This is an optimization exercise on Yosys and OpenROAD, whose aim is small area and a short achievable clock period, not a production implementation.
RTL that was checked went through simulation tests only; none was proved equivalent to the original.
Not every run is shown, and edits may drop behaviour that the tests do not exercise.
Function not checked in run 13: the RTL went through the layout flow alone.

`design.v`:
```
module clk_ctrl
(
	input  wire        clk_i,
	input  wire        rstn_i,
	input  wire [15:0] freq,
	output wire        dds1_o,
	output wire        dds_o
);
reg  [15:0] fr;
reg  [31:0] cnt;      
reg  [31:0] cnt1;     
reg  [1:0]  pa;       
reg  [2:0]  pb;       
reg         dds;
reg         dds1;
wire [31:0] cnt_n;
wire [31:0] cnt1_n;
wire [1:0]  pa_n;
wire [2:0]  pb_n;
wire        dds_n;
wire        dds1_n;
wire [10:0] gq;       
localparam [31:0] CNT_INV  = 32'h0007fcf8;
localparam [31:0] CNT1_INV = 32'h03bf007f;
always @(posedge clk_i or negedge rstn_i)
	if (rstn_i == 1'b0) begin
		fr   <= 16'd0;
		cnt  <= CNT_INV;
		cnt1 <= CNT1_INV;
		pa   <= 0;
		pb   <= 0;
		dds  <= 1'b0;
		dds1 <= 1'b0;
	end else begin
		fr   <= freq;
		cnt  <= cnt_n;
		cnt1 <= cnt1_n;
		pa   <= pa_n;
		pb   <= pb_n;
		dds  <= dds_n;
		dds1 <= dds1_n;
	end
assign dds_o  = dds;
assign dds1_o = dds1;
wire as_1;
wire ac_2;
wire as_3;
wire ac_4;
wire as_5;
wire ac_6;
wire as_7;
wire ac_8;
wire as_9;
wire ac_10;
wire as_11;
wire ac_12;
wire as_13;
wire ac_14;
wire as_15;
wire ac_16;
wire as_17;
wire ac_18;
wire as_19;
wire ac_20;
wire as_21;
wire ac_22;
wire as_23;
wire ac_24;
wire as_25;
wire ac_26;
wire as_27;
wire ac_28;
wire as_29;
wire ac_30;
wire as_31;
wire ac_32;
wire as_33;
wire ac_34;
wire as_35;
wire ac_36;
wire as_37;
wire ac_38;
wire as_39;
wire ac_40;
wire as_41;
wire ac_42;
wire as_43;
wire ac_44;
wire as_45;
wire ac_46;
wire as_47;
wire ac_48;
wire as_49;
wire ac_50;
wire as_51;
wire ac_52;
wire as_53;
wire ac_54;
wire as_55;
wire ac_56;
wire as_57;
wire ac_58;
wire as_59;
wire ac_60;
wire as_61;
wire ac_62;
wire as_63;
wire ac_64;
wire as_65;
wire ac_66;
wire as_67;
wire ac_68;
wire as_69;
wire ac_70;
wire as_71;
wire ac_72;
wire as_73;
wire ac_74;
wire as_75;
wire ac_76;
wire n_77;
wire as_78;
wire ac_79;
wire n_80;
wire as_81;
wire ac_82;
wire as_83;
wire ac_84;
wire as_85;
wire ac_86;
wire n_87;
wire as_88;
wire ac_89;
wire as_90;
wire ac_91;
wire as_92;
wire ac_93;
wire n_94;
wire as_95;
wire ac_96;
wire n_97;
wire as_98;
wire ac_99;
wire as_100;
wire ac_101;
wire n_102;
wire as_103;
wire ac_104;
wire as_105;
wire ac_106;
wire n_107;
wire as_108;
wire ac_109;
wire as_110;
wire ac_111;
wire n_112;
wire as_113;
wire ac_114;
wire as_115;
wire ac_116;
wire as_117;
wire ac_118;
wire as_119;
wire ac_120;
wire as_121;
wire ac_122;
wire as_123;
wire ac_124;
wire n_125;
wire as_126;
wire ac_127;
wire as_128;
wire ac_129;
wire as_130;
wire ac_131;
wire as_132;
wire ac_133;
wire as_134;
wire ac_135;
wire as_136;
wire ac_137;
wire as_138;
wire ac_139;
wire as_140;
wire ac_141;
wire as_142;
wire ac_143;
wire as_144;
wire ac_145;
wire as_146;
wire ac_147;
wire as_148;
wire ac_149;
wire n_150;
wire as_151;
wire ac_152;
wire as_153;
wire ac_154;
wire n_155;
wire as_156;
wire ac_157;
wire as_158;
wire ac_159;
wire n_160;
wire as_161;
wire ac_162;
wire as_163;
wire ac_164;
wire as_165;
wire ac_166;
wire as_167;
wire ac_168;
wire n_169;
wire as_170;
wire ac_171;
wire n_172;
wire as_173;
wire ac_174;
wire as_175;
wire ac_176;
wire as_177;
wire ac_178;
wire n_179;
wire as_180;
wire ac_181;
wire as_182;
wire ac_183;
wire n_184;
wire as_185;
wire ac_186;
wire as_187;
wire ac_188;
wire as_189;
wire ac_190;
wire as_191;
wire ac_192;
wire n_193;
wire as_194;
wire ac_195;
wire n_196;
wire as_197;
wire ac_198;
wire as_199;
wire ac_200;
wire as_201;
wire ac_202;
wire n_203;
wire as_204;
wire ac_205;
wire as_206;
wire ac_207;
wire n_208;
wire as_209;
wire ac_210;
wire n_211;
wire as_212;
wire ac_213;
wire n_214;
wire as_215;
wire ac_216;
wire n_217;
wire as_218;
wire ac_219;
wire as_220;
wire ac_221;
wire n_222;
wire as_223;
wire ac_224;
wire as_225;
wire ac_226;
wire as_227;
wire ac_228;
wire as_229;
wire ac_230;
wire n_231;
wire as_232;
wire ac_233;
wire as_234;
wire ac_235;
wire as_236;
wire ac_237;
wire as_238;
wire ac_239;
wire as_240;
wire ac_241;
wire as_242;
wire ac_243;
wire as_244;
wire ac_245;
wire as_246;
wire ac_247;
wire as_248;
wire ac_249;
wire as_250;
wire ac_251;
wire as_252;
wire ac_253;
wire as_254;
wire ac_255;
wire as_256;
wire ac_257;
wire as_258;
wire ac_259;
wire as_260;
wire ac_261;
wire n_262;
wire as_263;
wire ac_264;
wire as_265;
wire ac_266;
wire as_267;
wire ac_268;
wire as_269;
wire ac_270;
wire n_271;
wire as_272;
wire ac_273;
wire as_274;
wire ac_275;
wire n_276;
wire as_277;
wire ac_278;
wire n_279;
wire as_280;
wire ac_281;
wire n_282;
wire as_283;
wire ac_284;
wire n_285;
wire as_286;
wire ac_287;
wire n_288;
wire as_289;
wire ac_290;
wire n_291;
wire as_292;
wire ac_293;
wire n_294;
wire as_295;
wire ac_296;
wire n_297;
wire as_298;
wire ac_299;
wire n_300;
wire as_301;
wire ac_302;
wire n_303;
wire as_304;
wire ac_305;
wire n_306;
wire as_307;
wire ac_308;
wire n_309;
wire as_310;
wire ac_311;
wire n_312;
wire as_313;
wire ac_314;
wire n_315;
wire as_316;
wire ac_317;
wire n_318;
wire as_319;
wire ac_320;
wire n_321;
wire as_322;
wire ac_323;
wire n_324;
wire as_325;
wire ac_326;
wire n_327;
wire as_328;
wire ac_329;
wire n_330;
wire as_331;
wire ac_332;
wire as_333;
wire ac_334;
wire as_335;
wire ac_336;
wire n_337;
wire as_338;
wire ac_339;
wire as_340;
wire ac_341;
wire n_342;
wire as_343;
wire ac_344;
wire as_345;
wire ac_346;
wire as_347;
wire ac_348;
wire as_349;
wire ac_350;
wire n_351;
wire as_352;
wire ac_353;
wire n_354;
wire as_355;
wire ac_356;
wire as_357;
wire ac_358;
wire as_359;
wire ac_360;
wire as_361;
wire ac_362;
wire as_363;
wire ac_364;
wire as_365;
wire ac_366;
wire as_367;
wire ac_368;
wire as_369;
wire ac_370;
wire as_371;
wire ac_372;
wire n_373;
wire as_374;
wire ac_375;
wire n_376;
wire as_377;
wire ac_378;
wire n_379;
wire as_380;
wire ac_381;
wire n_382;
wire as_383;
wire ac_384;
wire n_385;
wire as_386;
wire ac_387;
wire n_388;
wire as_389;
wire ac_390;
wire as_391;
wire ac_392;
wire n_393;
wire as_394;
wire ac_395;
wire n_396;
wire as_397;
wire ac_398;
wire n_399;
wire as_400;
wire ac_401;
wire n_402;
wire as_403;
wire ac_404;
wire n_405;
wire as_406;
wire ac_407;
wire n_408;
wire as_409;
wire ac_410;
wire n_411;
wire as_412;
wire ac_413;
wire n_414;
wire as_415;
wire ac_416;
wire n_417;
wire as_418;
wire ac_419;
wire n_420;
wire as_421;
wire ac_422;
wire n_423;
wire as_424;
wire ac_425;
wire n_426;
wire as_427;
wire ac_428;
wire n_429;
wire as_430;
wire ac_431;
wire n_432;
wire as_433;
wire ac_434;
wire n_435;
wire as_436;
wire ac_437;
wire n_438;
wire as_439;
wire ac_440;
wire n_441;
wire as_442;
wire ac_443;
wire n_444;
wire as_445;
wire ac_446;
wire n_447;
wire as_448;
wire ac_449;
wire n_450;
wire as_451;
wire ac_452;
wire n_453;
wire as_454;
wire ac_455;
wire n_456;
wire as_457;
wire ac_458;
wire n_459;
wire as_460;
wire ac_461;
wire n_462;
wire as_463;
wire ac_464;
wire as_465;
wire ac_466;
wire as_467;
wire ac_468;
wire as_469;
wire ac_470;
wire n_471;
wire as_472;
wire ac_473;
wire n_474;
wire as_475;
wire ac_476;
wire n_477;
wire as_478;
wire ac_479;
wire n_480;
wire as_481;
wire ac_482;
wire n_483;
wire as_484;
wire ac_485;
wire n_486;
wire as_487;
wire ac_488;
wire as_489;
wire ac_490;
wire as_491;
wire ac_492;
wire as_493;
wire ac_494;
wire as_495;
wire ac_496;
wire n_497;
wire afg_498;
wire afp_499;
wire n_500;
wire afg_501;
wire afp_502;
wire n_503;
wire n_504;
wire afg_505;
wire afp_506;
wire n_507;
wire n_508;
wire afg_509;
wire afp_510;
wire n_511;
wire n_512;
wire afg_513;
wire afp_514;
wire n_515;
wire afg_516;
wire afp_517;
wire afg_518;
wire afp_519;
wire n_520;
wire afg_521;
wire afp_522;
wire n_523;
wire n_524;
wire afg_525;
wire afp_526;
wire n_527;
wire n_528;
wire afg_529;
wire afp_530;
wire n_531;
wire n_532;
wire afg_533;
wire afp_534;
wire n_535;
wire afg_536;
wire afp_537;
wire afg_538;
wire afp_539;
wire afG_540;
wire afP_541;
wire afG_542;
wire afP_543;
wire afG_544;
wire afP_545;
wire afG_546;
wire afP_547;
wire afG_548;
wire afP_549;
wire afG_550;
wire afP_551;
wire afG_552;
wire afP_553;
wire afG_554;
wire afP_555;
wire afG_556;
wire afP_557;
wire afG_558;
wire afP_559;
wire afG_560;
wire afP_561;
wire afG_562;
wire afP_563;
wire ars_564;
wire arc_565;
wire ars_566;
wire arc_567;
wire n_568;
wire ars_569;
wire arc_570;
wire n_571;
wire ars_572;
wire arc_573;
wire ars_574;
wire arc_575;
wire ars_576;
wire arc_577;
wire ars_578;
wire arc_579;
wire n_580;
wire ars_581;
wire arc_582;
wire n_583;
wire ars_584;
wire arc_585;
wire n_586;
wire ars_587;
wire arc_588;
wire n_589;
wire ars_590;
wire arc_591;
wire n_592;
wire ars_593;
wire arc_594;
wire n_595;
wire ars_596;
wire arc_597;
wire ars_598;
wire arc_599;
wire ars_600;
wire arc_601;
wire n_602;
wire ars_603;
wire arc_604;
wire ars_605;
wire arc_606;
wire n_607;
wire ars_608;
wire arc_609;
wire ars_610;
wire arc_611;
wire ars_612;
wire arc_613;
wire ars_614;
wire arc_615;
wire ars_616;
wire arc_617;
wire ars_618;
wire arc_619;
wire ars_620;
wire arc_621;
wire n_622;
wire ars_623;
wire arc_624;
wire n_625;
wire ars_626;
wire arc_627;
wire n_628;
wire ars_629;
wire arc_630;
wire n_631;
wire ars_632;
wire arc_633;
wire ars_634;
wire arc_635;
wire ars_636;
wire arc_637;
wire ars_638;
wire arc_639;
wire ars_640;
wire arc_641;
wire qs_642;
wire qc_643;
wire qs_644;
wire qc_645;
wire qs_646;
wire qc_647;
wire qs_648;
wire qc_649;
wire qs_650;
wire qc_651;
wire qs_652;
wire qc_653;
wire qs_654;
wire qc_655;
wire qs_656;
wire qc_657;
wire qs_658;
wire qc_659;
wire n_660;
wire qs_661;
wire qc_662;
wire qs_663;
wire qc_664;
wire n_665;
wire qs_666;
wire qc_667;
wire qs_668;
wire qc_669;
wire n_670;
wire qs_671;
wire qc_672;
wire qs_673;
wire qc_674;
wire n_675;
wire qs_676;
wire qc_677;
wire qs_678;
wire qc_679;
wire qs_680;
wire qc_681;
wire qs_682;
wire qc_683;
wire qs_684;
wire qc_685;
wire qs_686;
wire qc_687;
wire qs_688;
wire qc_689;
wire qs_690;
wire qc_691;
wire qs_692;
wire qc_693;
wire qs_694;
wire qc_695;
wire n_696;
wire qs_697;
wire qc_698;
wire qs_699;
wire qc_700;
wire n_701;
wire qs_702;
wire qc_703;
wire n_704;
wire qs_705;
wire qc_706;
wire n_707;
wire qs_708;
wire qc_709;
wire qs_710;
wire qc_711;
wire qs_712;
wire qc_713;
wire qs_714;
wire qc_715;
wire qs_716;
wire qc_717;
wire qs_718;
wire qc_719;
wire qs_720;
wire qc_721;
wire qs_722;
wire qc_723;
wire qs_724;
wire qc_725;
wire qs_726;
wire qc_727;
wire n_728;
wire qs_729;
wire qc_730;
wire n_731;
wire qs_732;
wire qc_733;
wire n_734;
wire qs_735;
wire qc_736;
wire n_737;
wire qs_738;
wire qc_739;
wire n_740;
wire qs_741;
wire qc_742;
wire n_743;
wire qs_744;
wire qc_745;
wire n_746;
wire qs_747;
wire qc_748;
wire qs_749;
wire qc_750;
wire n_751;
wire qs_752;
wire qc_753;
wire n_754;
wire qs_755;
wire qc_756;
wire n_757;
wire qs_758;
wire qc_759;
wire qs_760;
wire qc_761;
wire n_762;
wire qs_763;
wire qc_764;
wire qs_765;
wire qc_766;
wire qs_767;
wire qc_768;
wire qs_769;
wire qc_770;
wire qs_771;
wire qc_772;
wire n_773;
wire qfg_774;
wire qfp_775;
wire qfg_776;
wire qfp_777;
wire qfg_778;
wire qfp_779;
wire n_780;
wire qfg_781;
wire qfp_782;
wire n_783;
wire qfg_784;
wire qfp_785;
wire qfg_786;
wire qfp_787;
wire qfg_788;
wire qfp_789;
wire qfG_790;
wire qfP_791;
wire qfG_792;
wire qfP_793;
wire qfG_794;
wire qfP_795;
wire qfG_796;
wire qfP_797;
wire qfG_798;
wire qfP_799;
wire qfG_800;
wire qfP_801;
wire qrs_802;
wire qrc_803;
wire qrs_804;
wire qrc_805;
wire qrs_806;
wire qrc_807;
wire qrs_808;
wire qrc_809;
wire qrs_810;
wire qrc_811;
wire qrs_812;
wire qrc_813;
wire qrs_814;
wire qrc_815;
wire qrs_816;
wire qrc_817;
wire qrs_818;
wire qrc_819;
wire qrs_820;
wire qrc_821;
wire qrs_822;
wire qrc_823;
wire bs_824;
wire bc_825;
wire bs_826;
wire bc_827;
wire bs_828;
wire bc_829;
wire bs_830;
wire bc_831;
wire bs_832;
wire bc_833;
wire bs_834;
wire bc_835;
wire bs_836;
wire bc_837;
wire bs_838;
wire bc_839;
wire bs_840;
wire bc_841;
wire bs_842;
wire bc_843;
wire bs_844;
wire bc_845;
wire bs_846;
wire bc_847;
wire bs_848;
wire bc_849;
wire bs_850;
wire bc_851;
wire bs_852;
wire bc_853;
wire bs_854;
wire bc_855;
wire bs_856;
wire bc_857;
wire bs_858;
wire bc_859;
wire bs_860;
wire bc_861;
wire n_862;
wire bs_863;
wire bc_864;
wire bs_865;
wire bc_866;
wire bs_867;
wire bc_868;
wire bs_869;
wire bc_870;
wire bs_871;
wire bc_872;
wire bs_873;
wire bc_874;
wire bs_875;
wire bc_876;
wire bs_877;
wire bc_878;
wire bs_879;
wire bc_880;
wire bs_881;
wire bc_882;
wire bs_883;
wire bc_884;
wire bs_885;
wire bc_886;
wire n_887;
wire bs_888;
wire bc_889;
wire bs_890;
wire bc_891;
wire bs_892;
wire bc_893;
wire bs_894;
wire bc_895;
wire n_896;
wire bs_897;
wire bc_898;
wire bs_899;
wire bc_900;
wire bs_901;
wire bc_902;
wire n_903;
wire bs_904;
wire bc_905;
wire bs_906;
wire bc_907;
wire bs_908;
wire bc_909;
wire bs_910;
wire bc_911;
wire bs_912;
wire bc_913;
wire bs_914;
wire bc_915;
wire bs_916;
wire bc_917;
wire bs_918;
wire bc_919;
wire bs_920;
wire bc_921;
wire bs_922;
wire bc_923;
wire bs_924;
wire bc_925;
wire n_926;
wire bs_927;
wire bc_928;
wire n_929;
wire bs_930;
wire bc_931;
wire n_932;
wire bs_933;
wire bc_934;
wire bs_935;
wire bc_936;
wire bs_937;
wire bc_938;
wire bs_939;
wire bc_940;
wire bs_941;
wire bc_942;
wire bs_943;
wire bc_944;
wire n_945;
wire bs_946;
wire bc_947;
wire n_948;
wire bs_949;
wire bc_950;
wire bs_951;
wire bc_952;
wire bs_953;
wire bc_954;
wire n_955;
wire bs_956;
wire bc_957;
wire n_958;
wire bs_959;
wire bc_960;
wire n_961;
wire bs_962;
wire bc_963;
wire bs_964;
wire bc_965;
wire bs_966;
wire bc_967;
wire bs_968;
wire bc_969;
wire bs_970;
wire bc_971;
wire n_972;
wire bs_973;
wire bc_974;
wire bs_975;
wire bc_976;
wire n_977;
wire bs_978;
wire bc_979;
wire bs_980;
wire bc_981;
wire bs_982;
wire bc_983;
wire bs_984;
wire bc_985;
wire n_986;
wire bs_987;
wire bc_988;
wire n_989;
wire bs_990;
wire bc_991;
wire bs_992;
wire bc_993;
wire n_994;
wire bs_995;
wire bc_996;
wire n_997;
wire bs_998;
wire bc_999;
wire n_1000;
wire bs_1001;
wire bc_1002;
wire bs_1003;
wire bc_1004;
wire bs_1005;
wire bc_1006;
wire n_1007;
wire bs_1008;
wire bc_1009;
wire bs_1010;
wire bc_1011;
wire bs_1012;
wire bc_1013;
wire bs_1014;
wire bc_1015;
wire bs_1016;
wire bc_1017;
wire bs_1018;
wire bc_1019;
wire bs_1020;
wire bc_1021;
wire bs_1022;
wire bc_1023;
wire n_1024;
wire bs_1025;
wire bc_1026;
wire n_1027;
wire bs_1028;
wire bc_1029;
wire bs_1030;
wire bc_1031;
wire n_1032;
wire bs_1033;
wire bc_1034;
wire bs_1035;
wire bc_1036;
wire n_1037;
wire bs_1038;
wire bc_1039;
wire n_1040;
wire bs_1041;
wire bc_1042;
wire bs_1043;
wire bc_1044;
wire bs_1045;
wire bc_1046;
wire n_1047;
wire bs_1048;
wire bc_1049;
wire n_1050;
wire bs_1051;
wire bc_1052;
wire n_1053;
wire bs_1054;
wire bc_1055;
wire bs_1056;
wire bc_1057;
wire n_1058;
wire bs_1059;
wire bc_1060;
wire n_1061;
wire bs_1062;
wire bc_1063;
wire n_1064;
wire bs_1065;
wire bc_1066;
wire bs_1067;
wire bc_1068;
wire bs_1069;
wire bc_1070;
wire bs_1071;
wire bc_1072;
wire n_1073;
wire bs_1074;
wire bc_1075;
wire n_1076;
wire bs_1077;
wire bc_1078;
wire n_1079;
wire bs_1080;
wire bc_1081;
wire bs_1082;
wire bc_1083;
wire n_1084;
wire bs_1085;
wire bc_1086;
wire n_1087;
wire bs_1088;
wire bc_1089;
wire n_1090;
wire bs_1091;
wire bc_1092;
wire n_1093;
wire bs_1094;
wire bc_1095;
wire n_1096;
wire bs_1097;
wire bc_1098;
wire n_1099;
wire bs_1100;
wire bc_1101;
wire n_1102;
wire bs_1103;
wire bc_1104;
wire n_1105;
wire bs_1106;
wire bc_1107;
wire n_1108;
wire bs_1109;
wire bc_1110;
wire bs_1111;
wire bc_1112;
wire bs_1113;
wire bc_1114;
wire bs_1115;
wire bc_1116;
wire bs_1117;
wire bc_1118;
wire bs_1119;
wire bc_1120;
wire bs_1121;
wire bc_1122;
wire bfg_1123;
wire bfp_1124;
wire n_1125;
wire bfg_1126;
wire bfp_1127;
wire n_1128;
wire n_1129;
wire bfg_1130;
wire bfp_1131;
wire n_1132;
wire bfg_1133;
wire bfp_1134;
wire n_1135;
wire bfg_1136;
wire bfp_1137;
wire n_1138;
wire n_1139;
wire bfg_1140;
wire bfp_1141;
wire n_1142;
wire bfg_1143;
wire bfp_1144;
wire bfg_1145;
wire bfp_1146;
wire bfg_1147;
wire bfp_1148;
wire bfg_1149;
wire bfp_1150;
wire bfG_1151;
wire bfP_1152;
wire bfG_1153;
wire bfP_1154;
wire bfG_1155;
wire bfP_1156;
wire bfG_1157;
wire bfP_1158;
wire bfG_1159;
wire bfP_1160;
wire bfG_1161;
wire bfP_1162;
wire bfG_1163;
wire bfP_1164;
wire bfG_1165;
wire bfP_1166;
wire bfG_1167;
wire bfP_1168;
wire brs_1169;
wire brc_1170;
wire n_1171;
wire brs_1172;
wire brc_1173;
wire brs_1174;
wire brc_1175;
wire brs_1176;
wire brc_1177;
wire n_1178;
wire brs_1179;
wire brc_1180;
wire n_1181;
wire brs_1182;
wire brc_1183;
wire n_1184;
wire brs_1185;
wire brc_1186;
wire n_1187;
wire brs_1188;
wire brc_1189;
wire n_1190;
wire brs_1191;
wire brc_1192;
wire n_1193;
wire brs_1194;
wire brc_1195;
wire brs_1196;
wire brc_1197;
wire brs_1198;
wire brc_1199;
wire brs_1200;
wire brc_1201;
wire brs_1202;
wire brc_1203;
wire brs_1204;
wire brc_1205;
wire n_1206;
wire brs_1207;
wire brc_1208;
wire n_1209;
wire brs_1210;
wire brc_1211;
wire brs_1212;
wire brc_1213;
wire brs_1214;
wire brc_1215;
wire brs_1216;
wire brc_1217;
wire brs_1218;
wire brc_1219;
wire brs_1220;
wire brc_1221;
wire brs_1222;
wire brc_1223;
wire n_1224;
wire brs_1225;
wire brc_1226;
wire brs_1227;
wire brc_1228;
wire n_1229;
wire brs_1230;
wire brc_1231;
wire n_1232;
wire brs_1233;
wire brc_1234;
wire brs_1235;
wire brc_1236;
wire brs_1237;
wire brc_1238;
wire brs_1239;
wire brc_1240;
wire brs_1241;
wire brc_1242;
wire brs_1243;
wire brc_1244;
wire n_1245;
wire n_1246;
wire n_1247;
wire n_1248;
wire n_1249;
wire n_1250;
wire tA_0;
wire tB_0;
wire tA_1;
wire tB_1;
wire tA_2;
wire tB_2;
wire tA_3;
wire tB_3;
wire tA_4;
wire tB_4;
wire tA_5;
wire tB_5;
wire tA_6;
wire tB_6;
wire tA_7;
wire tB_7;
wire tA_8;
wire tB_8;
wire tA_9;
wire tB_9;
wire tA_10;
wire tB_10;
wire tA_11;
wire tB_11;
wire tA_12;
wire tB_12;
wire tA_13;
wire tB_13;
wire tA_14;
wire tB_14;
wire tA_15;
wire tB_15;
wire tA_16;
wire tB_16;
wire tA_17;
wire tB_17;
wire tA_18;
wire tB_18;
wire tA_19;
wire tB_19;
wire tA_20;
wire tB_20;
wire tA_21;
wire tB_21;
wire tA_22;
wire tB_22;
wire tA_23;
wire tB_23;
wire tA_24;
wire tB_24;
wire tA_25;
wire tB_25;
wire tA_26;
wire tB_26;
wire tA_27;
wire tB_27;
wire tA_28;
wire tB_28;
wire tA_29;
wire tB_29;
wire tA_30;
wire tB_30;
wire tA_31;
wire tB_31;
wire dc_1251;
wire dc_1252;
wire dc_1253;
assign as_1 = 1'b1 ^ fr[0];
assign ac_2 = 1'b1 & ~fr[0];
assign as_3 = fr[0] ^ fr[11];
assign ac_4 = fr[0] & ~fr[11];
cc_fa uas_5 (.a(fr[10]), .b(fr[12]), .c(fr[14]), .s(as_5), .co(ac_6));
cc_fa uas_7 (.a(fr[11]), .b(fr[13]), .c(fr[15]), .s(as_7), .co(ac_8));
cc_fa uas_9 (.a(fr[0]), .b(fr[12]), .c(fr[14]), .s(as_9), .co(ac_10));
cc_fa uas_11 (.a(cnt[0]), .b(fr[11]), .c(fr[4]), .s(as_11), .co(ac_12));
cc_fa uas_13 (.a(fr[13]), .b(fr[15]), .c(fr[1]), .s(as_13), .co(ac_14));
cc_fa uas_15 (.a(cnt[1]), .b(fr[12]), .c(fr[5]), .s(as_15), .co(ac_16));
cc_fa uas_17 (.a(fr[0]), .b(fr[10]), .c(fr[14]), .s(as_17), .co(ac_18));
cc_fa uas_19 (.a(cnt[2]), .b(fr[13]), .c(fr[6]), .s(as_19), .co(ac_20));
cc_fa uas_21 (.a(fr[11]), .b(fr[15]), .c(fr[1]), .s(as_21), .co(ac_22));
assign as_23 = ~(fr[14] ^ fr[7]);
assign ac_24 = fr[14] | fr[7];
cc_fa uas_25 (.a(cnt[3]), .b(fr[12]), .c(fr[2]), .s(as_25), .co(ac_26));
assign as_27 = ~(fr[10] ^ fr[15]);
assign ac_28 = fr[10] | fr[15];
cc_fa uas_29 (.a(cnt[4]), .b(fr[13]), .c(fr[3]), .s(as_29), .co(ac_30));
assign as_31 = ~(fr[11] ^ fr[9]);
assign ac_32 = fr[11] | fr[9];
assign as_33 = cnt[5] ^ fr[14];
assign ac_34 = ~(cnt[5] | fr[14]);
assign as_35 = ~(fr[0] ^ fr[10]);
assign ac_36 = fr[0] | fr[10];
cc_fa uas_37 (.a(cnt[6]), .b(fr[15]), .c(fr[5]), .s(as_37), .co(ac_38));
cc_fa uas_39 (.a(cnt[7]), .b(fr[6]), .c(fr[8]), .s(as_39), .co(ac_40));
cc_fa uas_41 (.a(cnt[8]), .b(fr[12]), .c(fr[14]), .s(as_41), .co(ac_42));
cc_fa uas_43 (.a(cnt[9]), .b(fr[13]), .c(fr[15]), .s(as_43), .co(ac_44));
assign as_45 = cnt[10] ^ fr[11];
assign ac_46 = ~(cnt[10] | fr[11]);
assign as_47 = cnt[11] ^ fr[10];
assign ac_48 = ~(cnt[11] | fr[10]);
assign as_49 = cnt[12] ^ fr[0];
assign ac_50 = cnt[12] & fr[0];
assign as_51 = cnt[13] ^ fr[12];
assign ac_52 = ~(cnt[13] | fr[12]);
cc_fa uas_53 (.a(cnt[14]), .b(fr[13]), .c(fr[15]), .s(as_53), .co(ac_54));
assign as_55 = ~(fr[1] ^ fr[9]);
assign ac_56 = fr[1] | fr[9];
assign as_57 = ~(fr[10] ^ fr[2]);
assign ac_58 = fr[10] | fr[2];
assign as_59 = cnt[16] ^ fr[15];
assign ac_60 = ~(cnt[16] | fr[15]);
cc_fa uas_61 (.a(cnt[17]), .b(fr[5]), .c(fr[9]), .s(as_61), .co(ac_62));
assign as_63 = ~(fr[12] ^ fr[1]);
assign ac_64 = fr[12] | fr[1];
assign as_65 = ~(cnt[19] ^ fr[13]);
assign ac_66 = cnt[19] | fr[13];
assign as_67 = ~(cnt[20] ^ fr[14]);
assign ac_68 = cnt[20] | fr[14];
assign as_69 = ~(cnt[21] ^ fr[15]);
assign ac_70 = cnt[21] | fr[15];
assign as_71 = 1'b1 ^ cnt[22];
assign ac_72 = 1'b1 & cnt[22];
assign as_73 = 1'b1 ^ cnt[23];
assign ac_74 = 1'b1 & cnt[23];
assign as_75 = ~(fr[0] ^ fr[13]);
assign ac_76 = fr[0] | fr[13];
assign n_77 = ~fr[3];
cc_fa uas_78 (.a(fr[14]), .b(fr[1]), .c(n_77), .s(as_78), .co(ac_79));
assign n_80 = ~fr[4];
cc_fa uas_81 (.a(fr[15]), .b(fr[2]), .c(n_80), .s(as_81), .co(ac_82));
assign as_83 = fr[6] ^ fr[8];
assign ac_84 = ~(fr[6] | fr[8]);
cc_fa uas_85 (.a(fr[1]), .b(fr[5]), .c(fr[7]), .s(as_85), .co(ac_86));
assign n_87 = ~fr[9];
cc_fa uas_88 (.a(fr[3]), .b(n_87), .c(ac_2), .s(as_88), .co(ac_89));
cc_fa uas_90 (.a(fr[10]), .b(fr[2]), .c(fr[6]), .s(as_90), .co(ac_91));
assign as_92 = fr[4] ^ fr[8];
assign ac_93 = fr[4] & ~fr[8];
assign n_94 = ~fr[0];
cc_fa uas_95 (.a(n_94), .b(fr[11]), .c(fr[3]), .s(as_95), .co(ac_96));
assign n_97 = ~fr[5];
cc_fa uas_98 (.a(n_97), .b(fr[7]), .c(fr[9]), .s(as_98), .co(ac_99));
cc_fa uas_100 (.a(fr[10]), .b(fr[12]), .c(fr[4]), .s(as_100), .co(ac_101));
assign n_102 = ~fr[8];
cc_fa uas_103 (.a(fr[1]), .b(fr[6]), .c(n_102), .s(as_103), .co(ac_104));
cc_fa uas_105 (.a(fr[13]), .b(fr[5]), .c(fr[9]), .s(as_105), .co(ac_106));
assign n_107 = ~as_3;
cc_fa uas_108 (.a(fr[2]), .b(fr[7]), .c(n_107), .s(as_108), .co(ac_109));
cc_fa uas_110 (.a(fr[1]), .b(fr[3]), .c(fr[8]), .s(as_110), .co(ac_111));
assign n_112 = ~ac_4;
cc_fa uas_113 (.a(fr[6]), .b(n_112), .c(as_5), .s(as_113), .co(ac_114));
cc_fa uas_115 (.a(fr[2]), .b(fr[4]), .c(fr[9]), .s(as_115), .co(ac_116));
cc_fa uas_117 (.a(fr[7]), .b(ac_6), .c(as_7), .s(as_117), .co(ac_118));
cc_fa uas_119 (.a(fr[10]), .b(fr[3]), .c(fr[5]), .s(as_119), .co(ac_120));
cc_fa uas_121 (.a(fr[8]), .b(ac_8), .c(as_9), .s(as_121), .co(ac_122));
cc_fa uas_123 (.a(fr[6]), .b(n_87), .c(pa[0]), .s(as_123), .co(ac_124));
assign n_125 = ~as_11;
cc_fa uas_126 (.a(ac_10), .b(n_125), .c(as_13), .s(as_126), .co(ac_127));
cc_fa uas_128 (.a(fr[2]), .b(ac_14), .c(as_17), .s(as_128), .co(ac_129));
cc_fa uas_130 (.a(fr[7]), .b(ac_12), .c(as_15), .s(as_130), .co(ac_131));
cc_fa uas_132 (.a(fr[3]), .b(ac_18), .c(as_21), .s(as_132), .co(ac_133));
cc_fa uas_134 (.a(fr[8]), .b(ac_16), .c(as_19), .s(as_134), .co(ac_135));
cc_fa uas_136 (.a(fr[4]), .b(ac_22), .c(as_25), .s(as_136), .co(ac_137));
cc_fa uas_138 (.a(fr[9]), .b(ac_20), .c(as_23), .s(as_138), .co(ac_139));
cc_fa uas_140 (.a(fr[5]), .b(ac_26), .c(as_29), .s(as_140), .co(ac_141));
cc_fa uas_142 (.a(fr[8]), .b(ac_24), .c(as_27), .s(as_142), .co(ac_143));
cc_fa uas_144 (.a(fr[4]), .b(fr[6]), .c(ac_30), .s(as_144), .co(ac_145));
cc_fa uas_146 (.a(ac_28), .b(as_33), .c(as_31), .s(as_146), .co(ac_147));
cc_fa uas_148 (.a(fr[12]), .b(ac_34), .c(ac_32), .s(as_148), .co(ac_149));
assign n_150 = ~as_35;
cc_fa uas_151 (.a(fr[7]), .b(n_150), .c(as_37), .s(as_151), .co(ac_152));
cc_fa uas_153 (.a(fr[11]), .b(fr[13]), .c(fr[1]), .s(as_153), .co(ac_154));
assign n_155 = ~ac_36;
cc_fa uas_156 (.a(n_155), .b(ac_38), .c(as_39), .s(as_156), .co(ac_157));
cc_fa uas_158 (.a(fr[0]), .b(fr[7]), .c(fr[9]), .s(as_158), .co(ac_159));
assign n_160 = ~ac_40;
cc_fa uas_161 (.a(fr[2]), .b(n_160), .c(as_41), .s(as_161), .co(ac_162));
cc_fa uas_163 (.a(fr[10]), .b(fr[1]), .c(fr[8]), .s(as_163), .co(ac_164));
cc_fa uas_165 (.a(fr[3]), .b(ac_42), .c(as_43), .s(as_165), .co(ac_166));
cc_fa uas_167 (.a(fr[14]), .b(fr[4]), .c(ac_44), .s(as_167), .co(ac_168));
assign n_169 = ~as_45;
cc_fa uas_170 (.a(fr[2]), .b(fr[9]), .c(n_169), .s(as_170), .co(ac_171));
assign n_172 = ~fr[15];
cc_fa uas_173 (.a(fr[12]), .b(n_172), .c(fr[3]), .s(as_173), .co(ac_174));
cc_fa uas_175 (.a(fr[5]), .b(ac_46), .c(as_47), .s(as_175), .co(ac_176));
cc_fa uas_177 (.a(fr[11]), .b(fr[13]), .c(fr[4]), .s(as_177), .co(ac_178));
assign n_179 = ~as_49;
cc_fa uas_180 (.a(fr[6]), .b(ac_48), .c(n_179), .s(as_180), .co(ac_181));
cc_fa uas_182 (.a(fr[14]), .b(fr[1]), .c(fr[5]), .s(as_182), .co(ac_183));
assign n_184 = ~ac_50;
cc_fa uas_185 (.a(fr[7]), .b(n_184), .c(as_51), .s(as_185), .co(ac_186));
cc_fa uas_187 (.a(fr[0]), .b(fr[8]), .c(ac_52), .s(as_187), .co(ac_188));
cc_fa uas_189 (.a(fr[2]), .b(fr[6]), .c(as_53), .s(as_189), .co(ac_190));
cc_fa uas_191 (.a(cnt[15]), .b(fr[14]), .c(fr[3]), .s(as_191), .co(ac_192));
assign n_193 = ~as_55;
cc_fa uas_194 (.a(fr[7]), .b(ac_54), .c(n_193), .s(as_194), .co(ac_195));
assign n_196 = ~pa[1];
cc_fa uas_197 (.a(fr[4]), .b(fr[8]), .c(n_196), .s(as_197), .co(ac_198));
cc_fa uas_199 (.a(ac_56), .b(as_59), .c(as_57), .s(as_199), .co(ac_200));
cc_fa uas_201 (.a(fr[0]), .b(fr[11]), .c(fr[3]), .s(as_201), .co(ac_202));
assign n_203 = ~as_61;
cc_fa uas_204 (.a(ac_60), .b(ac_58), .c(n_203), .s(as_204), .co(ac_205));
cc_fa uas_206 (.a(cnt[18]), .b(fr[10]), .c(fr[6]), .s(as_206), .co(ac_207));
assign n_208 = ~ac_62;
cc_fa uas_209 (.a(fr[4]), .b(n_208), .c(as_63), .s(as_209), .co(ac_210));
assign n_211 = ~fr[11];
cc_fa uas_212 (.a(n_211), .b(fr[2]), .c(fr[5]), .s(as_212), .co(ac_213));
assign n_214 = ~fr[7];
cc_fa uas_215 (.a(n_214), .b(ac_64), .c(as_65), .s(as_215), .co(ac_216));
assign n_217 = ~fr[12];
cc_fa uas_218 (.a(n_217), .b(fr[3]), .c(fr[6]), .s(as_218), .co(ac_219));
cc_fa uas_220 (.a(n_102), .b(ac_66), .c(as_67), .s(as_220), .co(ac_221));
assign n_222 = ~fr[13];
cc_fa uas_223 (.a(n_222), .b(fr[4]), .c(fr[7]), .s(as_223), .co(ac_224));
cc_fa uas_225 (.a(n_87), .b(ac_68), .c(as_69), .s(as_225), .co(ac_226));
cc_fa uas_227 (.a(fr[10]), .b(fr[14]), .c(n_97), .s(as_227), .co(ac_228));
cc_fa uas_229 (.a(fr[8]), .b(ac_70), .c(as_71), .s(as_229), .co(ac_230));
assign n_231 = ~fr[6];
cc_fa uas_232 (.a(fr[11]), .b(fr[15]), .c(n_231), .s(as_232), .co(ac_233));
cc_fa uas_234 (.a(fr[9]), .b(ac_72), .c(as_73), .s(as_234), .co(ac_235));
cc_fa uas_236 (.a(cnt[24]), .b(fr[10]), .c(fr[7]), .s(as_236), .co(ac_237));
assign as_238 = ac_74 ^ fr[12];
assign ac_239 = ac_74 & ~fr[12];
assign as_240 = ~(cnt[25] ^ fr[11]);
assign ac_241 = cnt[25] | fr[11];
assign as_242 = fr[8] ^ fr[13];
assign ac_243 = fr[8] & ~fr[13];
assign as_244 = ~(cnt[26] ^ fr[12]);
assign ac_245 = cnt[26] | fr[12];
assign as_246 = fr[9] ^ fr[14];
assign ac_247 = fr[9] & ~fr[14];
assign as_248 = ~(cnt[27] ^ fr[10]);
assign ac_249 = cnt[27] | fr[10];
assign as_250 = fr[13] ^ fr[15];
assign ac_251 = fr[13] & ~fr[15];
assign as_252 = cnt[28] ^ fr[11];
assign ac_253 = cnt[28] & fr[11];
assign as_254 = 1'b1 ^ cnt[29];
assign ac_255 = 1'b1 & cnt[29];
assign as_256 = fr[11] ^ fr[0];
assign ac_257 = fr[11] & ~fr[0];
cc_fa uas_258 (.a(n_217), .b(fr[1]), .c(fr[3]), .s(as_258), .co(ac_259));
cc_fa uas_260 (.a(fr[2]), .b(fr[4]), .c(fr[6]), .s(as_260), .co(ac_261));
assign n_262 = ~ac_76;
cc_fa uas_263 (.a(fr[5]), .b(fr[7]), .c(n_262), .s(as_263), .co(ac_264));
cc_fa uas_265 (.a(ac_79), .b(as_83), .c(as_81), .s(as_265), .co(ac_266));
cc_fa uas_267 (.a(ac_84), .b(ac_82), .c(as_88), .s(as_267), .co(ac_268));
cc_fa uas_269 (.a(ac_86), .b(as_92), .c(as_90), .s(as_269), .co(ac_270));
assign n_271 = ~ac_93;
cc_fa uas_272 (.a(n_271), .b(ac_91), .c(as_95), .s(as_272), .co(ac_273));
cc_fa uas_274 (.a(ac_96), .b(ac_99), .c(as_100), .s(as_274), .co(ac_275));
assign n_276 = ~ac_104;
cc_fa uas_277 (.a(ac_101), .b(n_276), .c(as_105), .s(as_277), .co(ac_278));
assign n_279 = ~ac_106;
cc_fa uas_280 (.a(n_279), .b(as_110), .c(ac_109), .s(as_280), .co(ac_281));
assign n_282 = ~ac_114;
cc_fa uas_283 (.a(ac_111), .b(as_115), .c(n_282), .s(as_283), .co(ac_284));
assign n_285 = ~ac_118;
cc_fa uas_286 (.a(ac_116), .b(as_119), .c(n_285), .s(as_286), .co(ac_287));
assign n_288 = ~ac_122;
cc_fa uas_289 (.a(ac_120), .b(as_123), .c(n_288), .s(as_289), .co(ac_290));
assign n_291 = ~ac_124;
cc_fa uas_292 (.a(n_291), .b(ac_127), .c(as_128), .s(as_292), .co(ac_293));
assign n_294 = ~ac_131;
cc_fa uas_295 (.a(ac_129), .b(n_294), .c(as_132), .s(as_295), .co(ac_296));
assign n_297 = ~ac_135;
cc_fa uas_298 (.a(ac_133), .b(n_297), .c(as_136), .s(as_298), .co(ac_299));
assign n_300 = ~ac_139;
cc_fa uas_301 (.a(ac_137), .b(n_300), .c(as_140), .s(as_301), .co(ac_302));
assign n_303 = ~ac_143;
cc_fa uas_304 (.a(ac_141), .b(n_303), .c(as_144), .s(as_304), .co(ac_305));
assign n_306 = ~ac_145;
cc_fa uas_307 (.a(n_306), .b(ac_147), .c(as_148), .s(as_307), .co(ac_308));
assign n_309 = ~ac_152;
cc_fa uas_310 (.a(as_153), .b(ac_149), .c(n_309), .s(as_310), .co(ac_311));
assign n_312 = ~ac_154;
cc_fa uas_313 (.a(n_312), .b(as_158), .c(ac_157), .s(as_313), .co(ac_314));
assign n_315 = ~ac_162;
cc_fa uas_316 (.a(ac_159), .b(as_163), .c(n_315), .s(as_316), .co(ac_317));
assign n_318 = ~ac_164;
cc_fa uas_319 (.a(n_318), .b(ac_166), .c(as_167), .s(as_319), .co(ac_320));
assign n_321 = ~ac_168;
cc_fa uas_322 (.a(as_173), .b(n_321), .c(ac_171), .s(as_322), .co(ac_323));
assign n_324 = ~ac_176;
cc_fa uas_325 (.a(ac_174), .b(as_177), .c(n_324), .s(as_325), .co(ac_326));
assign n_327 = ~ac_181;
cc_fa uas_328 (.a(ac_178), .b(as_182), .c(n_327), .s(as_328), .co(ac_329));
assign n_330 = ~ac_183;
cc_fa uas_331 (.a(n_330), .b(ac_186), .c(as_187), .s(as_331), .co(ac_332));
cc_fa uas_333 (.a(as_191), .b(ac_190), .c(as_194), .s(as_333), .co(ac_334));
cc_fa uas_335 (.a(ac_192), .b(as_197), .c(ac_195), .s(as_335), .co(ac_336));
assign n_337 = ~ac_198;
cc_fa uas_338 (.a(n_337), .b(as_201), .c(ac_200), .s(as_338), .co(ac_339));
cc_fa uas_340 (.a(ac_202), .b(ac_205), .c(as_209), .s(as_340), .co(ac_341));
assign n_342 = ~ac_207;
cc_fa uas_343 (.a(n_342), .b(as_212), .c(ac_210), .s(as_343), .co(ac_344));
cc_fa uas_345 (.a(ac_213), .b(as_218), .c(ac_216), .s(as_345), .co(ac_346));
cc_fa uas_347 (.a(ac_219), .b(as_223), .c(ac_221), .s(as_347), .co(ac_348));
cc_fa uas_349 (.a(ac_224), .b(ac_226), .c(as_229), .s(as_349), .co(ac_350));
assign n_351 = ~ac_230;
cc_fa uas_352 (.a(ac_228), .b(as_232), .c(n_351), .s(as_352), .co(ac_353));
assign n_354 = ~as_236;
cc_fa uas_355 (.a(ac_233), .b(n_354), .c(as_238), .s(as_355), .co(ac_356));
cc_fa uas_357 (.a(ac_237), .b(ac_239), .c(as_240), .s(as_357), .co(ac_358));
cc_fa uas_359 (.a(ac_243), .b(ac_241), .c(as_244), .s(as_359), .co(ac_360));
cc_fa uas_361 (.a(ac_247), .b(ac_245), .c(as_248), .s(as_361), .co(ac_362));
cc_fa uas_363 (.a(fr[14]), .b(ac_251), .c(ac_249), .s(as_363), .co(ac_364));
cc_fa uas_365 (.a(fr[12]), .b(fr[15]), .c(ac_253), .s(as_365), .co(ac_366));
assign as_367 = ~(cnt[30] ^ fr[13]);
assign ac_368 = cnt[30] | fr[13];
assign as_369 = 1'b1 ^ cnt[31];
assign ac_370 = 1'b1 & cnt[31];
assign as_371 = fr[2] ^ fr[4];
assign ac_372 = ~(fr[2] | fr[4]);
assign n_373 = ~ac_257;
cc_fa uas_374 (.a(fr[5]), .b(n_373), .c(as_258), .s(as_374), .co(ac_375));
assign n_376 = ~as_75;
cc_fa uas_377 (.a(ac_259), .b(as_260), .c(n_376), .s(as_377), .co(ac_378));
assign n_379 = ~as_78;
cc_fa uas_380 (.a(ac_261), .b(n_379), .c(as_263), .s(as_380), .co(ac_381));
assign n_382 = ~as_265;
cc_fa uas_383 (.a(as_1), .b(ac_264), .c(n_382), .s(as_383), .co(ac_384));
assign n_385 = ~as_85;
cc_fa uas_386 (.a(n_385), .b(ac_266), .c(as_267), .s(as_386), .co(ac_387));
assign n_388 = ~as_269;
cc_fa uas_389 (.a(ac_89), .b(n_388), .c(ac_268), .s(as_389), .co(ac_390));
cc_fa uas_391 (.a(as_98), .b(ac_270), .c(as_272), .s(as_391), .co(ac_392));
assign n_393 = ~as_103;
cc_fa uas_394 (.a(n_393), .b(ac_273), .c(as_274), .s(as_394), .co(ac_395));
assign n_396 = ~as_108;
cc_fa uas_397 (.a(ac_275), .b(n_396), .c(as_277), .s(as_397), .co(ac_398));
assign n_399 = ~as_280;
cc_fa uas_400 (.a(ac_278), .b(as_113), .c(n_399), .s(as_400), .co(ac_401));
assign n_402 = ~as_117;
cc_fa uas_403 (.a(n_402), .b(ac_281), .c(as_283), .s(as_403), .co(ac_404));
assign n_405 = ~as_121;
cc_fa uas_406 (.a(n_405), .b(ac_284), .c(as_286), .s(as_406), .co(ac_407));
assign n_408 = ~as_126;
cc_fa uas_409 (.a(n_408), .b(ac_287), .c(as_289), .s(as_409), .co(ac_410));
assign n_411 = ~as_292;
cc_fa uas_412 (.a(as_130), .b(ac_290), .c(n_411), .s(as_412), .co(ac_413));
assign n_414 = ~as_134;
cc_fa uas_415 (.a(n_414), .b(ac_293), .c(as_295), .s(as_415), .co(ac_416));
assign n_417 = ~as_138;
cc_fa uas_418 (.a(n_417), .b(ac_296), .c(as_298), .s(as_418), .co(ac_419));
assign n_420 = ~as_142;
cc_fa uas_421 (.a(n_420), .b(ac_299), .c(as_301), .s(as_421), .co(ac_422));
assign n_423 = ~as_146;
cc_fa uas_424 (.a(n_423), .b(ac_302), .c(as_304), .s(as_424), .co(ac_425));
assign n_426 = ~as_307;
cc_fa uas_427 (.a(as_151), .b(ac_305), .c(n_426), .s(as_427), .co(ac_428));
assign n_429 = ~as_156;
cc_fa uas_430 (.a(n_429), .b(ac_308), .c(as_310), .s(as_430), .co(ac_431));
assign n_432 = ~as_313;
cc_fa uas_433 (.a(as_161), .b(ac_311), .c(n_432), .s(as_433), .co(ac_434));
assign n_435 = ~as_165;
cc_fa uas_436 (.a(n_435), .b(ac_314), .c(as_316), .s(as_436), .co(ac_437));
assign n_438 = ~as_319;
cc_fa uas_439 (.a(as_170), .b(ac_317), .c(n_438), .s(as_439), .co(ac_440));
assign n_441 = ~as_322;
cc_fa uas_442 (.a(as_175), .b(ac_320), .c(n_441), .s(as_442), .co(ac_443));
assign n_444 = ~as_180;
cc_fa uas_445 (.a(n_444), .b(ac_323), .c(as_325), .s(as_445), .co(ac_446));
assign n_447 = ~as_185;
cc_fa uas_448 (.a(n_447), .b(ac_326), .c(as_328), .s(as_448), .co(ac_449));
assign n_450 = ~as_331;
cc_fa uas_451 (.a(as_189), .b(ac_329), .c(n_450), .s(as_451), .co(ac_452));
assign n_453 = ~as_333;
cc_fa uas_454 (.a(ac_188), .b(ac_332), .c(n_453), .s(as_454), .co(ac_455));
assign n_456 = ~as_199;
cc_fa uas_457 (.a(n_456), .b(ac_334), .c(as_335), .s(as_457), .co(ac_458));
assign n_459 = ~ac_336;
cc_fa uas_460 (.a(as_204), .b(n_459), .c(as_338), .s(as_460), .co(ac_461));
assign n_462 = ~as_206;
cc_fa uas_463 (.a(n_462), .b(ac_339), .c(as_340), .s(as_463), .co(ac_464));
cc_fa uas_465 (.a(as_215), .b(ac_341), .c(as_343), .s(as_465), .co(ac_466));
cc_fa uas_467 (.a(as_220), .b(ac_344), .c(as_345), .s(as_467), .co(ac_468));
cc_fa uas_469 (.a(as_225), .b(ac_346), .c(as_347), .s(as_469), .co(ac_470));
assign n_471 = ~as_227;
cc_fa uas_472 (.a(n_471), .b(ac_348), .c(as_349), .s(as_472), .co(ac_473));
assign n_474 = ~as_352;
cc_fa uas_475 (.a(as_234), .b(ac_350), .c(n_474), .s(as_475), .co(ac_476));
assign n_477 = ~ac_235;
cc_fa uas_478 (.a(n_477), .b(ac_353), .c(as_355), .s(as_478), .co(ac_479));
assign n_480 = ~as_357;
cc_fa uas_481 (.a(as_242), .b(ac_356), .c(n_480), .s(as_481), .co(ac_482));
assign n_483 = ~as_246;
cc_fa uas_484 (.a(n_483), .b(ac_358), .c(as_359), .s(as_484), .co(ac_485));
assign n_486 = ~as_250;
cc_fa uas_487 (.a(n_486), .b(ac_360), .c(as_361), .s(as_487), .co(ac_488));
cc_fa uas_489 (.a(as_252), .b(ac_362), .c(as_363), .s(as_489), .co(ac_490));
cc_fa uas_491 (.a(as_254), .b(ac_364), .c(as_365), .s(as_491), .co(ac_492));
cc_fa uas_493 (.a(ac_255), .b(as_367), .c(ac_366), .s(as_493), .co(ac_494));
cc_fa uas_495 (.a(fr[14]), .b(ac_368), .c(as_369), .s(as_495), .co(ac_496));
assign n_497 = ~as_256;
assign afg_498 = n_497 & as_371;
assign afp_499 = n_497 | as_371;
assign n_500 = ~as_374;
assign afg_501 = ac_372 & n_500;
assign afp_502 = ac_372 | n_500;
assign n_503 = ~ac_375;
assign n_504 = ~as_377;
assign afg_505 = n_503 & n_504;
assign afp_506 = n_503 | n_504;
assign n_507 = ~ac_378;
assign n_508 = ~as_380;
assign afg_509 = n_507 & n_508;
assign afp_510 = n_507 | n_508;
assign n_511 = ~ac_381;
assign n_512 = ~as_383;
assign afg_513 = n_511 & n_512;
assign afp_514 = n_511 | n_512;
assign n_515 = ~ac_384;
assign afg_516 = n_515 & as_386;
assign afp_517 = n_515 | as_386;
assign afg_518 = ac_387 & as_389;
assign afp_519 = ac_387 | as_389;
assign n_520 = ~as_391;
assign afg_521 = ac_390 & n_520;
assign afp_522 = ac_390 | n_520;
assign n_523 = ~ac_392;
assign n_524 = ~as_394;
assign afg_525 = n_523 & n_524;
assign afp_526 = n_523 | n_524;
assign n_527 = ~ac_395;
assign n_528 = ~as_397;
assign afg_529 = n_527 & n_528;
assign afp_530 = n_527 | n_528;
assign n_531 = ~ac_398;
assign n_532 = ~as_400;
assign afg_533 = n_531 & n_532;
assign afp_534 = n_531 | n_532;
assign n_535 = ~ac_401;
assign afg_536 = n_535 & as_403;
assign afp_537 = n_535 | as_403;
assign afg_538 = ac_404 & as_406;
assign afp_539 = ac_404 | as_406;
assign afG_540 = afg_501 | (afp_502 & afg_498);
assign afP_541 = afp_502 & afp_499;
assign afG_542 = afg_509 | (afp_510 & afg_505);
assign afP_543 = afp_510 & afp_506;
assign afG_544 = afg_516 | (afp_517 & afg_513);
assign afP_545 = afp_517 & afp_514;
assign afG_546 = afg_521 | (afp_522 & afg_518);
assign afP_547 = afp_522 & afp_519;
assign afG_548 = afg_529 | (afp_530 & afg_525);
assign afP_549 = afp_530 & afp_526;
assign afG_550 = afg_536 | (afp_537 & afg_533);
assign afP_551 = afp_537 & afp_534;
assign afG_552 = afG_542 | (afP_543 & afG_540);
assign afP_553 = afP_543 & afP_541;
assign afG_554 = afG_546 | (afP_547 & afG_544);
assign afP_555 = afP_547 & afP_545;
assign afG_556 = afG_550 | (afP_551 & afG_548);
assign afP_557 = afP_551 & afP_549;
assign afG_558 = afG_554 | (afP_555 & afG_552);
assign afP_559 = afP_555 & afP_553;
assign afG_560 = afg_538 | (afp_539 & afG_556);
assign afP_561 = afp_539 & afP_557;
assign afG_562 = afG_560 | (afP_561 & afG_558);
assign afP_563 = afP_561 & afP_559;
assign ars_564 = ac_407 ^ as_409;
assign arc_565 = ac_407 & as_409;
cc_fa uars_566 (.a(ac_410), .b(as_412), .c(arc_565), .s(ars_566), .co(arc_567));
assign n_568 = ~as_415;
cc_fa uars_569 (.a(ac_413), .b(n_568), .c(arc_567), .s(ars_569), .co(arc_570));
assign n_571 = ~arc_570;
cc_fa uars_572 (.a(ac_416), .b(as_418), .c(n_571), .s(ars_572), .co(arc_573));
cc_fa uars_574 (.a(ac_419), .b(as_421), .c(arc_573), .s(ars_574), .co(arc_575));
cc_fa uars_576 (.a(ac_422), .b(as_424), .c(arc_575), .s(ars_576), .co(arc_577));
cc_fa uars_578 (.a(ac_425), .b(as_427), .c(arc_577), .s(ars_578), .co(arc_579));
assign n_580 = ~as_430;
cc_fa uars_581 (.a(ac_428), .b(n_580), .c(arc_579), .s(ars_581), .co(arc_582));
assign n_583 = ~arc_582;
cc_fa uars_584 (.a(ac_431), .b(as_433), .c(n_583), .s(ars_584), .co(arc_585));
assign n_586 = ~as_436;
cc_fa uars_587 (.a(ac_434), .b(n_586), .c(arc_585), .s(ars_587), .co(arc_588));
assign n_589 = ~arc_588;
cc_fa uars_590 (.a(ac_437), .b(as_439), .c(n_589), .s(ars_590), .co(arc_591));
assign n_592 = ~as_442;
cc_fa uars_593 (.a(ac_440), .b(n_592), .c(arc_591), .s(ars_593), .co(arc_594));
assign n_595 = ~ac_443;
cc_fa uars_596 (.a(n_595), .b(as_445), .c(arc_594), .s(ars_596), .co(arc_597));
cc_fa uars_598 (.a(ac_446), .b(as_448), .c(arc_597), .s(ars_598), .co(arc_599));
cc_fa uars_600 (.a(ac_449), .b(as_451), .c(arc_599), .s(ars_600), .co(arc_601));
assign n_602 = ~as_454;
cc_fa uars_603 (.a(ac_452), .b(n_602), .c(arc_601), .s(ars_603), .co(arc_604));
assign ars_605 = ac_455 ^ as_457;
assign arc_606 = ac_455 & ~as_457;
assign n_607 = ~ac_458;
cc_fa uars_608 (.a(n_607), .b(as_460), .c(arc_606), .s(ars_608), .co(arc_609));
cc_fa uars_610 (.a(ac_461), .b(as_463), .c(arc_609), .s(ars_610), .co(arc_611));
cc_fa uars_612 (.a(ac_464), .b(as_465), .c(arc_611), .s(ars_612), .co(arc_613));
cc_fa uars_614 (.a(ac_466), .b(as_467), .c(arc_613), .s(ars_614), .co(arc_615));
cc_fa uars_616 (.a(ac_468), .b(as_469), .c(arc_615), .s(ars_616), .co(arc_617));
cc_fa uars_618 (.a(ac_470), .b(as_472), .c(arc_617), .s(ars_618), .co(arc_619));
cc_fa uars_620 (.a(ac_473), .b(as_475), .c(arc_619), .s(ars_620), .co(arc_621));
assign n_622 = ~as_478;
cc_fa uars_623 (.a(ac_476), .b(n_622), .c(arc_621), .s(ars_623), .co(arc_624));
assign n_625 = ~arc_624;
cc_fa uars_626 (.a(ac_479), .b(as_481), .c(n_625), .s(ars_626), .co(arc_627));
assign n_628 = ~as_484;
cc_fa uars_629 (.a(ac_482), .b(n_628), .c(arc_627), .s(ars_629), .co(arc_630));
assign n_631 = ~arc_630;
cc_fa uars_632 (.a(ac_485), .b(as_487), .c(n_631), .s(ars_632), .co(arc_633));
cc_fa uars_634 (.a(ac_488), .b(as_489), .c(arc_633), .s(ars_634), .co(arc_635));
cc_fa uars_636 (.a(ac_490), .b(as_491), .c(arc_635), .s(ars_636), .co(arc_637));
cc_fa uars_638 (.a(ac_492), .b(as_493), .c(arc_637), .s(ars_638), .co(arc_639));
cc_fa uars_640 (.a(as_495), .b(ac_494), .c(arc_639), .s(ars_640), .co(arc_641));
assign qs_642 = 1'b1 ^ fr[0];
assign qc_643 = 1'b1 & fr[0];
assign qs_644 = 1'b1 ^ fr[10];
assign qc_645 = 1'b1 & ~fr[10];
assign qs_646 = 1'b1 ^ fr[11];
assign qc_647 = 1'b1 & ~fr[11];
assign qs_648 = 1'b1 ^ fr[12];
assign qc_649 = 1'b1 & ~fr[12];
cc_fa uqs_650 (.a(fr[10]), .b(fr[15]), .c(fr[4]), .s(qs_650), .co(qc_651));
cc_fa uqs_652 (.a(n_211), .b(fr[14]), .c(fr[2]), .s(qs_652), .co(qc_653));
cc_fa uqs_654 (.a(fr[12]), .b(fr[6]), .c(qs_642), .s(qs_654), .co(qc_655));
assign qs_656 = fr[15] ^ fr[3];
assign qc_657 = ~(fr[15] | fr[3]);
cc_fa uqs_658 (.a(fr[13]), .b(fr[1]), .c(fr[7]), .s(qs_658), .co(qc_659));
assign n_660 = ~qc_643;
cc_fa uqs_661 (.a(fr[4]), .b(n_660), .c(qs_644), .s(qs_661), .co(qc_662));
cc_fa uqs_663 (.a(fr[14]), .b(fr[2]), .c(fr[8]), .s(qs_663), .co(qc_664));
assign n_665 = ~qc_645;
cc_fa uqs_666 (.a(fr[5]), .b(n_665), .c(qs_646), .s(qs_666), .co(qc_667));
cc_fa uqs_668 (.a(fr[15]), .b(fr[3]), .c(fr[9]), .s(qs_668), .co(qc_669));
assign n_670 = ~qc_647;
cc_fa uqs_671 (.a(fr[6]), .b(n_670), .c(qs_648), .s(qs_671), .co(qc_672));
assign qs_673 = ~(fr[10] ^ fr[4]);
assign qc_674 = fr[10] | fr[4];
assign n_675 = ~qc_649;
cc_fa uqs_676 (.a(fr[13]), .b(fr[7]), .c(n_675), .s(qs_676), .co(qc_677));
assign qs_678 = ~(fr[11] ^ fr[5]);
assign qc_679 = fr[11] | fr[5];
assign qs_680 = fr[14] ^ fr[8];
assign qc_681 = ~(fr[14] | fr[8]);
assign qs_682 = ~(fr[12] ^ fr[6]);
assign qc_683 = fr[12] | fr[6];
assign qs_684 = fr[15] ^ fr[9];
assign qc_685 = ~(fr[15] | fr[9]);
assign qs_686 = fr[13] ^ fr[10];
assign qc_687 = fr[13] & ~fr[10];
assign qs_688 = 1'b1 ^ fr[11];
assign qc_689 = 1'b1 & ~fr[11];
assign qs_690 = 1'b1 ^ fr[12];
assign qc_691 = 1'b1 & ~fr[12];
assign qs_692 = fr[13] ^ fr[1];
assign qc_693 = ~(fr[13] | fr[1]);
cc_fa uqs_694 (.a(fr[5]), .b(n_102), .c(qc_651), .s(qs_694), .co(qc_695));
assign n_696 = ~qs_656;
cc_fa uqs_697 (.a(fr[9]), .b(qc_653), .c(n_696), .s(qs_697), .co(qc_698));
cc_fa uqs_699 (.a(qc_657), .b(qs_658), .c(qc_655), .s(qs_699), .co(qc_700));
assign n_701 = ~qc_662;
cc_fa uqs_702 (.a(qc_659), .b(qs_663), .c(n_701), .s(qs_702), .co(qc_703));
assign n_704 = ~qc_667;
cc_fa uqs_705 (.a(qc_664), .b(qs_668), .c(n_704), .s(qs_705), .co(qc_706));
assign n_707 = ~qc_672;
cc_fa uqs_708 (.a(qc_669), .b(qs_673), .c(n_707), .s(qs_708), .co(qc_709));
cc_fa uqs_710 (.a(qc_674), .b(qs_680), .c(qs_678), .s(qs_710), .co(qc_711));
cc_fa uqs_712 (.a(qc_681), .b(qc_679), .c(qs_684), .s(qs_712), .co(qc_713));
cc_fa uqs_714 (.a(fr[7]), .b(qc_685), .c(qc_683), .s(qs_714), .co(qc_715));
cc_fa uqs_716 (.a(fr[14]), .b(fr[8]), .c(qc_687), .s(qs_716), .co(qc_717));
cc_fa uqs_718 (.a(fr[15]), .b(fr[9]), .c(qc_689), .s(qs_718), .co(qc_719));
assign qs_720 = ~(fr[10] ^ qc_691);
assign qc_721 = fr[10] | qc_691;
assign qs_722 = 1'b1 ^ fr[11];
assign qc_723 = 1'b1 & fr[11];
assign qs_724 = 1'b1 ^ fr[12];
assign qc_725 = 1'b1 & fr[12];
assign qs_726 = qs_692 ^ fr[7];
assign qc_727 = qs_692 & ~fr[7];
assign n_728 = ~qs_652;
cc_fa uqs_729 (.a(qc_693), .b(n_728), .c(qs_694), .s(qs_729), .co(qc_730));
assign n_731 = ~qs_697;
cc_fa uqs_732 (.a(qc_695), .b(qs_654), .c(n_731), .s(qs_732), .co(qc_733));
assign n_734 = ~qs_699;
cc_fa uqs_735 (.a(qc_698), .b(qs_661), .c(n_734), .s(qs_735), .co(qc_736));
assign n_737 = ~qs_666;
cc_fa uqs_738 (.a(n_737), .b(qc_700), .c(qs_702), .s(qs_738), .co(qc_739));
assign n_740 = ~qs_671;
cc_fa uqs_741 (.a(n_740), .b(qc_703), .c(qs_705), .s(qs_741), .co(qc_742));
assign n_743 = ~qs_676;
cc_fa uqs_744 (.a(n_743), .b(qc_706), .c(qs_708), .s(qs_744), .co(qc_745));
assign n_746 = ~qc_677;
cc_fa uqs_747 (.a(n_746), .b(qs_710), .c(qc_709), .s(qs_747), .co(qc_748));
cc_fa uqs_749 (.a(qs_682), .b(qc_711), .c(qs_712), .s(qs_749), .co(qc_750));
assign n_751 = ~qs_686;
cc_fa uqs_752 (.a(n_751), .b(qc_713), .c(qs_714), .s(qs_752), .co(qc_753));
assign n_754 = ~qs_688;
cc_fa uqs_755 (.a(n_754), .b(qc_715), .c(qs_716), .s(qs_755), .co(qc_756));
assign n_757 = ~qs_690;
cc_fa uqs_758 (.a(n_757), .b(qc_717), .c(qs_718), .s(qs_758), .co(qc_759));
cc_fa uqs_760 (.a(n_222), .b(qc_719), .c(qs_720), .s(qs_760), .co(qc_761));
assign n_762 = ~fr[14];
cc_fa uqs_763 (.a(n_762), .b(qs_722), .c(qc_721), .s(qs_763), .co(qc_764));
cc_fa uqs_765 (.a(n_172), .b(qc_723), .c(qs_724), .s(qs_765), .co(qc_766));
assign qs_767 = fr[13] ^ qc_725;
assign qc_768 = fr[13] & qc_725;
assign qs_769 = 1'b1 ^ fr[14];
assign qc_770 = 1'b1 & fr[14];
assign qs_771 = 1'b1 ^ fr[15];
assign qc_772 = 1'b1 & fr[15];
assign n_773 = ~qs_726;
assign qfg_774 = qs_650 & n_773;
assign qfp_775 = qs_650 | n_773;
assign qfg_776 = qc_727 & qs_729;
assign qfp_777 = qc_727 | qs_729;
assign qfg_778 = qc_730 & qs_732;
assign qfp_779 = qc_730 | qs_732;
assign n_780 = ~qs_735;
assign qfg_781 = qc_733 & n_780;
assign qfp_782 = qc_733 | n_780;
assign n_783 = ~qc_736;
assign qfg_784 = n_783 & qs_738;
assign qfp_785 = n_783 | qs_738;
assign qfg_786 = qc_739 & qs_741;
assign qfp_787 = qc_739 | qs_741;
assign qfg_788 = qc_742 & qs_744;
assign qfp_789 = qc_742 | qs_744;
assign qfG_790 = qfg_776 | (qfp_777 & qfg_774);
assign qfP_791 = qfp_777 & qfp_775;
assign qfG_792 = qfg_781 | (qfp_782 & qfg_778);
assign qfP_793 = qfp_782 & qfp_779;
assign qfG_794 = qfg_786 | (qfp_787 & qfg_784);
assign qfP_795 = qfp_787 & qfp_785;
assign qfG_796 = qfG_792 | (qfP_793 & qfG_790);
assign qfP_797 = qfP_793 & qfP_791;
assign qfG_798 = qfg_788 | (qfp_789 & qfG_794);
assign qfP_799 = qfp_789 & qfP_795;
assign qfG_800 = qfG_798 | (qfP_799 & qfG_796);
assign qfP_801 = qfP_799 & qfP_797;
cc_fa uqrs_802 (.a(qc_745), .b(qs_747), .c(qfG_800), .s(qrs_802), .co(qrc_803));
cc_fa uqrs_804 (.a(qc_748), .b(qs_749), .c(qrc_803), .s(qrs_804), .co(qrc_805));
cc_fa uqrs_806 (.a(qc_750), .b(qs_752), .c(qrc_805), .s(qrs_806), .co(qrc_807));
cc_fa uqrs_808 (.a(qc_753), .b(qs_755), .c(qrc_807), .s(qrs_808), .co(qrc_809));
cc_fa uqrs_810 (.a(qc_756), .b(qs_758), .c(qrc_809), .s(qrs_810), .co(qrc_811));
cc_fa uqrs_812 (.a(qc_759), .b(qs_760), .c(qrc_811), .s(qrs_812), .co(qrc_813));
cc_fa uqrs_814 (.a(qc_761), .b(qs_763), .c(qrc_813), .s(qrs_814), .co(qrc_815));
cc_fa uqrs_816 (.a(qs_765), .b(qc_764), .c(qrc_815), .s(qrs_816), .co(qrc_817));
cc_fa uqrs_818 (.a(qs_767), .b(qc_766), .c(qrc_817), .s(qrs_818), .co(qrc_819));
cc_fa uqrs_820 (.a(qs_769), .b(qc_768), .c(qrc_819), .s(qrs_820), .co(qrc_821));
cc_fa uqrs_822 (.a(qc_770), .b(qs_771), .c(qrc_821), .s(qrs_822), .co(qrc_823));
assign gq[0] = qrs_802;
assign gq[1] = qrs_804;
assign gq[2] = qrs_806;
assign gq[3] = qrs_808;
assign gq[4] = qrs_810;
assign gq[5] = qrs_812;
assign gq[6] = qrs_814;
assign gq[7] = qrs_816;
assign gq[8] = qrs_818;
assign gq[9] = qrs_820;
assign gq[10] = qrs_822;
assign bs_824 = 1'b1 ^ cnt1[13];
assign bc_825 = 1'b1 & cnt1[13];
assign bs_826 = 1'b1 ^ cnt1[22];
assign bc_827 = 1'b1 & cnt1[22];
assign bs_828 = 1'b1 ^ cnt1[23];
assign bc_829 = 1'b1 & ~cnt1[23];
assign bs_830 = 1'b1 ^ cnt1[3];
assign bc_831 = 1'b1 & ~cnt1[3];
assign bs_832 = ~(gq[10] ^ gq[1]);
assign bc_833 = gq[10] | gq[1];
assign bs_834 = cnt1[5] ^ gq[0];
assign bc_835 = ~(cnt1[5] | gq[0]);
assign bs_836 = cnt1[6] ^ gq[1];
assign bc_837 = ~(cnt1[6] | gq[1]);
cc_fa ubs_838 (.a(cnt1[7]), .b(gq[0]), .c(gq[4]), .s(bs_838), .co(bc_839));
cc_fa ubs_840 (.a(cnt1[8]), .b(gq[1]), .c(gq[5]), .s(bs_840), .co(bc_841));
assign bs_842 = ~(cnt1[9] ^ gq[2]);
assign bc_843 = cnt1[9] | gq[2];
assign bs_844 = ~(cnt1[10] ^ gq[3]);
assign bc_845 = cnt1[10] | gq[3];
cc_fa ubs_846 (.a(cnt1[11]), .b(gq[4]), .c(gq[8]), .s(bs_846), .co(bc_847));
assign bs_848 = gq[0] ^ gq[6];
assign bc_849 = ~(gq[0] | gq[6]);
cc_fa ubs_850 (.a(cnt1[12]), .b(gq[5]), .c(gq[9]), .s(bs_850), .co(bc_851));
assign bs_852 = gq[1] ^ gq[7];
assign bc_853 = ~(gq[1] | gq[7]);
cc_fa ubs_854 (.a(gq[0]), .b(gq[2]), .c(gq[8]), .s(bs_854), .co(bc_855));
cc_fa ubs_856 (.a(gq[10]), .b(gq[6]), .c(bs_824), .s(bs_856), .co(bc_857));
cc_fa ubs_858 (.a(cnt1[14]), .b(gq[7]), .c(bc_825), .s(bs_858), .co(bc_859));
cc_fa ubs_860 (.a(gq[1]), .b(gq[3]), .c(gq[9]), .s(bs_860), .co(bc_861));
assign n_862 = ~cnt1[15];
cc_fa ubs_863 (.a(n_862), .b(gq[10]), .c(gq[2]), .s(bs_863), .co(bc_864));
assign bs_865 = gq[8] ^ gq[4];
assign bc_866 = gq[8] & ~gq[4];
assign bs_867 = cnt1[16] ^ gq[3];
assign bc_868 = cnt1[16] & gq[3];
assign bs_869 = gq[9] ^ gq[5];
assign bc_870 = gq[9] & ~gq[5];
cc_fa ubs_871 (.a(cnt1[17]), .b(gq[0]), .c(gq[4]), .s(bs_871), .co(bc_872));
assign bs_873 = gq[10] ^ gq[6];
assign bc_874 = gq[10] & ~gq[6];
cc_fa ubs_875 (.a(cnt1[18]), .b(gq[1]), .c(gq[5]), .s(bs_875), .co(bc_876));
assign bs_877 = cnt1[19] ^ gq[0];
assign bc_878 = cnt1[19] & gq[0];
assign bs_879 = gq[2] ^ gq[6];
assign bc_880 = ~(gq[2] | gq[6]);
cc_fa ubs_881 (.a(cnt1[20]), .b(gq[1]), .c(gq[3]), .s(bs_881), .co(bc_882));
assign bs_883 = gq[7] ^ gq[9];
assign bc_884 = ~(gq[7] | gq[9]);
cc_fa ubs_885 (.a(cnt1[21]), .b(gq[10]), .c(gq[2]), .s(bs_885), .co(bc_886));
assign n_887 = ~gq[0];
cc_fa ubs_888 (.a(n_887), .b(gq[4]), .c(gq[8]), .s(bs_888), .co(bc_889));
cc_fa ubs_890 (.a(gq[1]), .b(pb[2]), .c(bs_826), .s(bs_890), .co(bc_891));
cc_fa ubs_892 (.a(gq[3]), .b(gq[5]), .c(gq[9]), .s(bs_892), .co(bc_893));
cc_fa ubs_894 (.a(gq[10]), .b(gq[4]), .c(gq[6]), .s(bs_894), .co(bc_895));
assign n_896 = ~bs_828;
cc_fa ubs_897 (.a(gq[2]), .b(bc_827), .c(n_896), .s(bs_897), .co(bc_898));
cc_fa ubs_899 (.a(cnt1[24]), .b(gq[5]), .c(gq[7]), .s(bs_899), .co(bc_900));
assign bs_901 = gq[3] ^ bc_829;
assign bc_902 = gq[3] & bc_829;
assign n_903 = ~cnt1[25];
assign bs_904 = ~(n_903 ^ gq[4]);
assign bc_905 = n_903 | gq[4];
assign bs_906 = gq[6] ^ gq[8];
assign bc_907 = ~(gq[6] | gq[8]);
assign bs_908 = ~(cnt1[26] ^ gq[5]);
assign bc_909 = cnt1[26] | gq[5];
assign bs_910 = gq[7] ^ gq[9];
assign bc_911 = ~(gq[7] | gq[9]);
assign bs_912 = ~(cnt1[27] ^ gq[6]);
assign bc_913 = cnt1[27] | gq[6];
assign bs_914 = gq[10] ^ gq[8];
assign bc_915 = ~(gq[10] | gq[8]);
assign bs_916 = cnt1[28] ^ gq[7];
assign bc_917 = cnt1[28] & gq[7];
assign bs_918 = 1'b1 ^ cnt1[29];
assign bc_919 = 1'b1 & cnt1[29];
assign bs_920 = 1'b1 ^ gq[3];
assign bc_921 = 1'b1 & ~gq[3];
assign bs_922 = gq[4] ^ gq[6];
assign bc_923 = ~(gq[4] | gq[6]);
cc_fa ubs_924 (.a(n_887), .b(gq[10]), .c(gq[5]), .s(bs_924), .co(bc_925));
assign n_926 = ~gq[6];
assign bs_927 = ~(gq[1] ^ n_926);
assign bc_928 = gq[1] | n_926;
assign n_929 = ~gq[7];
assign bs_930 = ~(gq[2] ^ n_929);
assign bc_931 = gq[2] | n_929;
assign n_932 = ~gq[10];
assign bs_933 = ~(n_932 ^ gq[3]);
assign bc_934 = n_932 | gq[3];
assign bs_935 = ~(n_887 ^ gq[4]);
assign bc_936 = n_887 | gq[4];
assign bs_937 = gq[10] ^ gq[1];
assign bc_938 = gq[10] & gq[1];
cc_fa ubs_939 (.a(cnt1[0]), .b(gq[2]), .c(n_926), .s(bs_939), .co(bc_940));
assign bs_941 = cnt1[1] ^ gq[3];
assign bc_942 = cnt1[1] & gq[3];
assign bs_943 = cnt1[2] ^ gq[4];
assign bc_944 = cnt1[2] & gq[4];
assign n_945 = ~gq[5];
cc_fa ubs_946 (.a(gq[0]), .b(n_945), .c(gq[9]), .s(bs_946), .co(bc_947));
assign n_948 = ~bc_831;
cc_fa ubs_949 (.a(cnt1[4]), .b(gq[6]), .c(n_948), .s(bs_949), .co(bc_950));
cc_fa ubs_951 (.a(gq[2]), .b(bc_833), .c(bs_834), .s(bs_951), .co(bc_952));
cc_fa ubs_953 (.a(gq[3]), .b(bc_835), .c(bs_836), .s(bs_953), .co(bc_954));
assign n_955 = ~bc_837;
cc_fa ubs_956 (.a(gq[2]), .b(gq[9]), .c(n_955), .s(bs_956), .co(bc_957));
assign n_958 = ~bc_839;
cc_fa ubs_959 (.a(gq[10]), .b(gq[3]), .c(n_958), .s(bs_959), .co(bc_960));
assign n_961 = ~gq[4];
cc_fa ubs_962 (.a(n_961), .b(gq[6]), .c(bc_841), .s(bs_962), .co(bc_963));
cc_fa ubs_964 (.a(n_945), .b(gq[7]), .c(bc_843), .s(bs_964), .co(bc_965));
cc_fa ubs_966 (.a(pb[1]), .b(bc_845), .c(bs_848), .s(bs_966), .co(bc_967));
cc_fa ubs_968 (.a(bc_849), .b(bc_847), .c(bs_852), .s(bs_968), .co(bc_969));
cc_fa ubs_970 (.a(bc_853), .b(bc_851), .c(bs_856), .s(bs_970), .co(bc_971));
assign n_972 = ~bc_857;
cc_fa ubs_973 (.a(bc_855), .b(bs_860), .c(n_972), .s(bs_973), .co(bc_974));
cc_fa ubs_975 (.a(bc_861), .b(bs_865), .c(bs_863), .s(bs_975), .co(bc_976));
assign n_977 = ~bc_866;
cc_fa ubs_978 (.a(n_977), .b(bc_864), .c(bs_867), .s(bs_978), .co(bc_979));
cc_fa ubs_980 (.a(bc_868), .b(bs_873), .c(bs_871), .s(bs_980), .co(bc_981));
cc_fa ubs_982 (.a(gq[7]), .b(bc_872), .c(bs_875), .s(bs_982), .co(bc_983));
cc_fa ubs_984 (.a(gq[8]), .b(bc_876), .c(bs_877), .s(bs_984), .co(bc_985));
assign n_986 = ~bc_878;
cc_fa ubs_987 (.a(n_986), .b(bc_880), .c(bs_883), .s(bs_987), .co(bc_988));
assign n_989 = ~bc_884;
cc_fa ubs_990 (.a(n_989), .b(bc_882), .c(bs_885), .s(bs_990), .co(bc_991));
cc_fa ubs_992 (.a(bc_886), .b(bc_889), .c(bs_892), .s(bs_992), .co(bc_993));
assign n_994 = ~bc_891;
cc_fa ubs_995 (.a(bc_893), .b(bs_894), .c(n_994), .s(bs_995), .co(bc_996));
assign n_997 = ~bs_901;
cc_fa ubs_998 (.a(bc_895), .b(bs_899), .c(n_997), .s(bs_998), .co(bc_999));
assign n_1000 = ~bc_900;
cc_fa ubs_1001 (.a(n_1000), .b(bs_906), .c(bc_902), .s(bs_1001), .co(bc_1002));
cc_fa ubs_1003 (.a(bc_907), .b(bc_905), .c(bs_910), .s(bs_1003), .co(bc_1004));
cc_fa ubs_1005 (.a(bc_911), .b(bc_909), .c(bs_914), .s(bs_1005), .co(bc_1006));
assign n_1007 = ~gq[9];
cc_fa ubs_1008 (.a(n_1007), .b(bc_915), .c(bc_913), .s(bs_1008), .co(bc_1009));
cc_fa ubs_1010 (.a(n_932), .b(gq[8]), .c(bc_917), .s(bs_1010), .co(bc_1011));
assign bs_1012 = cnt1[30] ^ gq[9];
assign bc_1013 = cnt1[30] & gq[9];
assign bs_1014 = 1'b1 ^ cnt1[31];
assign bc_1015 = 1'b1 & cnt1[31];
assign bs_1016 = gq[1] ^ gq[3];
assign bc_1017 = ~(gq[1] | gq[3]);
cc_fa ubs_1018 (.a(gq[2]), .b(gq[4]), .c(gq[7]), .s(bs_1018), .co(bc_1019));
cc_fa ubs_1020 (.a(gq[5]), .b(gq[8]), .c(bs_920), .s(bs_1020), .co(bc_1021));
cc_fa ubs_1022 (.a(n_1007), .b(bc_921), .c(bs_922), .s(bs_1022), .co(bc_1023));
assign n_1024 = ~bc_923;
cc_fa ubs_1025 (.a(gq[7]), .b(n_1024), .c(bs_924), .s(bs_1025), .co(bc_1026));
assign n_1027 = ~bs_927;
cc_fa ubs_1028 (.a(gq[8]), .b(bc_925), .c(n_1027), .s(bs_1028), .co(bc_1029));
cc_fa ubs_1030 (.a(n_1007), .b(bc_928), .c(bs_930), .s(bs_1030), .co(bc_1031));
assign n_1032 = ~gq[8];
cc_fa ubs_1033 (.a(n_1032), .b(bc_931), .c(bs_933), .s(bs_1033), .co(bc_1034));
cc_fa ubs_1035 (.a(n_1007), .b(bc_934), .c(bs_935), .s(bs_1035), .co(bc_1036));
assign n_1037 = ~bs_937;
cc_fa ubs_1038 (.a(gq[5]), .b(bc_936), .c(n_1037), .s(bs_1038), .co(bc_1039));
assign n_1040 = ~pb[0];
cc_fa ubs_1041 (.a(n_1040), .b(bc_938), .c(bs_939), .s(bs_1041), .co(bc_1042));
cc_fa ubs_1043 (.a(n_929), .b(bc_940), .c(bs_941), .s(bs_1043), .co(bc_1044));
cc_fa ubs_1045 (.a(n_1032), .b(bc_942), .c(bs_943), .s(bs_1045), .co(bc_1046));
assign n_1047 = ~bs_946;
cc_fa ubs_1048 (.a(bc_944), .b(bs_830), .c(n_1047), .s(bs_1048), .co(bc_1049));
assign n_1050 = ~bs_949;
cc_fa ubs_1051 (.a(bc_947), .b(bs_832), .c(n_1050), .s(bs_1051), .co(bc_1052));
assign n_1053 = ~bs_951;
cc_fa ubs_1054 (.a(gq[7]), .b(bc_950), .c(n_1053), .s(bs_1054), .co(bc_1055));
cc_fa ubs_1056 (.a(n_1032), .b(bc_952), .c(bs_953), .s(bs_1056), .co(bc_1057));
assign n_1058 = ~bs_956;
cc_fa ubs_1059 (.a(bs_838), .b(bc_954), .c(n_1058), .s(bs_1059), .co(bc_1060));
assign n_1061 = ~bs_840;
cc_fa ubs_1062 (.a(n_1061), .b(bc_957), .c(bs_959), .s(bs_1062), .co(bc_1063));
assign n_1064 = ~bc_960;
cc_fa ubs_1065 (.a(bs_842), .b(n_1064), .c(bs_962), .s(bs_1065), .co(bc_1066));
cc_fa ubs_1067 (.a(bs_844), .b(bc_963), .c(bs_964), .s(bs_1067), .co(bc_1068));
cc_fa ubs_1069 (.a(bs_846), .b(bc_965), .c(bs_966), .s(bs_1069), .co(bc_1070));
cc_fa ubs_1071 (.a(bs_850), .b(bc_967), .c(bs_968), .s(bs_1071), .co(bc_1072));
assign n_1073 = ~bs_854;
cc_fa ubs_1074 (.a(n_1073), .b(bc_969), .c(bs_970), .s(bs_1074), .co(bc_1075));
assign n_1076 = ~bs_973;
cc_fa ubs_1077 (.a(bs_858), .b(bc_971), .c(n_1076), .s(bs_1077), .co(bc_1078));
assign n_1079 = ~bc_859;
cc_fa ubs_1080 (.a(n_1079), .b(bs_975), .c(bc_974), .s(bs_1080), .co(bc_1081));
cc_fa ubs_1082 (.a(bs_869), .b(bc_976), .c(bs_978), .s(bs_1082), .co(bc_1083));
assign n_1084 = ~bc_870;
cc_fa ubs_1085 (.a(n_1084), .b(bc_979), .c(bs_980), .s(bs_1085), .co(bc_1086));
assign n_1087 = ~bc_874;
cc_fa ubs_1088 (.a(n_1087), .b(bc_981), .c(bs_982), .s(bs_1088), .co(bc_1089));
assign n_1090 = ~bs_879;
cc_fa ubs_1091 (.a(n_1090), .b(bc_983), .c(bs_984), .s(bs_1091), .co(bc_1092));
assign n_1093 = ~bs_987;
cc_fa ubs_1094 (.a(bs_881), .b(bc_985), .c(n_1093), .s(bs_1094), .co(bc_1095));
assign n_1096 = ~bc_988;
cc_fa ubs_1097 (.a(bs_888), .b(n_1096), .c(bs_990), .s(bs_1097), .co(bc_1098));
assign n_1099 = ~bs_890;
cc_fa ubs_1100 (.a(bc_991), .b(n_1099), .c(bs_992), .s(bs_1100), .co(bc_1101));
assign n_1102 = ~bs_897;
cc_fa ubs_1103 (.a(bc_993), .b(n_1102), .c(bs_995), .s(bs_1103), .co(bc_1104));
assign n_1105 = ~bc_898;
cc_fa ubs_1106 (.a(n_1105), .b(bc_996), .c(bs_998), .s(bs_1106), .co(bc_1107));
assign n_1108 = ~bc_999;
cc_fa ubs_1109 (.a(bs_904), .b(n_1108), .c(bs_1001), .s(bs_1109), .co(bc_1110));
cc_fa ubs_1111 (.a(bs_908), .b(bc_1002), .c(bs_1003), .s(bs_1111), .co(bc_1112));
cc_fa ubs_1113 (.a(bs_912), .b(bc_1004), .c(bs_1005), .s(bs_1113), .co(bc_1114));
cc_fa ubs_1115 (.a(bs_916), .b(bc_1006), .c(bs_1008), .s(bs_1115), .co(bc_1116));
cc_fa ubs_1117 (.a(bs_918), .b(bc_1009), .c(bs_1010), .s(bs_1117), .co(bc_1118));
cc_fa ubs_1119 (.a(bc_919), .b(bs_1012), .c(bc_1011), .s(bs_1119), .co(bc_1120));
cc_fa ubs_1121 (.a(gq[10]), .b(bc_1013), .c(bs_1014), .s(bs_1121), .co(bc_1122));
assign bfg_1123 = n_926 & bs_1016;
assign bfp_1124 = n_926 | bs_1016;
assign n_1125 = ~bs_1018;
assign bfg_1126 = bc_1017 & n_1125;
assign bfp_1127 = bc_1017 | n_1125;
assign n_1128 = ~bc_1019;
assign n_1129 = ~bs_1020;
assign bfg_1130 = n_1128 & n_1129;
assign bfp_1131 = n_1128 | n_1129;
assign n_1132 = ~bc_1021;
assign bfg_1133 = n_1132 & bs_1022;
assign bfp_1134 = n_1132 | bs_1022;
assign n_1135 = ~bs_1025;
assign bfg_1136 = bc_1023 & n_1135;
assign bfp_1137 = bc_1023 | n_1135;
assign n_1138 = ~bc_1026;
assign n_1139 = ~bs_1028;
assign bfg_1140 = n_1138 & n_1139;
assign bfp_1141 = n_1138 | n_1139;
assign n_1142 = ~bc_1029;
assign bfg_1143 = n_1142 & bs_1030;
assign bfp_1144 = n_1142 | bs_1030;
assign bfg_1145 = bc_1031 & bs_1033;
assign bfp_1146 = bc_1031 | bs_1033;
assign bfg_1147 = bc_1034 & bs_1035;
assign bfp_1148 = bc_1034 | bs_1035;
assign bfg_1149 = bc_1036 & bs_1038;
assign bfp_1150 = bc_1036 | bs_1038;
assign bfG_1151 = bfg_1126 | (bfp_1127 & bfg_1123);
assign bfP_1152 = bfp_1127 & bfp_1124;
assign bfG_1153 = bfg_1133 | (bfp_1134 & bfg_1130);
assign bfP_1154 = bfp_1134 & bfp_1131;
assign bfG_1155 = bfg_1140 | (bfp_1141 & bfg_1136);
assign bfP_1156 = bfp_1141 & bfp_1137;
assign bfG_1157 = bfg_1145 | (bfp_1146 & bfg_1143);
assign bfP_1158 = bfp_1146 & bfp_1144;
assign bfG_1159 = bfg_1149 | (bfp_1150 & bfg_1147);
assign bfP_1160 = bfp_1150 & bfp_1148;
assign bfG_1161 = bfG_1153 | (bfP_1154 & bfG_1151);
assign bfP_1162 = bfP_1154 & bfP_1152;
assign bfG_1163 = bfG_1157 | (bfP_1158 & bfG_1155);
assign bfP_1164 = bfP_1158 & bfP_1156;
assign bfG_1165 = bfG_1163 | (bfP_1164 & bfG_1161);
assign bfP_1166 = bfP_1164 & bfP_1162;
assign bfG_1167 = bfG_1159 | (bfP_1160 & bfG_1165);
assign bfP_1168 = bfP_1160 & bfP_1166;
assign brs_1169 = bc_1039 ^ bs_1041;
assign brc_1170 = bc_1039 & ~bs_1041;
assign n_1171 = ~brc_1170;
cc_fa ubrs_1172 (.a(bc_1042), .b(bs_1043), .c(n_1171), .s(brs_1172), .co(brc_1173));
cc_fa ubrs_1174 (.a(bc_1044), .b(bs_1045), .c(brc_1173), .s(brs_1174), .co(brc_1175));
cc_fa ubrs_1176 (.a(bc_1046), .b(bs_1048), .c(brc_1175), .s(brs_1176), .co(brc_1177));
assign n_1178 = ~bs_1051;
cc_fa ubrs_1179 (.a(bc_1049), .b(n_1178), .c(brc_1177), .s(brs_1179), .co(brc_1180));
assign n_1181 = ~bc_1052;
cc_fa ubrs_1182 (.a(n_1181), .b(bs_1054), .c(brc_1180), .s(brs_1182), .co(brc_1183));
assign n_1184 = ~bs_1056;
cc_fa ubrs_1185 (.a(bc_1055), .b(n_1184), .c(brc_1183), .s(brs_1185), .co(brc_1186));
assign n_1187 = ~brc_1186;
cc_fa ubrs_1188 (.a(bc_1057), .b(bs_1059), .c(n_1187), .s(brs_1188), .co(brc_1189));
assign n_1190 = ~bs_1062;
cc_fa ubrs_1191 (.a(bc_1060), .b(n_1190), .c(brc_1189), .s(brs_1191), .co(brc_1192));
assign n_1193 = ~bc_1063;
cc_fa ubrs_1194 (.a(n_1193), .b(bs_1065), .c(brc_1192), .s(brs_1194), .co(brc_1195));
cc_fa ubrs_1196 (.a(bc_1066), .b(bs_1067), .c(brc_1195), .s(brs_1196), .co(brc_1197));
assign brs_1198 = bc_1068 ^ bs_1069;
assign brc_1199 = bc_1068 & bs_1069;
cc_fa ubrs_1200 (.a(bc_1070), .b(bs_1071), .c(brc_1199), .s(brs_1200), .co(brc_1201));
cc_fa ubrs_1202 (.a(bc_1072), .b(bs_1074), .c(brc_1201), .s(brs_1202), .co(brc_1203));
cc_fa ubrs_1204 (.a(bc_1075), .b(bs_1077), .c(brc_1203), .s(brs_1204), .co(brc_1205));
assign n_1206 = ~bs_1080;
cc_fa ubrs_1207 (.a(bc_1078), .b(n_1206), .c(brc_1205), .s(brs_1207), .co(brc_1208));
assign n_1209 = ~brc_1208;
cc_fa ubrs_1210 (.a(bc_1081), .b(bs_1082), .c(n_1209), .s(brs_1210), .co(brc_1211));
cc_fa ubrs_1212 (.a(bc_1083), .b(bs_1085), .c(brc_1211), .s(brs_1212), .co(brc_1213));
cc_fa ubrs_1214 (.a(bc_1086), .b(bs_1088), .c(brc_1213), .s(brs_1214), .co(brc_1215));
cc_fa ubrs_1216 (.a(bc_1089), .b(bs_1091), .c(brc_1215), .s(brs_1216), .co(brc_1217));
cc_fa ubrs_1218 (.a(bc_1092), .b(bs_1094), .c(brc_1217), .s(brs_1218), .co(brc_1219));
cc_fa ubrs_1220 (.a(bc_1095), .b(bs_1097), .c(brc_1219), .s(brs_1220), .co(brc_1221));
assign brs_1222 = bc_1098 ^ bs_1100;
assign brc_1223 = ~(bc_1098 | bs_1100);
assign n_1224 = ~brc_1223;
cc_fa ubrs_1225 (.a(bc_1101), .b(bs_1103), .c(n_1224), .s(brs_1225), .co(brc_1226));
cc_fa ubrs_1227 (.a(bc_1104), .b(bs_1106), .c(brc_1226), .s(brs_1227), .co(brc_1228));
assign n_1229 = ~bs_1109;
cc_fa ubrs_1230 (.a(bc_1107), .b(n_1229), .c(brc_1228), .s(brs_1230), .co(brc_1231));
assign n_1232 = ~brc_1231;
cc_fa ubrs_1233 (.a(bc_1110), .b(bs_1111), .c(n_1232), .s(brs_1233), .co(brc_1234));
cc_fa ubrs_1235 (.a(bc_1112), .b(bs_1113), .c(brc_1234), .s(brs_1235), .co(brc_1236));
cc_fa ubrs_1237 (.a(bc_1114), .b(bs_1115), .c(brc_1236), .s(brs_1237), .co(brc_1238));
cc_fa ubrs_1239 (.a(bc_1116), .b(bs_1117), .c(brc_1238), .s(brs_1239), .co(brc_1240));
cc_fa ubrs_1241 (.a(bc_1118), .b(bs_1119), .c(brc_1240), .s(brs_1241), .co(brc_1242));
cc_fa ubrs_1243 (.a(bs_1121), .b(bc_1120), .c(brc_1242), .s(brs_1243), .co(brc_1244));
assign cnt_n[0] = ars_564;
assign cnt_n[1] = ars_566;
assign cnt_n[2] = ars_569;
assign cnt_n[3] = ars_572;
assign cnt_n[4] = ars_574;
assign cnt_n[5] = ars_576;
assign cnt_n[6] = ars_578;
assign cnt_n[7] = ars_581;
assign cnt_n[8] = ars_584;
assign cnt_n[9] = ars_587;
assign cnt_n[10] = ars_590;
assign cnt_n[11] = ars_593;
assign cnt_n[12] = ars_596;
assign cnt_n[13] = ars_598;
assign cnt_n[14] = ars_600;
assign cnt_n[15] = ars_603;
assign cnt_n[16] = ars_605;
assign n_1245 = ~ars_608;
assign cnt_n[17] = n_1245;
assign n_1246 = ~ars_610;
assign cnt_n[18] = n_1246;
assign cnt_n[19] = ars_612;
assign cnt_n[20] = ars_614;
assign cnt_n[21] = ars_616;
assign cnt_n[22] = ars_618;
assign cnt_n[23] = ars_620;
assign cnt_n[24] = ars_623;
assign n_1247 = ~ars_626;
assign cnt_n[25] = n_1247;
assign n_1248 = ~ars_629;
assign cnt_n[26] = n_1248;
assign cnt_n[27] = ars_632;
assign cnt_n[28] = ars_634;
assign cnt_n[29] = ars_636;
assign cnt_n[30] = ars_638;
assign cnt_n[31] = ars_640;
assign cnt1_n[0] = brs_1169;
assign cnt1_n[1] = brs_1172;
assign cnt1_n[2] = brs_1174;
assign cnt1_n[3] = brs_1176;
assign cnt1_n[4] = brs_1179;
assign cnt1_n[5] = brs_1182;
assign cnt1_n[6] = brs_1185;
assign cnt1_n[7] = brs_1188;
assign cnt1_n[8] = brs_1191;
assign cnt1_n[9] = brs_1194;
assign cnt1_n[10] = brs_1196;
assign cnt1_n[11] = brs_1198;
assign cnt1_n[12] = brs_1200;
assign cnt1_n[13] = brs_1202;
assign cnt1_n[14] = brs_1204;
assign cnt1_n[15] = brs_1207;
assign cnt1_n[16] = brs_1210;
assign cnt1_n[17] = brs_1212;
assign cnt1_n[18] = brs_1214;
assign cnt1_n[19] = brs_1216;
assign cnt1_n[20] = brs_1218;
assign cnt1_n[21] = brs_1220;
assign cnt1_n[22] = brs_1222;
assign cnt1_n[23] = brs_1225;
assign cnt1_n[24] = brs_1227;
assign cnt1_n[25] = brs_1230;
assign cnt1_n[26] = brs_1233;
assign cnt1_n[27] = brs_1235;
assign cnt1_n[28] = brs_1237;
assign cnt1_n[29] = brs_1239;
assign cnt1_n[30] = brs_1241;
assign cnt1_n[31] = brs_1243;
assign pa_n[0] = afG_562;
assign n_1249 = ~arc_604;
assign pa_n[1] = n_1249;
assign pb_n[0] = bfG_1167;
assign pb_n[1] = brc_1197;
assign n_1250 = ~brc_1221;
assign pb_n[2] = n_1250;
assign tA_0 = cnt_n[0];
assign tB_0 = cnt1_n[0] ^ 1'b1;
assign tA_1 = cnt_n[1];
assign tB_1 = cnt1_n[1] ^ 1'b1;
assign tA_2 = cnt_n[2];
assign tB_2 = cnt1_n[2] ^ 1'b1;
assign tA_3 = cnt_n[3] ^ 1'b1;
assign tB_3 = cnt1_n[3] ^ 1'b1;
assign tA_4 = cnt_n[4] ^ 1'b1;
assign tB_4 = cnt1_n[4] ^ 1'b1;
assign tA_5 = cnt_n[5] ^ 1'b1;
assign tB_5 = cnt1_n[5] ^ 1'b1;
assign tA_6 = cnt_n[6] ^ 1'b1;
assign tB_6 = cnt1_n[6] ^ 1'b1;
assign tA_7 = cnt_n[7] ^ 1'b1;
assign tB_7 = cnt1_n[7];
assign tA_8 = cnt_n[8];
assign tB_8 = cnt1_n[8];
assign tA_9 = cnt_n[9];
assign tB_9 = cnt1_n[9];
assign tA_10 = cnt_n[10] ^ 1'b1;
assign tB_10 = cnt1_n[10];
assign tA_11 = cnt_n[11] ^ 1'b1;
assign tB_11 = cnt1_n[11];
assign tA_12 = cnt_n[12] ^ 1'b1;
assign tB_12 = cnt1_n[12];
assign tA_13 = cnt_n[13] ^ 1'b1;
assign tB_13 = cnt1_n[13];
assign tA_14 = cnt_n[14] ^ 1'b1;
assign tB_14 = cnt1_n[14];
assign tA_15 = cnt_n[15] ^ 1'b1;
assign tB_15 = cnt1_n[15];
assign tA_16 = cnt_n[16] ^ 1'b1;
assign tB_16 = cnt1_n[16] ^ 1'b1;
assign tA_17 = cnt_n[17] ^ 1'b1;
assign tB_17 = cnt1_n[17] ^ 1'b1;
assign tA_18 = cnt_n[18] ^ 1'b1;
assign tB_18 = cnt1_n[18] ^ 1'b1;
assign tA_19 = cnt_n[19];
assign tB_19 = cnt1_n[19] ^ 1'b1;
assign tA_20 = cnt_n[20];
assign tB_20 = cnt1_n[20] ^ 1'b1;
assign tA_21 = cnt_n[21];
assign tB_21 = cnt1_n[21] ^ 1'b1;
assign tA_22 = cnt_n[22];
assign tB_22 = cnt1_n[22];
assign tA_23 = cnt_n[23];
assign tB_23 = cnt1_n[23] ^ 1'b1;
assign tA_24 = cnt_n[24];
assign tB_24 = cnt1_n[24] ^ 1'b1;
assign tA_25 = cnt_n[25];
assign tB_25 = cnt1_n[25] ^ 1'b1;
assign tA_26 = cnt_n[26];
assign tB_26 = cnt1_n[26];
assign tA_27 = cnt_n[27];
assign tB_27 = cnt1_n[27];
assign tA_28 = cnt_n[28];
assign tB_28 = cnt1_n[28];
assign tA_29 = cnt_n[29];
assign tB_29 = cnt1_n[29];
assign tA_30 = cnt_n[30];
assign tB_30 = cnt1_n[30];
assign tA_31 = cnt_n[31];
assign tB_31 = cnt1_n[31];
assign dc_1251 = (pa_n[0] & 1'b0 & (&{tA_1,tA_2,tA_3,tA_4,tA_5,tA_6,tA_7,tA_8,tA_9,tA_10,tA_11,tA_12,tA_13,tA_14,tA_15})) | ((pa_n[0] | 1'b0) & (&{tA_0,tA_1,tA_2,tA_3,tA_4,tA_5,tA_6,tA_7,tA_8,tA_9,tA_10,tA_11,tA_12,tA_13,tA_14,tA_15}));
assign dds_n = tA_31 ^ (((pa_n[1] ^ dc_1251) & (&{tA_16,tA_17,tA_18,tA_19,tA_20,tA_21,tA_22,tA_23,tA_24,tA_25,tA_26,tA_27,tA_28,tA_29,tA_30})) | (pa_n[1] & dc_1251 & (&{tA_17,tA_18,tA_19,tA_20,tA_21,tA_22,tA_23,tA_24,tA_25,tA_26,tA_27,tA_28,tA_29,tA_30})));
assign dc_1252 = (pb_n[0] & 1'b0 & (&{tB_1,tB_2,tB_3,tB_4,tB_5,tB_6,tB_7,tB_8,tB_9,tB_10})) | ((pb_n[0] | 1'b0) & (&{tB_0,tB_1,tB_2,tB_3,tB_4,tB_5,tB_6,tB_7,tB_8,tB_9,tB_10}));
assign dc_1253 = (pb_n[1] & dc_1252 & (&{tB_12,tB_13,tB_14,tB_15,tB_16,tB_17,tB_18,tB_19,tB_20,tB_21})) | ((pb_n[1] | dc_1252) & (&{tB_11,tB_12,tB_13,tB_14,tB_15,tB_16,tB_17,tB_18,tB_19,tB_20,tB_21}));
assign dds1_n = tB_31 ^ (((pb_n[2] ^ dc_1253) & (&{tB_22,tB_23,tB_24,tB_25,tB_26,tB_27,tB_28,tB_29,tB_30})) | (pb_n[2] & dc_1253 & (&{tB_23,tB_24,tB_25,tB_26,tB_27,tB_28,tB_29,tB_30})));
endmodule
module cc_fa (input wire a, input wire b, input wire c, output wire s, output wire co);
assign s  = a ^ b ^ c;
assign co = (a & b) | (a & c) | (b & c);
endmodule
```
`run.sh`:
```
#!/bin/bash
# synth_recipe.tcl (not shown) runs the flow's synth.tcl, then flattens the netlist and writes it again
# the make line also repeats each setting of config.mk as NAME=value (left out here)
make -C /OpenROAD-flow-scripts/flow DESIGN_CONFIG=/design/flow/config.mk WORK_HOME=/design/flow/orfs CLKGATE_MAP_FILE= SYNTH_SCRIPT=/design/flow/synth_recipe.tcl finish
```
`config.mk`:
```
export PLATFORM = sky130hd
export DESIGN_NAME = clk_ctrl
export DESIGN_NICKNAME = clk_ctrl
export VERILOG_FILES = /design/flow/design.v
export SDC_FILE = /design/flow/constraint.sdc
export NUM_CORES = 4
export LEC_CHECK = 0
export CAP_MARGIN = 20
export CORE_MARGIN = 2
export CORE_UTILIZATION = 40
export SLEW_MARGIN = 20
export SYNTH_HIERARCHICAL = 1
```
`constraint.sdc`:
```
create_clock -name core_clock -period 70.0 [get_ports {clk_i}]
set_input_delay 14.0000 -clock core_clock [delete_from_list [all_inputs] [get_ports {clk_i}]]
set_output_delay 14.0000 -clock core_clock [all_outputs]
set_load 0.01 [all_outputs]
```
==> metrics.yaml, run 1 <==
hold_class: "register to register"
grt_use_met2: 0.283
top_usage_layer: "met2"
crit_fanout: 1
startpoint: "dds"
grt_pass1_wl_um: 41900
status: "timing/DRC/antenna clean"
cp-endpoint: "dds_o"
routed_wl_um: 24400
postCtsHoldBufs: 0
fmax_mhz: 65.7
num_io_pins: 20
yosysWarnings: 7
fin_area_mm2: 0.0132
placed_cell_area_mm2: 0.0129
met1_usage: 0.269
grtUsageMet3: 0.0221
nNonClkInverters: 268
nMultiInputCombCells: 523
met3_length_um: 830
die_y_um: 177
stdcell_count: 1323
synth_area_leaders: "fa_1 (60%), dfrtp_1 (12%), inv_1 (8.4%), ha_1 (8.3%), dfstp_2 (6.6%)"
min_to: "cnt1[30]"
synthFlopType: "dfrtp_1"
worstSetupStartpointType: "register"
cts_tree: "yes"
first_iter_violations: 223
syn_area_per_cell_um2: 13.7
min_path_cells: 2
relSlewSlack: 0.367
synth_fa_ha_area_frac: 0.693
drive_gt1_frac: 0.0761
cpPeakStageDelay_ns: 0.53
mostFrequentLayoutCells: "fa_1 (363), inv_1 (268), ha_1 (80)"
place_congestion: 0.827
synth_xor_xnor_area_share: 0.00146
synth_cell_types: 38
synth_nets: 1339
final-nonclk-buf-share: 0.0257
hold_slack_ns: 0.806
cp_top_family: "buffers and inverters"
die_x_um: 177
largestClassByArea: "multi-input combinational cells"
final_common_cell: "fa_1"
grt_remaining_overflow: 0
crit_path_end_kind: "primary output"
min_period_ns: 15.21
wl_per_cell_um: 18.4
drv_cap: 0
track_usage: 0.181
yosysMostFrequentCell: "fa_1"
worst_pin_slew_ns: 0.950
clock_latency_ns: 0.36
rr_endpoint: "dds1"
cts_resized: 0
layout.area.seq_mm2: 0.00221
multi_input_area_share: 0.670
critPathSlowestCell: "clkdlybuf4s50_1"
portBuffers: 19
syn_inst: 878
antenna_left: 0
synth_commonest_cells: "fa_1 (363), inv_1 (268), ha_1 (80)"
synth_edf_count: 0
crit_chain: "clkdlybuf4s50_1"
cp.depth: 1
crit_buf_inv: 1
synthMuxAreaShare: 0
seq_share: 0.168
ys_seq_area_frac: 0.184
final_util: 0.444
route.met2.wl_um: 11800
rr_worst_depth: 43
clk_share: 0.0223
htreeDepth: 3
via_count: 6222
layout_worst_path_cycle_share: 0.217
synth_top_family_by_area: "adder cells"
via_per_inst: 4.70
num-clock-buffers: 13
post-dp-hpwl_um: 19000
synthArstFlopShare: 1.00
wl_met1_um: 11400
antenna_found_initial: 0
top_regs: "cnt1: 32 flops, cnt: 32 flops, fr: 16 flops"
cts-root-buf: "clkbuf_16"
rows: 63
hold_start: "cnt1[29]"
crit_type: "register to primary output"
clockBufferDepth: 2
synth.ff_latch_count: 87
rsz0062_at_grt: "no"
Run 1, supply voltage drop heat map:
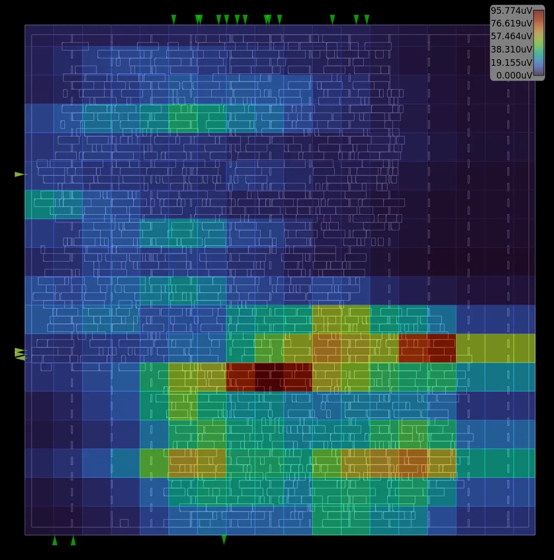

Run 1, wires at chosen ports, followed through buffers:
(3 px per um)
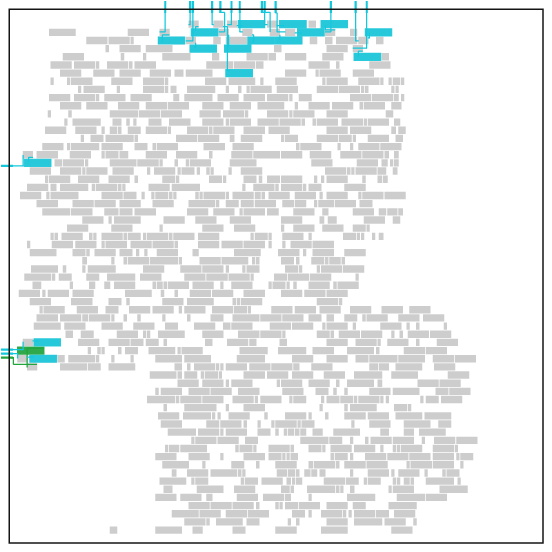
| color | port | direction | edge | end cells | buffers | wire |
|---|---|---|---|---|---|---|
| cyan | `freq` | input | 13 top, 3 left | 16 | 16 | 193 um |
| green | `dds_o` | output | left | 1 | 1 | 22.7 um |

Run 1, cells by drive strength:
(3 px per um)
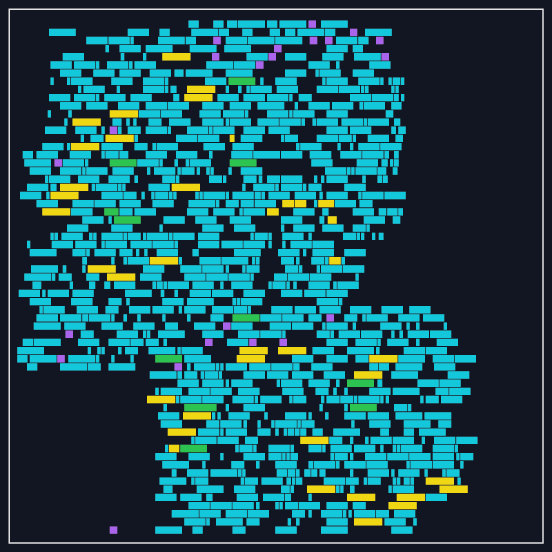
| color | size | cells | most used |
|---|---|---|---|
| yellow | drive 2 | 38 | dfstp_2 |
| cyan | drive 1 or less | 862 | fa_1 |
| green | drive 6 and up | 11 | clkbuf_16 |
| purple | drive 3 to 4 | 22 | buf_4 |
Area Overhead vs Synth: 9.30%
setup ws final: 54.79 ns

Run 1, M2 wires:
(3 px per um)
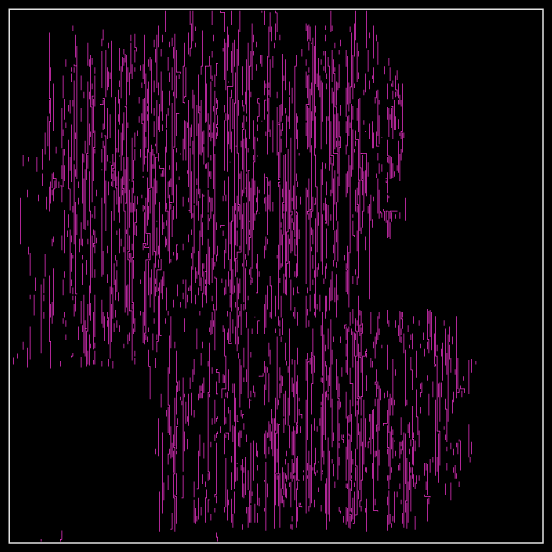

==> run 2: a larger rewrite; changed files in full <==
==> design.v <==
module clk_ctrl
(
	input  wire        clk_i,
	input  wire        rstn_i,
	input  wire [15:0] freq,
	output wire        dds1_o,
	output wire        dds_o
);
reg  [15:0] fr;
reg  [31:0] cnt;      
reg  [31:0] cnt1;     
reg  [2:0]  pa;       
reg  [3:0]  pb;       
reg         dds;
reg         dds1;
wire [31:0] cnt_n;
wire [31:0] cnt1_n;
wire [2:0]  pa_n;
wire [3:0]  pb_n;
wire        dds_n;
wire        dds1_n;
wire [10:0] gq;       
localparam [31:0] CNT_INV  = 32'h00000000;
localparam [31:0] CNT1_INV = 32'h00000000;
always @(posedge clk_i or negedge rstn_i)
	if (rstn_i == 1'b0) begin
		fr   <= 16'd0;
		cnt  <= CNT_INV;
		cnt1 <= CNT1_INV;
		pa   <= 0;
		pb   <= 0;
		dds  <= 1'b0;
		dds1 <= 1'b0;
	end else begin
		fr   <= freq;
		cnt  <= cnt_n;
		cnt1 <= cnt1_n;
		pa   <= pa_n;
		pb   <= pb_n;
		dds  <= dds_n;
		dds1 <= dds1_n;
	end
assign dds_o  = dds;
assign dds1_o = dds1;
wire n_1;
wire n_2;
wire n_3;
wire n_4;
wire n_5;
wire n_6;
wire n_7;
wire n_8;
wire n_9;
wire n_10;
wire n_11;
wire n_12;
wire n_13;
wire n_14;
wire n_15;
wire n_16;
wire p3s_17;
wire p3c_18;
wire p3s_19;
wire p3c_20;
wire p3s_21;
wire p3c_22;
wire p3s_23;
wire p3c_24;
wire p3s_25;
wire p3c_26;
wire p3s_27;
wire p3c_28;
wire p3s_29;
wire p3c_30;
wire p3s_31;
wire p3c_32;
wire p3s_33;
wire p3c_34;
wire p3s_35;
wire p3c_36;
wire p3s_37;
wire p3c_38;
wire p3s_39;
wire p3c_40;
wire p3s_41;
wire p3c_42;
wire p3s_43;
wire p3c_44;
wire p3s_45;
wire p3c_46;
wire p3s_47;
wire p3c_48;
wire n_49;
wire n_50;
wire n_51;
wire n_52;
wire n_53;
wire n_54;
wire n_55;
wire n_56;
wire n_57;
wire n_58;
wire n_59;
wire n_60;
wire n_61;
wire n_62;
wire n_63;
wire n_64;
wire n_65;
wire as_66;
wire ac_67;
wire as_68;
wire ac_69;
wire as_70;
wire ac_71;
wire as_72;
wire ac_73;
wire as_74;
wire ac_75;
wire as_76;
wire ac_77;
wire as_78;
wire ac_79;
wire as_80;
wire ac_81;
wire as_82;
wire ac_83;
wire as_84;
wire ac_85;
wire as_86;
wire ac_87;
wire as_88;
wire ac_89;
wire as_90;
wire ac_91;
wire as_92;
wire ac_93;
wire as_94;
wire ac_95;
wire as_96;
wire ac_97;
wire as_98;
wire ac_99;
wire as_100;
wire ac_101;
wire as_102;
wire ac_103;
wire as_104;
wire ac_105;
wire as_106;
wire ac_107;
wire as_108;
wire ac_109;
wire as_110;
wire ac_111;
wire as_112;
wire ac_113;
wire as_114;
wire ac_115;
wire as_116;
wire ac_117;
wire as_118;
wire ac_119;
wire as_120;
wire ac_121;
wire as_122;
wire ac_123;
wire as_124;
wire ac_125;
wire as_126;
wire ac_127;
wire as_128;
wire ac_129;
wire as_130;
wire ac_131;
wire as_132;
wire ac_133;
wire as_134;
wire ac_135;
wire as_136;
wire ac_137;
wire as_138;
wire ac_139;
wire as_140;
wire ac_141;
wire as_142;
wire ac_143;
wire as_144;
wire ac_145;
wire as_146;
wire ac_147;
wire as_148;
wire ac_149;
wire as_150;
wire ac_151;
wire as_152;
wire ac_153;
wire as_154;
wire ac_155;
wire as_156;
wire ac_157;
wire as_158;
wire ac_159;
wire as_160;
wire ac_161;
wire as_162;
wire ac_163;
wire as_164;
wire ac_165;
wire as_166;
wire ac_167;
wire as_168;
wire ac_169;
wire as_170;
wire ac_171;
wire as_172;
wire ac_173;
wire as_174;
wire ac_175;
wire as_176;
wire ac_177;
wire as_178;
wire ac_179;
wire as_180;
wire ac_181;
wire as_182;
wire ac_183;
wire as_184;
wire ac_185;
wire as_186;
wire ac_187;
wire as_188;
wire ac_189;
wire as_190;
wire ac_191;
wire as_192;
wire ac_193;
wire as_194;
wire ac_195;
wire as_196;
wire ac_197;
wire as_198;
wire ac_199;
wire as_200;
wire ac_201;
wire as_202;
wire ac_203;
wire as_204;
wire ac_205;
wire as_206;
wire ac_207;
wire as_208;
wire ac_209;
wire as_210;
wire ac_211;
wire as_212;
wire ac_213;
wire as_214;
wire ac_215;
wire as_216;
wire ac_217;
wire as_218;
wire ac_219;
wire as_220;
wire ac_221;
wire as_222;
wire ac_223;
wire as_224;
wire ac_225;
wire as_226;
wire ac_227;
wire as_228;
wire ac_229;
wire as_230;
wire ac_231;
wire as_232;
wire ac_233;
wire as_234;
wire ac_235;
wire as_236;
wire ac_237;
wire as_238;
wire ac_239;
wire as_240;
wire ac_241;
wire as_242;
wire ac_243;
wire as_244;
wire ac_245;
wire as_246;
wire ac_247;
wire as_248;
wire ac_249;
wire as_250;
wire ac_251;
wire as_252;
wire ac_253;
wire as_254;
wire ac_255;
wire as_256;
wire ac_257;
wire as_258;
wire ac_259;
wire as_260;
wire ac_261;
wire as_262;
wire ac_263;
wire as_264;
wire ac_265;
wire as_266;
wire ac_267;
wire as_268;
wire ac_269;
wire as_270;
wire ac_271;
wire as_272;
wire ac_273;
wire as_274;
wire ac_275;
wire as_276;
wire ac_277;
wire as_278;
wire ac_279;
wire as_280;
wire ac_281;
wire as_282;
wire ac_283;
wire as_284;
wire ac_285;
wire as_286;
wire ac_287;
wire as_288;
wire ac_289;
wire as_290;
wire ac_291;
wire as_292;
wire ac_293;
wire as_294;
wire ac_295;
wire as_296;
wire ac_297;
wire as_298;
wire ac_299;
wire as_300;
wire ac_301;
wire as_302;
wire ac_303;
wire as_304;
wire ac_305;
wire as_306;
wire ac_307;
wire as_308;
wire ac_309;
wire as_310;
wire ac_311;
wire as_312;
wire ac_313;
wire as_314;
wire ac_315;
wire as_316;
wire ac_317;
wire as_318;
wire ac_319;
wire as_320;
wire ac_321;
wire as_322;
wire ac_323;
wire as_324;
wire ac_325;
wire as_326;
wire ac_327;
wire as_328;
wire ac_329;
wire as_330;
wire ac_331;
wire as_332;
wire ac_333;
wire as_334;
wire ac_335;
wire as_336;
wire ac_337;
wire as_338;
wire ac_339;
wire as_340;
wire ac_341;
wire as_342;
wire ac_343;
wire as_344;
wire ac_345;
wire as_346;
wire ac_347;
wire as_348;
wire ac_349;
wire as_350;
wire ac_351;
wire as_352;
wire ac_353;
wire as_354;
wire ac_355;
wire afg_356;
wire afp_357;
wire afg_358;
wire afp_359;
wire afg_360;
wire afp_361;
wire afg_362;
wire afp_363;
wire afg_364;
wire afp_365;
wire afg_366;
wire afp_367;
wire afg_368;
wire afp_369;
wire afg_370;
wire afp_371;
wire afg_372;
wire afp_373;
wire afg_374;
wire afp_375;
wire afg_376;
wire afp_377;
wire afg_378;
wire afp_379;
wire afG_380;
wire afP_381;
wire afG_382;
wire afP_383;
wire afG_384;
wire afP_385;
wire afG_386;
wire afP_387;
wire afG_388;
wire afP_389;
wire afG_390;
wire afP_391;
wire afG_392;
wire afP_393;
wire afG_394;
wire afP_395;
wire afG_396;
wire afP_397;
wire afG_398;
wire afP_399;
wire afG_400;
wire afP_401;
wire ars_402;
wire arc_403;
wire ars_404;
wire arc_405;
wire ars_406;
wire arc_407;
wire ars_408;
wire arc_409;
wire ars_410;
wire arc_411;
wire ars_412;
wire arc_413;
wire ars_414;
wire arc_415;
wire ars_416;
wire arc_417;
wire ars_418;
wire arc_419;
wire ars_420;
wire arc_421;
wire ars_422;
wire arc_423;
wire ars_424;
wire arc_425;
wire ars_426;
wire arc_427;
wire ars_428;
wire arc_429;
wire ars_430;
wire arc_431;
wire ars_432;
wire arc_433;
wire ars_434;
wire arc_435;
wire ars_436;
wire arc_437;
wire ars_438;
wire arc_439;
wire ars_440;
wire arc_441;
wire ars_442;
wire arc_443;
wire ars_444;
wire arc_445;
wire ars_446;
wire arc_447;
wire ars_448;
wire arc_449;
wire ars_450;
wire arc_451;
wire ars_452;
wire arc_453;
wire ars_454;
wire arc_455;
wire ars_456;
wire arc_457;
wire ars_458;
wire arc_459;
wire ars_460;
wire arc_461;
wire ars_462;
wire arc_463;
wire ars_464;
wire arc_465;
wire qs_466;
wire qc_467;
wire qs_468;
wire qc_469;
wire qs_470;
wire qc_471;
wire qs_472;
wire qc_473;
wire qs_474;
wire qc_475;
wire qs_476;
wire qc_477;
wire qs_478;
wire qc_479;
wire qs_480;
wire qc_481;
wire qs_482;
wire qc_483;
wire qs_484;
wire qc_485;
wire qs_486;
wire qc_487;
wire qs_488;
wire qc_489;
wire qs_490;
wire qc_491;
wire qs_492;
wire qc_493;
wire qs_494;
wire qc_495;
wire qs_496;
wire qc_497;
wire qs_498;
wire qc_499;
wire qs_500;
wire qc_501;
wire qs_502;
wire qc_503;
wire qs_504;
wire qc_505;
wire qs_506;
wire qc_507;
wire qs_508;
wire qc_509;
wire qs_510;
wire qc_511;
wire qs_512;
wire qc_513;
wire qs_514;
wire qc_515;
wire qs_516;
wire qc_517;
wire qs_518;
wire qc_519;
wire qs_520;
wire qc_521;
wire qs_522;
wire qc_523;
wire qs_524;
wire qc_525;
wire qs_526;
wire qc_527;
wire qs_528;
wire qc_529;
wire qs_530;
wire qc_531;
wire qs_532;
wire qc_533;
wire qs_534;
wire qc_535;
wire qs_536;
wire qc_537;
wire qs_538;
wire qc_539;
wire qs_540;
wire qc_541;
wire qs_542;
wire qc_543;
wire qs_544;
wire qc_545;
wire qs_546;
wire qc_547;
wire qs_548;
wire qc_549;
wire qs_550;
wire qc_551;
wire qs_552;
wire qc_553;
wire qs_554;
wire qc_555;
wire qs_556;
wire qc_557;
wire qs_558;
wire qc_559;
wire qs_560;
wire qc_561;
wire qfg_562;
wire qfp_563;
wire qfg_564;
wire qfp_565;
wire qfg_566;
wire qfp_567;
wire qfg_568;
wire qfp_569;
wire qfg_570;
wire qfp_571;
wire qfg_572;
wire qfp_573;
wire qfg_574;
wire qfp_575;
wire qfG_576;
wire qfP_577;
wire qfG_578;
wire qfP_579;
wire qfG_580;
wire qfP_581;
wire qfG_582;
wire qfP_583;
wire qfG_584;
wire qfP_585;
wire qfG_586;
wire qfP_587;
wire qrs_588;
wire qrc_589;
wire qrs_590;
wire qrc_591;
wire qrs_592;
wire qrc_593;
wire qrs_594;
wire qrc_595;
wire qrs_596;
wire qrc_597;
wire qrs_598;
wire qrc_599;
wire qrs_600;
wire qrc_601;
wire qrs_602;
wire qrc_603;
wire qrs_604;
wire qrc_605;
wire qrs_606;
wire qrc_607;
wire qrs_608;
wire qrc_609;
wire n_610;
wire n_611;
wire n_612;
wire n_613;
wire n_614;
wire n_615;
wire n_616;
wire n_617;
wire n_618;
wire n_619;
wire n_620;
wire bs_621;
wire bc_622;
wire bs_623;
wire bc_624;
wire bs_625;
wire bc_626;
wire bs_627;
wire bc_628;
wire bs_629;
wire bc_630;
wire bs_631;
wire bc_632;
wire bs_633;
wire bc_634;
wire bs_635;
wire bc_636;
wire bs_637;
wire bc_638;
wire bs_639;
wire bc_640;
wire bs_641;
wire bc_642;
wire bs_643;
wire bc_644;
wire bs_645;
wire bc_646;
wire bs_647;
wire bc_648;
wire bs_649;
wire bc_650;
wire bs_651;
wire bc_652;
wire bs_653;
wire bc_654;
wire bs_655;
wire bc_656;
wire bs_657;
wire bc_658;
wire bs_659;
wire bc_660;
wire bs_661;
wire bc_662;
wire bs_663;
wire bc_664;
wire bs_665;
wire bc_666;
wire bs_667;
wire bc_668;
wire bs_669;
wire bc_670;
wire bs_671;
wire bc_672;
wire bs_673;
wire bc_674;
wire bs_675;
wire bc_676;
wire bs_677;
wire bc_678;
wire bs_679;
wire bc_680;
wire bs_681;
wire bc_682;
wire bs_683;
wire bc_684;
wire bs_685;
wire bc_686;
wire bs_687;
wire bc_688;
wire bs_689;
wire bc_690;
wire bs_691;
wire bc_692;
wire bs_693;
wire bc_694;
wire bs_695;
wire bc_696;
wire bs_697;
wire bc_698;
wire bs_699;
wire bc_700;
wire bs_701;
wire bc_702;
wire bs_703;
wire bc_704;
wire bs_705;
wire bc_706;
wire bs_707;
wire bc_708;
wire bs_709;
wire bc_710;
wire bs_711;
wire bc_712;
wire bs_713;
wire bc_714;
wire bs_715;
wire bc_716;
wire bs_717;
wire bc_718;
wire bs_719;
wire bc_720;
wire bs_721;
wire bc_722;
wire bs_723;
wire bc_724;
wire bs_725;
wire bc_726;
wire bs_727;
wire bc_728;
wire bs_729;
wire bc_730;
wire bs_731;
wire bc_732;
wire bs_733;
wire bc_734;
wire bs_735;
wire bc_736;
wire bs_737;
wire bc_738;
wire bs_739;
wire bc_740;
wire bs_741;
wire bc_742;
wire bs_743;
wire bc_744;
wire bs_745;
wire bc_746;
wire bs_747;
wire bc_748;
wire bs_749;
wire bc_750;
wire bs_751;
wire bc_752;
wire bs_753;
wire bc_754;
wire bs_755;
wire bc_756;
wire bs_757;
wire bc_758;
wire bs_759;
wire bc_760;
wire bs_761;
wire bc_762;
wire bs_763;
wire bc_764;
wire bs_765;
wire bc_766;
wire bs_767;
wire bc_768;
wire bs_769;
wire bc_770;
wire bs_771;
wire bc_772;
wire bs_773;
wire bc_774;
wire bs_775;
wire bc_776;
wire bs_777;
wire bc_778;
wire bs_779;
wire bc_780;
wire bs_781;
wire bc_782;
wire bs_783;
wire bc_784;
wire bs_785;
wire bc_786;
wire bs_787;
wire bc_788;
wire bs_789;
wire bc_790;
wire bs_791;
wire bc_792;
wire bs_793;
wire bc_794;
wire bs_795;
wire bc_796;
wire bs_797;
wire bc_798;
wire bs_799;
wire bc_800;
wire bs_801;
wire bc_802;
wire bs_803;
wire bc_804;
wire bs_805;
wire bc_806;
wire bs_807;
wire bc_808;
wire bs_809;
wire bc_810;
wire bs_811;
wire bc_812;
wire bs_813;
wire bc_814;
wire bs_815;
wire bc_816;
wire bs_817;
wire bc_818;
wire bs_819;
wire bc_820;
wire bs_821;
wire bc_822;
wire bs_823;
wire bc_824;
wire bs_825;
wire bc_826;
wire bs_827;
wire bc_828;
wire bs_829;
wire bc_830;
wire bs_831;
wire bc_832;
wire bs_833;
wire bc_834;
wire bs_835;
wire bc_836;
wire bs_837;
wire bc_838;
wire bs_839;
wire bc_840;
wire bs_841;
wire bc_842;
wire bs_843;
wire bc_844;
wire bs_845;
wire bc_846;
wire bs_847;
wire bc_848;
wire bs_849;
wire bc_850;
wire bs_851;
wire bc_852;
wire bs_853;
wire bc_854;
wire bs_855;
wire bc_856;
wire bs_857;
wire bc_858;
wire bs_859;
wire bc_860;
wire bfg_861;
wire bfp_862;
wire bfg_863;
wire bfp_864;
wire bfg_865;
wire bfp_866;
wire bfg_867;
wire bfp_868;
wire bfg_869;
wire bfp_870;
wire bfg_871;
wire bfp_872;
wire bfg_873;
wire bfp_874;
wire bfg_875;
wire bfp_876;
wire bfg_877;
wire bfp_878;
wire bfg_879;
wire bfp_880;
wire bfG_881;
wire bfP_882;
wire bfG_883;
wire bfP_884;
wire bfG_885;
wire bfP_886;
wire bfG_887;
wire bfP_888;
wire bfG_889;
wire bfP_890;
wire bfG_891;
wire bfP_892;
wire bfG_893;
wire bfP_894;
wire bfG_895;
wire bfP_896;
wire bfG_897;
wire bfP_898;
wire brs_899;
wire brc_900;
wire brs_901;
wire brc_902;
wire brs_903;
wire brc_904;
wire brs_905;
wire brc_906;
wire brs_907;
wire brc_908;
wire brs_909;
wire brc_910;
wire brs_911;
wire brc_912;
wire brs_913;
wire brc_914;
wire brs_915;
wire brc_916;
wire brs_917;
wire brc_918;
wire brs_919;
wire brc_920;
wire brs_921;
wire brc_922;
wire brs_923;
wire brc_924;
wire brs_925;
wire brc_926;
wire brs_927;
wire brc_928;
wire brs_929;
wire brc_930;
wire brs_931;
wire brc_932;
wire brs_933;
wire brc_934;
wire brs_935;
wire brc_936;
wire brs_937;
wire brc_938;
wire brs_939;
wire brc_940;
wire brs_941;
wire brc_942;
wire brs_943;
wire brc_944;
wire brs_945;
wire brc_946;
wire brs_947;
wire brc_948;
wire brs_949;
wire brc_950;
wire brs_951;
wire brc_952;
wire brs_953;
wire brc_954;
wire brs_955;
wire brc_956;
wire brs_957;
wire brc_958;
wire brs_959;
wire brc_960;
wire brs_961;
wire brc_962;
wire tA_0;
wire tB_0;
wire tA_1;
wire tB_1;
wire tA_2;
wire tB_2;
wire tA_3;
wire tB_3;
wire tA_4;
wire tB_4;
wire tA_5;
wire tB_5;
wire tA_6;
wire tB_6;
wire tA_7;
wire tB_7;
wire tA_8;
wire tB_8;
wire tA_9;
wire tB_9;
wire tA_10;
wire tB_10;
wire tA_11;
wire tB_11;
wire tA_12;
wire tB_12;
wire tA_13;
wire tB_13;
wire tA_14;
wire tB_14;
wire tA_15;
wire tB_15;
wire tA_16;
wire tB_16;
wire tA_17;
wire tB_17;
wire tA_18;
wire tB_18;
wire tA_19;
wire tB_19;
wire tA_20;
wire tB_20;
wire tA_21;
wire tB_21;
wire tA_22;
wire tB_22;
wire tA_23;
wire tB_23;
wire tA_24;
wire tB_24;
wire tA_25;
wire tB_25;
wire tA_26;
wire tB_26;
wire tA_27;
wire tB_27;
wire tA_28;
wire tB_28;
wire tA_29;
wire tB_29;
wire tA_30;
wire tB_30;
wire tA_31;
wire tB_31;
wire dc_963;
wire dc_964;
wire dc_965;
wire dc_966;
wire dc_967;
assign n_1 = ~fr[0];
assign n_2 = ~fr[1];
assign n_3 = ~fr[2];
assign n_4 = ~fr[3];
assign n_5 = ~fr[4];
assign n_6 = ~fr[5];
assign n_7 = ~fr[6];
assign n_8 = ~fr[7];
assign n_9 = ~fr[8];
assign n_10 = ~fr[9];
assign n_11 = ~fr[10];
assign n_12 = ~fr[11];
assign n_13 = ~fr[12];
assign n_14 = ~fr[13];
assign n_15 = ~fr[14];
assign n_16 = ~fr[15];
cc_ha up3s_17 (.a(fr[0]), .b(fr[1]), .s(p3s_17), .co(p3c_18));
cc_fa up3s_19 (.a(fr[1]), .b(fr[2]), .c(p3c_18), .s(p3s_19), .co(p3c_20));
cc_fa up3s_21 (.a(fr[2]), .b(fr[3]), .c(p3c_20), .s(p3s_21), .co(p3c_22));
cc_fa up3s_23 (.a(fr[3]), .b(fr[4]), .c(p3c_22), .s(p3s_23), .co(p3c_24));
cc_fa up3s_25 (.a(fr[4]), .b(fr[5]), .c(p3c_24), .s(p3s_25), .co(p3c_26));
cc_fa up3s_27 (.a(fr[5]), .b(fr[6]), .c(p3c_26), .s(p3s_27), .co(p3c_28));
cc_fa up3s_29 (.a(fr[6]), .b(fr[7]), .c(p3c_28), .s(p3s_29), .co(p3c_30));
cc_fa up3s_31 (.a(fr[7]), .b(fr[8]), .c(p3c_30), .s(p3s_31), .co(p3c_32));
cc_fa up3s_33 (.a(fr[8]), .b(fr[9]), .c(p3c_32), .s(p3s_33), .co(p3c_34));
cc_fa up3s_35 (.a(fr[9]), .b(fr[10]), .c(p3c_34), .s(p3s_35), .co(p3c_36));
cc_fa up3s_37 (.a(fr[10]), .b(fr[11]), .c(p3c_36), .s(p3s_37), .co(p3c_38));
cc_fa up3s_39 (.a(fr[11]), .b(fr[12]), .c(p3c_38), .s(p3s_39), .co(p3c_40));
cc_fa up3s_41 (.a(fr[12]), .b(fr[13]), .c(p3c_40), .s(p3s_41), .co(p3c_42));
cc_fa up3s_43 (.a(fr[13]), .b(fr[14]), .c(p3c_42), .s(p3s_43), .co(p3c_44));
cc_fa up3s_45 (.a(fr[14]), .b(fr[15]), .c(p3c_44), .s(p3s_45), .co(p3c_46));
cc_ha up3s_47 (.a(fr[15]), .b(p3c_46), .s(p3s_47), .co(p3c_48));
assign n_49 = ~p3s_17;
assign n_50 = ~p3s_19;
assign n_51 = ~p3s_21;
assign n_52 = ~p3s_23;
assign n_53 = ~p3s_25;
assign n_54 = ~p3s_27;
assign n_55 = ~p3s_29;
assign n_56 = ~p3s_31;
assign n_57 = ~p3s_33;
assign n_58 = ~p3s_35;
assign n_59 = ~p3s_37;
assign n_60 = ~p3s_39;
assign n_61 = ~p3s_41;
assign n_62 = ~p3s_43;
assign n_63 = ~p3s_45;
assign n_64 = ~p3s_47;
assign n_65 = ~p3c_48;
cc_ha uas_66 (.a(cnt[0]), .b(pa[0]), .s(as_66), .co(ac_67));
cc_ha uas_68 (.a(cnt[1]), .b(n_1), .s(as_68), .co(ac_69));
cc_fa uas_70 (.a(cnt[2]), .b(n_2), .c(n_53), .s(as_70), .co(ac_71));
cc_ha uas_72 (.a(cnt[3]), .b(n_3), .s(as_72), .co(ac_73));
cc_ha uas_74 (.a(cnt[6]), .b(n_1), .s(as_74), .co(ac_75));
cc_ha uas_76 (.a(cnt[11]), .b(n_11), .s(as_76), .co(ac_77));
cc_ha uas_78 (.a(cnt[12]), .b(fr[0]), .s(as_78), .co(ac_79));
cc_ha uas_80 (.a(fr[14]), .b(fr[15]), .s(as_80), .co(ac_81));
cc_ha uas_82 (.a(n_49), .b(n_54), .s(as_82), .co(ac_83));
cc_ha uas_84 (.a(n_50), .b(n_55), .s(as_84), .co(ac_85));
cc_fa uas_86 (.a(n_1), .b(n_51), .c(n_56), .s(as_86), .co(ac_87));
cc_fa uas_88 (.a(n_49), .b(n_52), .c(n_57), .s(as_88), .co(ac_89));
cc_ha uas_90 (.a(n_60), .b(p3s_43), .s(as_90), .co(ac_91));
cc_fa uas_92 (.a(n_50), .b(n_53), .c(n_58), .s(as_92), .co(ac_93));
cc_ha uas_94 (.a(n_61), .b(p3s_47), .s(as_94), .co(ac_95));
cc_fa uas_96 (.a(as_66), .b(n_51), .c(n_54), .s(as_96), .co(ac_97));
cc_fa uas_98 (.a(n_59), .b(n_62), .c(p3c_48), .s(as_98), .co(ac_99));
cc_fa uas_100 (.a(ac_67), .b(as_68), .c(n_52), .s(as_100), .co(ac_101));
cc_fa uas_102 (.a(n_55), .b(n_60), .c(p3s_45), .s(as_102), .co(ac_103));
cc_fa uas_104 (.a(ac_69), .b(as_70), .c(n_56), .s(as_104), .co(ac_105));
cc_fa uas_106 (.a(n_61), .b(n_63), .c(n_64), .s(as_106), .co(ac_107));
cc_fa uas_108 (.a(as_72), .b(ac_71), .c(n_54), .s(as_108), .co(ac_109));
cc_fa uas_110 (.a(n_57), .b(n_62), .c(n_65), .s(as_110), .co(ac_111));
cc_fa uas_112 (.a(cnt[4]), .b(n_4), .c(ac_73), .s(as_112), .co(ac_113));
cc_fa uas_114 (.a(n_55), .b(n_58), .c(p3s_45), .s(as_114), .co(ac_115));
cc_fa uas_116 (.a(cnt[5]), .b(n_5), .c(n_56), .s(as_116), .co(ac_117));
cc_fa uas_118 (.a(n_59), .b(n_63), .c(p3s_47), .s(as_118), .co(ac_119));
cc_fa uas_120 (.a(n_6), .b(as_74), .c(n_57), .s(as_120), .co(ac_121));
cc_fa uas_122 (.a(n_60), .b(n_65), .c(n_64), .s(as_122), .co(ac_123));
cc_fa uas_124 (.a(cnt[7]), .b(n_7), .c(ac_75), .s(as_124), .co(ac_125));
cc_fa uas_126 (.a(n_49), .b(n_58), .c(p3s_41), .s(as_126), .co(ac_127));
cc_fa uas_128 (.a(cnt[8]), .b(n_8), .c(n_50), .s(as_128), .co(ac_129));
cc_fa uas_130 (.a(n_59), .b(n_61), .c(p3s_43), .s(as_130), .co(ac_131));
cc_fa uas_132 (.a(cnt[9]), .b(n_9), .c(n_51), .s(as_132), .co(ac_133));
cc_fa uas_134 (.a(n_60), .b(n_62), .c(p3s_45), .s(as_134), .co(ac_135));
cc_fa uas_136 (.a(cnt[10]), .b(n_10), .c(n_52), .s(as_136), .co(ac_137));
cc_fa uas_138 (.a(n_61), .b(n_63), .c(p3s_47), .s(as_138), .co(ac_139));
cc_fa uas_140 (.a(pa[1]), .b(as_76), .c(n_53), .s(as_140), .co(ac_141));
cc_fa uas_142 (.a(n_62), .b(p3c_48), .c(n_64), .s(as_142), .co(ac_143));
cc_fa uas_144 (.a(n_12), .b(ac_77), .c(as_78), .s(as_144), .co(ac_145));
cc_fa uas_146 (.a(n_54), .b(n_63), .c(n_65), .s(as_146), .co(ac_147));
cc_fa uas_148 (.a(cnt[13]), .b(n_13), .c(ac_79), .s(as_148), .co(ac_149));
cc_fa uas_150 (.a(p3s_17), .b(n_55), .c(p3s_47), .s(as_150), .co(ac_151));
cc_fa uas_152 (.a(cnt[14]), .b(n_14), .c(p3s_19), .s(as_152), .co(ac_153));
cc_fa uas_154 (.a(n_56), .b(p3c_48), .c(n_64), .s(as_154), .co(ac_155));
cc_fa uas_156 (.a(cnt[15]), .b(n_15), .c(p3s_21), .s(as_156), .co(ac_157));
cc_ha uas_158 (.a(n_57), .b(n_65), .s(as_158), .co(ac_159));
cc_fa uas_160 (.a(cnt[16]), .b(fr[15]), .c(p3s_23), .s(as_160), .co(ac_161));
cc_fa uas_162 (.a(cnt[17]), .b(fr[0]), .c(n_16), .s(as_162), .co(ac_163));
cc_ha uas_164 (.a(cnt[18]), .b(fr[1]), .s(as_164), .co(ac_165));
cc_fa uas_166 (.a(cnt[19]), .b(fr[2]), .c(p3s_29), .s(as_166), .co(ac_167));
cc_fa uas_168 (.a(cnt[20]), .b(fr[3]), .c(p3s_31), .s(as_168), .co(ac_169));
cc_fa uas_170 (.a(cnt[21]), .b(fr[4]), .c(p3s_33), .s(as_170), .co(ac_171));
cc_fa uas_172 (.a(cnt[22]), .b(fr[5]), .c(pa[2]), .s(as_172), .co(ac_173));
cc_ha uas_174 (.a(p3s_35), .b(n_63), .s(as_174), .co(ac_175));
cc_fa uas_176 (.a(cnt[23]), .b(fr[6]), .c(p3s_37), .s(as_176), .co(ac_177));
cc_ha uas_178 (.a(p3c_48), .b(n_64), .s(as_178), .co(ac_179));
cc_fa uas_180 (.a(cnt[24]), .b(fr[7]), .c(p3s_39), .s(as_180), .co(ac_181));
cc_ha uas_182 (.a(n_1), .b(fr[13]), .s(as_182), .co(ac_183));
cc_fa uas_184 (.a(n_15), .b(n_49), .c(n_52), .s(as_184), .co(ac_185));
cc_fa uas_186 (.a(as_80), .b(n_50), .c(n_53), .s(as_186), .co(ac_187));
cc_fa uas_188 (.a(ac_81), .b(n_51), .c(n_54), .s(as_188), .co(ac_189));
cc_ha uas_190 (.a(n_52), .b(n_55), .s(as_190), .co(ac_191));
cc_fa uas_192 (.a(n_1), .b(n_53), .c(n_56), .s(as_192), .co(ac_193));
cc_fa uas_194 (.a(as_82), .b(n_57), .c(p3s_37), .s(as_194), .co(ac_195));
cc_fa uas_196 (.a(ac_83), .b(as_84), .c(n_58), .s(as_196), .co(ac_197));
cc_fa uas_198 (.a(ac_85), .b(as_86), .c(n_59), .s(as_198), .co(ac_199));
cc_fa uas_200 (.a(ac_87), .b(as_88), .c(as_90), .s(as_200), .co(ac_201));
cc_fa uas_202 (.a(ac_89), .b(as_92), .c(ac_91), .s(as_202), .co(ac_203));
cc_fa uas_204 (.a(as_96), .b(ac_93), .c(ac_95), .s(as_204), .co(ac_205));
cc_fa uas_206 (.a(as_100), .b(ac_97), .c(ac_99), .s(as_206), .co(ac_207));
cc_fa uas_208 (.a(ac_101), .b(as_104), .c(ac_103), .s(as_208), .co(ac_209));
cc_fa uas_210 (.a(as_108), .b(ac_105), .c(ac_107), .s(as_210), .co(ac_211));
cc_fa uas_212 (.a(as_112), .b(ac_109), .c(ac_111), .s(as_212), .co(ac_213));
cc_fa uas_214 (.a(ac_113), .b(as_116), .c(ac_115), .s(as_214), .co(ac_215));
cc_fa uas_216 (.a(ac_117), .b(as_120), .c(ac_119), .s(as_216), .co(ac_217));
cc_fa uas_218 (.a(as_124), .b(ac_121), .c(as_126), .s(as_218), .co(ac_219));
cc_fa uas_220 (.a(ac_125), .b(as_128), .c(ac_127), .s(as_220), .co(ac_221));
cc_fa uas_222 (.a(ac_129), .b(as_132), .c(ac_131), .s(as_222), .co(ac_223));
cc_fa uas_224 (.a(ac_133), .b(as_136), .c(ac_135), .s(as_224), .co(ac_225));
cc_fa uas_226 (.a(ac_137), .b(as_140), .c(ac_139), .s(as_226), .co(ac_227));
cc_fa uas_228 (.a(as_144), .b(ac_141), .c(ac_143), .s(as_228), .co(ac_229));
cc_fa uas_230 (.a(ac_145), .b(as_148), .c(ac_147), .s(as_230), .co(ac_231));
cc_fa uas_232 (.a(ac_149), .b(as_152), .c(ac_151), .s(as_232), .co(ac_233));
cc_fa uas_234 (.a(ac_153), .b(as_156), .c(as_158), .s(as_234), .co(ac_235));
cc_fa uas_236 (.a(ac_157), .b(as_160), .c(n_58), .s(as_236), .co(ac_237));
cc_fa uas_238 (.a(as_162), .b(ac_161), .c(p3s_25), .s(as_238), .co(ac_239));
cc_fa uas_240 (.a(ac_163), .b(as_164), .c(p3s_27), .s(as_240), .co(ac_241));
cc_fa uas_242 (.a(ac_165), .b(as_166), .c(n_60), .s(as_242), .co(ac_243));
cc_fa uas_244 (.a(ac_167), .b(as_168), .c(n_61), .s(as_244), .co(ac_245));
cc_fa uas_246 (.a(ac_169), .b(as_170), .c(n_62), .s(as_246), .co(ac_247));
cc_fa uas_248 (.a(as_172), .b(ac_171), .c(p3s_47), .s(as_248), .co(ac_249));
cc_fa uas_250 (.a(ac_173), .b(as_176), .c(ac_175), .s(as_250), .co(ac_251));
cc_fa uas_252 (.a(ac_177), .b(as_180), .c(n_65), .s(as_252), .co(ac_253));
cc_fa uas_254 (.a(cnt[25]), .b(fr[8]), .c(ac_181), .s(as_254), .co(ac_255));
cc_fa uas_256 (.a(cnt[26]), .b(fr[9]), .c(p3s_41), .s(as_256), .co(ac_257));
cc_fa uas_258 (.a(cnt[27]), .b(fr[10]), .c(p3s_43), .s(as_258), .co(ac_259));
cc_fa uas_260 (.a(cnt[28]), .b(fr[11]), .c(p3s_45), .s(as_260), .co(ac_261));
cc_fa uas_262 (.a(cnt[29]), .b(fr[12]), .c(n_65), .s(as_262), .co(ac_263));
cc_ha uas_264 (.a(cnt[30]), .b(n_14), .s(as_264), .co(ac_265));
cc_ha uas_266 (.a(cnt[31]), .b(fr[13]), .s(as_266), .co(ac_267));
cc_ha uas_268 (.a(fr[12]), .b(n_50), .s(as_268), .co(ac_269));
cc_fa uas_270 (.a(as_182), .b(n_51), .c(p3s_27), .s(as_270), .co(ac_271));
cc_fa uas_272 (.a(ac_183), .b(as_184), .c(p3s_29), .s(as_272), .co(ac_273));
cc_fa uas_274 (.a(ac_185), .b(as_186), .c(p3s_31), .s(as_274), .co(ac_275));
cc_fa uas_276 (.a(ac_187), .b(as_188), .c(p3s_33), .s(as_276), .co(ac_277));
cc_fa uas_278 (.a(ac_189), .b(as_190), .c(p3s_35), .s(as_278), .co(ac_279));
cc_fa uas_280 (.a(ac_191), .b(as_192), .c(n_59), .s(as_280), .co(ac_281));
cc_fa uas_282 (.a(ac_193), .b(p3s_39), .c(as_194), .s(as_282), .co(ac_283));
cc_fa uas_284 (.a(as_196), .b(ac_195), .c(p3s_41), .s(as_284), .co(ac_285));
cc_fa uas_286 (.a(ac_197), .b(as_198), .c(n_62), .s(as_286), .co(ac_287));
cc_fa uas_288 (.a(ac_199), .b(p3s_45), .c(as_200), .s(as_288), .co(ac_289));
cc_fa uas_290 (.a(ac_201), .b(as_202), .c(as_94), .s(as_290), .co(ac_291));
cc_fa uas_292 (.a(ac_203), .b(as_98), .c(as_204), .s(as_292), .co(ac_293));
cc_fa uas_294 (.a(as_102), .b(ac_205), .c(as_206), .s(as_294), .co(ac_295));
cc_fa uas_296 (.a(as_106), .b(ac_207), .c(as_208), .s(as_296), .co(ac_297));
cc_fa uas_298 (.a(as_110), .b(ac_209), .c(as_210), .s(as_298), .co(ac_299));
cc_fa uas_300 (.a(as_114), .b(ac_211), .c(as_212), .s(as_300), .co(ac_301));
cc_fa uas_302 (.a(as_118), .b(ac_213), .c(as_214), .s(as_302), .co(ac_303));
cc_fa uas_304 (.a(ac_215), .b(as_122), .c(as_216), .s(as_304), .co(ac_305));
cc_fa uas_306 (.a(as_218), .b(ac_123), .c(ac_217), .s(as_306), .co(ac_307));
cc_fa uas_308 (.a(ac_219), .b(as_130), .c(as_220), .s(as_308), .co(ac_309));
cc_fa uas_310 (.a(ac_221), .b(as_134), .c(as_222), .s(as_310), .co(ac_311));
cc_fa uas_312 (.a(ac_223), .b(as_138), .c(as_224), .s(as_312), .co(ac_313));
cc_fa uas_314 (.a(ac_225), .b(as_142), .c(as_226), .s(as_314), .co(ac_315));
cc_fa uas_316 (.a(as_146), .b(ac_227), .c(as_228), .s(as_316), .co(ac_317));
cc_fa uas_318 (.a(as_150), .b(ac_229), .c(as_230), .s(as_318), .co(ac_319));
cc_fa uas_320 (.a(as_154), .b(ac_231), .c(as_232), .s(as_320), .co(ac_321));
cc_fa uas_322 (.a(ac_155), .b(ac_233), .c(as_234), .s(as_322), .co(ac_323));
cc_fa uas_324 (.a(as_236), .b(ac_159), .c(ac_235), .s(as_324), .co(ac_325));
cc_fa uas_326 (.a(as_238), .b(n_59), .c(ac_237), .s(as_326), .co(ac_327));
cc_fa uas_328 (.a(ac_239), .b(as_240), .c(p3s_39), .s(as_328), .co(ac_329));
cc_fa uas_330 (.a(ac_241), .b(p3s_41), .c(as_242), .s(as_330), .co(ac_331));
cc_fa uas_332 (.a(ac_243), .b(p3s_43), .c(as_244), .s(as_332), .co(ac_333));
cc_fa uas_334 (.a(ac_245), .b(p3s_45), .c(as_246), .s(as_334), .co(ac_335));
cc_fa uas_336 (.a(ac_247), .b(as_174), .c(as_248), .s(as_336), .co(ac_337));
cc_fa uas_338 (.a(ac_249), .b(as_178), .c(as_250), .s(as_338), .co(ac_339));
cc_fa uas_340 (.a(ac_179), .b(ac_251), .c(as_252), .s(as_340), .co(ac_341));
cc_fa uas_342 (.a(n_61), .b(as_254), .c(ac_253), .s(as_342), .co(ac_343));
cc_fa uas_344 (.a(ac_255), .b(n_62), .c(as_256), .s(as_344), .co(ac_345));
cc_fa uas_346 (.a(ac_257), .b(n_63), .c(as_258), .s(as_346), .co(ac_347));
cc_fa uas_348 (.a(ac_259), .b(n_64), .c(as_260), .s(as_348), .co(ac_349));
cc_fa uas_350 (.a(p3s_47), .b(ac_261), .c(as_262), .s(as_350), .co(ac_351));
cc_fa uas_352 (.a(as_264), .b(p3c_48), .c(ac_263), .s(as_352), .co(ac_353));
cc_fa uas_354 (.a(n_15), .b(ac_265), .c(as_266), .s(as_354), .co(ac_355));
assign afg_356 = as_268 & p3s_25;
assign afp_357 = as_268 | p3s_25;
assign afg_358 = ac_269 & as_270;
assign afp_359 = ac_269 | as_270;
assign afg_360 = ac_271 & as_272;
assign afp_361 = ac_271 | as_272;
assign afg_362 = ac_273 & as_274;
assign afp_363 = ac_273 | as_274;
assign afg_364 = ac_275 & as_276;
assign afp_365 = ac_275 | as_276;
assign afg_366 = ac_277 & as_278;
assign afp_367 = ac_277 | as_278;
assign afg_368 = ac_279 & as_280;
assign afp_369 = ac_279 | as_280;
assign afg_370 = ac_281 & as_282;
assign afp_371 = ac_281 | as_282;
assign afg_372 = ac_283 & as_284;
assign afp_373 = ac_283 | as_284;
assign afg_374 = ac_285 & as_286;
assign afp_375 = ac_285 | as_286;
assign afg_376 = ac_287 & as_288;
assign afp_377 = ac_287 | as_288;
assign afg_378 = ac_289 & as_290;
assign afp_379 = ac_289 | as_290;
assign afG_380 = afg_358 | (afp_359 & afg_356);
assign afP_381 = afp_359 & afp_357;
assign afG_382 = afg_362 | (afp_363 & afg_360);
assign afP_383 = afp_363 & afp_361;
assign afG_384 = afg_366 | (afp_367 & afg_364);
assign afP_385 = afp_367 & afp_365;
assign afG_386 = afg_370 | (afp_371 & afg_368);
assign afP_387 = afp_371 & afp_369;
assign afG_388 = afg_374 | (afp_375 & afg_372);
assign afP_389 = afp_375 & afp_373;
assign afG_390 = afg_378 | (afp_379 & afg_376);
assign afP_391 = afp_379 & afp_377;
assign afG_392 = afG_382 | (afP_383 & afG_380);
assign afP_393 = afP_383 & afP_381;
assign afG_394 = afG_386 | (afP_387 & afG_384);
assign afP_395 = afP_387 & afP_385;
assign afG_396 = afG_390 | (afP_391 & afG_388);
assign afP_397 = afP_391 & afP_389;
assign afG_398 = afG_394 | (afP_395 & afG_392);
assign afP_399 = afP_395 & afP_393;
assign afG_400 = afG_396 | (afP_397 & afG_398);
assign afP_401 = afP_397 & afP_399;
cc_ha uars_402 (.a(ac_291), .b(as_292), .s(ars_402), .co(arc_403));
cc_fa uars_404 (.a(ac_293), .b(as_294), .c(arc_403), .s(ars_404), .co(arc_405));
cc_fa uars_406 (.a(ac_295), .b(as_296), .c(arc_405), .s(ars_406), .co(arc_407));
cc_fa uars_408 (.a(ac_297), .b(as_298), .c(arc_407), .s(ars_408), .co(arc_409));
cc_fa uars_410 (.a(ac_299), .b(as_300), .c(arc_409), .s(ars_410), .co(arc_411));
cc_fa uars_412 (.a(ac_301), .b(as_302), .c(arc_411), .s(ars_412), .co(arc_413));
cc_fa uars_414 (.a(ac_303), .b(as_304), .c(arc_413), .s(ars_414), .co(arc_415));
cc_fa uars_416 (.a(ac_305), .b(as_306), .c(arc_415), .s(ars_416), .co(arc_417));
cc_fa uars_418 (.a(as_308), .b(ac_307), .c(arc_417), .s(ars_418), .co(arc_419));
cc_fa uars_420 (.a(ac_309), .b(as_310), .c(arc_419), .s(ars_420), .co(arc_421));
cc_fa uars_422 (.a(ac_311), .b(as_312), .c(arc_421), .s(ars_422), .co(arc_423));
cc_ha uars_424 (.a(ac_313), .b(as_314), .s(ars_424), .co(arc_425));
cc_fa uars_426 (.a(ac_315), .b(as_316), .c(arc_425), .s(ars_426), .co(arc_427));
cc_fa uars_428 (.a(ac_317), .b(as_318), .c(arc_427), .s(ars_428), .co(arc_429));
cc_fa uars_430 (.a(ac_319), .b(as_320), .c(arc_429), .s(ars_430), .co(arc_431));
cc_fa uars_432 (.a(ac_321), .b(as_322), .c(arc_431), .s(ars_432), .co(arc_433));
cc_fa uars_434 (.a(ac_323), .b(as_324), .c(arc_433), .s(ars_434), .co(arc_435));
cc_fa uars_436 (.a(as_326), .b(ac_325), .c(arc_435), .s(ars_436), .co(arc_437));
cc_fa uars_438 (.a(ac_327), .b(as_328), .c(arc_437), .s(ars_438), .co(arc_439));
cc_fa uars_440 (.a(ac_329), .b(as_330), .c(arc_439), .s(ars_440), .co(arc_441));
cc_fa uars_442 (.a(ac_331), .b(as_332), .c(arc_441), .s(ars_442), .co(arc_443));
cc_fa uars_444 (.a(ac_333), .b(as_334), .c(arc_443), .s(ars_444), .co(arc_445));
cc_ha uars_446 (.a(ac_335), .b(as_336), .s(ars_446), .co(arc_447));
cc_fa uars_448 (.a(ac_337), .b(as_338), .c(arc_447), .s(ars_448), .co(arc_449));
cc_fa uars_450 (.a(ac_339), .b(as_340), .c(arc_449), .s(ars_450), .co(arc_451));
cc_fa uars_452 (.a(ac_341), .b(as_342), .c(arc_451), .s(ars_452), .co(arc_453));
cc_fa uars_454 (.a(as_344), .b(ac_343), .c(arc_453), .s(ars_454), .co(arc_455));
cc_fa uars_456 (.a(ac_345), .b(as_346), .c(arc_455), .s(ars_456), .co(arc_457));
cc_fa uars_458 (.a(ac_347), .b(as_348), .c(arc_457), .s(ars_458), .co(arc_459));
cc_fa uars_460 (.a(ac_349), .b(as_350), .c(arc_459), .s(ars_460), .co(arc_461));
cc_fa uars_462 (.a(ac_351), .b(as_352), .c(arc_461), .s(ars_462), .co(arc_463));
cc_fa uars_464 (.a(as_354), .b(ac_353), .c(arc_463), .s(ars_464), .co(arc_465));
cc_fa uqs_466 (.a(fr[10]), .b(n_14), .c(fr[15]), .s(qs_466), .co(qc_467));
cc_fa uqs_468 (.a(fr[11]), .b(n_15), .c(n_3), .s(qs_468), .co(qc_469));
cc_fa uqs_470 (.a(fr[0]), .b(fr[12]), .c(n_4), .s(qs_470), .co(qc_471));
cc_ha uqs_472 (.a(fr[6]), .b(n_10), .s(qs_472), .co(qc_473));
cc_fa uqs_474 (.a(n_11), .b(n_16), .c(fr[1]), .s(qs_474), .co(qc_475));
cc_fa uqs_476 (.a(n_5), .b(fr[7]), .c(n_14), .s(qs_476), .co(qc_477));
cc_fa uqs_478 (.a(n_12), .b(fr[13]), .c(fr[2]), .s(qs_478), .co(qc_479));
cc_fa uqs_480 (.a(n_6), .b(fr[8]), .c(n_15), .s(qs_480), .co(qc_481));
cc_fa uqs_482 (.a(n_13), .b(fr[14]), .c(fr[3]), .s(qs_482), .co(qc_483));
cc_fa uqs_484 (.a(n_7), .b(fr[9]), .c(n_16), .s(qs_484), .co(qc_485));
cc_fa uqs_486 (.a(fr[10]), .b(fr[15]), .c(fr[4]), .s(qs_486), .co(qc_487));
cc_ha uqs_488 (.a(n_8), .b(fr[13]), .s(qs_488), .co(qc_489));
cc_fa uqs_490 (.a(fr[11]), .b(n_14), .c(fr[5]), .s(qs_490), .co(qc_491));
cc_ha uqs_492 (.a(n_9), .b(fr[14]), .s(qs_492), .co(qc_493));
cc_fa uqs_494 (.a(fr[12]), .b(n_15), .c(fr[6]), .s(qs_494), .co(qc_495));
cc_ha uqs_496 (.a(n_10), .b(fr[15]), .s(qs_496), .co(qc_497));
cc_fa uqs_498 (.a(n_11), .b(fr[13]), .c(n_16), .s(qs_498), .co(qc_499));
cc_ha uqs_500 (.a(n_2), .b(fr[4]), .s(qs_500), .co(qc_501));
cc_fa uqs_502 (.a(fr[5]), .b(n_9), .c(qc_467), .s(qs_502), .co(qc_503));
cc_fa uqs_504 (.a(fr[15]), .b(qc_469), .c(qs_472), .s(qs_504), .co(qc_505));
cc_fa uqs_506 (.a(qc_473), .b(qc_471), .c(qs_474), .s(qs_506), .co(qc_507));
cc_fa uqs_508 (.a(qc_475), .b(qc_477), .c(qs_478), .s(qs_508), .co(qc_509));
cc_fa uqs_510 (.a(qc_479), .b(qc_481), .c(qs_482), .s(qs_510), .co(qc_511));
cc_fa uqs_512 (.a(qc_483), .b(qc_485), .c(qs_488), .s(qs_512), .co(qc_513));
cc_fa uqs_514 (.a(qc_489), .b(qc_487), .c(qs_492), .s(qs_514), .co(qc_515));
cc_fa uqs_516 (.a(qc_493), .b(qc_491), .c(qs_496), .s(qs_516), .co(qc_517));
cc_fa uqs_518 (.a(fr[7]), .b(qc_497), .c(qc_495), .s(qs_518), .co(qc_519));
cc_fa uqs_520 (.a(n_12), .b(fr[8]), .c(n_15), .s(qs_520), .co(qc_521));
cc_fa uqs_522 (.a(n_13), .b(fr[14]), .c(fr[9]), .s(qs_522), .co(qc_523));
cc_ha uqs_524 (.a(fr[10]), .b(fr[15]), .s(qs_524), .co(qc_525));
cc_ha uqs_526 (.a(fr[11]), .b(n_14), .s(qs_526), .co(qc_527));
cc_ha uqs_528 (.a(fr[12]), .b(n_15), .s(qs_528), .co(qc_529));
cc_ha uqs_530 (.a(n_8), .b(qs_500), .s(qs_530), .co(qc_531));
cc_fa uqs_532 (.a(qc_501), .b(qs_468), .c(qs_502), .s(qs_532), .co(qc_533));
cc_fa uqs_534 (.a(qs_470), .b(qc_503), .c(qs_504), .s(qs_534), .co(qc_535));
cc_fa uqs_536 (.a(qs_476), .b(qc_505), .c(qs_506), .s(qs_536), .co(qc_537));
cc_fa uqs_538 (.a(qs_480), .b(qc_507), .c(qs_508), .s(qs_538), .co(qc_539));
cc_fa uqs_540 (.a(qs_484), .b(qc_509), .c(qs_510), .s(qs_540), .co(qc_541));
cc_fa uqs_542 (.a(qs_486), .b(qc_511), .c(qs_512), .s(qs_542), .co(qc_543));
cc_fa uqs_544 (.a(qs_490), .b(qc_513), .c(qs_514), .s(qs_544), .co(qc_545));
cc_fa uqs_546 (.a(qs_494), .b(qc_515), .c(qs_516), .s(qs_546), .co(qc_547));
cc_fa uqs_548 (.a(qs_498), .b(qc_517), .c(qs_518), .s(qs_548), .co(qc_549));
cc_fa uqs_550 (.a(qc_499), .b(qs_520), .c(qc_519), .s(qs_550), .co(qc_551));
cc_fa uqs_552 (.a(n_16), .b(qc_521), .c(qs_522), .s(qs_552), .co(qc_553));
cc_fa uqs_554 (.a(fr[13]), .b(qc_523), .c(qs_524), .s(qs_554), .co(qc_555));
cc_fa uqs_556 (.a(fr[14]), .b(qc_525), .c(qs_526), .s(qs_556), .co(qc_557));
cc_fa uqs_558 (.a(fr[15]), .b(qc_527), .c(qs_528), .s(qs_558), .co(qc_559));
cc_fa uqs_560 (.a(fr[13]), .b(n_16), .c(qc_529), .s(qs_560), .co(qc_561));
assign qfg_562 = qs_466 & qs_530;
assign qfp_563 = qs_466 | qs_530;
assign qfg_564 = qc_531 & qs_532;
assign qfp_565 = qc_531 | qs_532;
assign qfg_566 = qc_533 & qs_534;
assign qfp_567 = qc_533 | qs_534;
assign qfg_568 = qc_535 & qs_536;
assign qfp_569 = qc_535 | qs_536;
assign qfg_570 = qc_537 & qs_538;
assign qfp_571 = qc_537 | qs_538;
assign qfg_572 = qc_539 & qs_540;
assign qfp_573 = qc_539 | qs_540;
assign qfg_574 = qc_541 & qs_542;
assign qfp_575 = qc_541 | qs_542;
assign qfG_576 = qfg_564 | (qfp_565 & qfg_562);
assign qfP_577 = qfp_565 & qfp_563;
assign qfG_578 = qfg_568 | (qfp_569 & qfg_566);
assign qfP_579 = qfp_569 & qfp_567;
assign qfG_580 = qfg_572 | (qfp_573 & qfg_570);
assign qfP_581 = qfp_573 & qfp_571;
assign qfG_582 = qfG_578 | (qfP_579 & qfG_576);
assign qfP_583 = qfP_579 & qfP_577;
assign qfG_584 = qfg_574 | (qfp_575 & qfG_580);
assign qfP_585 = qfp_575 & qfP_581;
assign qfG_586 = qfG_584 | (qfP_585 & qfG_582);
assign qfP_587 = qfP_585 & qfP_583;
cc_fa uqrs_588 (.a(qc_543), .b(qs_544), .c(qfG_586), .s(qrs_588), .co(qrc_589));
cc_fa uqrs_590 (.a(qc_545), .b(qs_546), .c(qrc_589), .s(qrs_590), .co(qrc_591));
cc_fa uqrs_592 (.a(qc_547), .b(qs_548), .c(qrc_591), .s(qrs_592), .co(qrc_593));
cc_fa uqrs_594 (.a(qc_549), .b(qs_550), .c(qrc_593), .s(qrs_594), .co(qrc_595));
cc_fa uqrs_596 (.a(qs_552), .b(qc_551), .c(qrc_595), .s(qrs_596), .co(qrc_597));
cc_fa uqrs_598 (.a(qc_553), .b(qs_554), .c(qrc_597), .s(qrs_598), .co(qrc_599));
cc_fa uqrs_600 (.a(qc_555), .b(qs_556), .c(qrc_599), .s(qrs_600), .co(qrc_601));
cc_fa uqrs_602 (.a(qc_557), .b(qs_558), .c(qrc_601), .s(qrs_602), .co(qrc_603));
cc_fa uqrs_604 (.a(qc_559), .b(qs_560), .c(qrc_603), .s(qrs_604), .co(qrc_605));
cc_fa uqrs_606 (.a(n_15), .b(qc_561), .c(qrc_605), .s(qrs_606), .co(qrc_607));
cc_fa uqrs_608 (.a(fr[14]), .b(n_16), .c(qrc_607), .s(qrs_608), .co(qrc_609));
assign gq[0] = qrs_588;
assign gq[1] = qrs_590;
assign gq[2] = qrs_592;
assign gq[3] = qrs_594;
assign gq[4] = qrs_596;
assign gq[5] = qrs_598;
assign gq[6] = qrs_600;
assign gq[7] = qrs_602;
assign gq[8] = qrs_604;
assign gq[9] = qrs_606;
assign gq[10] = qrs_608;
assign n_610 = ~gq[0];
assign n_611 = ~gq[1];
assign n_612 = ~gq[2];
assign n_613 = ~gq[3];
assign n_614 = ~gq[4];
assign n_615 = ~gq[5];
assign n_616 = ~gq[6];
assign n_617 = ~gq[7];
assign n_618 = ~gq[8];
assign n_619 = ~gq[9];
assign n_620 = ~gq[10];
cc_ha ubs_621 (.a(cnt1[0]), .b(pb[0]), .s(bs_621), .co(bc_622));
cc_ha ubs_623 (.a(cnt1[3]), .b(gq[0]), .s(bs_623), .co(bc_624));
cc_fa ubs_625 (.a(cnt1[4]), .b(gq[1]), .c(n_616), .s(bs_625), .co(bc_626));
cc_fa ubs_627 (.a(cnt1[5]), .b(n_610), .c(gq[2]), .s(bs_627), .co(bc_628));
cc_ha ubs_629 (.a(cnt1[6]), .b(n_611), .s(bs_629), .co(bc_630));
cc_fa ubs_631 (.a(cnt1[7]), .b(gq[0]), .c(n_612), .s(bs_631), .co(bc_632));
cc_fa ubs_633 (.a(cnt1[8]), .b(pb[1]), .c(gq[1]), .s(bs_633), .co(bc_634));
cc_ha ubs_635 (.a(n_613), .b(gq[5]), .s(bs_635), .co(bc_636));
cc_fa ubs_637 (.a(cnt1[9]), .b(gq[2]), .c(n_614), .s(bs_637), .co(bc_638));
cc_fa ubs_639 (.a(cnt1[10]), .b(gq[3]), .c(n_615), .s(bs_639), .co(bc_640));
cc_fa ubs_641 (.a(cnt1[11]), .b(n_610), .c(gq[4]), .s(bs_641), .co(bc_642));
cc_ha ubs_643 (.a(n_616), .b(gq[7]), .s(bs_643), .co(bc_644));
cc_fa ubs_645 (.a(cnt1[12]), .b(n_611), .c(gq[5]), .s(bs_645), .co(bc_646));
cc_ha ubs_647 (.a(n_617), .b(gq[9]), .s(bs_647), .co(bc_648));
cc_fa ubs_649 (.a(cnt1[13]), .b(n_610), .c(n_612), .s(bs_649), .co(bc_650));
cc_fa ubs_651 (.a(gq[6]), .b(n_618), .c(n_620), .s(bs_651), .co(bc_652));
cc_fa ubs_653 (.a(cnt1[14]), .b(n_611), .c(n_613), .s(bs_653), .co(bc_654));
cc_fa ubs_655 (.a(gq[7]), .b(n_619), .c(gq[10]), .s(bs_655), .co(bc_656));
cc_fa ubs_657 (.a(cnt1[15]), .b(n_612), .c(n_614), .s(bs_657), .co(bc_658));
cc_ha ubs_659 (.a(gq[8]), .b(n_620), .s(bs_659), .co(bc_660));
cc_fa ubs_661 (.a(cnt1[16]), .b(pb[2]), .c(n_613), .s(bs_661), .co(bc_662));
cc_ha ubs_663 (.a(n_615), .b(n_619), .s(bs_663), .co(bc_664));
cc_fa ubs_665 (.a(cnt1[17]), .b(n_610), .c(n_614), .s(bs_665), .co(bc_666));
cc_fa ubs_667 (.a(n_616), .b(gq[9]), .c(gq[10]), .s(bs_667), .co(bc_668));
cc_fa ubs_669 (.a(cnt1[18]), .b(n_611), .c(n_615), .s(bs_669), .co(bc_670));
cc_fa ubs_671 (.a(cnt1[19]), .b(n_610), .c(n_612), .s(bs_671), .co(bc_672));
cc_fa ubs_673 (.a(cnt1[20]), .b(n_611), .c(n_613), .s(bs_673), .co(bc_674));
cc_ha ubs_675 (.a(n_617), .b(n_618), .s(bs_675), .co(bc_676));
cc_fa ubs_677 (.a(cnt1[21]), .b(gq[0]), .c(n_612), .s(bs_677), .co(bc_678));
cc_fa ubs_679 (.a(n_614), .b(n_618), .c(n_620), .s(bs_679), .co(bc_680));
cc_fa ubs_681 (.a(cnt1[22]), .b(gq[1]), .c(n_613), .s(bs_681), .co(bc_682));
cc_ha ubs_683 (.a(n_615), .b(gq[9]), .s(bs_683), .co(bc_684));
cc_fa ubs_685 (.a(cnt1[23]), .b(gq[2]), .c(n_614), .s(bs_685), .co(bc_686));
cc_fa ubs_687 (.a(n_616), .b(n_619), .c(gq[10]), .s(bs_687), .co(bc_688));
cc_fa ubs_689 (.a(cnt1[24]), .b(pb[3]), .c(gq[3]), .s(bs_689), .co(bc_690));
cc_fa ubs_691 (.a(n_615), .b(n_617), .c(n_620), .s(bs_691), .co(bc_692));
cc_fa ubs_693 (.a(cnt1[25]), .b(gq[4]), .c(n_616), .s(bs_693), .co(bc_694));
cc_fa ubs_695 (.a(cnt1[26]), .b(gq[5]), .c(n_617), .s(bs_695), .co(bc_696));
cc_fa ubs_697 (.a(cnt1[27]), .b(gq[6]), .c(n_618), .s(bs_697), .co(bc_698));
cc_ha ubs_699 (.a(cnt1[28]), .b(gq[7]), .s(bs_699), .co(bc_700));
cc_ha ubs_701 (.a(n_614), .b(n_616), .s(bs_701), .co(bc_702));
cc_fa ubs_703 (.a(gq[0]), .b(n_615), .c(n_617), .s(bs_703), .co(bc_704));
cc_ha ubs_705 (.a(gq[1]), .b(n_616), .s(bs_705), .co(bc_706));
cc_fa ubs_707 (.a(gq[2]), .b(n_617), .c(n_618), .s(bs_707), .co(bc_708));
cc_fa ubs_709 (.a(gq[3]), .b(n_618), .c(n_619), .s(bs_709), .co(bc_710));
cc_fa ubs_711 (.a(n_610), .b(gq[4]), .c(gq[9]), .s(bs_711), .co(bc_712));
cc_fa ubs_713 (.a(n_611), .b(gq[5]), .c(n_619), .s(bs_713), .co(bc_714));
cc_fa ubs_715 (.a(bs_621), .b(n_612), .c(gq[6]), .s(bs_715), .co(bc_716));
cc_fa ubs_717 (.a(cnt1[1]), .b(bc_622), .c(n_613), .s(bs_717), .co(bc_718));
cc_fa ubs_719 (.a(cnt1[2]), .b(n_614), .c(gq[7]), .s(bs_719), .co(bc_720));
cc_fa ubs_721 (.a(bs_623), .b(n_615), .c(gq[8]), .s(bs_721), .co(bc_722));
cc_fa ubs_723 (.a(bc_624), .b(bs_625), .c(gq[9]), .s(bs_723), .co(bc_724));
cc_fa ubs_725 (.a(bs_627), .b(bc_626), .c(n_617), .s(bs_725), .co(bc_726));
cc_fa ubs_727 (.a(bs_629), .b(bc_628), .c(gq[3]), .s(bs_727), .co(bc_728));
cc_fa ubs_729 (.a(bc_630), .b(bs_631), .c(gq[4]), .s(bs_729), .co(bc_730));
cc_fa ubs_731 (.a(bs_633), .b(bc_632), .c(bs_635), .s(bs_731), .co(bc_732));
cc_fa ubs_733 (.a(bc_634), .b(bs_637), .c(bc_636), .s(bs_733), .co(bc_734));
cc_fa ubs_735 (.a(bc_638), .b(gq[6]), .c(bs_639), .s(bs_735), .co(bc_736));
cc_fa ubs_737 (.a(bs_641), .b(bc_640), .c(gq[8]), .s(bs_737), .co(bc_738));
cc_fa ubs_739 (.a(bc_642), .b(bs_645), .c(bc_644), .s(bs_739), .co(bc_740));
cc_fa ubs_741 (.a(bs_649), .b(bc_646), .c(bc_648), .s(bs_741), .co(bc_742));
cc_fa ubs_743 (.a(bc_650), .b(bs_653), .c(bc_652), .s(bs_743), .co(bc_744));
cc_fa ubs_745 (.a(bc_654), .b(bs_657), .c(bc_656), .s(bs_745), .co(bc_746));
cc_fa ubs_747 (.a(bs_661), .b(bc_658), .c(bs_663), .s(bs_747), .co(bc_748));
cc_fa ubs_749 (.a(bc_662), .b(bs_665), .c(bc_664), .s(bs_749), .co(bc_750));
cc_fa ubs_751 (.a(bc_666), .b(bs_669), .c(n_617), .s(bs_751), .co(bc_752));
cc_fa ubs_753 (.a(bs_671), .b(bc_670), .c(n_616), .s(bs_753), .co(bc_754));
cc_fa ubs_755 (.a(bc_672), .b(bs_673), .c(bs_675), .s(bs_755), .co(bc_756));
cc_fa ubs_757 (.a(bs_677), .b(bc_674), .c(bc_676), .s(bs_757), .co(bc_758));
cc_fa ubs_759 (.a(bc_678), .b(bs_681), .c(bs_683), .s(bs_759), .co(bc_760));
cc_fa ubs_761 (.a(bc_682), .b(bs_685), .c(bc_684), .s(bs_761), .co(bc_762));
cc_fa ubs_763 (.a(bs_689), .b(bc_686), .c(bc_688), .s(bs_763), .co(bc_764));
cc_fa ubs_765 (.a(bc_690), .b(bs_693), .c(gq[8]), .s(bs_765), .co(bc_766));
cc_fa ubs_767 (.a(bc_694), .b(n_618), .c(bs_695), .s(bs_767), .co(bc_768));
cc_fa ubs_769 (.a(bc_696), .b(n_619), .c(bs_697), .s(bs_769), .co(bc_770));
cc_fa ubs_771 (.a(bs_699), .b(bc_698), .c(n_619), .s(bs_771), .co(bc_772));
cc_fa ubs_773 (.a(cnt1[29]), .b(bc_700), .c(gq[8]), .s(bs_773), .co(bc_774));
cc_ha ubs_775 (.a(cnt1[30]), .b(gq[9]), .s(bs_775), .co(bc_776));
cc_ha ubs_777 (.a(n_611), .b(n_613), .s(bs_777), .co(bc_778));
cc_fa ubs_779 (.a(n_612), .b(n_614), .c(n_617), .s(bs_779), .co(bc_780));
cc_fa ubs_781 (.a(n_613), .b(n_615), .c(gq[8]), .s(bs_781), .co(bc_782));
cc_fa ubs_783 (.a(bs_701), .b(n_618), .c(n_619), .s(bs_783), .co(bc_784));
cc_fa ubs_785 (.a(bc_702), .b(bs_703), .c(n_620), .s(bs_785), .co(bc_786));
cc_fa ubs_787 (.a(bs_705), .b(gq[8]), .c(bc_704), .s(bs_787), .co(bc_788));
cc_fa ubs_789 (.a(bc_706), .b(gq[9]), .c(bs_707), .s(bs_789), .co(bc_790));
cc_fa ubs_791 (.a(bc_708), .b(gq[10]), .c(bs_709), .s(bs_791), .co(bc_792));
cc_fa ubs_793 (.a(bc_710), .b(n_620), .c(bs_711), .s(bs_793), .co(bc_794));
cc_fa ubs_795 (.a(bc_712), .b(gq[10]), .c(bs_713), .s(bs_795), .co(bc_796));
cc_fa ubs_797 (.a(bs_715), .b(bc_714), .c(n_620), .s(bs_797), .co(bc_798));
cc_fa ubs_799 (.a(bs_717), .b(bc_716), .c(n_617), .s(bs_799), .co(bc_800));
cc_fa ubs_801 (.a(bc_718), .b(n_618), .c(bs_719), .s(bs_801), .co(bc_802));
cc_fa ubs_803 (.a(bc_720), .b(n_619), .c(bs_721), .s(bs_803), .co(bc_804));
cc_fa ubs_805 (.a(bc_722), .b(n_620), .c(bs_723), .s(bs_805), .co(bc_806));
cc_fa ubs_807 (.a(bs_725), .b(bc_724), .c(gq[10]), .s(bs_807), .co(bc_808));
cc_fa ubs_809 (.a(bs_727), .b(n_618), .c(bc_726), .s(bs_809), .co(bc_810));
cc_fa ubs_811 (.a(bc_728), .b(bs_729), .c(n_619), .s(bs_811), .co(bc_812));
cc_fa ubs_813 (.a(bc_730), .b(bs_731), .c(n_620), .s(bs_813), .co(bc_814));
cc_fa ubs_815 (.a(n_616), .b(bc_732), .c(bs_733), .s(bs_815), .co(bc_816));
cc_fa ubs_817 (.a(bc_734), .b(n_617), .c(bs_735), .s(bs_817), .co(bc_818));
cc_fa ubs_819 (.a(bc_736), .b(bs_643), .c(bs_737), .s(bs_819), .co(bc_820));
cc_fa ubs_821 (.a(bc_738), .b(bs_739), .c(bs_647), .s(bs_821), .co(bc_822));
cc_fa ubs_823 (.a(bc_740), .b(bs_741), .c(bs_651), .s(bs_823), .co(bc_824));
cc_fa ubs_825 (.a(bc_742), .b(bs_655), .c(bs_743), .s(bs_825), .co(bc_826));
cc_fa ubs_827 (.a(bs_659), .b(bc_744), .c(bs_745), .s(bs_827), .co(bc_828));
cc_fa ubs_829 (.a(bc_660), .b(bs_747), .c(bc_746), .s(bs_829), .co(bc_830));
cc_fa ubs_831 (.a(bc_748), .b(bs_749), .c(bs_667), .s(bs_831), .co(bc_832));
cc_fa ubs_833 (.a(bs_751), .b(bc_750), .c(bc_668), .s(bs_833), .co(bc_834));
cc_fa ubs_835 (.a(bs_753), .b(gq[8]), .c(bc_752), .s(bs_835), .co(bc_836));
cc_fa ubs_837 (.a(bc_754), .b(n_619), .c(bs_755), .s(bs_837), .co(bc_838));
cc_fa ubs_839 (.a(bc_756), .b(bs_757), .c(bs_679), .s(bs_839), .co(bc_840));
cc_fa ubs_841 (.a(bc_758), .b(bc_680), .c(bs_759), .s(bs_841), .co(bc_842));
cc_fa ubs_843 (.a(bc_760), .b(bs_761), .c(bs_687), .s(bs_843), .co(bc_844));
cc_fa ubs_845 (.a(bc_762), .b(bs_691), .c(bs_763), .s(bs_845), .co(bc_846));
cc_fa ubs_847 (.a(bs_765), .b(bc_692), .c(bc_764), .s(bs_847), .co(bc_848));
cc_fa ubs_849 (.a(bc_766), .b(gq[9]), .c(bs_767), .s(bs_849), .co(bc_850));
cc_fa ubs_851 (.a(bc_768), .b(gq[10]), .c(bs_769), .s(bs_851), .co(bc_852));
cc_fa ubs_853 (.a(n_620), .b(bc_770), .c(bs_771), .s(bs_853), .co(bc_854));
cc_fa ubs_855 (.a(bs_773), .b(bc_772), .c(gq[10]), .s(bs_855), .co(bc_856));
cc_fa ubs_857 (.a(bc_774), .b(bs_775), .c(n_620), .s(bs_857), .co(bc_858));
cc_fa ubs_859 (.a(cnt1[31]), .b(bc_776), .c(n_620), .s(bs_859), .co(bc_860));
assign bfg_861 = bs_777 & n_616;
assign bfp_862 = bs_777 | n_616;
assign bfg_863 = bc_778 & bs_779;
assign bfp_864 = bc_778 | bs_779;
assign bfg_865 = bc_780 & bs_781;
assign bfp_866 = bc_780 | bs_781;
assign bfg_867 = bc_782 & bs_783;
assign bfp_868 = bc_782 | bs_783;
assign bfg_869 = bc_784 & bs_785;
assign bfp_870 = bc_784 | bs_785;
assign bfg_871 = bs_787 & bc_786;
assign bfp_872 = bs_787 | bc_786;
assign bfg_873 = bc_788 & bs_789;
assign bfp_874 = bc_788 | bs_789;
assign bfg_875 = bc_790 & bs_791;
assign bfp_876 = bc_790 | bs_791;
assign bfg_877 = bc_792 & bs_793;
assign bfp_878 = bc_792 | bs_793;
assign bfg_879 = bc_794 & bs_795;
assign bfp_880 = bc_794 | bs_795;
assign bfG_881 = bfg_863 | (bfp_864 & bfg_861);
assign bfP_882 = bfp_864 & bfp_862;
assign bfG_883 = bfg_867 | (bfp_868 & bfg_865);
assign bfP_884 = bfp_868 & bfp_866;
assign bfG_885 = bfg_871 | (bfp_872 & bfg_869);
assign bfP_886 = bfp_872 & bfp_870;
assign bfG_887 = bfg_875 | (bfp_876 & bfg_873);
assign bfP_888 = bfp_876 & bfp_874;
assign bfG_889 = bfg_879 | (bfp_880 & bfg_877);
assign bfP_890 = bfp_880 & bfp_878;
assign bfG_891 = bfG_883 | (bfP_884 & bfG_881);
assign bfP_892 = bfP_884 & bfP_882;
assign bfG_893 = bfG_887 | (bfP_888 & bfG_885);
assign bfP_894 = bfP_888 & bfP_886;
assign bfG_895 = bfG_893 | (bfP_894 & bfG_891);
assign bfP_896 = bfP_894 & bfP_892;
assign bfG_897 = bfG_889 | (bfP_890 & bfG_895);
assign bfP_898 = bfP_890 & bfP_896;
cc_ha ubrs_899 (.a(bc_796), .b(bs_797), .s(brs_899), .co(brc_900));
cc_fa ubrs_901 (.a(bs_799), .b(bc_798), .c(brc_900), .s(brs_901), .co(brc_902));
cc_fa ubrs_903 (.a(bc_800), .b(bs_801), .c(brc_902), .s(brs_903), .co(brc_904));
cc_fa ubrs_905 (.a(bc_802), .b(bs_803), .c(brc_904), .s(brs_905), .co(brc_906));
cc_fa ubrs_907 (.a(bc_804), .b(bs_805), .c(brc_906), .s(brs_907), .co(brc_908));
cc_fa ubrs_909 (.a(bc_806), .b(bs_807), .c(brc_908), .s(brs_909), .co(brc_910));
cc_fa ubrs_911 (.a(bs_809), .b(bc_808), .c(brc_910), .s(brs_911), .co(brc_912));
cc_fa ubrs_913 (.a(bc_810), .b(bs_811), .c(brc_912), .s(brs_913), .co(brc_914));
cc_ha ubrs_915 (.a(bc_812), .b(bs_813), .s(brs_915), .co(brc_916));
cc_fa ubrs_917 (.a(bs_815), .b(bc_814), .c(brc_916), .s(brs_917), .co(brc_918));
cc_fa ubrs_919 (.a(bc_816), .b(bs_817), .c(brc_918), .s(brs_919), .co(brc_920));
cc_fa ubrs_921 (.a(bc_818), .b(bs_819), .c(brc_920), .s(brs_921), .co(brc_922));
cc_fa ubrs_923 (.a(bc_820), .b(bs_821), .c(brc_922), .s(brs_923), .co(brc_924));
cc_fa ubrs_925 (.a(bc_822), .b(bs_823), .c(brc_924), .s(brs_925), .co(brc_926));
cc_fa ubrs_927 (.a(bc_824), .b(bs_825), .c(brc_926), .s(brs_927), .co(brc_928));
cc_fa ubrs_929 (.a(bc_826), .b(bs_827), .c(brc_928), .s(brs_929), .co(brc_930));
cc_ha ubrs_931 (.a(bc_828), .b(bs_829), .s(brs_931), .co(brc_932));
cc_fa ubrs_933 (.a(bs_831), .b(bc_830), .c(brc_932), .s(brs_933), .co(brc_934));
cc_fa ubrs_935 (.a(bc_832), .b(bs_833), .c(brc_934), .s(brs_935), .co(brc_936));
cc_fa ubrs_937 (.a(bs_835), .b(bc_834), .c(brc_936), .s(brs_937), .co(brc_938));
cc_fa ubrs_939 (.a(bc_836), .b(bs_837), .c(brc_938), .s(brs_939), .co(brc_940));
cc_fa ubrs_941 (.a(bc_838), .b(bs_839), .c(brc_940), .s(brs_941), .co(brc_942));
cc_fa ubrs_943 (.a(bc_840), .b(bs_841), .c(brc_942), .s(brs_943), .co(brc_944));
cc_fa ubrs_945 (.a(bc_842), .b(bs_843), .c(brc_944), .s(brs_945), .co(brc_946));
cc_ha ubrs_947 (.a(bc_844), .b(bs_845), .s(brs_947), .co(brc_948));
cc_fa ubrs_949 (.a(bc_846), .b(bs_847), .c(brc_948), .s(brs_949), .co(brc_950));
cc_fa ubrs_951 (.a(bs_849), .b(bc_848), .c(brc_950), .s(brs_951), .co(brc_952));
cc_fa ubrs_953 (.a(bc_850), .b(bs_851), .c(brc_952), .s(brs_953), .co(brc_954));
cc_fa ubrs_955 (.a(bc_852), .b(bs_853), .c(brc_954), .s(brs_955), .co(brc_956));
cc_fa ubrs_957 (.a(bc_854), .b(bs_855), .c(brc_956), .s(brs_957), .co(brc_958));
cc_fa ubrs_959 (.a(bc_856), .b(bs_857), .c(brc_958), .s(brs_959), .co(brc_960));
cc_fa ubrs_961 (.a(bc_858), .b(bs_859), .c(brc_960), .s(brs_961), .co(brc_962));
assign cnt_n[0] = ars_402;
assign cnt_n[1] = ars_404;
assign cnt_n[2] = ars_406;
assign cnt_n[3] = ars_408;
assign cnt_n[4] = ars_410;
assign cnt_n[5] = ars_412;
assign cnt_n[6] = ars_414;
assign cnt_n[7] = ars_416;
assign cnt_n[8] = ars_418;
assign cnt_n[9] = ars_420;
assign cnt_n[10] = ars_422;
assign cnt_n[11] = ars_424;
assign cnt_n[12] = ars_426;
assign cnt_n[13] = ars_428;
assign cnt_n[14] = ars_430;
assign cnt_n[15] = ars_432;
assign cnt_n[16] = ars_434;
assign cnt_n[17] = ars_436;
assign cnt_n[18] = ars_438;
assign cnt_n[19] = ars_440;
assign cnt_n[20] = ars_442;
assign cnt_n[21] = ars_444;
assign cnt_n[22] = ars_446;
assign cnt_n[23] = ars_448;
assign cnt_n[24] = ars_450;
assign cnt_n[25] = ars_452;
assign cnt_n[26] = ars_454;
assign cnt_n[27] = ars_456;
assign cnt_n[28] = ars_458;
assign cnt_n[29] = ars_460;
assign cnt_n[30] = ars_462;
assign cnt_n[31] = ars_464;
assign cnt1_n[0] = brs_899;
assign cnt1_n[1] = brs_901;
assign cnt1_n[2] = brs_903;
assign cnt1_n[3] = brs_905;
assign cnt1_n[4] = brs_907;
assign cnt1_n[5] = brs_909;
assign cnt1_n[6] = brs_911;
assign cnt1_n[7] = brs_913;
assign cnt1_n[8] = brs_915;
assign cnt1_n[9] = brs_917;
assign cnt1_n[10] = brs_919;
assign cnt1_n[11] = brs_921;
assign cnt1_n[12] = brs_923;
assign cnt1_n[13] = brs_925;
assign cnt1_n[14] = brs_927;
assign cnt1_n[15] = brs_929;
assign cnt1_n[16] = brs_931;
assign cnt1_n[17] = brs_933;
assign cnt1_n[18] = brs_935;
assign cnt1_n[19] = brs_937;
assign cnt1_n[20] = brs_939;
assign cnt1_n[21] = brs_941;
assign cnt1_n[22] = brs_943;
assign cnt1_n[23] = brs_945;
assign cnt1_n[24] = brs_947;
assign cnt1_n[25] = brs_949;
assign cnt1_n[26] = brs_951;
assign cnt1_n[27] = brs_953;
assign cnt1_n[28] = brs_955;
assign cnt1_n[29] = brs_957;
assign cnt1_n[30] = brs_959;
assign cnt1_n[31] = brs_961;
assign pa_n[0] = afG_400;
assign pa_n[1] = arc_423;
assign pa_n[2] = arc_445;
assign pb_n[0] = bfG_897;
assign pb_n[1] = brc_914;
assign pb_n[2] = brc_930;
assign pb_n[3] = brc_946;
assign tA_0 = cnt_n[0];
assign tB_0 = cnt1_n[0];
assign tA_1 = cnt_n[1];
assign tB_1 = cnt1_n[1];
assign tA_2 = cnt_n[2];
assign tB_2 = cnt1_n[2];
assign tA_3 = cnt_n[3];
assign tB_3 = cnt1_n[3];
assign tA_4 = cnt_n[4];
assign tB_4 = cnt1_n[4];
assign tA_5 = cnt_n[5];
assign tB_5 = cnt1_n[5];
assign tA_6 = cnt_n[6];
assign tB_6 = cnt1_n[6];
assign tA_7 = cnt_n[7];
assign tB_7 = cnt1_n[7];
assign tA_8 = cnt_n[8];
assign tB_8 = cnt1_n[8];
assign tA_9 = cnt_n[9];
assign tB_9 = cnt1_n[9];
assign tA_10 = cnt_n[10];
assign tB_10 = cnt1_n[10];
assign tA_11 = cnt_n[11];
assign tB_11 = cnt1_n[11];
assign tA_12 = cnt_n[12];
assign tB_12 = cnt1_n[12];
assign tA_13 = cnt_n[13];
assign tB_13 = cnt1_n[13];
assign tA_14 = cnt_n[14];
assign tB_14 = cnt1_n[14];
assign tA_15 = cnt_n[15];
assign tB_15 = cnt1_n[15];
assign tA_16 = cnt_n[16];
assign tB_16 = cnt1_n[16];
assign tA_17 = cnt_n[17];
assign tB_17 = cnt1_n[17];
assign tA_18 = cnt_n[18];
assign tB_18 = cnt1_n[18];
assign tA_19 = cnt_n[19];
assign tB_19 = cnt1_n[19];
assign tA_20 = cnt_n[20];
assign tB_20 = cnt1_n[20];
assign tA_21 = cnt_n[21];
assign tB_21 = cnt1_n[21];
assign tA_22 = cnt_n[22];
assign tB_22 = cnt1_n[22];
assign tA_23 = cnt_n[23];
assign tB_23 = cnt1_n[23];
assign tA_24 = cnt_n[24];
assign tB_24 = cnt1_n[24];
assign tA_25 = cnt_n[25];
assign tB_25 = cnt1_n[25];
assign tA_26 = cnt_n[26];
assign tB_26 = cnt1_n[26];
assign tA_27 = cnt_n[27];
assign tB_27 = cnt1_n[27];
assign tA_28 = cnt_n[28];
assign tB_28 = cnt1_n[28];
assign tA_29 = cnt_n[29];
assign tB_29 = cnt1_n[29];
assign tA_30 = cnt_n[30];
assign tB_30 = cnt1_n[30];
assign tA_31 = cnt_n[31];
assign tB_31 = cnt1_n[31];
assign dc_963 = (pa_n[0] & 1'b0 & (&{tA_1,tA_2,tA_3,tA_4,tA_5,tA_6,tA_7,tA_8,tA_9,tA_10})) | ((pa_n[0] | 1'b0) & (&{tA_0,tA_1,tA_2,tA_3,tA_4,tA_5,tA_6,tA_7,tA_8,tA_9,tA_10}));
assign dc_964 = (pa_n[1] & dc_963 & (&{tA_12,tA_13,tA_14,tA_15,tA_16,tA_17,tA_18,tA_19,tA_20,tA_21})) | ((pa_n[1] | dc_963) & (&{tA_11,tA_12,tA_13,tA_14,tA_15,tA_16,tA_17,tA_18,tA_19,tA_20,tA_21}));
assign dds_n = tA_31 ^ (((pa_n[2] ^ dc_964) & (&{tA_22,tA_23,tA_24,tA_25,tA_26,tA_27,tA_28,tA_29,tA_30})) | (pa_n[2] & dc_964 & (&{tA_23,tA_24,tA_25,tA_26,tA_27,tA_28,tA_29,tA_30})));
assign dc_965 = (pb_n[0] & 1'b0 & (&{tB_1,tB_2,tB_3,tB_4,tB_5,tB_6,tB_7})) | ((pb_n[0] | 1'b0) & (&{tB_0,tB_1,tB_2,tB_3,tB_4,tB_5,tB_6,tB_7}));
assign dc_966 = (pb_n[1] & dc_965 & (&{tB_9,tB_10,tB_11,tB_12,tB_13,tB_14,tB_15})) | ((pb_n[1] | dc_965) & (&{tB_8,tB_9,tB_10,tB_11,tB_12,tB_13,tB_14,tB_15}));
assign dc_967 = (pb_n[2] & dc_966 & (&{tB_17,tB_18,tB_19,tB_20,tB_21,tB_22,tB_23})) | ((pb_n[2] | dc_966) & (&{tB_16,tB_17,tB_18,tB_19,tB_20,tB_21,tB_22,tB_23}));
assign dds1_n = tB_31 ^ (((pb_n[3] ^ dc_967) & (&{tB_24,tB_25,tB_26,tB_27,tB_28,tB_29,tB_30})) | (pb_n[3] & dc_967 & (&{tB_25,tB_26,tB_27,tB_28,tB_29,tB_30})));
endmodule
module cc_ha (input wire a, input wire b, output wire s, output wire co);
assign s  = a ^ b;
assign co = a & b;
endmodule
module cc_fa (input wire a, input wire b, input wire c, output wire s, output wire co);
assign s  = a ^ b ^ c;
assign co = (a & b) | (a & c) | (b & c);
endmodule
Run 2, M2 wires:
(3 px per um)
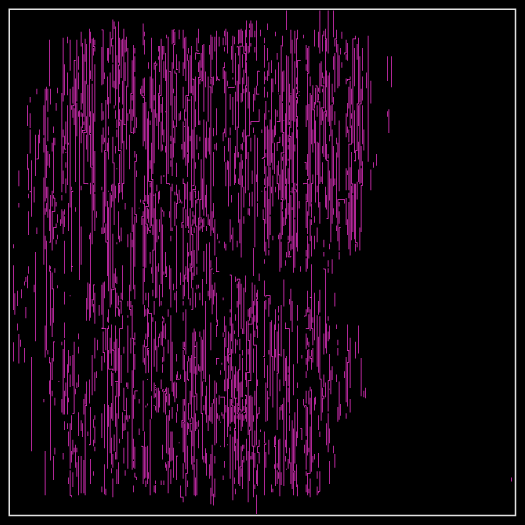
nets with wire on the layer: 1012
wire length on this layer: 12100 um
main direction: vertical
Post-Route WL: 24600 um
via count: 5505

Run 2, wires at chosen ports, followed through buffers:
(3 px per um)
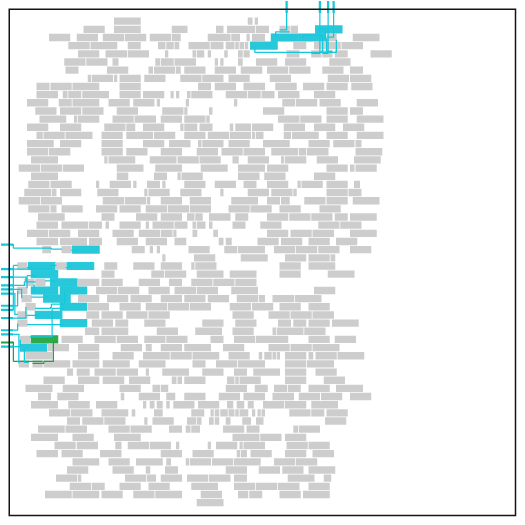
| color | port | direction | edge | end cells | buffers | wire |
|---|---|---|---|---|---|---|
| green | `dds_o` | output | left | 1 | 1 | 32.1 um |
| cyan | `freq` | input | 12 left, 4 top | 16 | 16 | 319 um |

==> metrics.yaml, run 2 <==
synth_xor_xnor_area_share: 0.00162  # was 0.00146
wl_per_cell_um: 24.1  # was 18.4 um
num-clock-buffers: 10  # was 13
track_usage: 0.199  # was 0.181
layout.area.seq_mm2: 0.00223  # was 0.00221 mm2
clk_share: 0.0266  # was 0.0223
met1_usage: 0.290  # was 0.269
fmax_mhz: 65.7  # about the same
cts_resized: 0  # unchanged
top_regs: "cnt1: 32 flops, cnt: 32 flops, fr: 16 flops"  # unchanged
place_congestion: 0.881  # was 0.827
rows: 60  # was 63
syn_area_per_cell_um2: 16.8  # was 13.7 um2
crit_buf_inv: 1  # unchanged
top_usage_layer: "met2"  # unchanged
rr_worst_depth: 40  # was 43
min_to: "cnt1[31]"  # was cnt1[30]
synth_fa_ha_area_frac: 0.717  # was 0.693
synth_area_leaders: "fa_1 (65%), dfrtp_1 (21%), ha_1 (6.4%), inv_1 (1.6%), nand4_1 (0.64%)"  # was fa_1 (60%), dfrtp_1 (12%), inv_1 (8.4%), ha_1 (8.3%), dfstp_2 (6.6%)
num_io_pins: 20  # unchanged
cpPeakStageDelay_ns: 0.53  # about the same
mostFrequentLayoutCells: "fa_1 (351), dfrtp_1 (89), ha_1 (55)"  # was fa_1 (363), inv_1 (268), ha_1 (80)
critPathSlowestCell: "clkdlybuf4s50_1"  # unchanged
layout_worst_path_cycle_share: 0.217  # about the same
grt_remaining_overflow: 0  # unchanged
largestClassByArea: "multi-input combinational cells"  # unchanged
rsz0062_at_grt: "no"  # unchanged
antenna_found_initial: 0  # unchanged
startpoint: "dds1"  # was dds
hold_slack_ns: 0.855  # was 0.806 ns
drive_gt1_frac: 0.0456  # was 0.0761
cp_top_family: "buffers and inverters"  # unchanged
die_y_um: 168  # was 177 um
worstSetupStartpointType: "register"  # unchanged
grtUsageMet3: 0.0357  # was 0.0221
placed_cell_area_mm2: 0.0114  # was 0.0129 mm2
synthMuxAreaShare: 0  # unchanged
cts-root-buf: "clkbuf_16"  # unchanged
synthArstFlopShare: 1.00  # unchanged
htreeDepth: 3  # unchanged
synth_edf_count: 0  # unchanged
nNonClkInverters: 46  # was 268
crit_path_end_kind: "primary output"  # unchanged
synth.ff_latch_count: 89  # was 87
yosysWarnings: 7  # unchanged
multi_input_area_share: 0.715  # was 0.670
synthFlopType: "dfrtp_1"  # unchanged
yosysMostFrequentCell: "fa_1"  # unchanged
route.met2.wl_um: 12100  # was 11800 um
synth_top_family_by_area: "adder cells"  # unchanged
syn_inst: 643  # was 878
status: "timing/DRC/antenna clean"  # unchanged
Run 2, cells by drive strength:
(3 px per um)
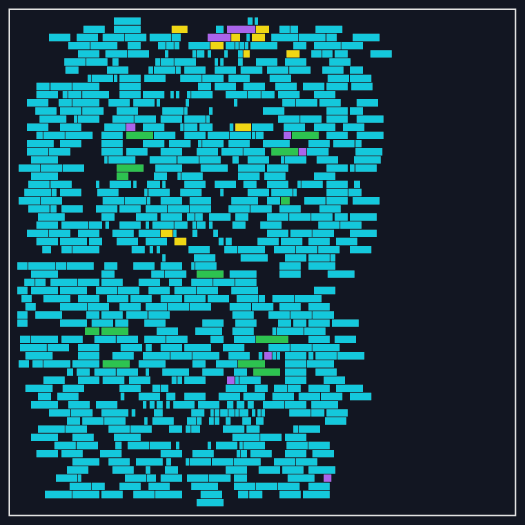
| color | size | cells |
|---|---|---|
| purple | drive 3 to 4 | 8 |
| yellow | drive 2 | 10 |
| cyan | drive 1 or less | 649 |
| green | drive 6 and up | 13 |
Non-clock buffers: 21
Area Overhead vs Synth: 8.73%
setup ws final: 54.78 ns
final instance area: 0.0117 mm2

Run 2, supply voltage drop heat map:
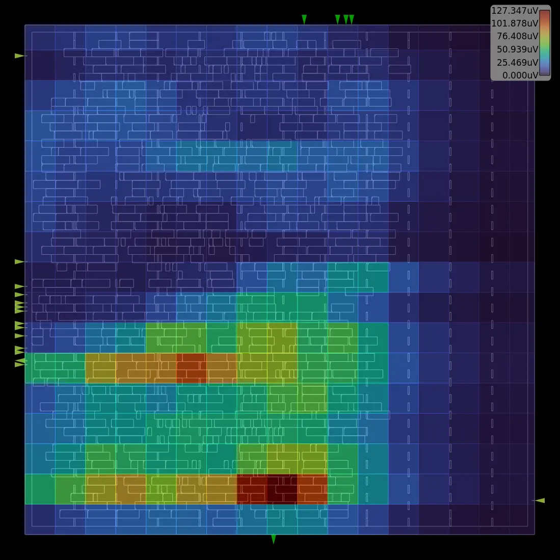

==> run 3: too many edits to list; what changed since run 2 <==
design.v: 1795 -> 1769 lines; modules unchanged: 2
  clk_ctrl: edited, 1787 -> 1761 lines
Run 3, supply voltage drop heat map:
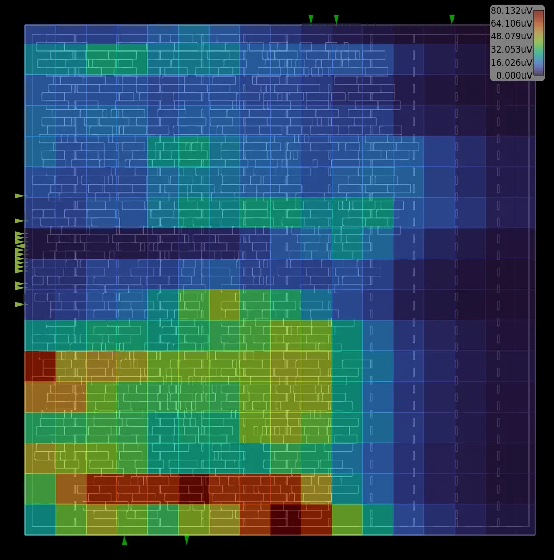

Run 3, cells by drive strength:
(3 px per um)
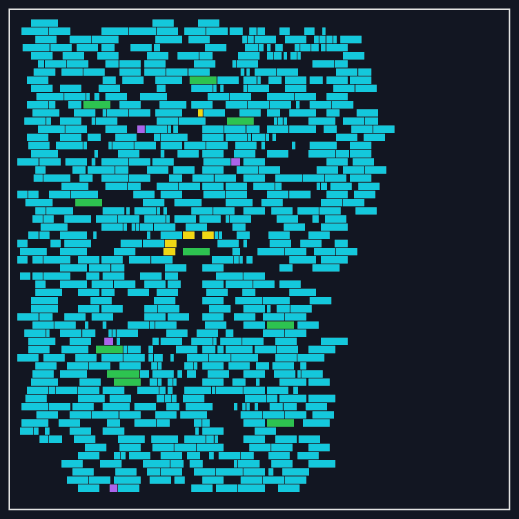
| color | size | cells |
|---|---|---|
| yellow | drive 2 | 5 |
| cyan | drive 1 or less | 640 |
| green | drive 6 and up | 10 |
| purple | drive 3 to 4 | 4 |

Run 3, wires at chosen ports, followed through buffers:
(3 px per um)
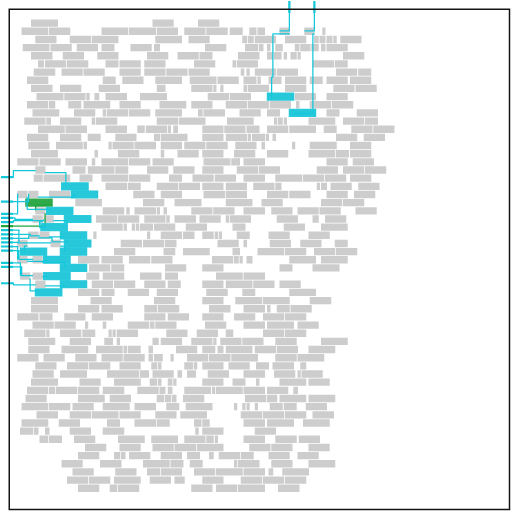
# IOs: 20
Port Buf Inserts: 19

==> metrics.yaml, run 3 <==
fmax_mhz: 65.6  # was 65.7 MHz
cp_top_family: "buffers and inverters"  # unchanged
cts_resized: 0  # unchanged
cp-endpoint: "dds1_o"  # unchanged
status: "timing/DRC/antenna clean"  # unchanged
final-nonclk-buf-share: 0.0171  # was 0.0173
top_regs: "cnt1: 32 flops, cnt: 32 flops, fr: 16 flops"  # unchanged
mostFrequentLayoutCells: "fa_1 (343), dfrtp_1 (90), ha_1 (56)"  # was fa_1 (351), dfrtp_1 (89), ha_1 (55)
syn_area_per_cell_um2: 16.9  # was 16.8 um2
synth_fa_ha_area_frac: 0.723  # was 0.717
synth_cell_types: 28  # was 39
nMultiInputCombCells: 489  # was 508
track_usage: 0.194  # was 0.199
clock_latency_ns: 0.37  # was 0.36 ns
post-dp-hpwl_um: 19600  # was 20300 um
via_count: 5296  # was 5505
rr_endpoint: "dds1"  # unchanged
rows: 59  # was 60
top_usage_layer: "met2"  # unchanged
hold_class: "register to register"  # unchanged
stdcell_count: 994  # was 1021
hold_slack_ns: 0.855  # about the same
synthMuxAreaShare: 0  # unchanged
cts_tree: "yes"  # unchanged
wl_met1_um: 10000  # was 10600 um
rsz0062_at_grt: "no"  # unchanged
clk_share: 0.0253  # was 0.0266
worst_pin_slew_ns: 0.806  # was 0.759 ns
largestClassByArea: "multi-input combinational cells"  # unchanged
layout_worst_path_cycle_share: 0.218  # was 0.217
met1_usage: 0.278  # was 0.290
clockBufferDepth: 2  # unchanged
synth_nets: 1040  # was 1067
routed_wl_um: 23800  # was 24600 um
nNonClkInverters: 44  # was 46
grt_use_met2: 0.312  # about the same
wl_per_cell_um: 23.9  # was 24.1 um
critPathSlowestCell: "clkdlybuf4s50_1"  # unchanged
worstSetupStartpointType: "register"  # unchanged
fin_area_mm2: 0.0114  # was 0.0117 mm2
grtUsageMet3: 0.0360  # was 0.0357
ys_seq_area_frac: 0.214  # was 0.206
num-clock-buffers: 12  # was 10
yosysWarnings: 7  # unchanged
die_y_um: 166  # was 168 um
Run 3, pin placement:
(3 px per um) Pins as bars across the die edge, other pins in gray.
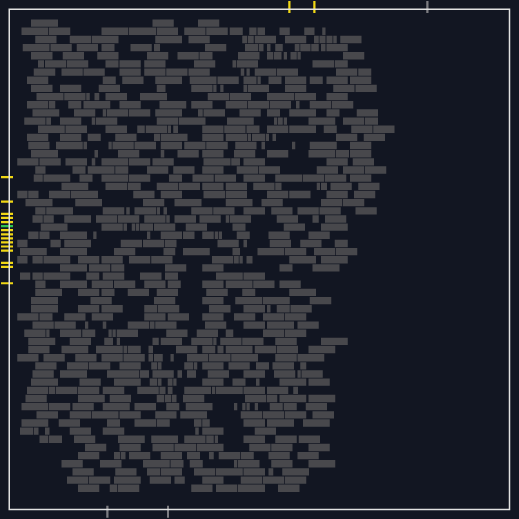

## Run 4: what changed since run 3
--- a/config.mk
+++ b/config.mk
@@ -9,4 +9,5 @@
 export CORE_MARGIN = 2
 export CORE_UTILIZATION = 40
+export CTS_BUF_LIST = sky130_fd_sc_hd__clkbuf_8
 export SLEW_MARGIN = 20
 export SYNTH_HIERARCHICAL = 1
Run 4, pin placement:
(3 px per um) Pins as bars across the die edge, other pins in gray.
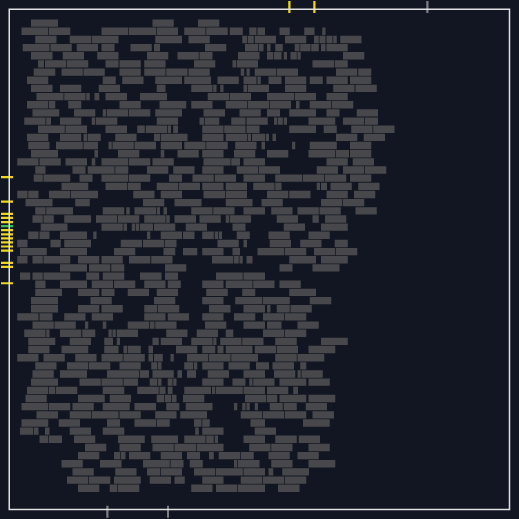
| color | port | pins | direction | edge |
|---|---|---|---|---|
| green | `dds_o` | 1 | output | left |
| yellow | `freq` | 16 | input | 14 left, 2 top |

Run 4, supply voltage drop heat map:
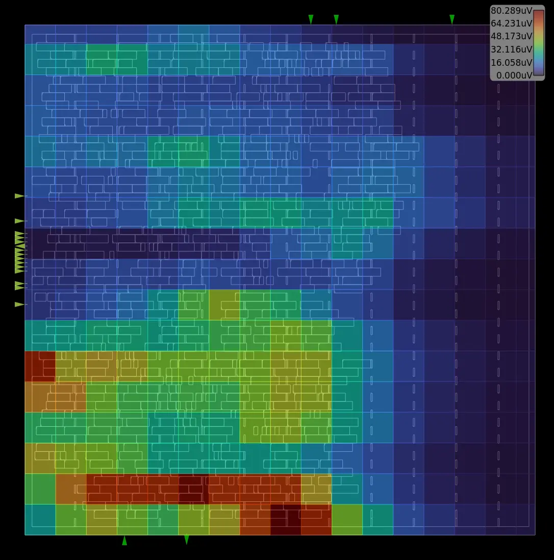

Run 4, cells by drive strength:
(3 px per um)
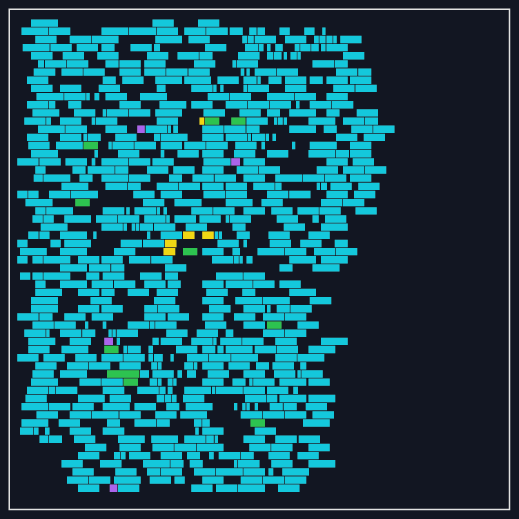
| color | size | cells |
|---|---|---|
| cyan | drive 1 or less | 640 |
| purple | drive 3 to 4 | 4 |
| green | drive 6 and up | 10 |
| yellow | drive 2 | 5 |
Area Overhead vs Synth: 7.62%
Non-clock buffers: 20
setup ws final: 54.72 ns
final instance area: 0.0113 mm2

==> metrics.yaml, run 4 <==
cts_tree: "yes"  # unchanged
final-nonclk-buf-share: 0.0172  # was 0.0171
drive_gt1_frac: 0.0288  # unchanged
portBuffers: 19  # unchanged
min_path_cells: 2  # unchanged
clock_latency_ns: 0.40  # was 0.37 ns
largestClassByArea: "multi-input combinational cells"  # unchanged
placed_cell_area_mm2: 0.0111  # unchanged
ys_seq_area_frac: 0.214  # unchanged
die_x_um: 166  # unchanged
hold_slack_ns: 0.860  # was 0.855 ns
clockBufferDepth: 2  # unchanged
synth_commonest_cells: "fa_1 (343), dfrtp_1 (90), ha_1 (56)"  # unchanged
fmax_mhz: 65.5  # was 65.6 MHz
relSlewSlack: 0.455  # was 0.462
num_io_pins: 20  # unchanged
synth_area_leaders: "fa_1 (65%), dfrtp_1 (21%), ha_1 (6.7%), inv_1 (1.6%), nand4_1 (0.59%)"  # unchanged
status: "timing/DRC/antenna clean"  # unchanged
startpoint: "dds1"  # unchanged
min_period_ns: 15.28  # was 15.25 ns
synth_fa_ha_area_frac: 0.723  # unchanged
top_usage_layer: "met2"  # unchanged
grtUsageMet3: 0.0343  # was 0.0360
worstSetupStartpointType: "register"  # unchanged
die_y_um: 166  # unchanged
final_util: 0.436  # was 0.440
clk_share: 0.0166  # was 0.0253
grt_use_met2: 0.311  # was 0.312
final_common_cell: "fa_1"  # unchanged
grt_remaining_overflow: 0  # unchanged
syn_area_per_cell_um2: 16.9  # unchanged
synthMuxAreaShare: 0  # unchanged
syn_inst: 623  # unchanged
place_congestion: 0.876  # unchanged
met3_length_um: 1650  # was 1480 um
crit_path_end_kind: "primary output"  # unchanged
cpPeakStageDelay_ns: 0.54  # about the same
hold_start: "cnt1[31]"  # unchanged
cp.depth: 1  # unchanged
antenna_left: 0  # unchanged
rr_endpoint: "dds1"  # unchanged
cp-endpoint: "dds1_o"  # unchanged
rows: 59  # unchanged
critPathSlowestCell: "clkdlybuf4s50_1"  # unchanged
multi_input_area_share: 0.716  # was 0.709
yosysWarnings: 7  # unchanged
first_iter_violations: 418  # was 396
route.met2.wl_um: 11900  # about the same
num-clock-buffers: 9  # was 12
worst_pin_slew_ns: 0.816  # was 0.806 ns
stdcell_count: 994  # unchanged
via_count: 5294  # was 5296
Run 4, wires at chosen ports, followed through buffers:
(3 px per um)
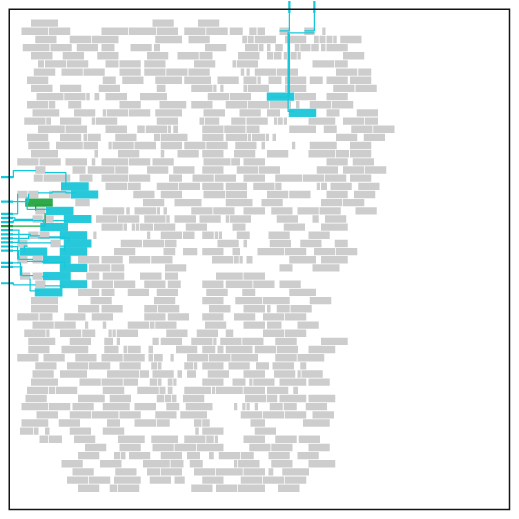

## Run 5: what changed since run 4
==> flow/run.sh (new file) <==
#!/bin/bash
# The standard layout (standard.sh, all ORFS steps unchanged), except that the
# port buffers that buffer_ports inserts are plain sky130_fd_sc_hd__buf_1 cells
# instead of the delay buffers it picks by default. Every port is still buffered.
set -euo pipefail
export BUFFER_PORTS_ARGS="-buffer_cell sky130_fd_sc_hd__buf_1"
bash standard.sh finish > standard_make.log 2>&1
==> standard.sh (new file) <==
#!/bin/bash
# synth_recipe.tcl (not shown) runs the flow's synth.tcl, then flattens the netlist and writes it again
# the make line also repeats each setting of config.mk as NAME=value (left out here)
make -C /OpenROAD-flow-scripts/flow DESIGN_CONFIG=/design/flow/config.mk WORK_HOME=/design/flow/orfs CLKGATE_MAP_FILE= SYNTH_SCRIPT=/design/flow/synth_recipe.tcl "${@:-finish}"
--- a/config.mk
+++ b/config.mk
@@ -9,5 +9,4 @@
 export CORE_MARGIN = 2
 export CORE_UTILIZATION = 40
-export CTS_BUF_LIST = sky130_fd_sc_hd__clkbuf_8
 export SLEW_MARGIN = 20
 export SYNTH_HIERARCHICAL = 1
removed: run.sh
Run 5, wires at chosen ports, followed through buffers:
(3 px per um)
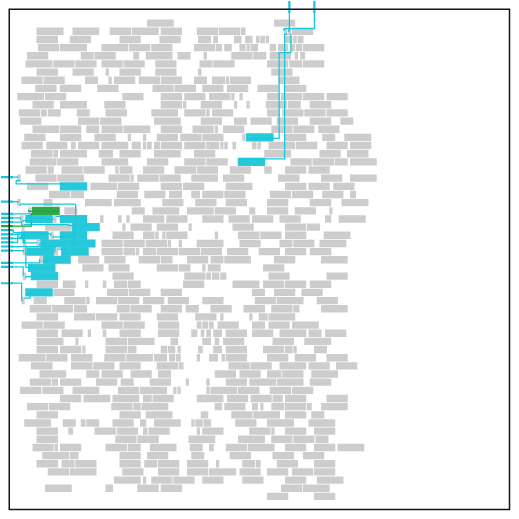
| color | port | direction | edge | end cells | buffers | wire |
|---|---|---|---|---|---|---|
| green | `dds_o` | output | left | 1 | 1 | 21.4 um |
| cyan | `freq` | input | 14 left, 2 top | 16 | 16 | 349 um |

Run 5, cells by drive strength:
(3 px per um)
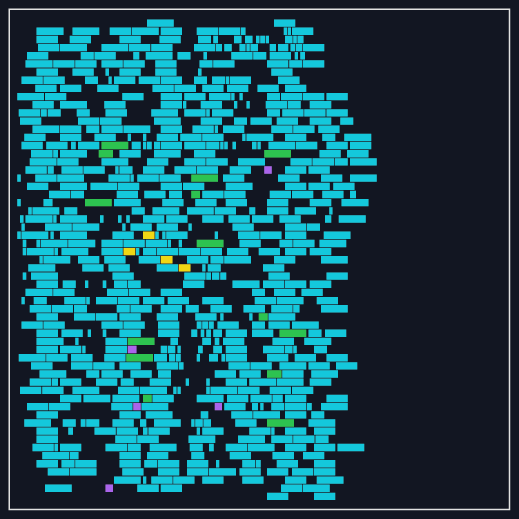
| color | size | cells | most used |
|---|---|---|---|
| cyan | drive 1 or less | 637 | fa_1 |
| green | drive 6 and up | 14 | clkbuf_16 |
| yellow | drive 2 | 4 | maj3_2 |
| purple | drive 3 to 4 | 5 | buf_4 |
Area Overhead vs Synth: 7.64%
setup ws final: 55.16 ns

==> metrics.yaml, run 5 <==
status: "timing/DRC/antenna clean"  # unchanged
rr_endpoint: "dds"  # was dds1
crit_type: "register to primary output"  # unchanged
synthMuxAreaShare: 0  # unchanged
critPathSlowestCell: "dfrtp_1"  # was clkdlybuf4s50_1
htreeDepth: 3  # unchanged
routed_wl_um: 23400  # was 23700 um
antenna_left: 0  # unchanged
synth.ff_latch_count: 90  # unchanged
nNonClkInverters: 44  # unchanged
cp_top_family: "flip-flops"  # was buffers and inverters
met1_usage: 0.272  # was 0.277
seq_share: 0.199  # about the same
cpPeakStageDelay_ns: 0.36  # was 0.54 ns
synth_xor_xnor_area_share: 0.00166  # unchanged
track_usage: 0.191  # was 0.193
wl_per_cell_um: 23.5  # was 23.8 um
grt_use_met2: 0.305  # was 0.311
hold_slack_ns: 0.817  # was 0.860 ns
cp.depth: 1  # unchanged
grtUsageMet3: 0.0450  # was 0.0343
top_regs: "cnt1: 32 flops, cnt: 32 flops, fr: 16 flops"  # unchanged
synth_cell_types: 28  # unchanged
yosysWarnings: 7  # unchanged
wl_met1_um: 10100  # was 9840 um
worst_pin_slew_ns: 0.781  # was 0.816 ns
layout_worst_path_cycle_share: 0.212  # was 0.218
num_io_pins: 20  # unchanged
ys_seq_area_frac: 0.214  # unchanged
final_common_cell: "fa_1"  # unchanged
synth_area_leaders: "fa_1 (65%), dfrtp_1 (21%), ha_1 (6.7%), inv_1 (1.6%), nand4_1 (0.59%)"  # unchanged
cts-root-buf: "clkbuf_16"  # was clkbuf_8
fin_area_mm2: 0.0113  # about the same
clockBufferDepth: 2  # unchanged
startpoint: "dds1"  # unchanged
grt_pass1_wl_um: 39400  # was 39600 um
grt_remaining_overflow: 0  # unchanged
postCtsHoldBufs: 0  # unchanged
synthArstFlopShare: 1.00  # unchanged
place_congestion: 0.877  # was 0.876
synth_top_family_by_area: "adder cells"  # unchanged
die_y_um: 166  # unchanged
synth_nets: 1040  # unchanged
final-nonclk-buf-share: 0.00795  # was 0.0172
rows: 59  # unchanged
syn_inst: 623  # unchanged
clk_share: 0.0261  # was 0.0166
synth_edf_count: 0  # unchanged
top_usage_layer: "met2"  # unchanged
via_count: 5261  # was 5294
largestClassByArea: "multi-input combinational cells"  # unchanged
syn_area_per_cell_um2: 16.9  # unchanged
drv_cap: 0  # unchanged
nMultiInputCombCells: 489  # unchanged
crit_path_end_kind: "primary output"  # unchanged
min_period_ns: 14.84  # was 15.28 ns
via_per_inst: 5.29  # was 5.33
relSlewSlack: 0.479  # was 0.455
crit_fanout: 1  # unchanged
fmax_mhz: 67.4  # was 65.5 MHz
die_x_um: 166  # unchanged
portBuffers: 19  # unchanged
post-dp-hpwl_um: 19300  # was 19600 um
hold_start: "cnt1[31]"  # unchanged
met3_length_um: 1170  # was 1650 um
first_iter_violations: 300  # was 418
rsz0062_at_grt: "no"  # unchanged
final_util: 0.436  # about the same
num-nonclk-buffers: 21  # was 20
synth_fa_ha_area_frac: 0.723  # unchanged
yosysMostFrequentCell: "fa_1"  # unchanged
cts_resized: 0  # unchanged
drive_gt1_frac: 0.0348  # was 0.0288
synthFlopType: "dfrtp_1"  # unchanged
multi_input_area_share: 0.716  # about the same
mostFrequentLayoutCells: "fa_1 (343), dfrtp_1 (90), ha_1 (56)"  # unchanged
antenna_found_initial: 0  # unchanged
Run 5, M2 wires:
(3 px per um)
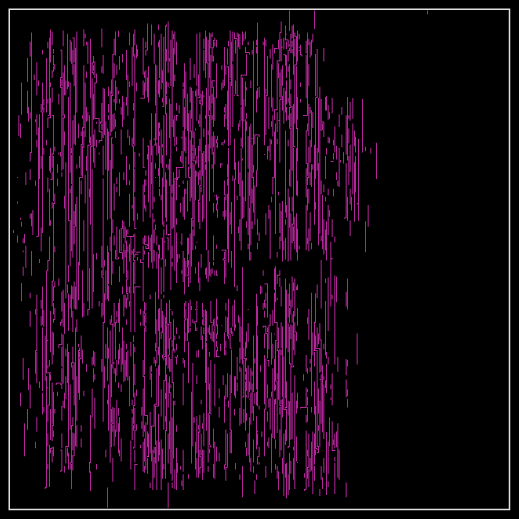
main direction: vertical
share of all routed wire: 50%

Run 5, pin placement:
(3 px per um) Pins as bars across the die edge, other pins in gray.
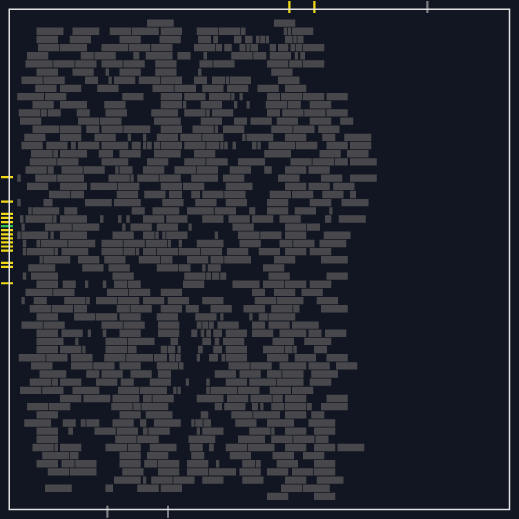

## Run 6: what changed since run 5
--- a/config.mk
+++ b/config.mk
@@ -6,7 +6,9 @@
 export NUM_CORES = 4
 export LEC_CHECK = 0
+export ABC_AREA = 1
 export CAP_MARGIN = 20
 export CORE_MARGIN = 2
 export CORE_UTILIZATION = 40
+export CTS_BUF_LIST = sky130_fd_sc_hd__clkbuf_8
 export SLEW_MARGIN = 20
 export SYNTH_HIERARCHICAL = 1
Run 6, pin placement:
(3 px per um) Pins as bars across the die edge, other pins in gray.
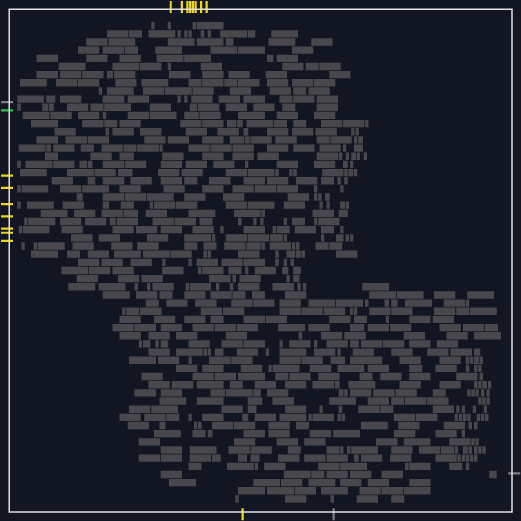
| color | port | pins | direction | edge |
|---|---|---|---|---|
| green | `dds_o` | 1 | output | left |
| yellow | `freq` | 16 | input | 8 top, 7 left, 1 bottom |
all pins by edge: 9 left, 8 top, 2 bottom, 1 right

Run 6, cells by drive strength:
(3 px per um)
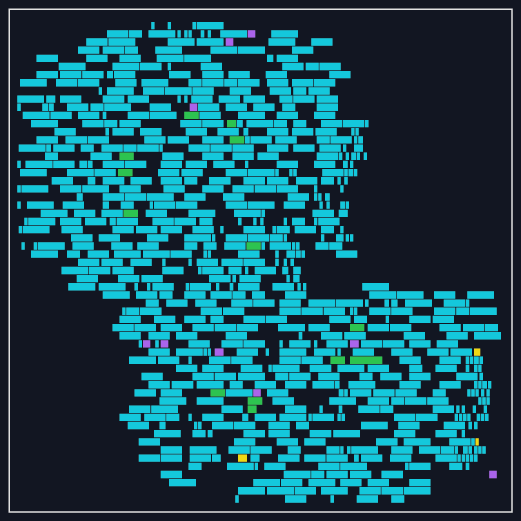
Non-clock buffers: 24
setup ws final: 55.11 ns
Area Overhead vs Synth: 6.98%
final instance area: 0.0114 mm2

==> metrics.yaml, run 6 <==
syn_inst: 678  # was 623
synthArstFlopShare: 1.00  # unchanged
ys_seq_area_frac: 0.212  # was 0.214
place_congestion: 0.874  # was 0.877
rr_worst_depth: 38  # was 36
synth_commonest_cells: "fa_1 (343), dfrtp_1 (90), nand2_1 (60)"  # was fa_1 (343), dfrtp_1 (90), ha_1 (56)
synth_top_family_by_area: "adder cells"  # unchanged
crit_path_end_kind: "primary output"  # unchanged
synth_area_leaders: "fa_1 (65%), dfrtp_1 (21%), ha_1 (6.6%), nand2_1 (2.1%), inv_1 (2.0%)"  # was fa_1 (65%), dfrtp_1 (21%), ha_1 (6.7%), inv_1 (1.6%), nand4_1 (0.59%)
wl_per_cell_um: 21.8  # was 23.5 um
hold_slack_ns: 0.825  # was 0.817 ns
drive_gt1_frac: 0.0348  # about the same
yosysWarnings: 7  # unchanged
synthFlopType: "dfrtp_1"  # unchanged
top_regs: "cnt1: 32 flops, cnt: 32 flops, fr: 16 flops"  # unchanged
num-clock-buffers: 10  # was 11
rsz0062_at_grt: "no"  # unchanged
synth_cell_types: 28  # unchanged
cts_tree: "yes"  # unchanged
relSlewSlack: 0.423  # was 0.479
crit_type: "register to primary output"  # unchanged
antenna_found_initial: 0  # unchanged
postCtsHoldBufs: 0  # unchanged
critPathSlowestCell: "dfrtp_1"  # unchanged
cpPeakStageDelay_ns: 0.38  # was 0.36 ns
die_y_um: 167  # was 166 um
crit_buf_inv: 1  # unchanged
worst_pin_slew_ns: 0.865  # was 0.781 ns
clk_share: 0.0185  # was 0.0261
multi_input_area_share: 0.717  # was 0.716
synth_fa_ha_area_frac: 0.711  # was 0.723
met3_length_um: 1370  # was 1170 um
met1_usage: 0.279  # was 0.272
synth_nets: 1095  # was 1040
synth_edf_count: 0  # unchanged
route.met2.wl_um: 11000  # was 11800 um
yosysMostFrequentCell: "fa_1"  # unchanged
rows: 59  # unchanged
via_per_inst: 5.11  # was 5.29
status: "timing/DRC/antenna clean"  # unchanged
mostFrequentLayoutCells: "fa_1 (343), dfrtp_1 (90), nand2_1 (60)"  # was fa_1 (343), dfrtp_1 (90), ha_1 (56)
drv_cap: 0  # unchanged
nMultiInputCombCells: 528  # was 489
cp-endpoint: "dds_o"  # was dds1_o
htreeDepth: 3  # unchanged
nNonClkInverters: 60  # was 44
min_path_cells: 2  # unchanged
portBuffers: 19  # unchanged
Run 6, M2 wires:
(3 px per um)
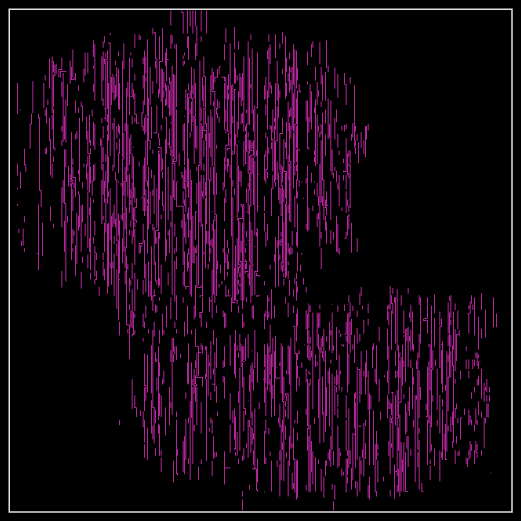
nets with wire on the layer: 981
main direction: vertical
longest straight run: 50.3 um
Post-Route WL: 23000 um
GR met2 Demand/Resource: 0.286
via count: 5383

Run 6, wires at chosen ports, followed through buffers:
(3 px per um)
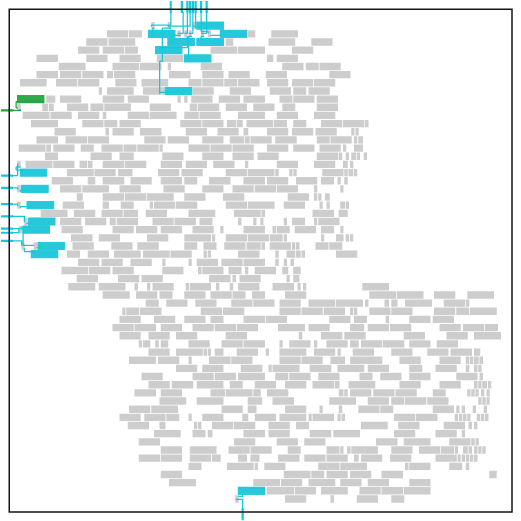

## Run 7: what changed since run 6
--- a/config.mk
+++ b/config.mk
@@ -6,9 +6,9 @@
 export NUM_CORES = 4
 export LEC_CHECK = 0
-export ABC_AREA = 1
 export CAP_MARGIN = 20
 export CORE_MARGIN = 2
 export CORE_UTILIZATION = 40
 export CTS_BUF_LIST = sky130_fd_sc_hd__clkbuf_8
+export CTS_CLUSTER_SIZE = 30
 export SLEW_MARGIN = 20
 export SYNTH_HIERARCHICAL = 1
Run 7, wires at chosen ports, followed through buffers:
(3 px per um)
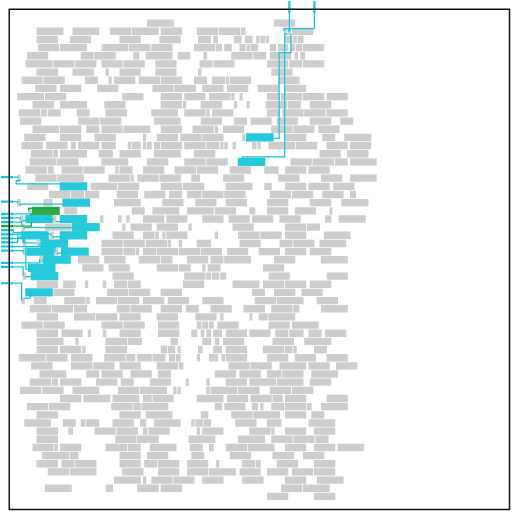

Run 7, pin placement:
(3 px per um) Pins as bars across the die edge, other pins in gray.
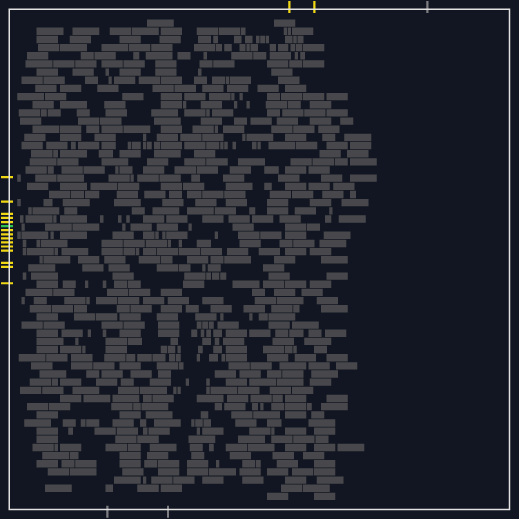
| color | port | pins | direction | edge |
|---|---|---|---|---|
| yellow | `freq` | 16 | input | 14 left, 2 top |
| green | `dds_o` | 1 | output | left |
all pins by edge: 15 left, 3 top, 2 bottom

==> metrics.yaml, run 7 <==
worstSetupStartpointType: "register"  # unchanged
first_iter_violations: 291  # was 285
hold_slack_ns: 0.824  # was 0.825 ns
num-clock-buffers: 11  # was 10
wl_per_cell_um: 23.4  # was 21.8 um
drv_cap: 0  # unchanged
synth_cell_types: 28  # unchanged
status: "timing/DRC/antenna clean"  # unchanged
synth.ff_latch_count: 90  # unchanged
layout.area.seq_mm2: 0.00225  # unchanged
met3_length_um: 1280  # was 1370 um
synthFlopType: "dfrtp_1"  # unchanged
mostFrequentLayoutCells: "fa_1 (343), dfrtp_1 (90), ha_1 (56)"  # was fa_1 (343), dfrtp_1 (90), nand2_1 (60)
die_y_um: 166  # was 167 um
min_to: "cnt1[31]"  # unchanged
min_period_ns: 14.88  # was 14.89 ns
yosysMostFrequentCell: "fa_1"  # unchanged
cp-endpoint: "dds_o"  # unchanged
clock_latency_ns: 0.40  # was 0.39 ns
startpoint: "dds"  # unchanged
syn_inst: 623  # was 678
final_common_cell: "fa_1"  # unchanged
crit_type: "register to primary output"  # unchanged
synth_edf_count: 0  # unchanged
via_per_inst: 5.25  # was 5.11
synthArstFlopShare: 1.00  # unchanged
crit_path_end_kind: "primary output"  # unchanged
grt_pass1_wl_um: 39300  # was 38900 um
grtUsageMet3: 0.0455  # was 0.0390
grt_remaining_overflow: 0  # unchanged
crit_fanout: 1  # unchanged
cts-root-buf: "clkbuf_8"  # unchanged
critPathSlowestCell: "dfrtp_1"  # unchanged
min_path_cells: 2  # unchanged
die_x_um: 166  # was 167 um
num_io_pins: 20  # unchanged
place_congestion: 0.877  # was 0.874
largestClassByArea: "multi-input combinational cells"  # unchanged
clk_share: 0.0173  # was 0.0185
synth_commonest_cells: "fa_1 (343), dfrtp_1 (90), ha_1 (56)"  # was fa_1 (343), dfrtp_1 (90), nand2_1 (60)
relSlewSlack: 0.468  # was 0.423
nMultiInputCombCells: 489  # was 528
crit_buf_inv: 1  # unchanged
crit_chain: "buf_1"  # unchanged
fin_area_mm2: 0.0112  # was 0.0114 mm2
synthMuxAreaShare: 0  # unchanged
synth_xor_xnor_area_share: 0.00166  # was 0.00165
htreeDepth: 3  # unchanged
cpPeakStageDelay_ns: 0.38  # about the same
rr_worst_depth: 36  # was 38
track_usage: 0.191  # was 0.188
top_usage_layer: "met2"  # unchanged
cts_resized: 0  # unchanged
stdcell_count: 995  # was 1053
timing.final.ws_setup_ns: 55.12  # was 55.11 ns
top_regs: "cnt1: 32 flops, cnt: 32 flops, fr: 16 flops"  # unchanged
layout_worst_path_cycle_share: 0.213  # about the same
hold_class: "register to register"  # unchanged
rows: 59  # unchanged
worst_pin_slew_ns: 0.797  # was 0.865 ns
met1_usage: 0.271  # was 0.279
nNonClkInverters: 44  # was 60
cp_top_family: "flip-flops"  # unchanged
synth_area_leaders: "fa_1 (65%), dfrtp_1 (21%), ha_1 (6.7%), inv_1 (1.6%), nand4_1 (0.59%)"  # was fa_1 (65%), dfrtp_1 (21%), ha_1 (6.6%), nand2_1 (2.1%), inv_1 (2.0%)
synth_fa_ha_area_frac: 0.723  # was 0.711
syn_area_per_cell_um2: 16.9  # was 15.7 um2
antenna_left: 0  # unchanged
final_util: 0.432  # was 0.437
Run 7, M2 wires:
(3 px per um)
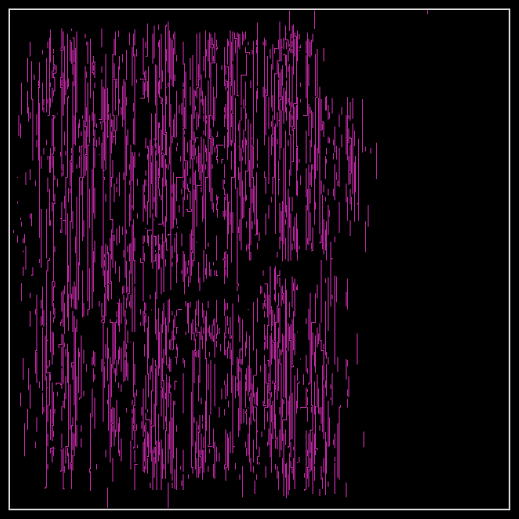
wire length on this layer: 11700 um
share of all routed wire: 50%
main direction: vertical
longest straight run: 65.3 um
GR met2 Demand/Resource: 0.305
Post-Route WL: 23300 um
via count: 5222

Run 7, supply voltage drop heat map:
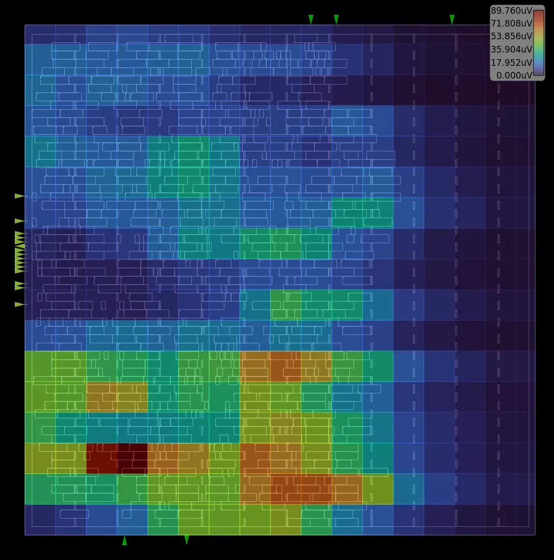

## Run 8: what changed since run 7
--- a/config.mk
+++ b/config.mk
@@ -9,5 +9,5 @@
 export CORE_MARGIN = 2
 export CORE_UTILIZATION = 40
-export CTS_BUF_LIST = sky130_fd_sc_hd__clkbuf_8
+export CTS_BUF_LIST = sky130_fd_sc_hd__clkbuf_16
 export CTS_CLUSTER_SIZE = 30
 export SLEW_MARGIN = 20
Run 8, supply voltage drop heat map:
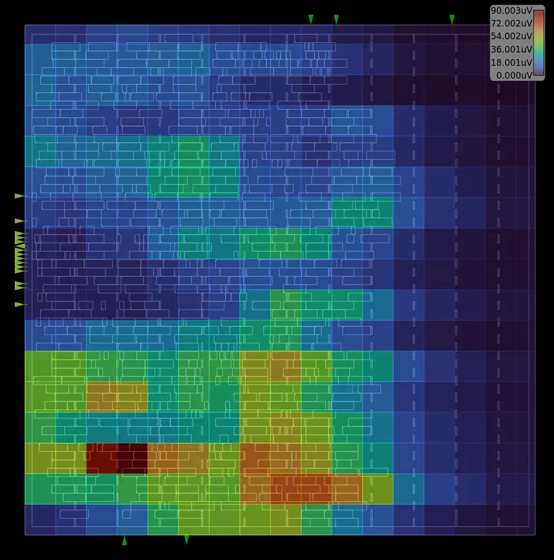

Run 8, pin placement:
(3 px per um) Pins as bars across the die edge, other pins in gray.
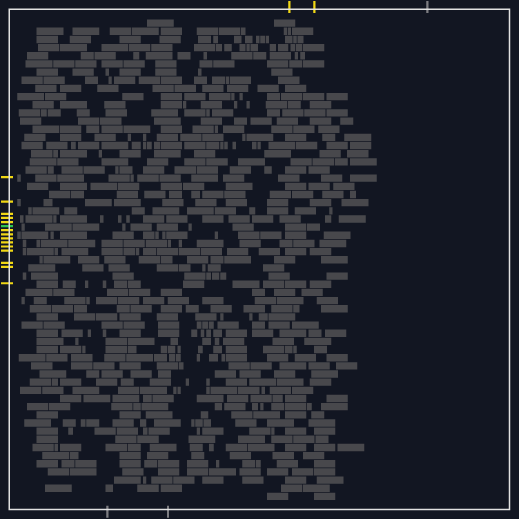
| color | port | pins | direction | edge |
|---|---|---|---|---|
| green | `dds_o` | 1 | output | left |
| yellow | `freq` | 16 | input | 14 left, 2 top |
DIE WIDTH: 166 um
Die H: 166 um

Run 8, cells by drive strength:
(3 px per um)
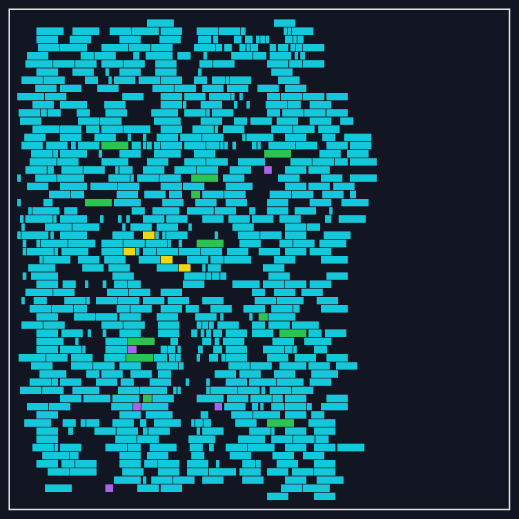
| color | size | cells | most used |
|---|---|---|---|
| green | drive 6 and up | 12 | clkbuf_16 |
| purple | drive 3 to 4 | 5 | buf_4 |
| cyan | drive 1 or less | 639 | fa_1 |
| yellow | drive 2 | 4 | maj3_2 |

==> metrics.yaml, run 8 <==
status: "timing/DRC/antenna clean"  # unchanged
synth.ff_latch_count: 90  # unchanged
met3_length_um: 1250  # was 1280 um
critPathSlowestCell: "dfrtp_1"  # unchanged
final-nonclk-buf-share: 0.00796  # was 0.00802
synthFlopType: "dfrtp_1"  # unchanged
num-clock-buffers: 9  # was 11
place_congestion: 0.877  # unchanged
worst_pin_slew_ns: 0.792  # was 0.797 ns
wl_met1_um: 9930  # was 9870 um
placed_cell_area_mm2: 0.0110  # unchanged
min_period_ns: 14.84  # was 14.88 ns
final_common_cell: "fa_1"  # unchanged
timing.final.ws_setup_ns: 55.16  # was 55.12 ns
stdcell_count: 995  # unchanged
crit_fanout: 1  # unchanged
crit_buf_inv: 1  # unchanged
synthArstFlopShare: 1.00  # unchanged
synth_nets: 1040  # unchanged
fmax_mhz: 67.4  # was 67.2 MHz
cp-endpoint: "dds1_o"  # was dds_o
cts_tree: "yes"  # unchanged
syn_inst: 623  # unchanged
top_regs: "cnt1: 32 flops, cnt: 32 flops, fr: 16 flops"  # unchanged
hold_class: "register to register"  # unchanged
yosysMostFrequentCell: "fa_1"  # unchanged
final_util: 0.435  # was 0.432
drive_gt1_frac: 0.0318  # was 0.0348
cpPeakStageDelay_ns: 0.36  # was 0.38 ns
first_iter_violations: 309  # was 291
nNonClkInverters: 44  # unchanged
synth_xor_xnor_area_share: 0.00166  # unchanged
via_count: 5244  # was 5222
post-dp-hpwl_um: 19300  # unchanged
htreeDepth: 3  # unchanged
seq_share: 0.199  # was 0.201
rr_worst_depth: 36  # unchanged
layout.area.seq_mm2: 0.00225  # unchanged
antenna_found_initial: 0  # unchanged
synth_edf_count: 0  # unchanged
drv_cap: 0  # unchanged
synthMuxAreaShare: 0  # unchanged
top_usage_layer: "met2"  # unchanged
syn_to_final_growth_pct: 7.45  # was 6.68%
crit_path_end_kind: "primary output"  # unchanged
wl_per_cell_um: 23.5  # was 23.4 um
## Run 9: what changed since run 8
--- a/config.mk
+++ b/config.mk
@@ -9,6 +9,6 @@
 export CORE_MARGIN = 2
 export CORE_UTILIZATION = 40
-export CTS_BUF_LIST = sky130_fd_sc_hd__clkbuf_16
-export CTS_CLUSTER_SIZE = 30
+export CTS_BUF_LIST = sky130_fd_sc_hd__clkbuf_8
+export CTS_CLUSTER_DIAMETER = 100
 export SLEW_MARGIN = 20
 export SYNTH_HIERARCHICAL = 1
Run 9, cells by drive strength:
(3 px per um)
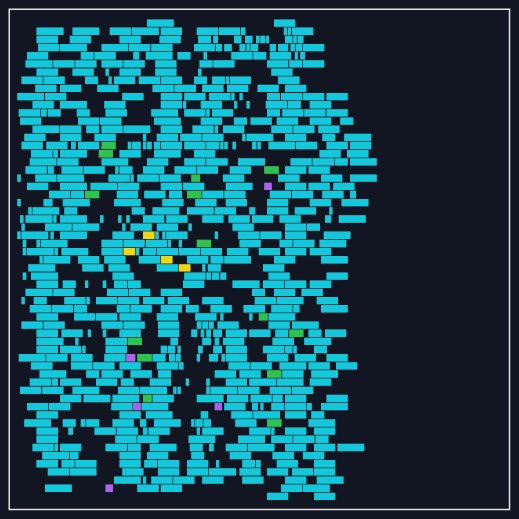
| color | size | cells | most used |
|---|---|---|---|
| purple | drive 3 to 4 | 5 | buf_4 |
| yellow | drive 2 | 4 | maj3_2 |
| cyan | drive 1 or less | 637 | fa_1 |
| green | drive 6 and up | 14 | clkbuf_8 |
setup ws final: 55.12 ns
Area Overhead vs Synth: 6.68%

==> metrics.yaml, run 9 <==
status: "timing/DRC/antenna clean"  # unchanged
worstSetupStartpointType: "register"  # unchanged
grt_use_met2: 0.305  # was 0.306
final_util: 0.432  # was 0.435
via_per_inst: 5.25  # was 5.27
route.met2.wl_um: 11700  # was 11800 um
yosysWarnings: 7  # unchanged
hold_class: "register to register"  # unchanged
clock_latency_ns: 0.40  # was 0.36 ns
final_common_cell: "fa_1"  # unchanged
nNonClkInverters: 44  # unchanged
die_y_um: 166  # unchanged
wl_met1_um: 9870  # was 9930 um
synth_commonest_cells: "fa_1 (343), dfrtp_1 (90), ha_1 (56)"  # unchanged
rr_worst_depth: 36  # unchanged
ys_seq_area_frac: 0.214  # unchanged
syn_area_per_cell_um2: 16.9  # unchanged
met3_length_um: 1280  # was 1250 um
synth_top_family_by_area: "adder cells"  # unchanged
mostFrequentLayoutCells: "fa_1 (343), dfrtp_1 (90), ha_1 (56)"  # unchanged
postCtsHoldBufs: 0  # unchanged
post-dp-hpwl_um: 19300  # unchanged
wl_per_cell_um: 23.4  # was 23.5 um
track_usage: 0.191  # about the same
drv_cap: 0  # unchanged
cts-root-buf: "clkbuf_8"  # was clkbuf_16
startpoint: "dds"  # was dds1
layout_worst_path_cycle_share: 0.213  # was 0.212
worst_pin_slew_ns: 0.797  # was 0.792 ns
largestClassByArea: "multi-input combinational cells"  # unchanged
hold_start: "cnt1[31]"  # unchanged
first_iter_violations: 291  # was 309
synthArstFlopShare: 1.00  # unchanged
fin_area_mm2: 0.0112  # was 0.0113 mm2
synth_fa_ha_area_frac: 0.723  # unchanged
crit_chain: "buf_1"  # unchanged
grt_remaining_overflow: 0  # unchanged
rr_endpoint: "dds"  # unchanged
cts_tree: "yes"  # unchanged
cts_resized: 0  # unchanged
min_path_cells: 2  # unchanged
grtUsageMet3: 0.0455  # was 0.0434
synthMuxAreaShare: 0  # unchanged
antenna_found_initial: 0  # unchanged
synth_area_leaders: "fa_1 (65%), dfrtp_1 (21%), ha_1 (6.7%), inv_1 (1.6%), nand4_1 (0.59%)"  # unchanged
synth_edf_count: 0  # unchanged
min_period_ns: 14.88  # was 14.84 ns
hold_slack_ns: 0.824  # was 0.818 ns
place_congestion: 0.877  # unchanged
top_usage_layer: "met2"  # unchanged
portBuffers: 19  # unchanged
stdcell_count: 995  # unchanged
rsz0062_at_grt: "no"  # unchanged
crit_type: "register to primary output"  # unchanged
multi_input_area_share: 0.722  # was 0.717
routed_wl_um: 23300  # was 23400 um
placed_cell_area_mm2: 0.0110  # unchanged
num-clock-buffers: 11  # was 9
syn_inst: 623  # unchanged
antenna_left: 0  # unchanged
synth_xor_xnor_area_share: 0.00166  # unchanged
grt_pass1_wl_um: 39300  # was 39400 um
drive_gt1_frac: 0.0348  # was 0.0318
layout.area.seq_mm2: 0.00225  # unchanged
rows: 59  # unchanged
top_regs: "cnt1: 32 flops, cnt: 32 flops, fr: 16 flops"  # unchanged
die_x_um: 166  # unchanged
cp_top_family: "flip-flops"  # unchanged
synth_nets: 1040  # unchanged
num_io_pins: 20  # unchanged
min_to: "cnt1[31]"  # unchanged
cpPeakStageDelay_ns: 0.38  # was 0.36 ns
yosysMostFrequentCell: "fa_1"  # unchanged
htreeDepth: 3  # unchanged
cp.depth: 1  # unchanged
via_count: 5222  # was 5244
crit_fanout: 1  # unchanged
seq_share: 0.201  # was 0.199
cp-endpoint: "dds_o"  # was dds1_o
## Run 10: what changed since run 9
--- a/config.mk
+++ b/config.mk
@@ -10,5 +10,4 @@
 export CORE_UTILIZATION = 40
 export CTS_BUF_LIST = sky130_fd_sc_hd__clkbuf_8
-export CTS_CLUSTER_DIAMETER = 100
 export SLEW_MARGIN = 20
 export SYNTH_HIERARCHICAL = 1
==> metrics.yaml, run 10 <==
fmax_mhz: 67.2  # unchanged
grt_remaining_overflow: 0  # unchanged
top_regs: "cnt1: 32 flops, cnt: 32 flops, fr: 16 flops"  # unchanged
met1_usage: 0.271  # unchanged
die_x_um: 166  # unchanged
startpoint: "dds"  # unchanged
syn_area_per_cell_um2: 16.9  # unchanged
rsz0062_at_grt: "no"  # unchanged
critPathSlowestCell: "dfrtp_1"  # unchanged
num-nonclk-buffers: 21  # unchanged
drive_gt1_frac: 0.0348  # unchanged
min_period_ns: 14.88  # unchanged
crit_path_end_kind: "primary output"  # unchanged
layout.area.seq_mm2: 0.00225  # unchanged
relSlewSlack: 0.468  # unchanged
synth.ff_latch_count: 90  # unchanged
cp_top_family: "flip-flops"  # unchanged
final-nonclk-buf-share: 0.00802  # unchanged
crit_buf_inv: 1  # unchanged
ys_seq_area_frac: 0.214  # unchanged
num-clock-buffers: 11  # unchanged
die_y_um: 166  # unchanged
synthMuxAreaShare: 0  # unchanged
placed_cell_area_mm2: 0.0110  # unchanged
post-dp-hpwl_um: 19300  # unchanged
grt_pass1_wl_um: 39300  # unchanged
status: "timing/DRC/antenna clean"  # unchanged
multi_input_area_share: 0.722  # unchanged
synthFlopType: "dfrtp_1"  # unchanged
wl_met1_um: 9870  # unchanged
route.met2.wl_um: 11700  # unchanged
first_iter_violations: 291  # unchanged
rows: 59  # unchanged
timing.final.ws_setup_ns: 55.12  # unchanged
cp-endpoint: "dds_o"  # unchanged
crit_type: "register to primary output"  # unchanged
syn_to_final_growth_pct: 6.68  # unchanged
antenna_left: 0  # unchanged
synth_top_family_by_area: "adder cells"  # unchanged
wl_per_cell_um: 23.4  # unchanged
final_util: 0.432  # unchanged
nNonClkInverters: 44  # unchanged
clock_latency_ns: 0.40  # about the same
grtUsageMet3: 0.0455  # unchanged
rr_endpoint: "dds"  # unchanged
layout_worst_path_cycle_share: 0.213  # unchanged
synth_commonest_cells: "fa_1 (343), dfrtp_1 (90), ha_1 (56)"  # unchanged
top_usage_layer: "met2"  # unchanged
clockBufferDepth: 2  # unchanged
met3_length_um: 1280  # unchanged
stdcell_count: 995  # unchanged
synth_xor_xnor_area_share: 0.00166  # unchanged
via_per_inst: 5.25  # unchanged
min_to: "cnt1[31]"  # unchanged
largestClassByArea: "multi-input combinational cells"  # unchanged
fin_area_mm2: 0.0112  # unchanged
nMultiInputCombCells: 489  # unchanged
worst_pin_slew_ns: 0.797  # unchanged
hold_class: "register to register"  # unchanged
synth_edf_count: 0  # unchanged
synth_fa_ha_area_frac: 0.723  # unchanged
synth_nets: 1040  # unchanged
postCtsHoldBufs: 0  # unchanged
rr_worst_depth: 36  # unchanged
grt_use_met2: 0.305  # unchanged
drv_cap: 0  # unchanged
seq_share: 0.201  # unchanged
via_count: 5222  # unchanged
yosysWarnings: 7  # unchanged
portBuffers: 19  # unchanged
cts-root-buf: "clkbuf_8"  # unchanged
synth_cell_types: 28  # unchanged
cts_resized: 0  # unchanged
track_usage: 0.191  # unchanged
synth_area_leaders: "fa_1 (65%), dfrtp_1 (21%), ha_1 (6.7%), inv_1 (1.6%), nand4_1 (0.59%)"  # unchanged
hold_slack_ns: 0.824  # unchanged
cpPeakStageDelay_ns: 0.38  # about the same
## Run 11: what changed since run 10
--- a/config.mk
+++ b/config.mk
@@ -6,8 +6,8 @@
 export NUM_CORES = 4
 export LEC_CHECK = 0
-export CAP_MARGIN = 20
+export CAP_MARGIN = 0
 export CORE_MARGIN = 2
 export CORE_UTILIZATION = 40
 export CTS_BUF_LIST = sky130_fd_sc_hd__clkbuf_8
-export SLEW_MARGIN = 20
+export SLEW_MARGIN = 0
 export SYNTH_HIERARCHICAL = 1
==> metrics.yaml, run 11 <==
status: "timing/DRC/antenna clean"  # unchanged
largestClassByArea: "multi-input combinational cells"  # unchanged
grt_remaining_overflow: 0  # unchanged
met3_length_um: 1280  # unchanged
drive_gt1_frac: 0.0348  # unchanged
cp-endpoint: "dds_o"  # unchanged
cp.depth: 1  # unchanged
cts_tree: "yes"  # unchanged
routed_wl_um: 23300  # unchanged
layout.area.seq_mm2: 0.00225  # unchanged
crit_buf_inv: 1  # unchanged
seq_share: 0.201  # unchanged
die_y_um: 166  # unchanged
rows: 59  # unchanged
synth.ff_latch_count: 90  # unchanged
nNonClkInverters: 44  # unchanged
min_path_cells: 2  # unchanged
yosysWarnings: 7  # unchanged
crit_chain: "buf_1"  # unchanged
wl_met1_um: 9870  # unchanged
min_to: "cnt1[31]"  # unchanged
route.met2.wl_um: 11700  # unchanged
synth_commonest_cells: "fa_1 (343), dfrtp_1 (90), ha_1 (56)"  # unchanged
syn_inst: 623  # unchanged
synth_edf_count: 0  # unchanged
clockBufferDepth: 2  # unchanged
track_usage: 0.191  # unchanged
num-clock-buffers: 11  # unchanged
ys_seq_area_frac: 0.214  # unchanged
final_util: 0.432  # unchanged
rr_worst_depth: 36  # unchanged
hold_start: "cnt1[31]"  # unchanged
met1_usage: 0.271  # unchanged
syn_area_per_cell_um2: 16.9  # unchanged
critPathSlowestCell: "dfrtp_1"  # unchanged
fmax_mhz: 67.2  # unchanged
rr_endpoint: "dds"  # unchanged
worst_pin_slew_ns: 0.797  # unchanged
clock_latency_ns: 0.40  # about the same
nMultiInputCombCells: 489  # unchanged
syn_to_final_growth_pct: 6.68  # unchanged
cpPeakStageDelay_ns: 0.38  # about the same
top_regs: "cnt1: 32 flops, cnt: 32 flops, fr: 16 flops"  # unchanged
crit_fanout: 1  # unchanged
synthFlopType: "dfrtp_1"  # unchanged
hold_class: "register to register"  # unchanged
die_x_um: 166  # unchanged
final_common_cell: "fa_1"  # unchanged
cts-root-buf: "clkbuf_8"  # unchanged
cts_resized: 0  # unchanged
top_usage_layer: "met2"  # unchanged
worstSetupStartpointType: "register"  # unchanged
rsz0062_at_grt: "no"  # unchanged
antenna_found_initial: 0  # unchanged
htreeDepth: 3  # unchanged
postCtsHoldBufs: 0  # unchanged
via_count: 5222  # unchanged
startpoint: "dds"  # unchanged
synth_area_leaders: "fa_1 (65%), dfrtp_1 (21%), ha_1 (6.7%), inv_1 (1.6%), nand4_1 (0.59%)"  # unchanged
placed_cell_area_mm2: 0.0110  # unchanged
synth_fa_ha_area_frac: 0.723  # unchanged
num-nonclk-buffers: 21  # unchanged
clk_share: 0.0173  # unchanged
relSlewSlack: 0.468  # unchanged
cp_top_family: "flip-flops"  # unchanged
grt_use_met2: 0.305  # unchanged
grt_pass1_wl_um: 39300  # unchanged
min_period_ns: 14.88  # unchanged
first_iter_violations: 291  # unchanged
via_per_inst: 5.25  # unchanged
num_io_pins: 20  # unchanged
synthMuxAreaShare: 0  # unchanged
portBuffers: 19  # unchanged
yosysMostFrequentCell: "fa_1"  # unchanged
place_congestion: 0.877  # unchanged
hold_slack_ns: 0.824  # unchanged
## Run 12: what changed since run 11
==> flow/run.sh (replaced) <==
#!/bin/bash
# The standard layout (standard.sh, all ORFS steps unchanged), except that the
# port buffers that buffer_ports inserts are plain sky130_fd_sc_hd__buf_2 cells
# instead of the delay buffers it picks by default. Every port is still buffered.
set -euo pipefail
export BUFFER_PORTS_ARGS="-buffer_cell sky130_fd_sc_hd__buf_2"
bash standard.sh finish > standard_make.log 2>&1
--- a/config.mk
+++ b/config.mk
@@ -6,8 +6,8 @@
 export NUM_CORES = 4
 export LEC_CHECK = 0
-export CAP_MARGIN = 0
+export CAP_MARGIN = 20
 export CORE_MARGIN = 2
 export CORE_UTILIZATION = 40
 export CTS_BUF_LIST = sky130_fd_sc_hd__clkbuf_8
-export SLEW_MARGIN = 0
+export SLEW_MARGIN = 20
 export SYNTH_HIERARCHICAL = 1
Run 12, M2 wires:
(3 px per um)
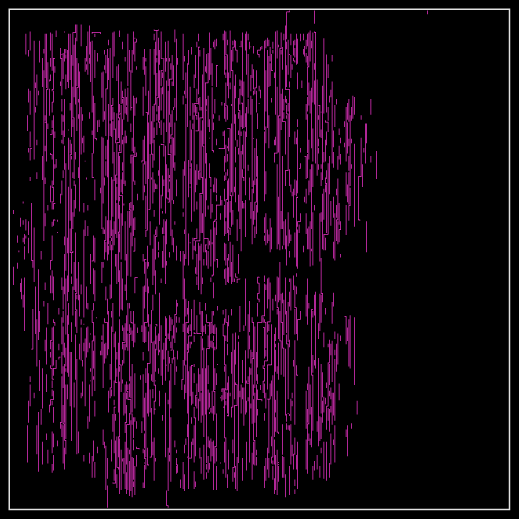
nets with wire on the layer: 970
share of all routed wire: 50%
longest straight run: 56.8 um
main direction: vertical

Run 12, supply voltage drop heat map:
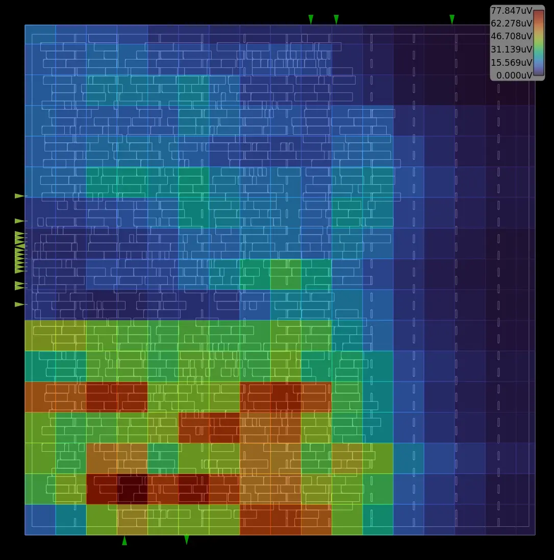

Run 12, pin placement:
(3 px per um) Pins as bars across the die edge, other pins in gray.
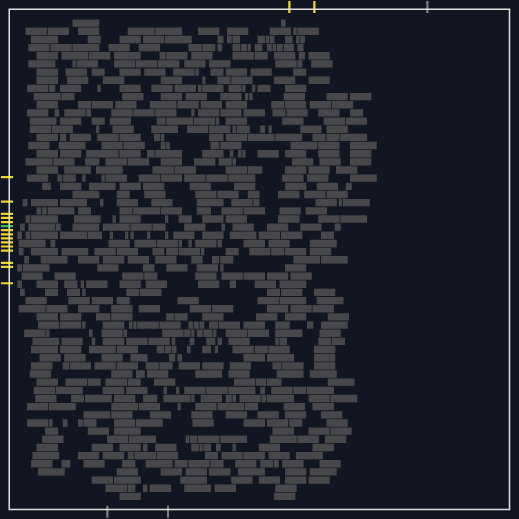
| color | port | pins | direction | edge |
|---|---|---|---|---|
| green | `dds_o` | 1 | output | left |
| yellow | `freq` | 16 | input | 14 left, 2 top |

==> metrics.yaml, run 12 <==
syn_inst: 623  # unchanged
hold_start: "cnt1[31]"  # unchanged
wl_met1_um: 9800  # was 9870 um
post-dp-hpwl_um: 19500  # was 19300 um
synth_nets: 1040  # unchanged
synth_xor_xnor_area_share: 0.00166  # unchanged
synth_commonest_cells: "fa_1 (343), dfrtp_1 (90), ha_1 (56)"  # unchanged
min_path_cells: 2  # unchanged
hold_slack_ns: 0.809  # was 0.824 ns
crit_buf_inv: 1  # unchanged
portBuffers: 19  # unchanged
synthMuxAreaShare: 0  # unchanged
antenna_found_initial: 0  # unchanged
min_period_ns: 14.90  # was 14.88 ns
cp_top_family: "flip-flops"  # unchanged
via_count: 5310  # was 5222
met1_usage: 0.274  # was 0.271
synth_area_leaders: "fa_1 (65%), dfrtp_1 (21%), ha_1 (6.7%), inv_1 (1.6%), nand4_1 (0.59%)"  # unchanged
place_congestion: 0.881  # was 0.877
drive_gt1_frac: 0.0607  # was 0.0348
grt_pass1_wl_um: 40100  # was 39300 um
clock_latency_ns: 0.40  # about the same
rows: 59  # unchanged
via_per_inst: 5.34  # was 5.25
grt_remaining_overflow: 0  # unchanged
crit_type: "register to primary output"  # unchanged
top_regs: "cnt1: 32 flops, cnt: 32 flops, fr: 16 flops"  # unchanged
min_to: "cnt1[31]"  # unchanged
status: "timing/DRC/antenna clean"  # unchanged
relSlewSlack: 0.431  # was 0.468
fin_area_mm2: 0.0113  # was 0.0112 mm2
grt_use_met2: 0.310  # was 0.305
cpPeakStageDelay_ns: 0.37  # was 0.38 ns
rsz0062_at_grt: "no"  # unchanged
rr_endpoint: "dds"  # unchanged
nNonClkInverters: 44  # unchanged
layout.area.seq_mm2: 0.00225  # unchanged
final_common_cell: "fa_1"  # unchanged
synth_cell_types: 28  # unchanged
num_io_pins: 20  # unchanged
nMultiInputCombCells: 489  # unchanged
synth_fa_ha_area_frac: 0.723  # unchanged
stdcell_count: 994  # was 995
routed_wl_um: 23800  # was 23300 um
rr_worst_depth: 36  # unchanged
timing.final.ws_setup_ns: 55.10  # was 55.12 ns
largestClassByArea: "multi-input combinational cells"  # unchanged
seq_share: 0.200  # was 0.201
synth.ff_latch_count: 90  # unchanged
yosysMostFrequentCell: "fa_1"  # unchanged
crit_chain: "buf_2"  # was buf_1
final-nonclk-buf-share: 0.00933  # was 0.00802
wl_per_cell_um: 23.9  # was 23.4 um
cp-endpoint: "dds_o"  # unchanged
fmax_mhz: 67.1  # was 67.2 MHz
highest_layer: "met4"  # unchanged
worstSetupStartpointType: "register"  # unchanged
cp.depth: 1  # unchanged
final_util: 0.433  # was 0.432
num-clock-buffers: 9  # was 11
route.met2.wl_um: 11900  # was 11700 um
cts_tree: "yes"  # unchanged
die_y_um: 166  # unchanged
mostFrequentLayoutCells: "fa_1 (343), dfrtp_1 (90), ha_1 (56)"  # unchanged
clk_share: 0.0189  # was 0.0173
syn_to_final_growth_pct: 7.00  # was 6.68%
syn_area_per_cell_um2: 16.9  # unchanged
ys_seq_area_frac: 0.214  # unchanged
antenna_left: 0  # unchanged
clockBufferDepth: 2  # unchanged
multi_input_area_share: 0.720  # was 0.722
layout_worst_path_cycle_share: 0.213  # about the same
startpoint: "dds"  # unchanged
htreeDepth: 3  # unchanged
cts_resized: 0  # unchanged
synthArstFlopShare: 1.00  # unchanged
grtUsageMet3: 0.0450  # was 0.0455
critPathSlowestCell: "dfrtp_1"  # unchanged
hold_class: "register to register"  # unchanged
die_x_um: 166  # unchanged
postCtsHoldBufs: 0  # unchanged
drv_cap: 0  # unchanged
num-nonclk-buffers: 20  # was 21
Run 12, cells by drive strength:
(3 px per um)
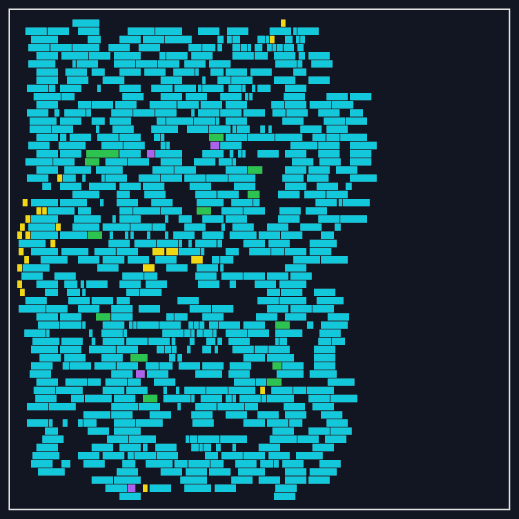

## Run 13: large edit since run 12, in outline
design.v: 1769 -> 1741 lines; modules unchanged: 2
  clk_ctrl: edited, 1761 -> 1733 lines
==> flow/run.sh (replaced) <==
#!/bin/bash
# The standard layout (standard.sh, all ORFS steps unchanged), except that the
# port buffers that buffer_ports inserts are plain sky130_fd_sc_hd__buf_1 cells
# instead of the delay buffers it picks by default. Every port is still buffered.
set -euo pipefail
export BUFFER_PORTS_ARGS="-buffer_cell sky130_fd_sc_hd__buf_1"
bash standard.sh finish > standard_make.log 2>&1
Run 13, cells by drive strength:
(3 px per um)
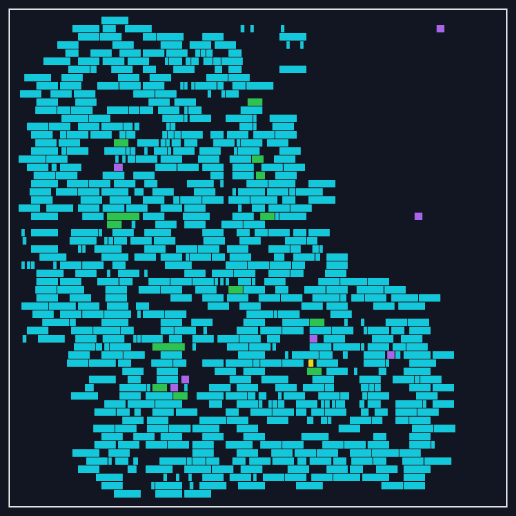
Non-clock buffers: 23
Area Overhead vs Synth: 7.20%
final instance area: 0.0112 mm2

Run 13, supply voltage drop heat map:
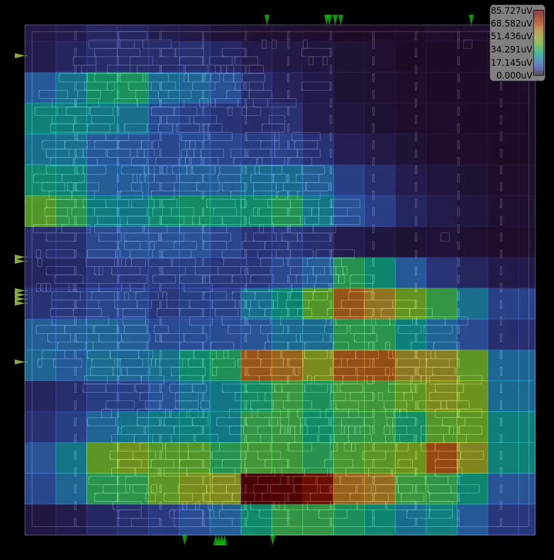

==> metrics.yaml, run 13 <==
mostFrequentLayoutCells: "fa_1 (337), dfrtp_1 (90), ha_1 (58)"  # was fa_1 (343), dfrtp_1 (90), ha_1 (56)
final-nonclk-buf-share: 0.00942  # was 0.00933
layout_worst_path_cycle_share: 0.213  # about the same
num_io_pins: 20  # unchanged
met3_length_um: 1220  # was 1570 um
wl_met1_um: 10500  # was 9800 um
hold_slack_ns: 0.847  # was 0.809 ns
startpoint: "dds"  # unchanged
rr_endpoint: "dds"  # unchanged
clk_share: 0.0202  # was 0.0189
rr_worst_depth: 40  # was 36
synth_top_family_by_area: "adder cells"  # unchanged
synth_nets: 1027  # was 1040
portBuffers: 19  # unchanged
synth_xor_xnor_area_share: 0.00168  # was 0.00166
track_usage: 0.209  # was 0.194
synthMuxAreaShare: 0  # unchanged
clockBufferDepth: 2  # unchanged
fmax_mhz: 67.0  # was 67.1 MHz
cts_resized: 0  # unchanged
yosysWarnings: 7  # unchanged
min_path_cells: 2  # unchanged
postCtsHoldBufs: 0  # unchanged
crit_buf_inv: 1  # unchanged
cts-root-buf: "clkbuf_8"  # unchanged
synth_fa_ha_area_frac: 0.723  # about the same
final_common_cell: "fa_1"  # unchanged
worst_pin_slew_ns: 0.866  # was 0.852 ns
die_y_um: 165  # was 166 um
via_per_inst: 5.35  # was 5.34
rsz0062_at_grt: "no"  # unchanged
antenna_found_initial: 0  # unchanged
status: "timing/DRC/antenna clean"  # unchanged
syn_inst: 614  # was 623
clock_latency_ns: 0.41  # was 0.40 ns
post-dp-hpwl_um: 20400  # was 19500 um
ys_seq_area_frac: 0.216  # was 0.214
cp-endpoint: "dds_o"  # unchanged
num-clock-buffers: 9  # unchanged
crit_path_end_kind: "primary output"  # unchanged
drv_cap: 0  # unchanged
hold_start: "cnt1[31]"  # unchanged
Run 13, M2 wires:
(3 px per um)
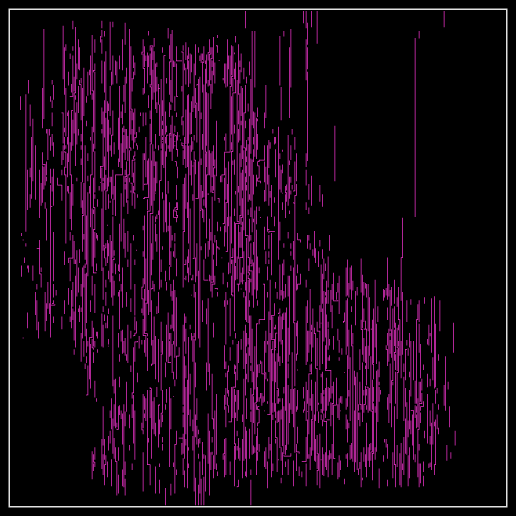
Post-Route WL: 24400 um
via count: 5283
GR met2 Demand/Resource: 0.326

Run 13, wires at chosen ports, followed through buffers:
(3 px per um)
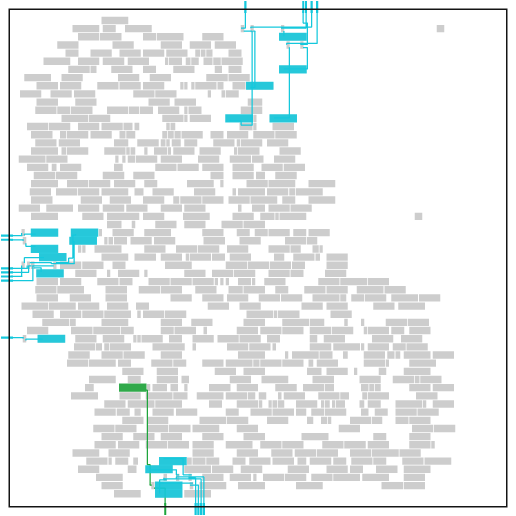

--- run 14: outline of the changes from run 13 ---
design.v: 1741 -> 1738 lines; modules unchanged: 2
  clk_ctrl: edited, 1733 -> 1730 lines
==> flow/run.sh (replaced) <==
#!/bin/bash
# The standard layout (standard.sh, all ORFS steps unchanged), except:
#  - the port buffers that buffer_ports inserts are plain sky130_fd_sc_hd__buf_1 cells
#    instead of the delay buffers it picks by default (every port is still buffered);
#  - clock tree synthesis arguments: -sink_clustering_enable -repair_clock_nets -buf_list sky130_fd_sc_hd__clkbuf_8 -root_buf sky130_fd_sc_hd__clkbuf_16 -sink_clustering_size 30 -sink_clustering_max_diameter 300
set -euo pipefail
export BUFFER_PORTS_ARGS="-buffer_cell sky130_fd_sc_hd__buf_1"
export CTS_ARGS="-sink_clustering_enable -repair_clock_nets -buf_list sky130_fd_sc_hd__clkbuf_8 -root_buf sky130_fd_sc_hd__clkbuf_16 -sink_clustering_size 30 -sink_clustering_max_diameter 300"
bash standard.sh finish > standard_make.log 2>&1
Run 14, wires at chosen ports, followed through buffers:
(3 px per um)
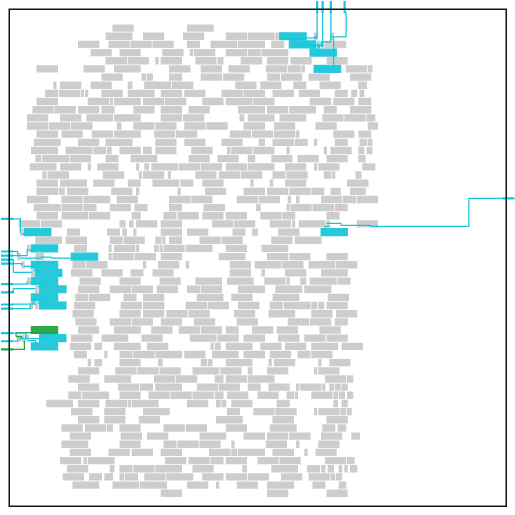

Run 14, cells by drive strength:
(3 px per um)
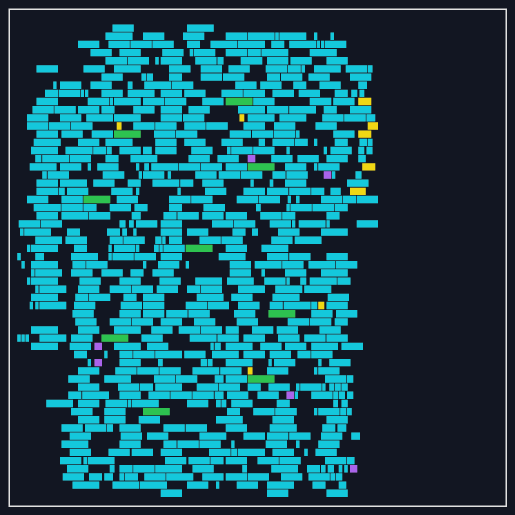
| color | size | cells | most used |
|---|---|---|---|
| purple | drive 3 to 4 | 6 | buf_4 |
| green | drive 6 and up | 9 | clkbuf_16 |
| cyan | drive 1 or less | 623 | fa_1 |
| yellow | drive 2 | 9 | clkinv_2 |

Run 14, M2 wires:
(3 px per um)
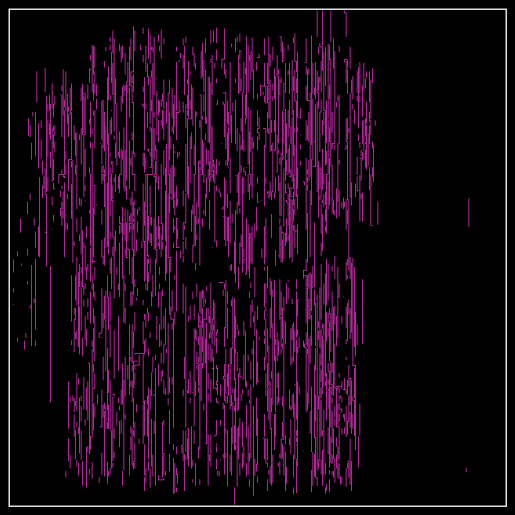
via count: 5215
GR met2 Demand/Resource: 0.323
Post-Route WL: 23700 um

==> metrics.yaml, run 14 <==
track_usage: 0.203  # was 0.209
multi_input_area_share: 0.717  # was 0.715
crit_buf_inv: 1  # unchanged
postCtsHoldBufs: 0  # unchanged
final-nonclk-buf-share: 0.00942  # about the same
crit_path_end_kind: "primary output"  # unchanged
placed_cell_area_mm2: 0.0109  # about the same
crit_type: "register to primary output"  # unchanged
htreeDepth: 3  # unchanged
syn_inst: 610  # was 614
relSlewSlack: 0.473  # was 0.423
nMultiInputCombCells: 477  # unchanged
crit_chain: "buf_1"  # unchanged
top_regs: "cnt1: 32 flops, cnt: 32 flops, fr: 16 flops"  # unchanged
min_period_ns: 14.85  # was 14.92 ns
synth_area_leaders: "fa_1 (65%), dfrtp_1 (21%), ha_1 (7.0%), inv_1 (1.6%), nand4_1 (0.66%)"  # was fa_1 (65%), dfrtp_1 (22%), ha_1 (7.0%), inv_1 (1.7%), nand4_1 (0.60%)
met3_length_um: 1790  # was 1220 um
drive_gt1_frac: 0.0371  # was 0.0322
synth_top_family_by_area: "adder cells"  # unchanged
synthMuxAreaShare: 0  # unchanged
syn_area_per_cell_um2: 17.0  # about the same
rows: 58  # was 59
cts_tree: "yes"  # unchanged
cp.depth: 1  # unchanged
die_x_um: 165  # about the same
synthFlopType: "dfrtp_1"  # unchanged
die_y_um: 165  # about the same
met1_usage: 0.272  # was 0.299
route.met2.wl_um: 11600  # was 12200 um
status: "timing/DRC/antenna clean"  # unchanged
portBuffers: 19  # unchanged
startpoint: "dds1"  # was dds
mostFrequentLayoutCells: "fa_1 (337), dfrtp_1 (89), ha_1 (58)"  # was fa_1 (337), dfrtp_1 (90), ha_1 (58)
drv_cap: 0  # unchanged
fin_area_mm2: 0.0112  # about the same
rr_endpoint: "dds"  # unchanged
nNonClkInverters: 44  # was 47
hold_start: "cnt1[31]"  # unchanged
yosysMostFrequentCell: "fa_1"  # unchanged
synth_commonest_cells: "fa_1 (337), dfrtp_1 (89), ha_1 (58)"  # was fa_1 (337), dfrtp_1 (90), ha_1 (58)
grtUsageMet3: 0.0599  # was 0.0442
largestClassByArea: "multi-input combinational cells"  # unchanged
antenna_found_initial: 0  # unchanged
layout_worst_path_cycle_share: 0.212  # was 0.213
min_path_cells: 2  # unchanged
grt_remaining_overflow: 0  # unchanged
num-nonclk-buffers: 23  # unchanged
hold_class: "register to register"  # unchanged
antenna_left: 0  # unchanged
hold_slack_ns: 0.820  # was 0.847 ns
yosysWarnings: 7  # unchanged
cts_resized: 0  # unchanged
num_io_pins: 20  # unchanged
rr_worst_depth: 38  # was 40
synth.ff_latch_count: 89  # was 90
clockBufferDepth: 2  # unchanged
grt_pass1_wl_um: 39700  # was 40800 um
cpPeakStageDelay_ns: 0.37  # was 0.40 ns
place_congestion: 0.900  # was 0.936
synth_edf_count: 0  # unchanged
synth_xor_xnor_area_share: 0.00169  # was 0.00168
post-dp-hpwl_um: 19500  # was 20400 um
clock_latency_ns: 0.36  # was 0.41 ns
stdcell_count: 977  # was 988
fmax_mhz: 67.3  # was 67.0 MHz
syn_to_final_growth_pct: 7.41  # was 7.20%
ys_seq_area_frac: 0.214  # was 0.216
wl_per_cell_um: 24.2  # was 24.7 um
synthArstFlopShare: 1.00  # unchanged
final_common_cell: "fa_1"  # unchanged
clk_share: 0.0225  # was 0.0202
top_usage_layer: "met2"  # unchanged
crit_fanout: 1  # unchanged
final_util: 0.441  # was 0.432
cp-endpoint: "dds1_o"  # was dds_o
timing.final.ws_setup_ns: 55.15  # was 55.08 ns
via_per_inst: 5.34  # was 5.35
rsz0062_at_grt: "no"  # unchanged
## Run 15: what changed since run 14
==> flow/run.sh (replaced) <==
#!/bin/bash
# The standard layout (standard.sh, all ORFS steps unchanged), except:
#  - the port buffers that buffer_ports inserts are plain sky130_fd_sc_hd__buf_1 cells
#    instead of the delay buffers it picks by default (every port is still buffered);
#  - clock tree synthesis arguments: -sink_clustering_enable -repair_clock_nets -buf_list sky130_fd_sc_hd__clkbuf_16 -root_buf sky130_fd_sc_hd__clkbuf_16 -sink_clustering_size 45 -sink_clustering_max_diameter 400
set -euo pipefail
export BUFFER_PORTS_ARGS="-buffer_cell sky130_fd_sc_hd__buf_1"
export CTS_ARGS="-sink_clustering_enable -repair_clock_nets -buf_list sky130_fd_sc_hd__clkbuf_16 -root_buf sky130_fd_sc_hd__clkbuf_16 -sink_clustering_size 45 -sink_clustering_max_diameter 400"
bash standard.sh finish > standard_make.log 2>&1
Run 15, pin placement:
(3 px per um) Pins as bars across the die edge, other pins in gray.
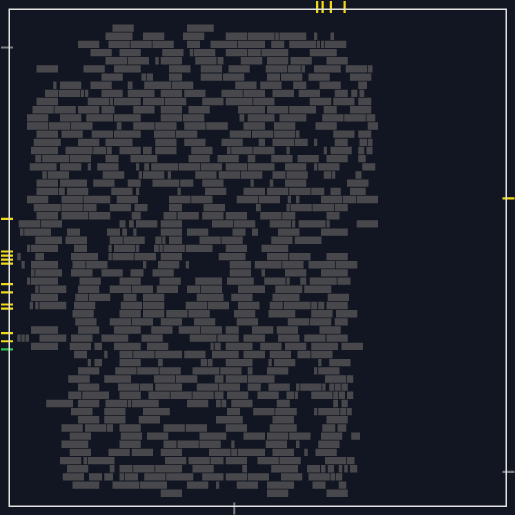
| color | port | pins | direction | edge |
|---|---|---|---|---|
| green | `dds_o` | 1 | output | left |
| yellow | `freq` | 16 | input | 11 left, 4 top, 1 right |
DIE WIDTH: 165 um
Die H: 165 um

Run 15, supply voltage drop heat map:
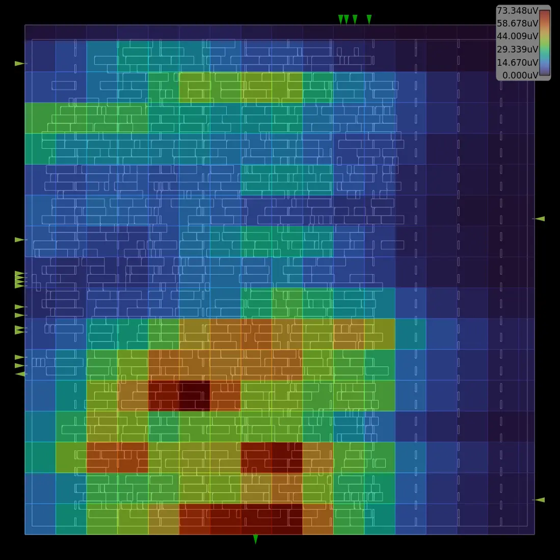

==> metrics.yaml, run 15 <==
status: "timing/DRC/antenna clean"  # unchanged
cts_resized: 0  # unchanged
ys_seq_area_frac: 0.214  # unchanged
cp.depth: 1  # unchanged
syn_area_per_cell_um2: 17.0  # unchanged
final_util: 0.441  # unchanged
synth_xor_xnor_area_share: 0.00169  # unchanged
syn_inst: 610  # unchanged
mostFrequentLayoutCells: "fa_1 (337), dfrtp_1 (89), ha_1 (58)"  # unchanged
grtUsageMet3: 0.0599  # unchanged
rsz0062_at_grt: "no"  # unchanged
wl_per_cell_um: 24.2  # unchanged
synthMuxAreaShare: 0  # unchanged
yosysMostFrequentCell: "fa_1"  # unchanged
stdcell_count: 977  # unchanged
synth_top_family_by_area: "adder cells"  # unchanged
synth_area_leaders: "fa_1 (65%), dfrtp_1 (21%), ha_1 (7.0%), inv_1 (1.6%), nand4_1 (0.66%)"  # unchanged
crit_path_end_kind: "primary output"  # unchanged
worstSetupStartpointType: "register"  # unchanged
clockBufferDepth: 2  # unchanged
htreeDepth: 3  # unchanged
met3_length_um: 1790  # unchanged
highest_layer: "met4"  # unchanged
postCtsHoldBufs: 0  # unchanged
first_iter_violations: 289  # unchanged
synthArstFlopShare: 1.00  # unchanged
nMultiInputCombCells: 477  # unchanged
cp_top_family: "flip-flops"  # unchanged
nNonClkInverters: 44  # unchanged
final-nonclk-buf-share: 0.00942  # unchanged
synth_cell_types: 30  # unchanged
antenna_found_initial: 0  # unchanged
seq_share: 0.200  # unchanged
place_congestion: 0.900  # unchanged
top_regs: "cnt1: 32 flops, cnt: 32 flops, fr: 16 flops"  # unchanged
crit_type: "register to primary output"  # unchanged
crit_fanout: 1  # unchanged
placed_cell_area_mm2: 0.0109  # unchanged
multi_input_area_share: 0.717  # unchanged
num-nonclk-buffers: 23  # unchanged
grt_use_met2: 0.323  # unchanged
post-dp-hpwl_um: 19500  # unchanged
antenna_left: 0  # unchanged
synthFlopType: "dfrtp_1"  # unchanged
synth_edf_count: 0  # unchanged
rr_worst_depth: 38  # unchanged
via_per_inst: 5.34  # unchanged
track_usage: 0.203  # unchanged
drv_cap: 0  # unchanged
syn_to_final_growth_pct: 7.41  # unchanged
worst_pin_slew_ns: 0.790  # unchanged
fmax_mhz: 67.3  # unchanged

-- afterwards: timing with drivers on the ports --
No port has a modelled driver above. Below, the same layouts with a new extraction and two added sets of constraints. Step 1 assumes that a clkbuf_16 drives the clock port and a buf_2 every other input. Step 2 adds t to the input delays and takes it off the output delays; t is the mean of the earliest and latest rising clock arrival at the registers after step 1. Input paths then give back, and output paths get back, about the clock's delay inside the block. Slacks: ideal / step 1 / step 2; pairs: ideal / step 1.
run	t (ns)	slack for setup (ns)	worst setup path after step 2	slew at the worst register clock pin (ns)
run 1	0.396	54.789 / 54.747 / 54.883	input, reset recovery	0.07 / 0.07
run 2	0.397	54.777 / 54.728 / 54.832	input, reset recovery	0.08 / 0.08
run 3	0.409	54.751 / 54.703 / 54.861	input, reset recovery	0.07 / 0.07
run 4	0.431	54.722 / 54.676 / 54.884	input, reset recovery	0.11 / 0.11
run 5	0.400	55.161 / 55.115 / 54.850	input, reset recovery	0.08 / 0.08
run 6	0.422	55.105 / 55.062 / 54.825	input, reset recovery	0.11 / 0.11
run 7	0.430	55.118 / 55.076 / 54.867	input, reset recovery	0.12 / 0.12
run 8	0.401	55.161 / 55.115 / 54.857	input, reset recovery	0.07 / 0.07
run 9	0.430	55.118 / 55.076 / 54.867	input, reset recovery	0.12 / 0.12
run 10	0.430	55.118 / 55.076 / 54.867	input, reset recovery	0.12 / 0.12
run 11	0.430	55.118 / 55.076 / 54.867	input, reset recovery	0.12 / 0.12
run 12	0.436	55.103 / 55.061 / 54.873	input, reset recovery	0.11 / 0.11
run 13	0.444	55.079 / 55.032 / 54.801	input, reset recovery	0.12 / 0.12
run 14	0.399	55.150 / 55.104 / 54.782	input, reset recovery	0.07 / 0.07
run 15	0.399	55.150 / 55.104 / 54.782	input, reset recovery	0.07 / 0.07
After both steps setup and hold are still met in every run listed. Setup slack includes reset recovery checks.
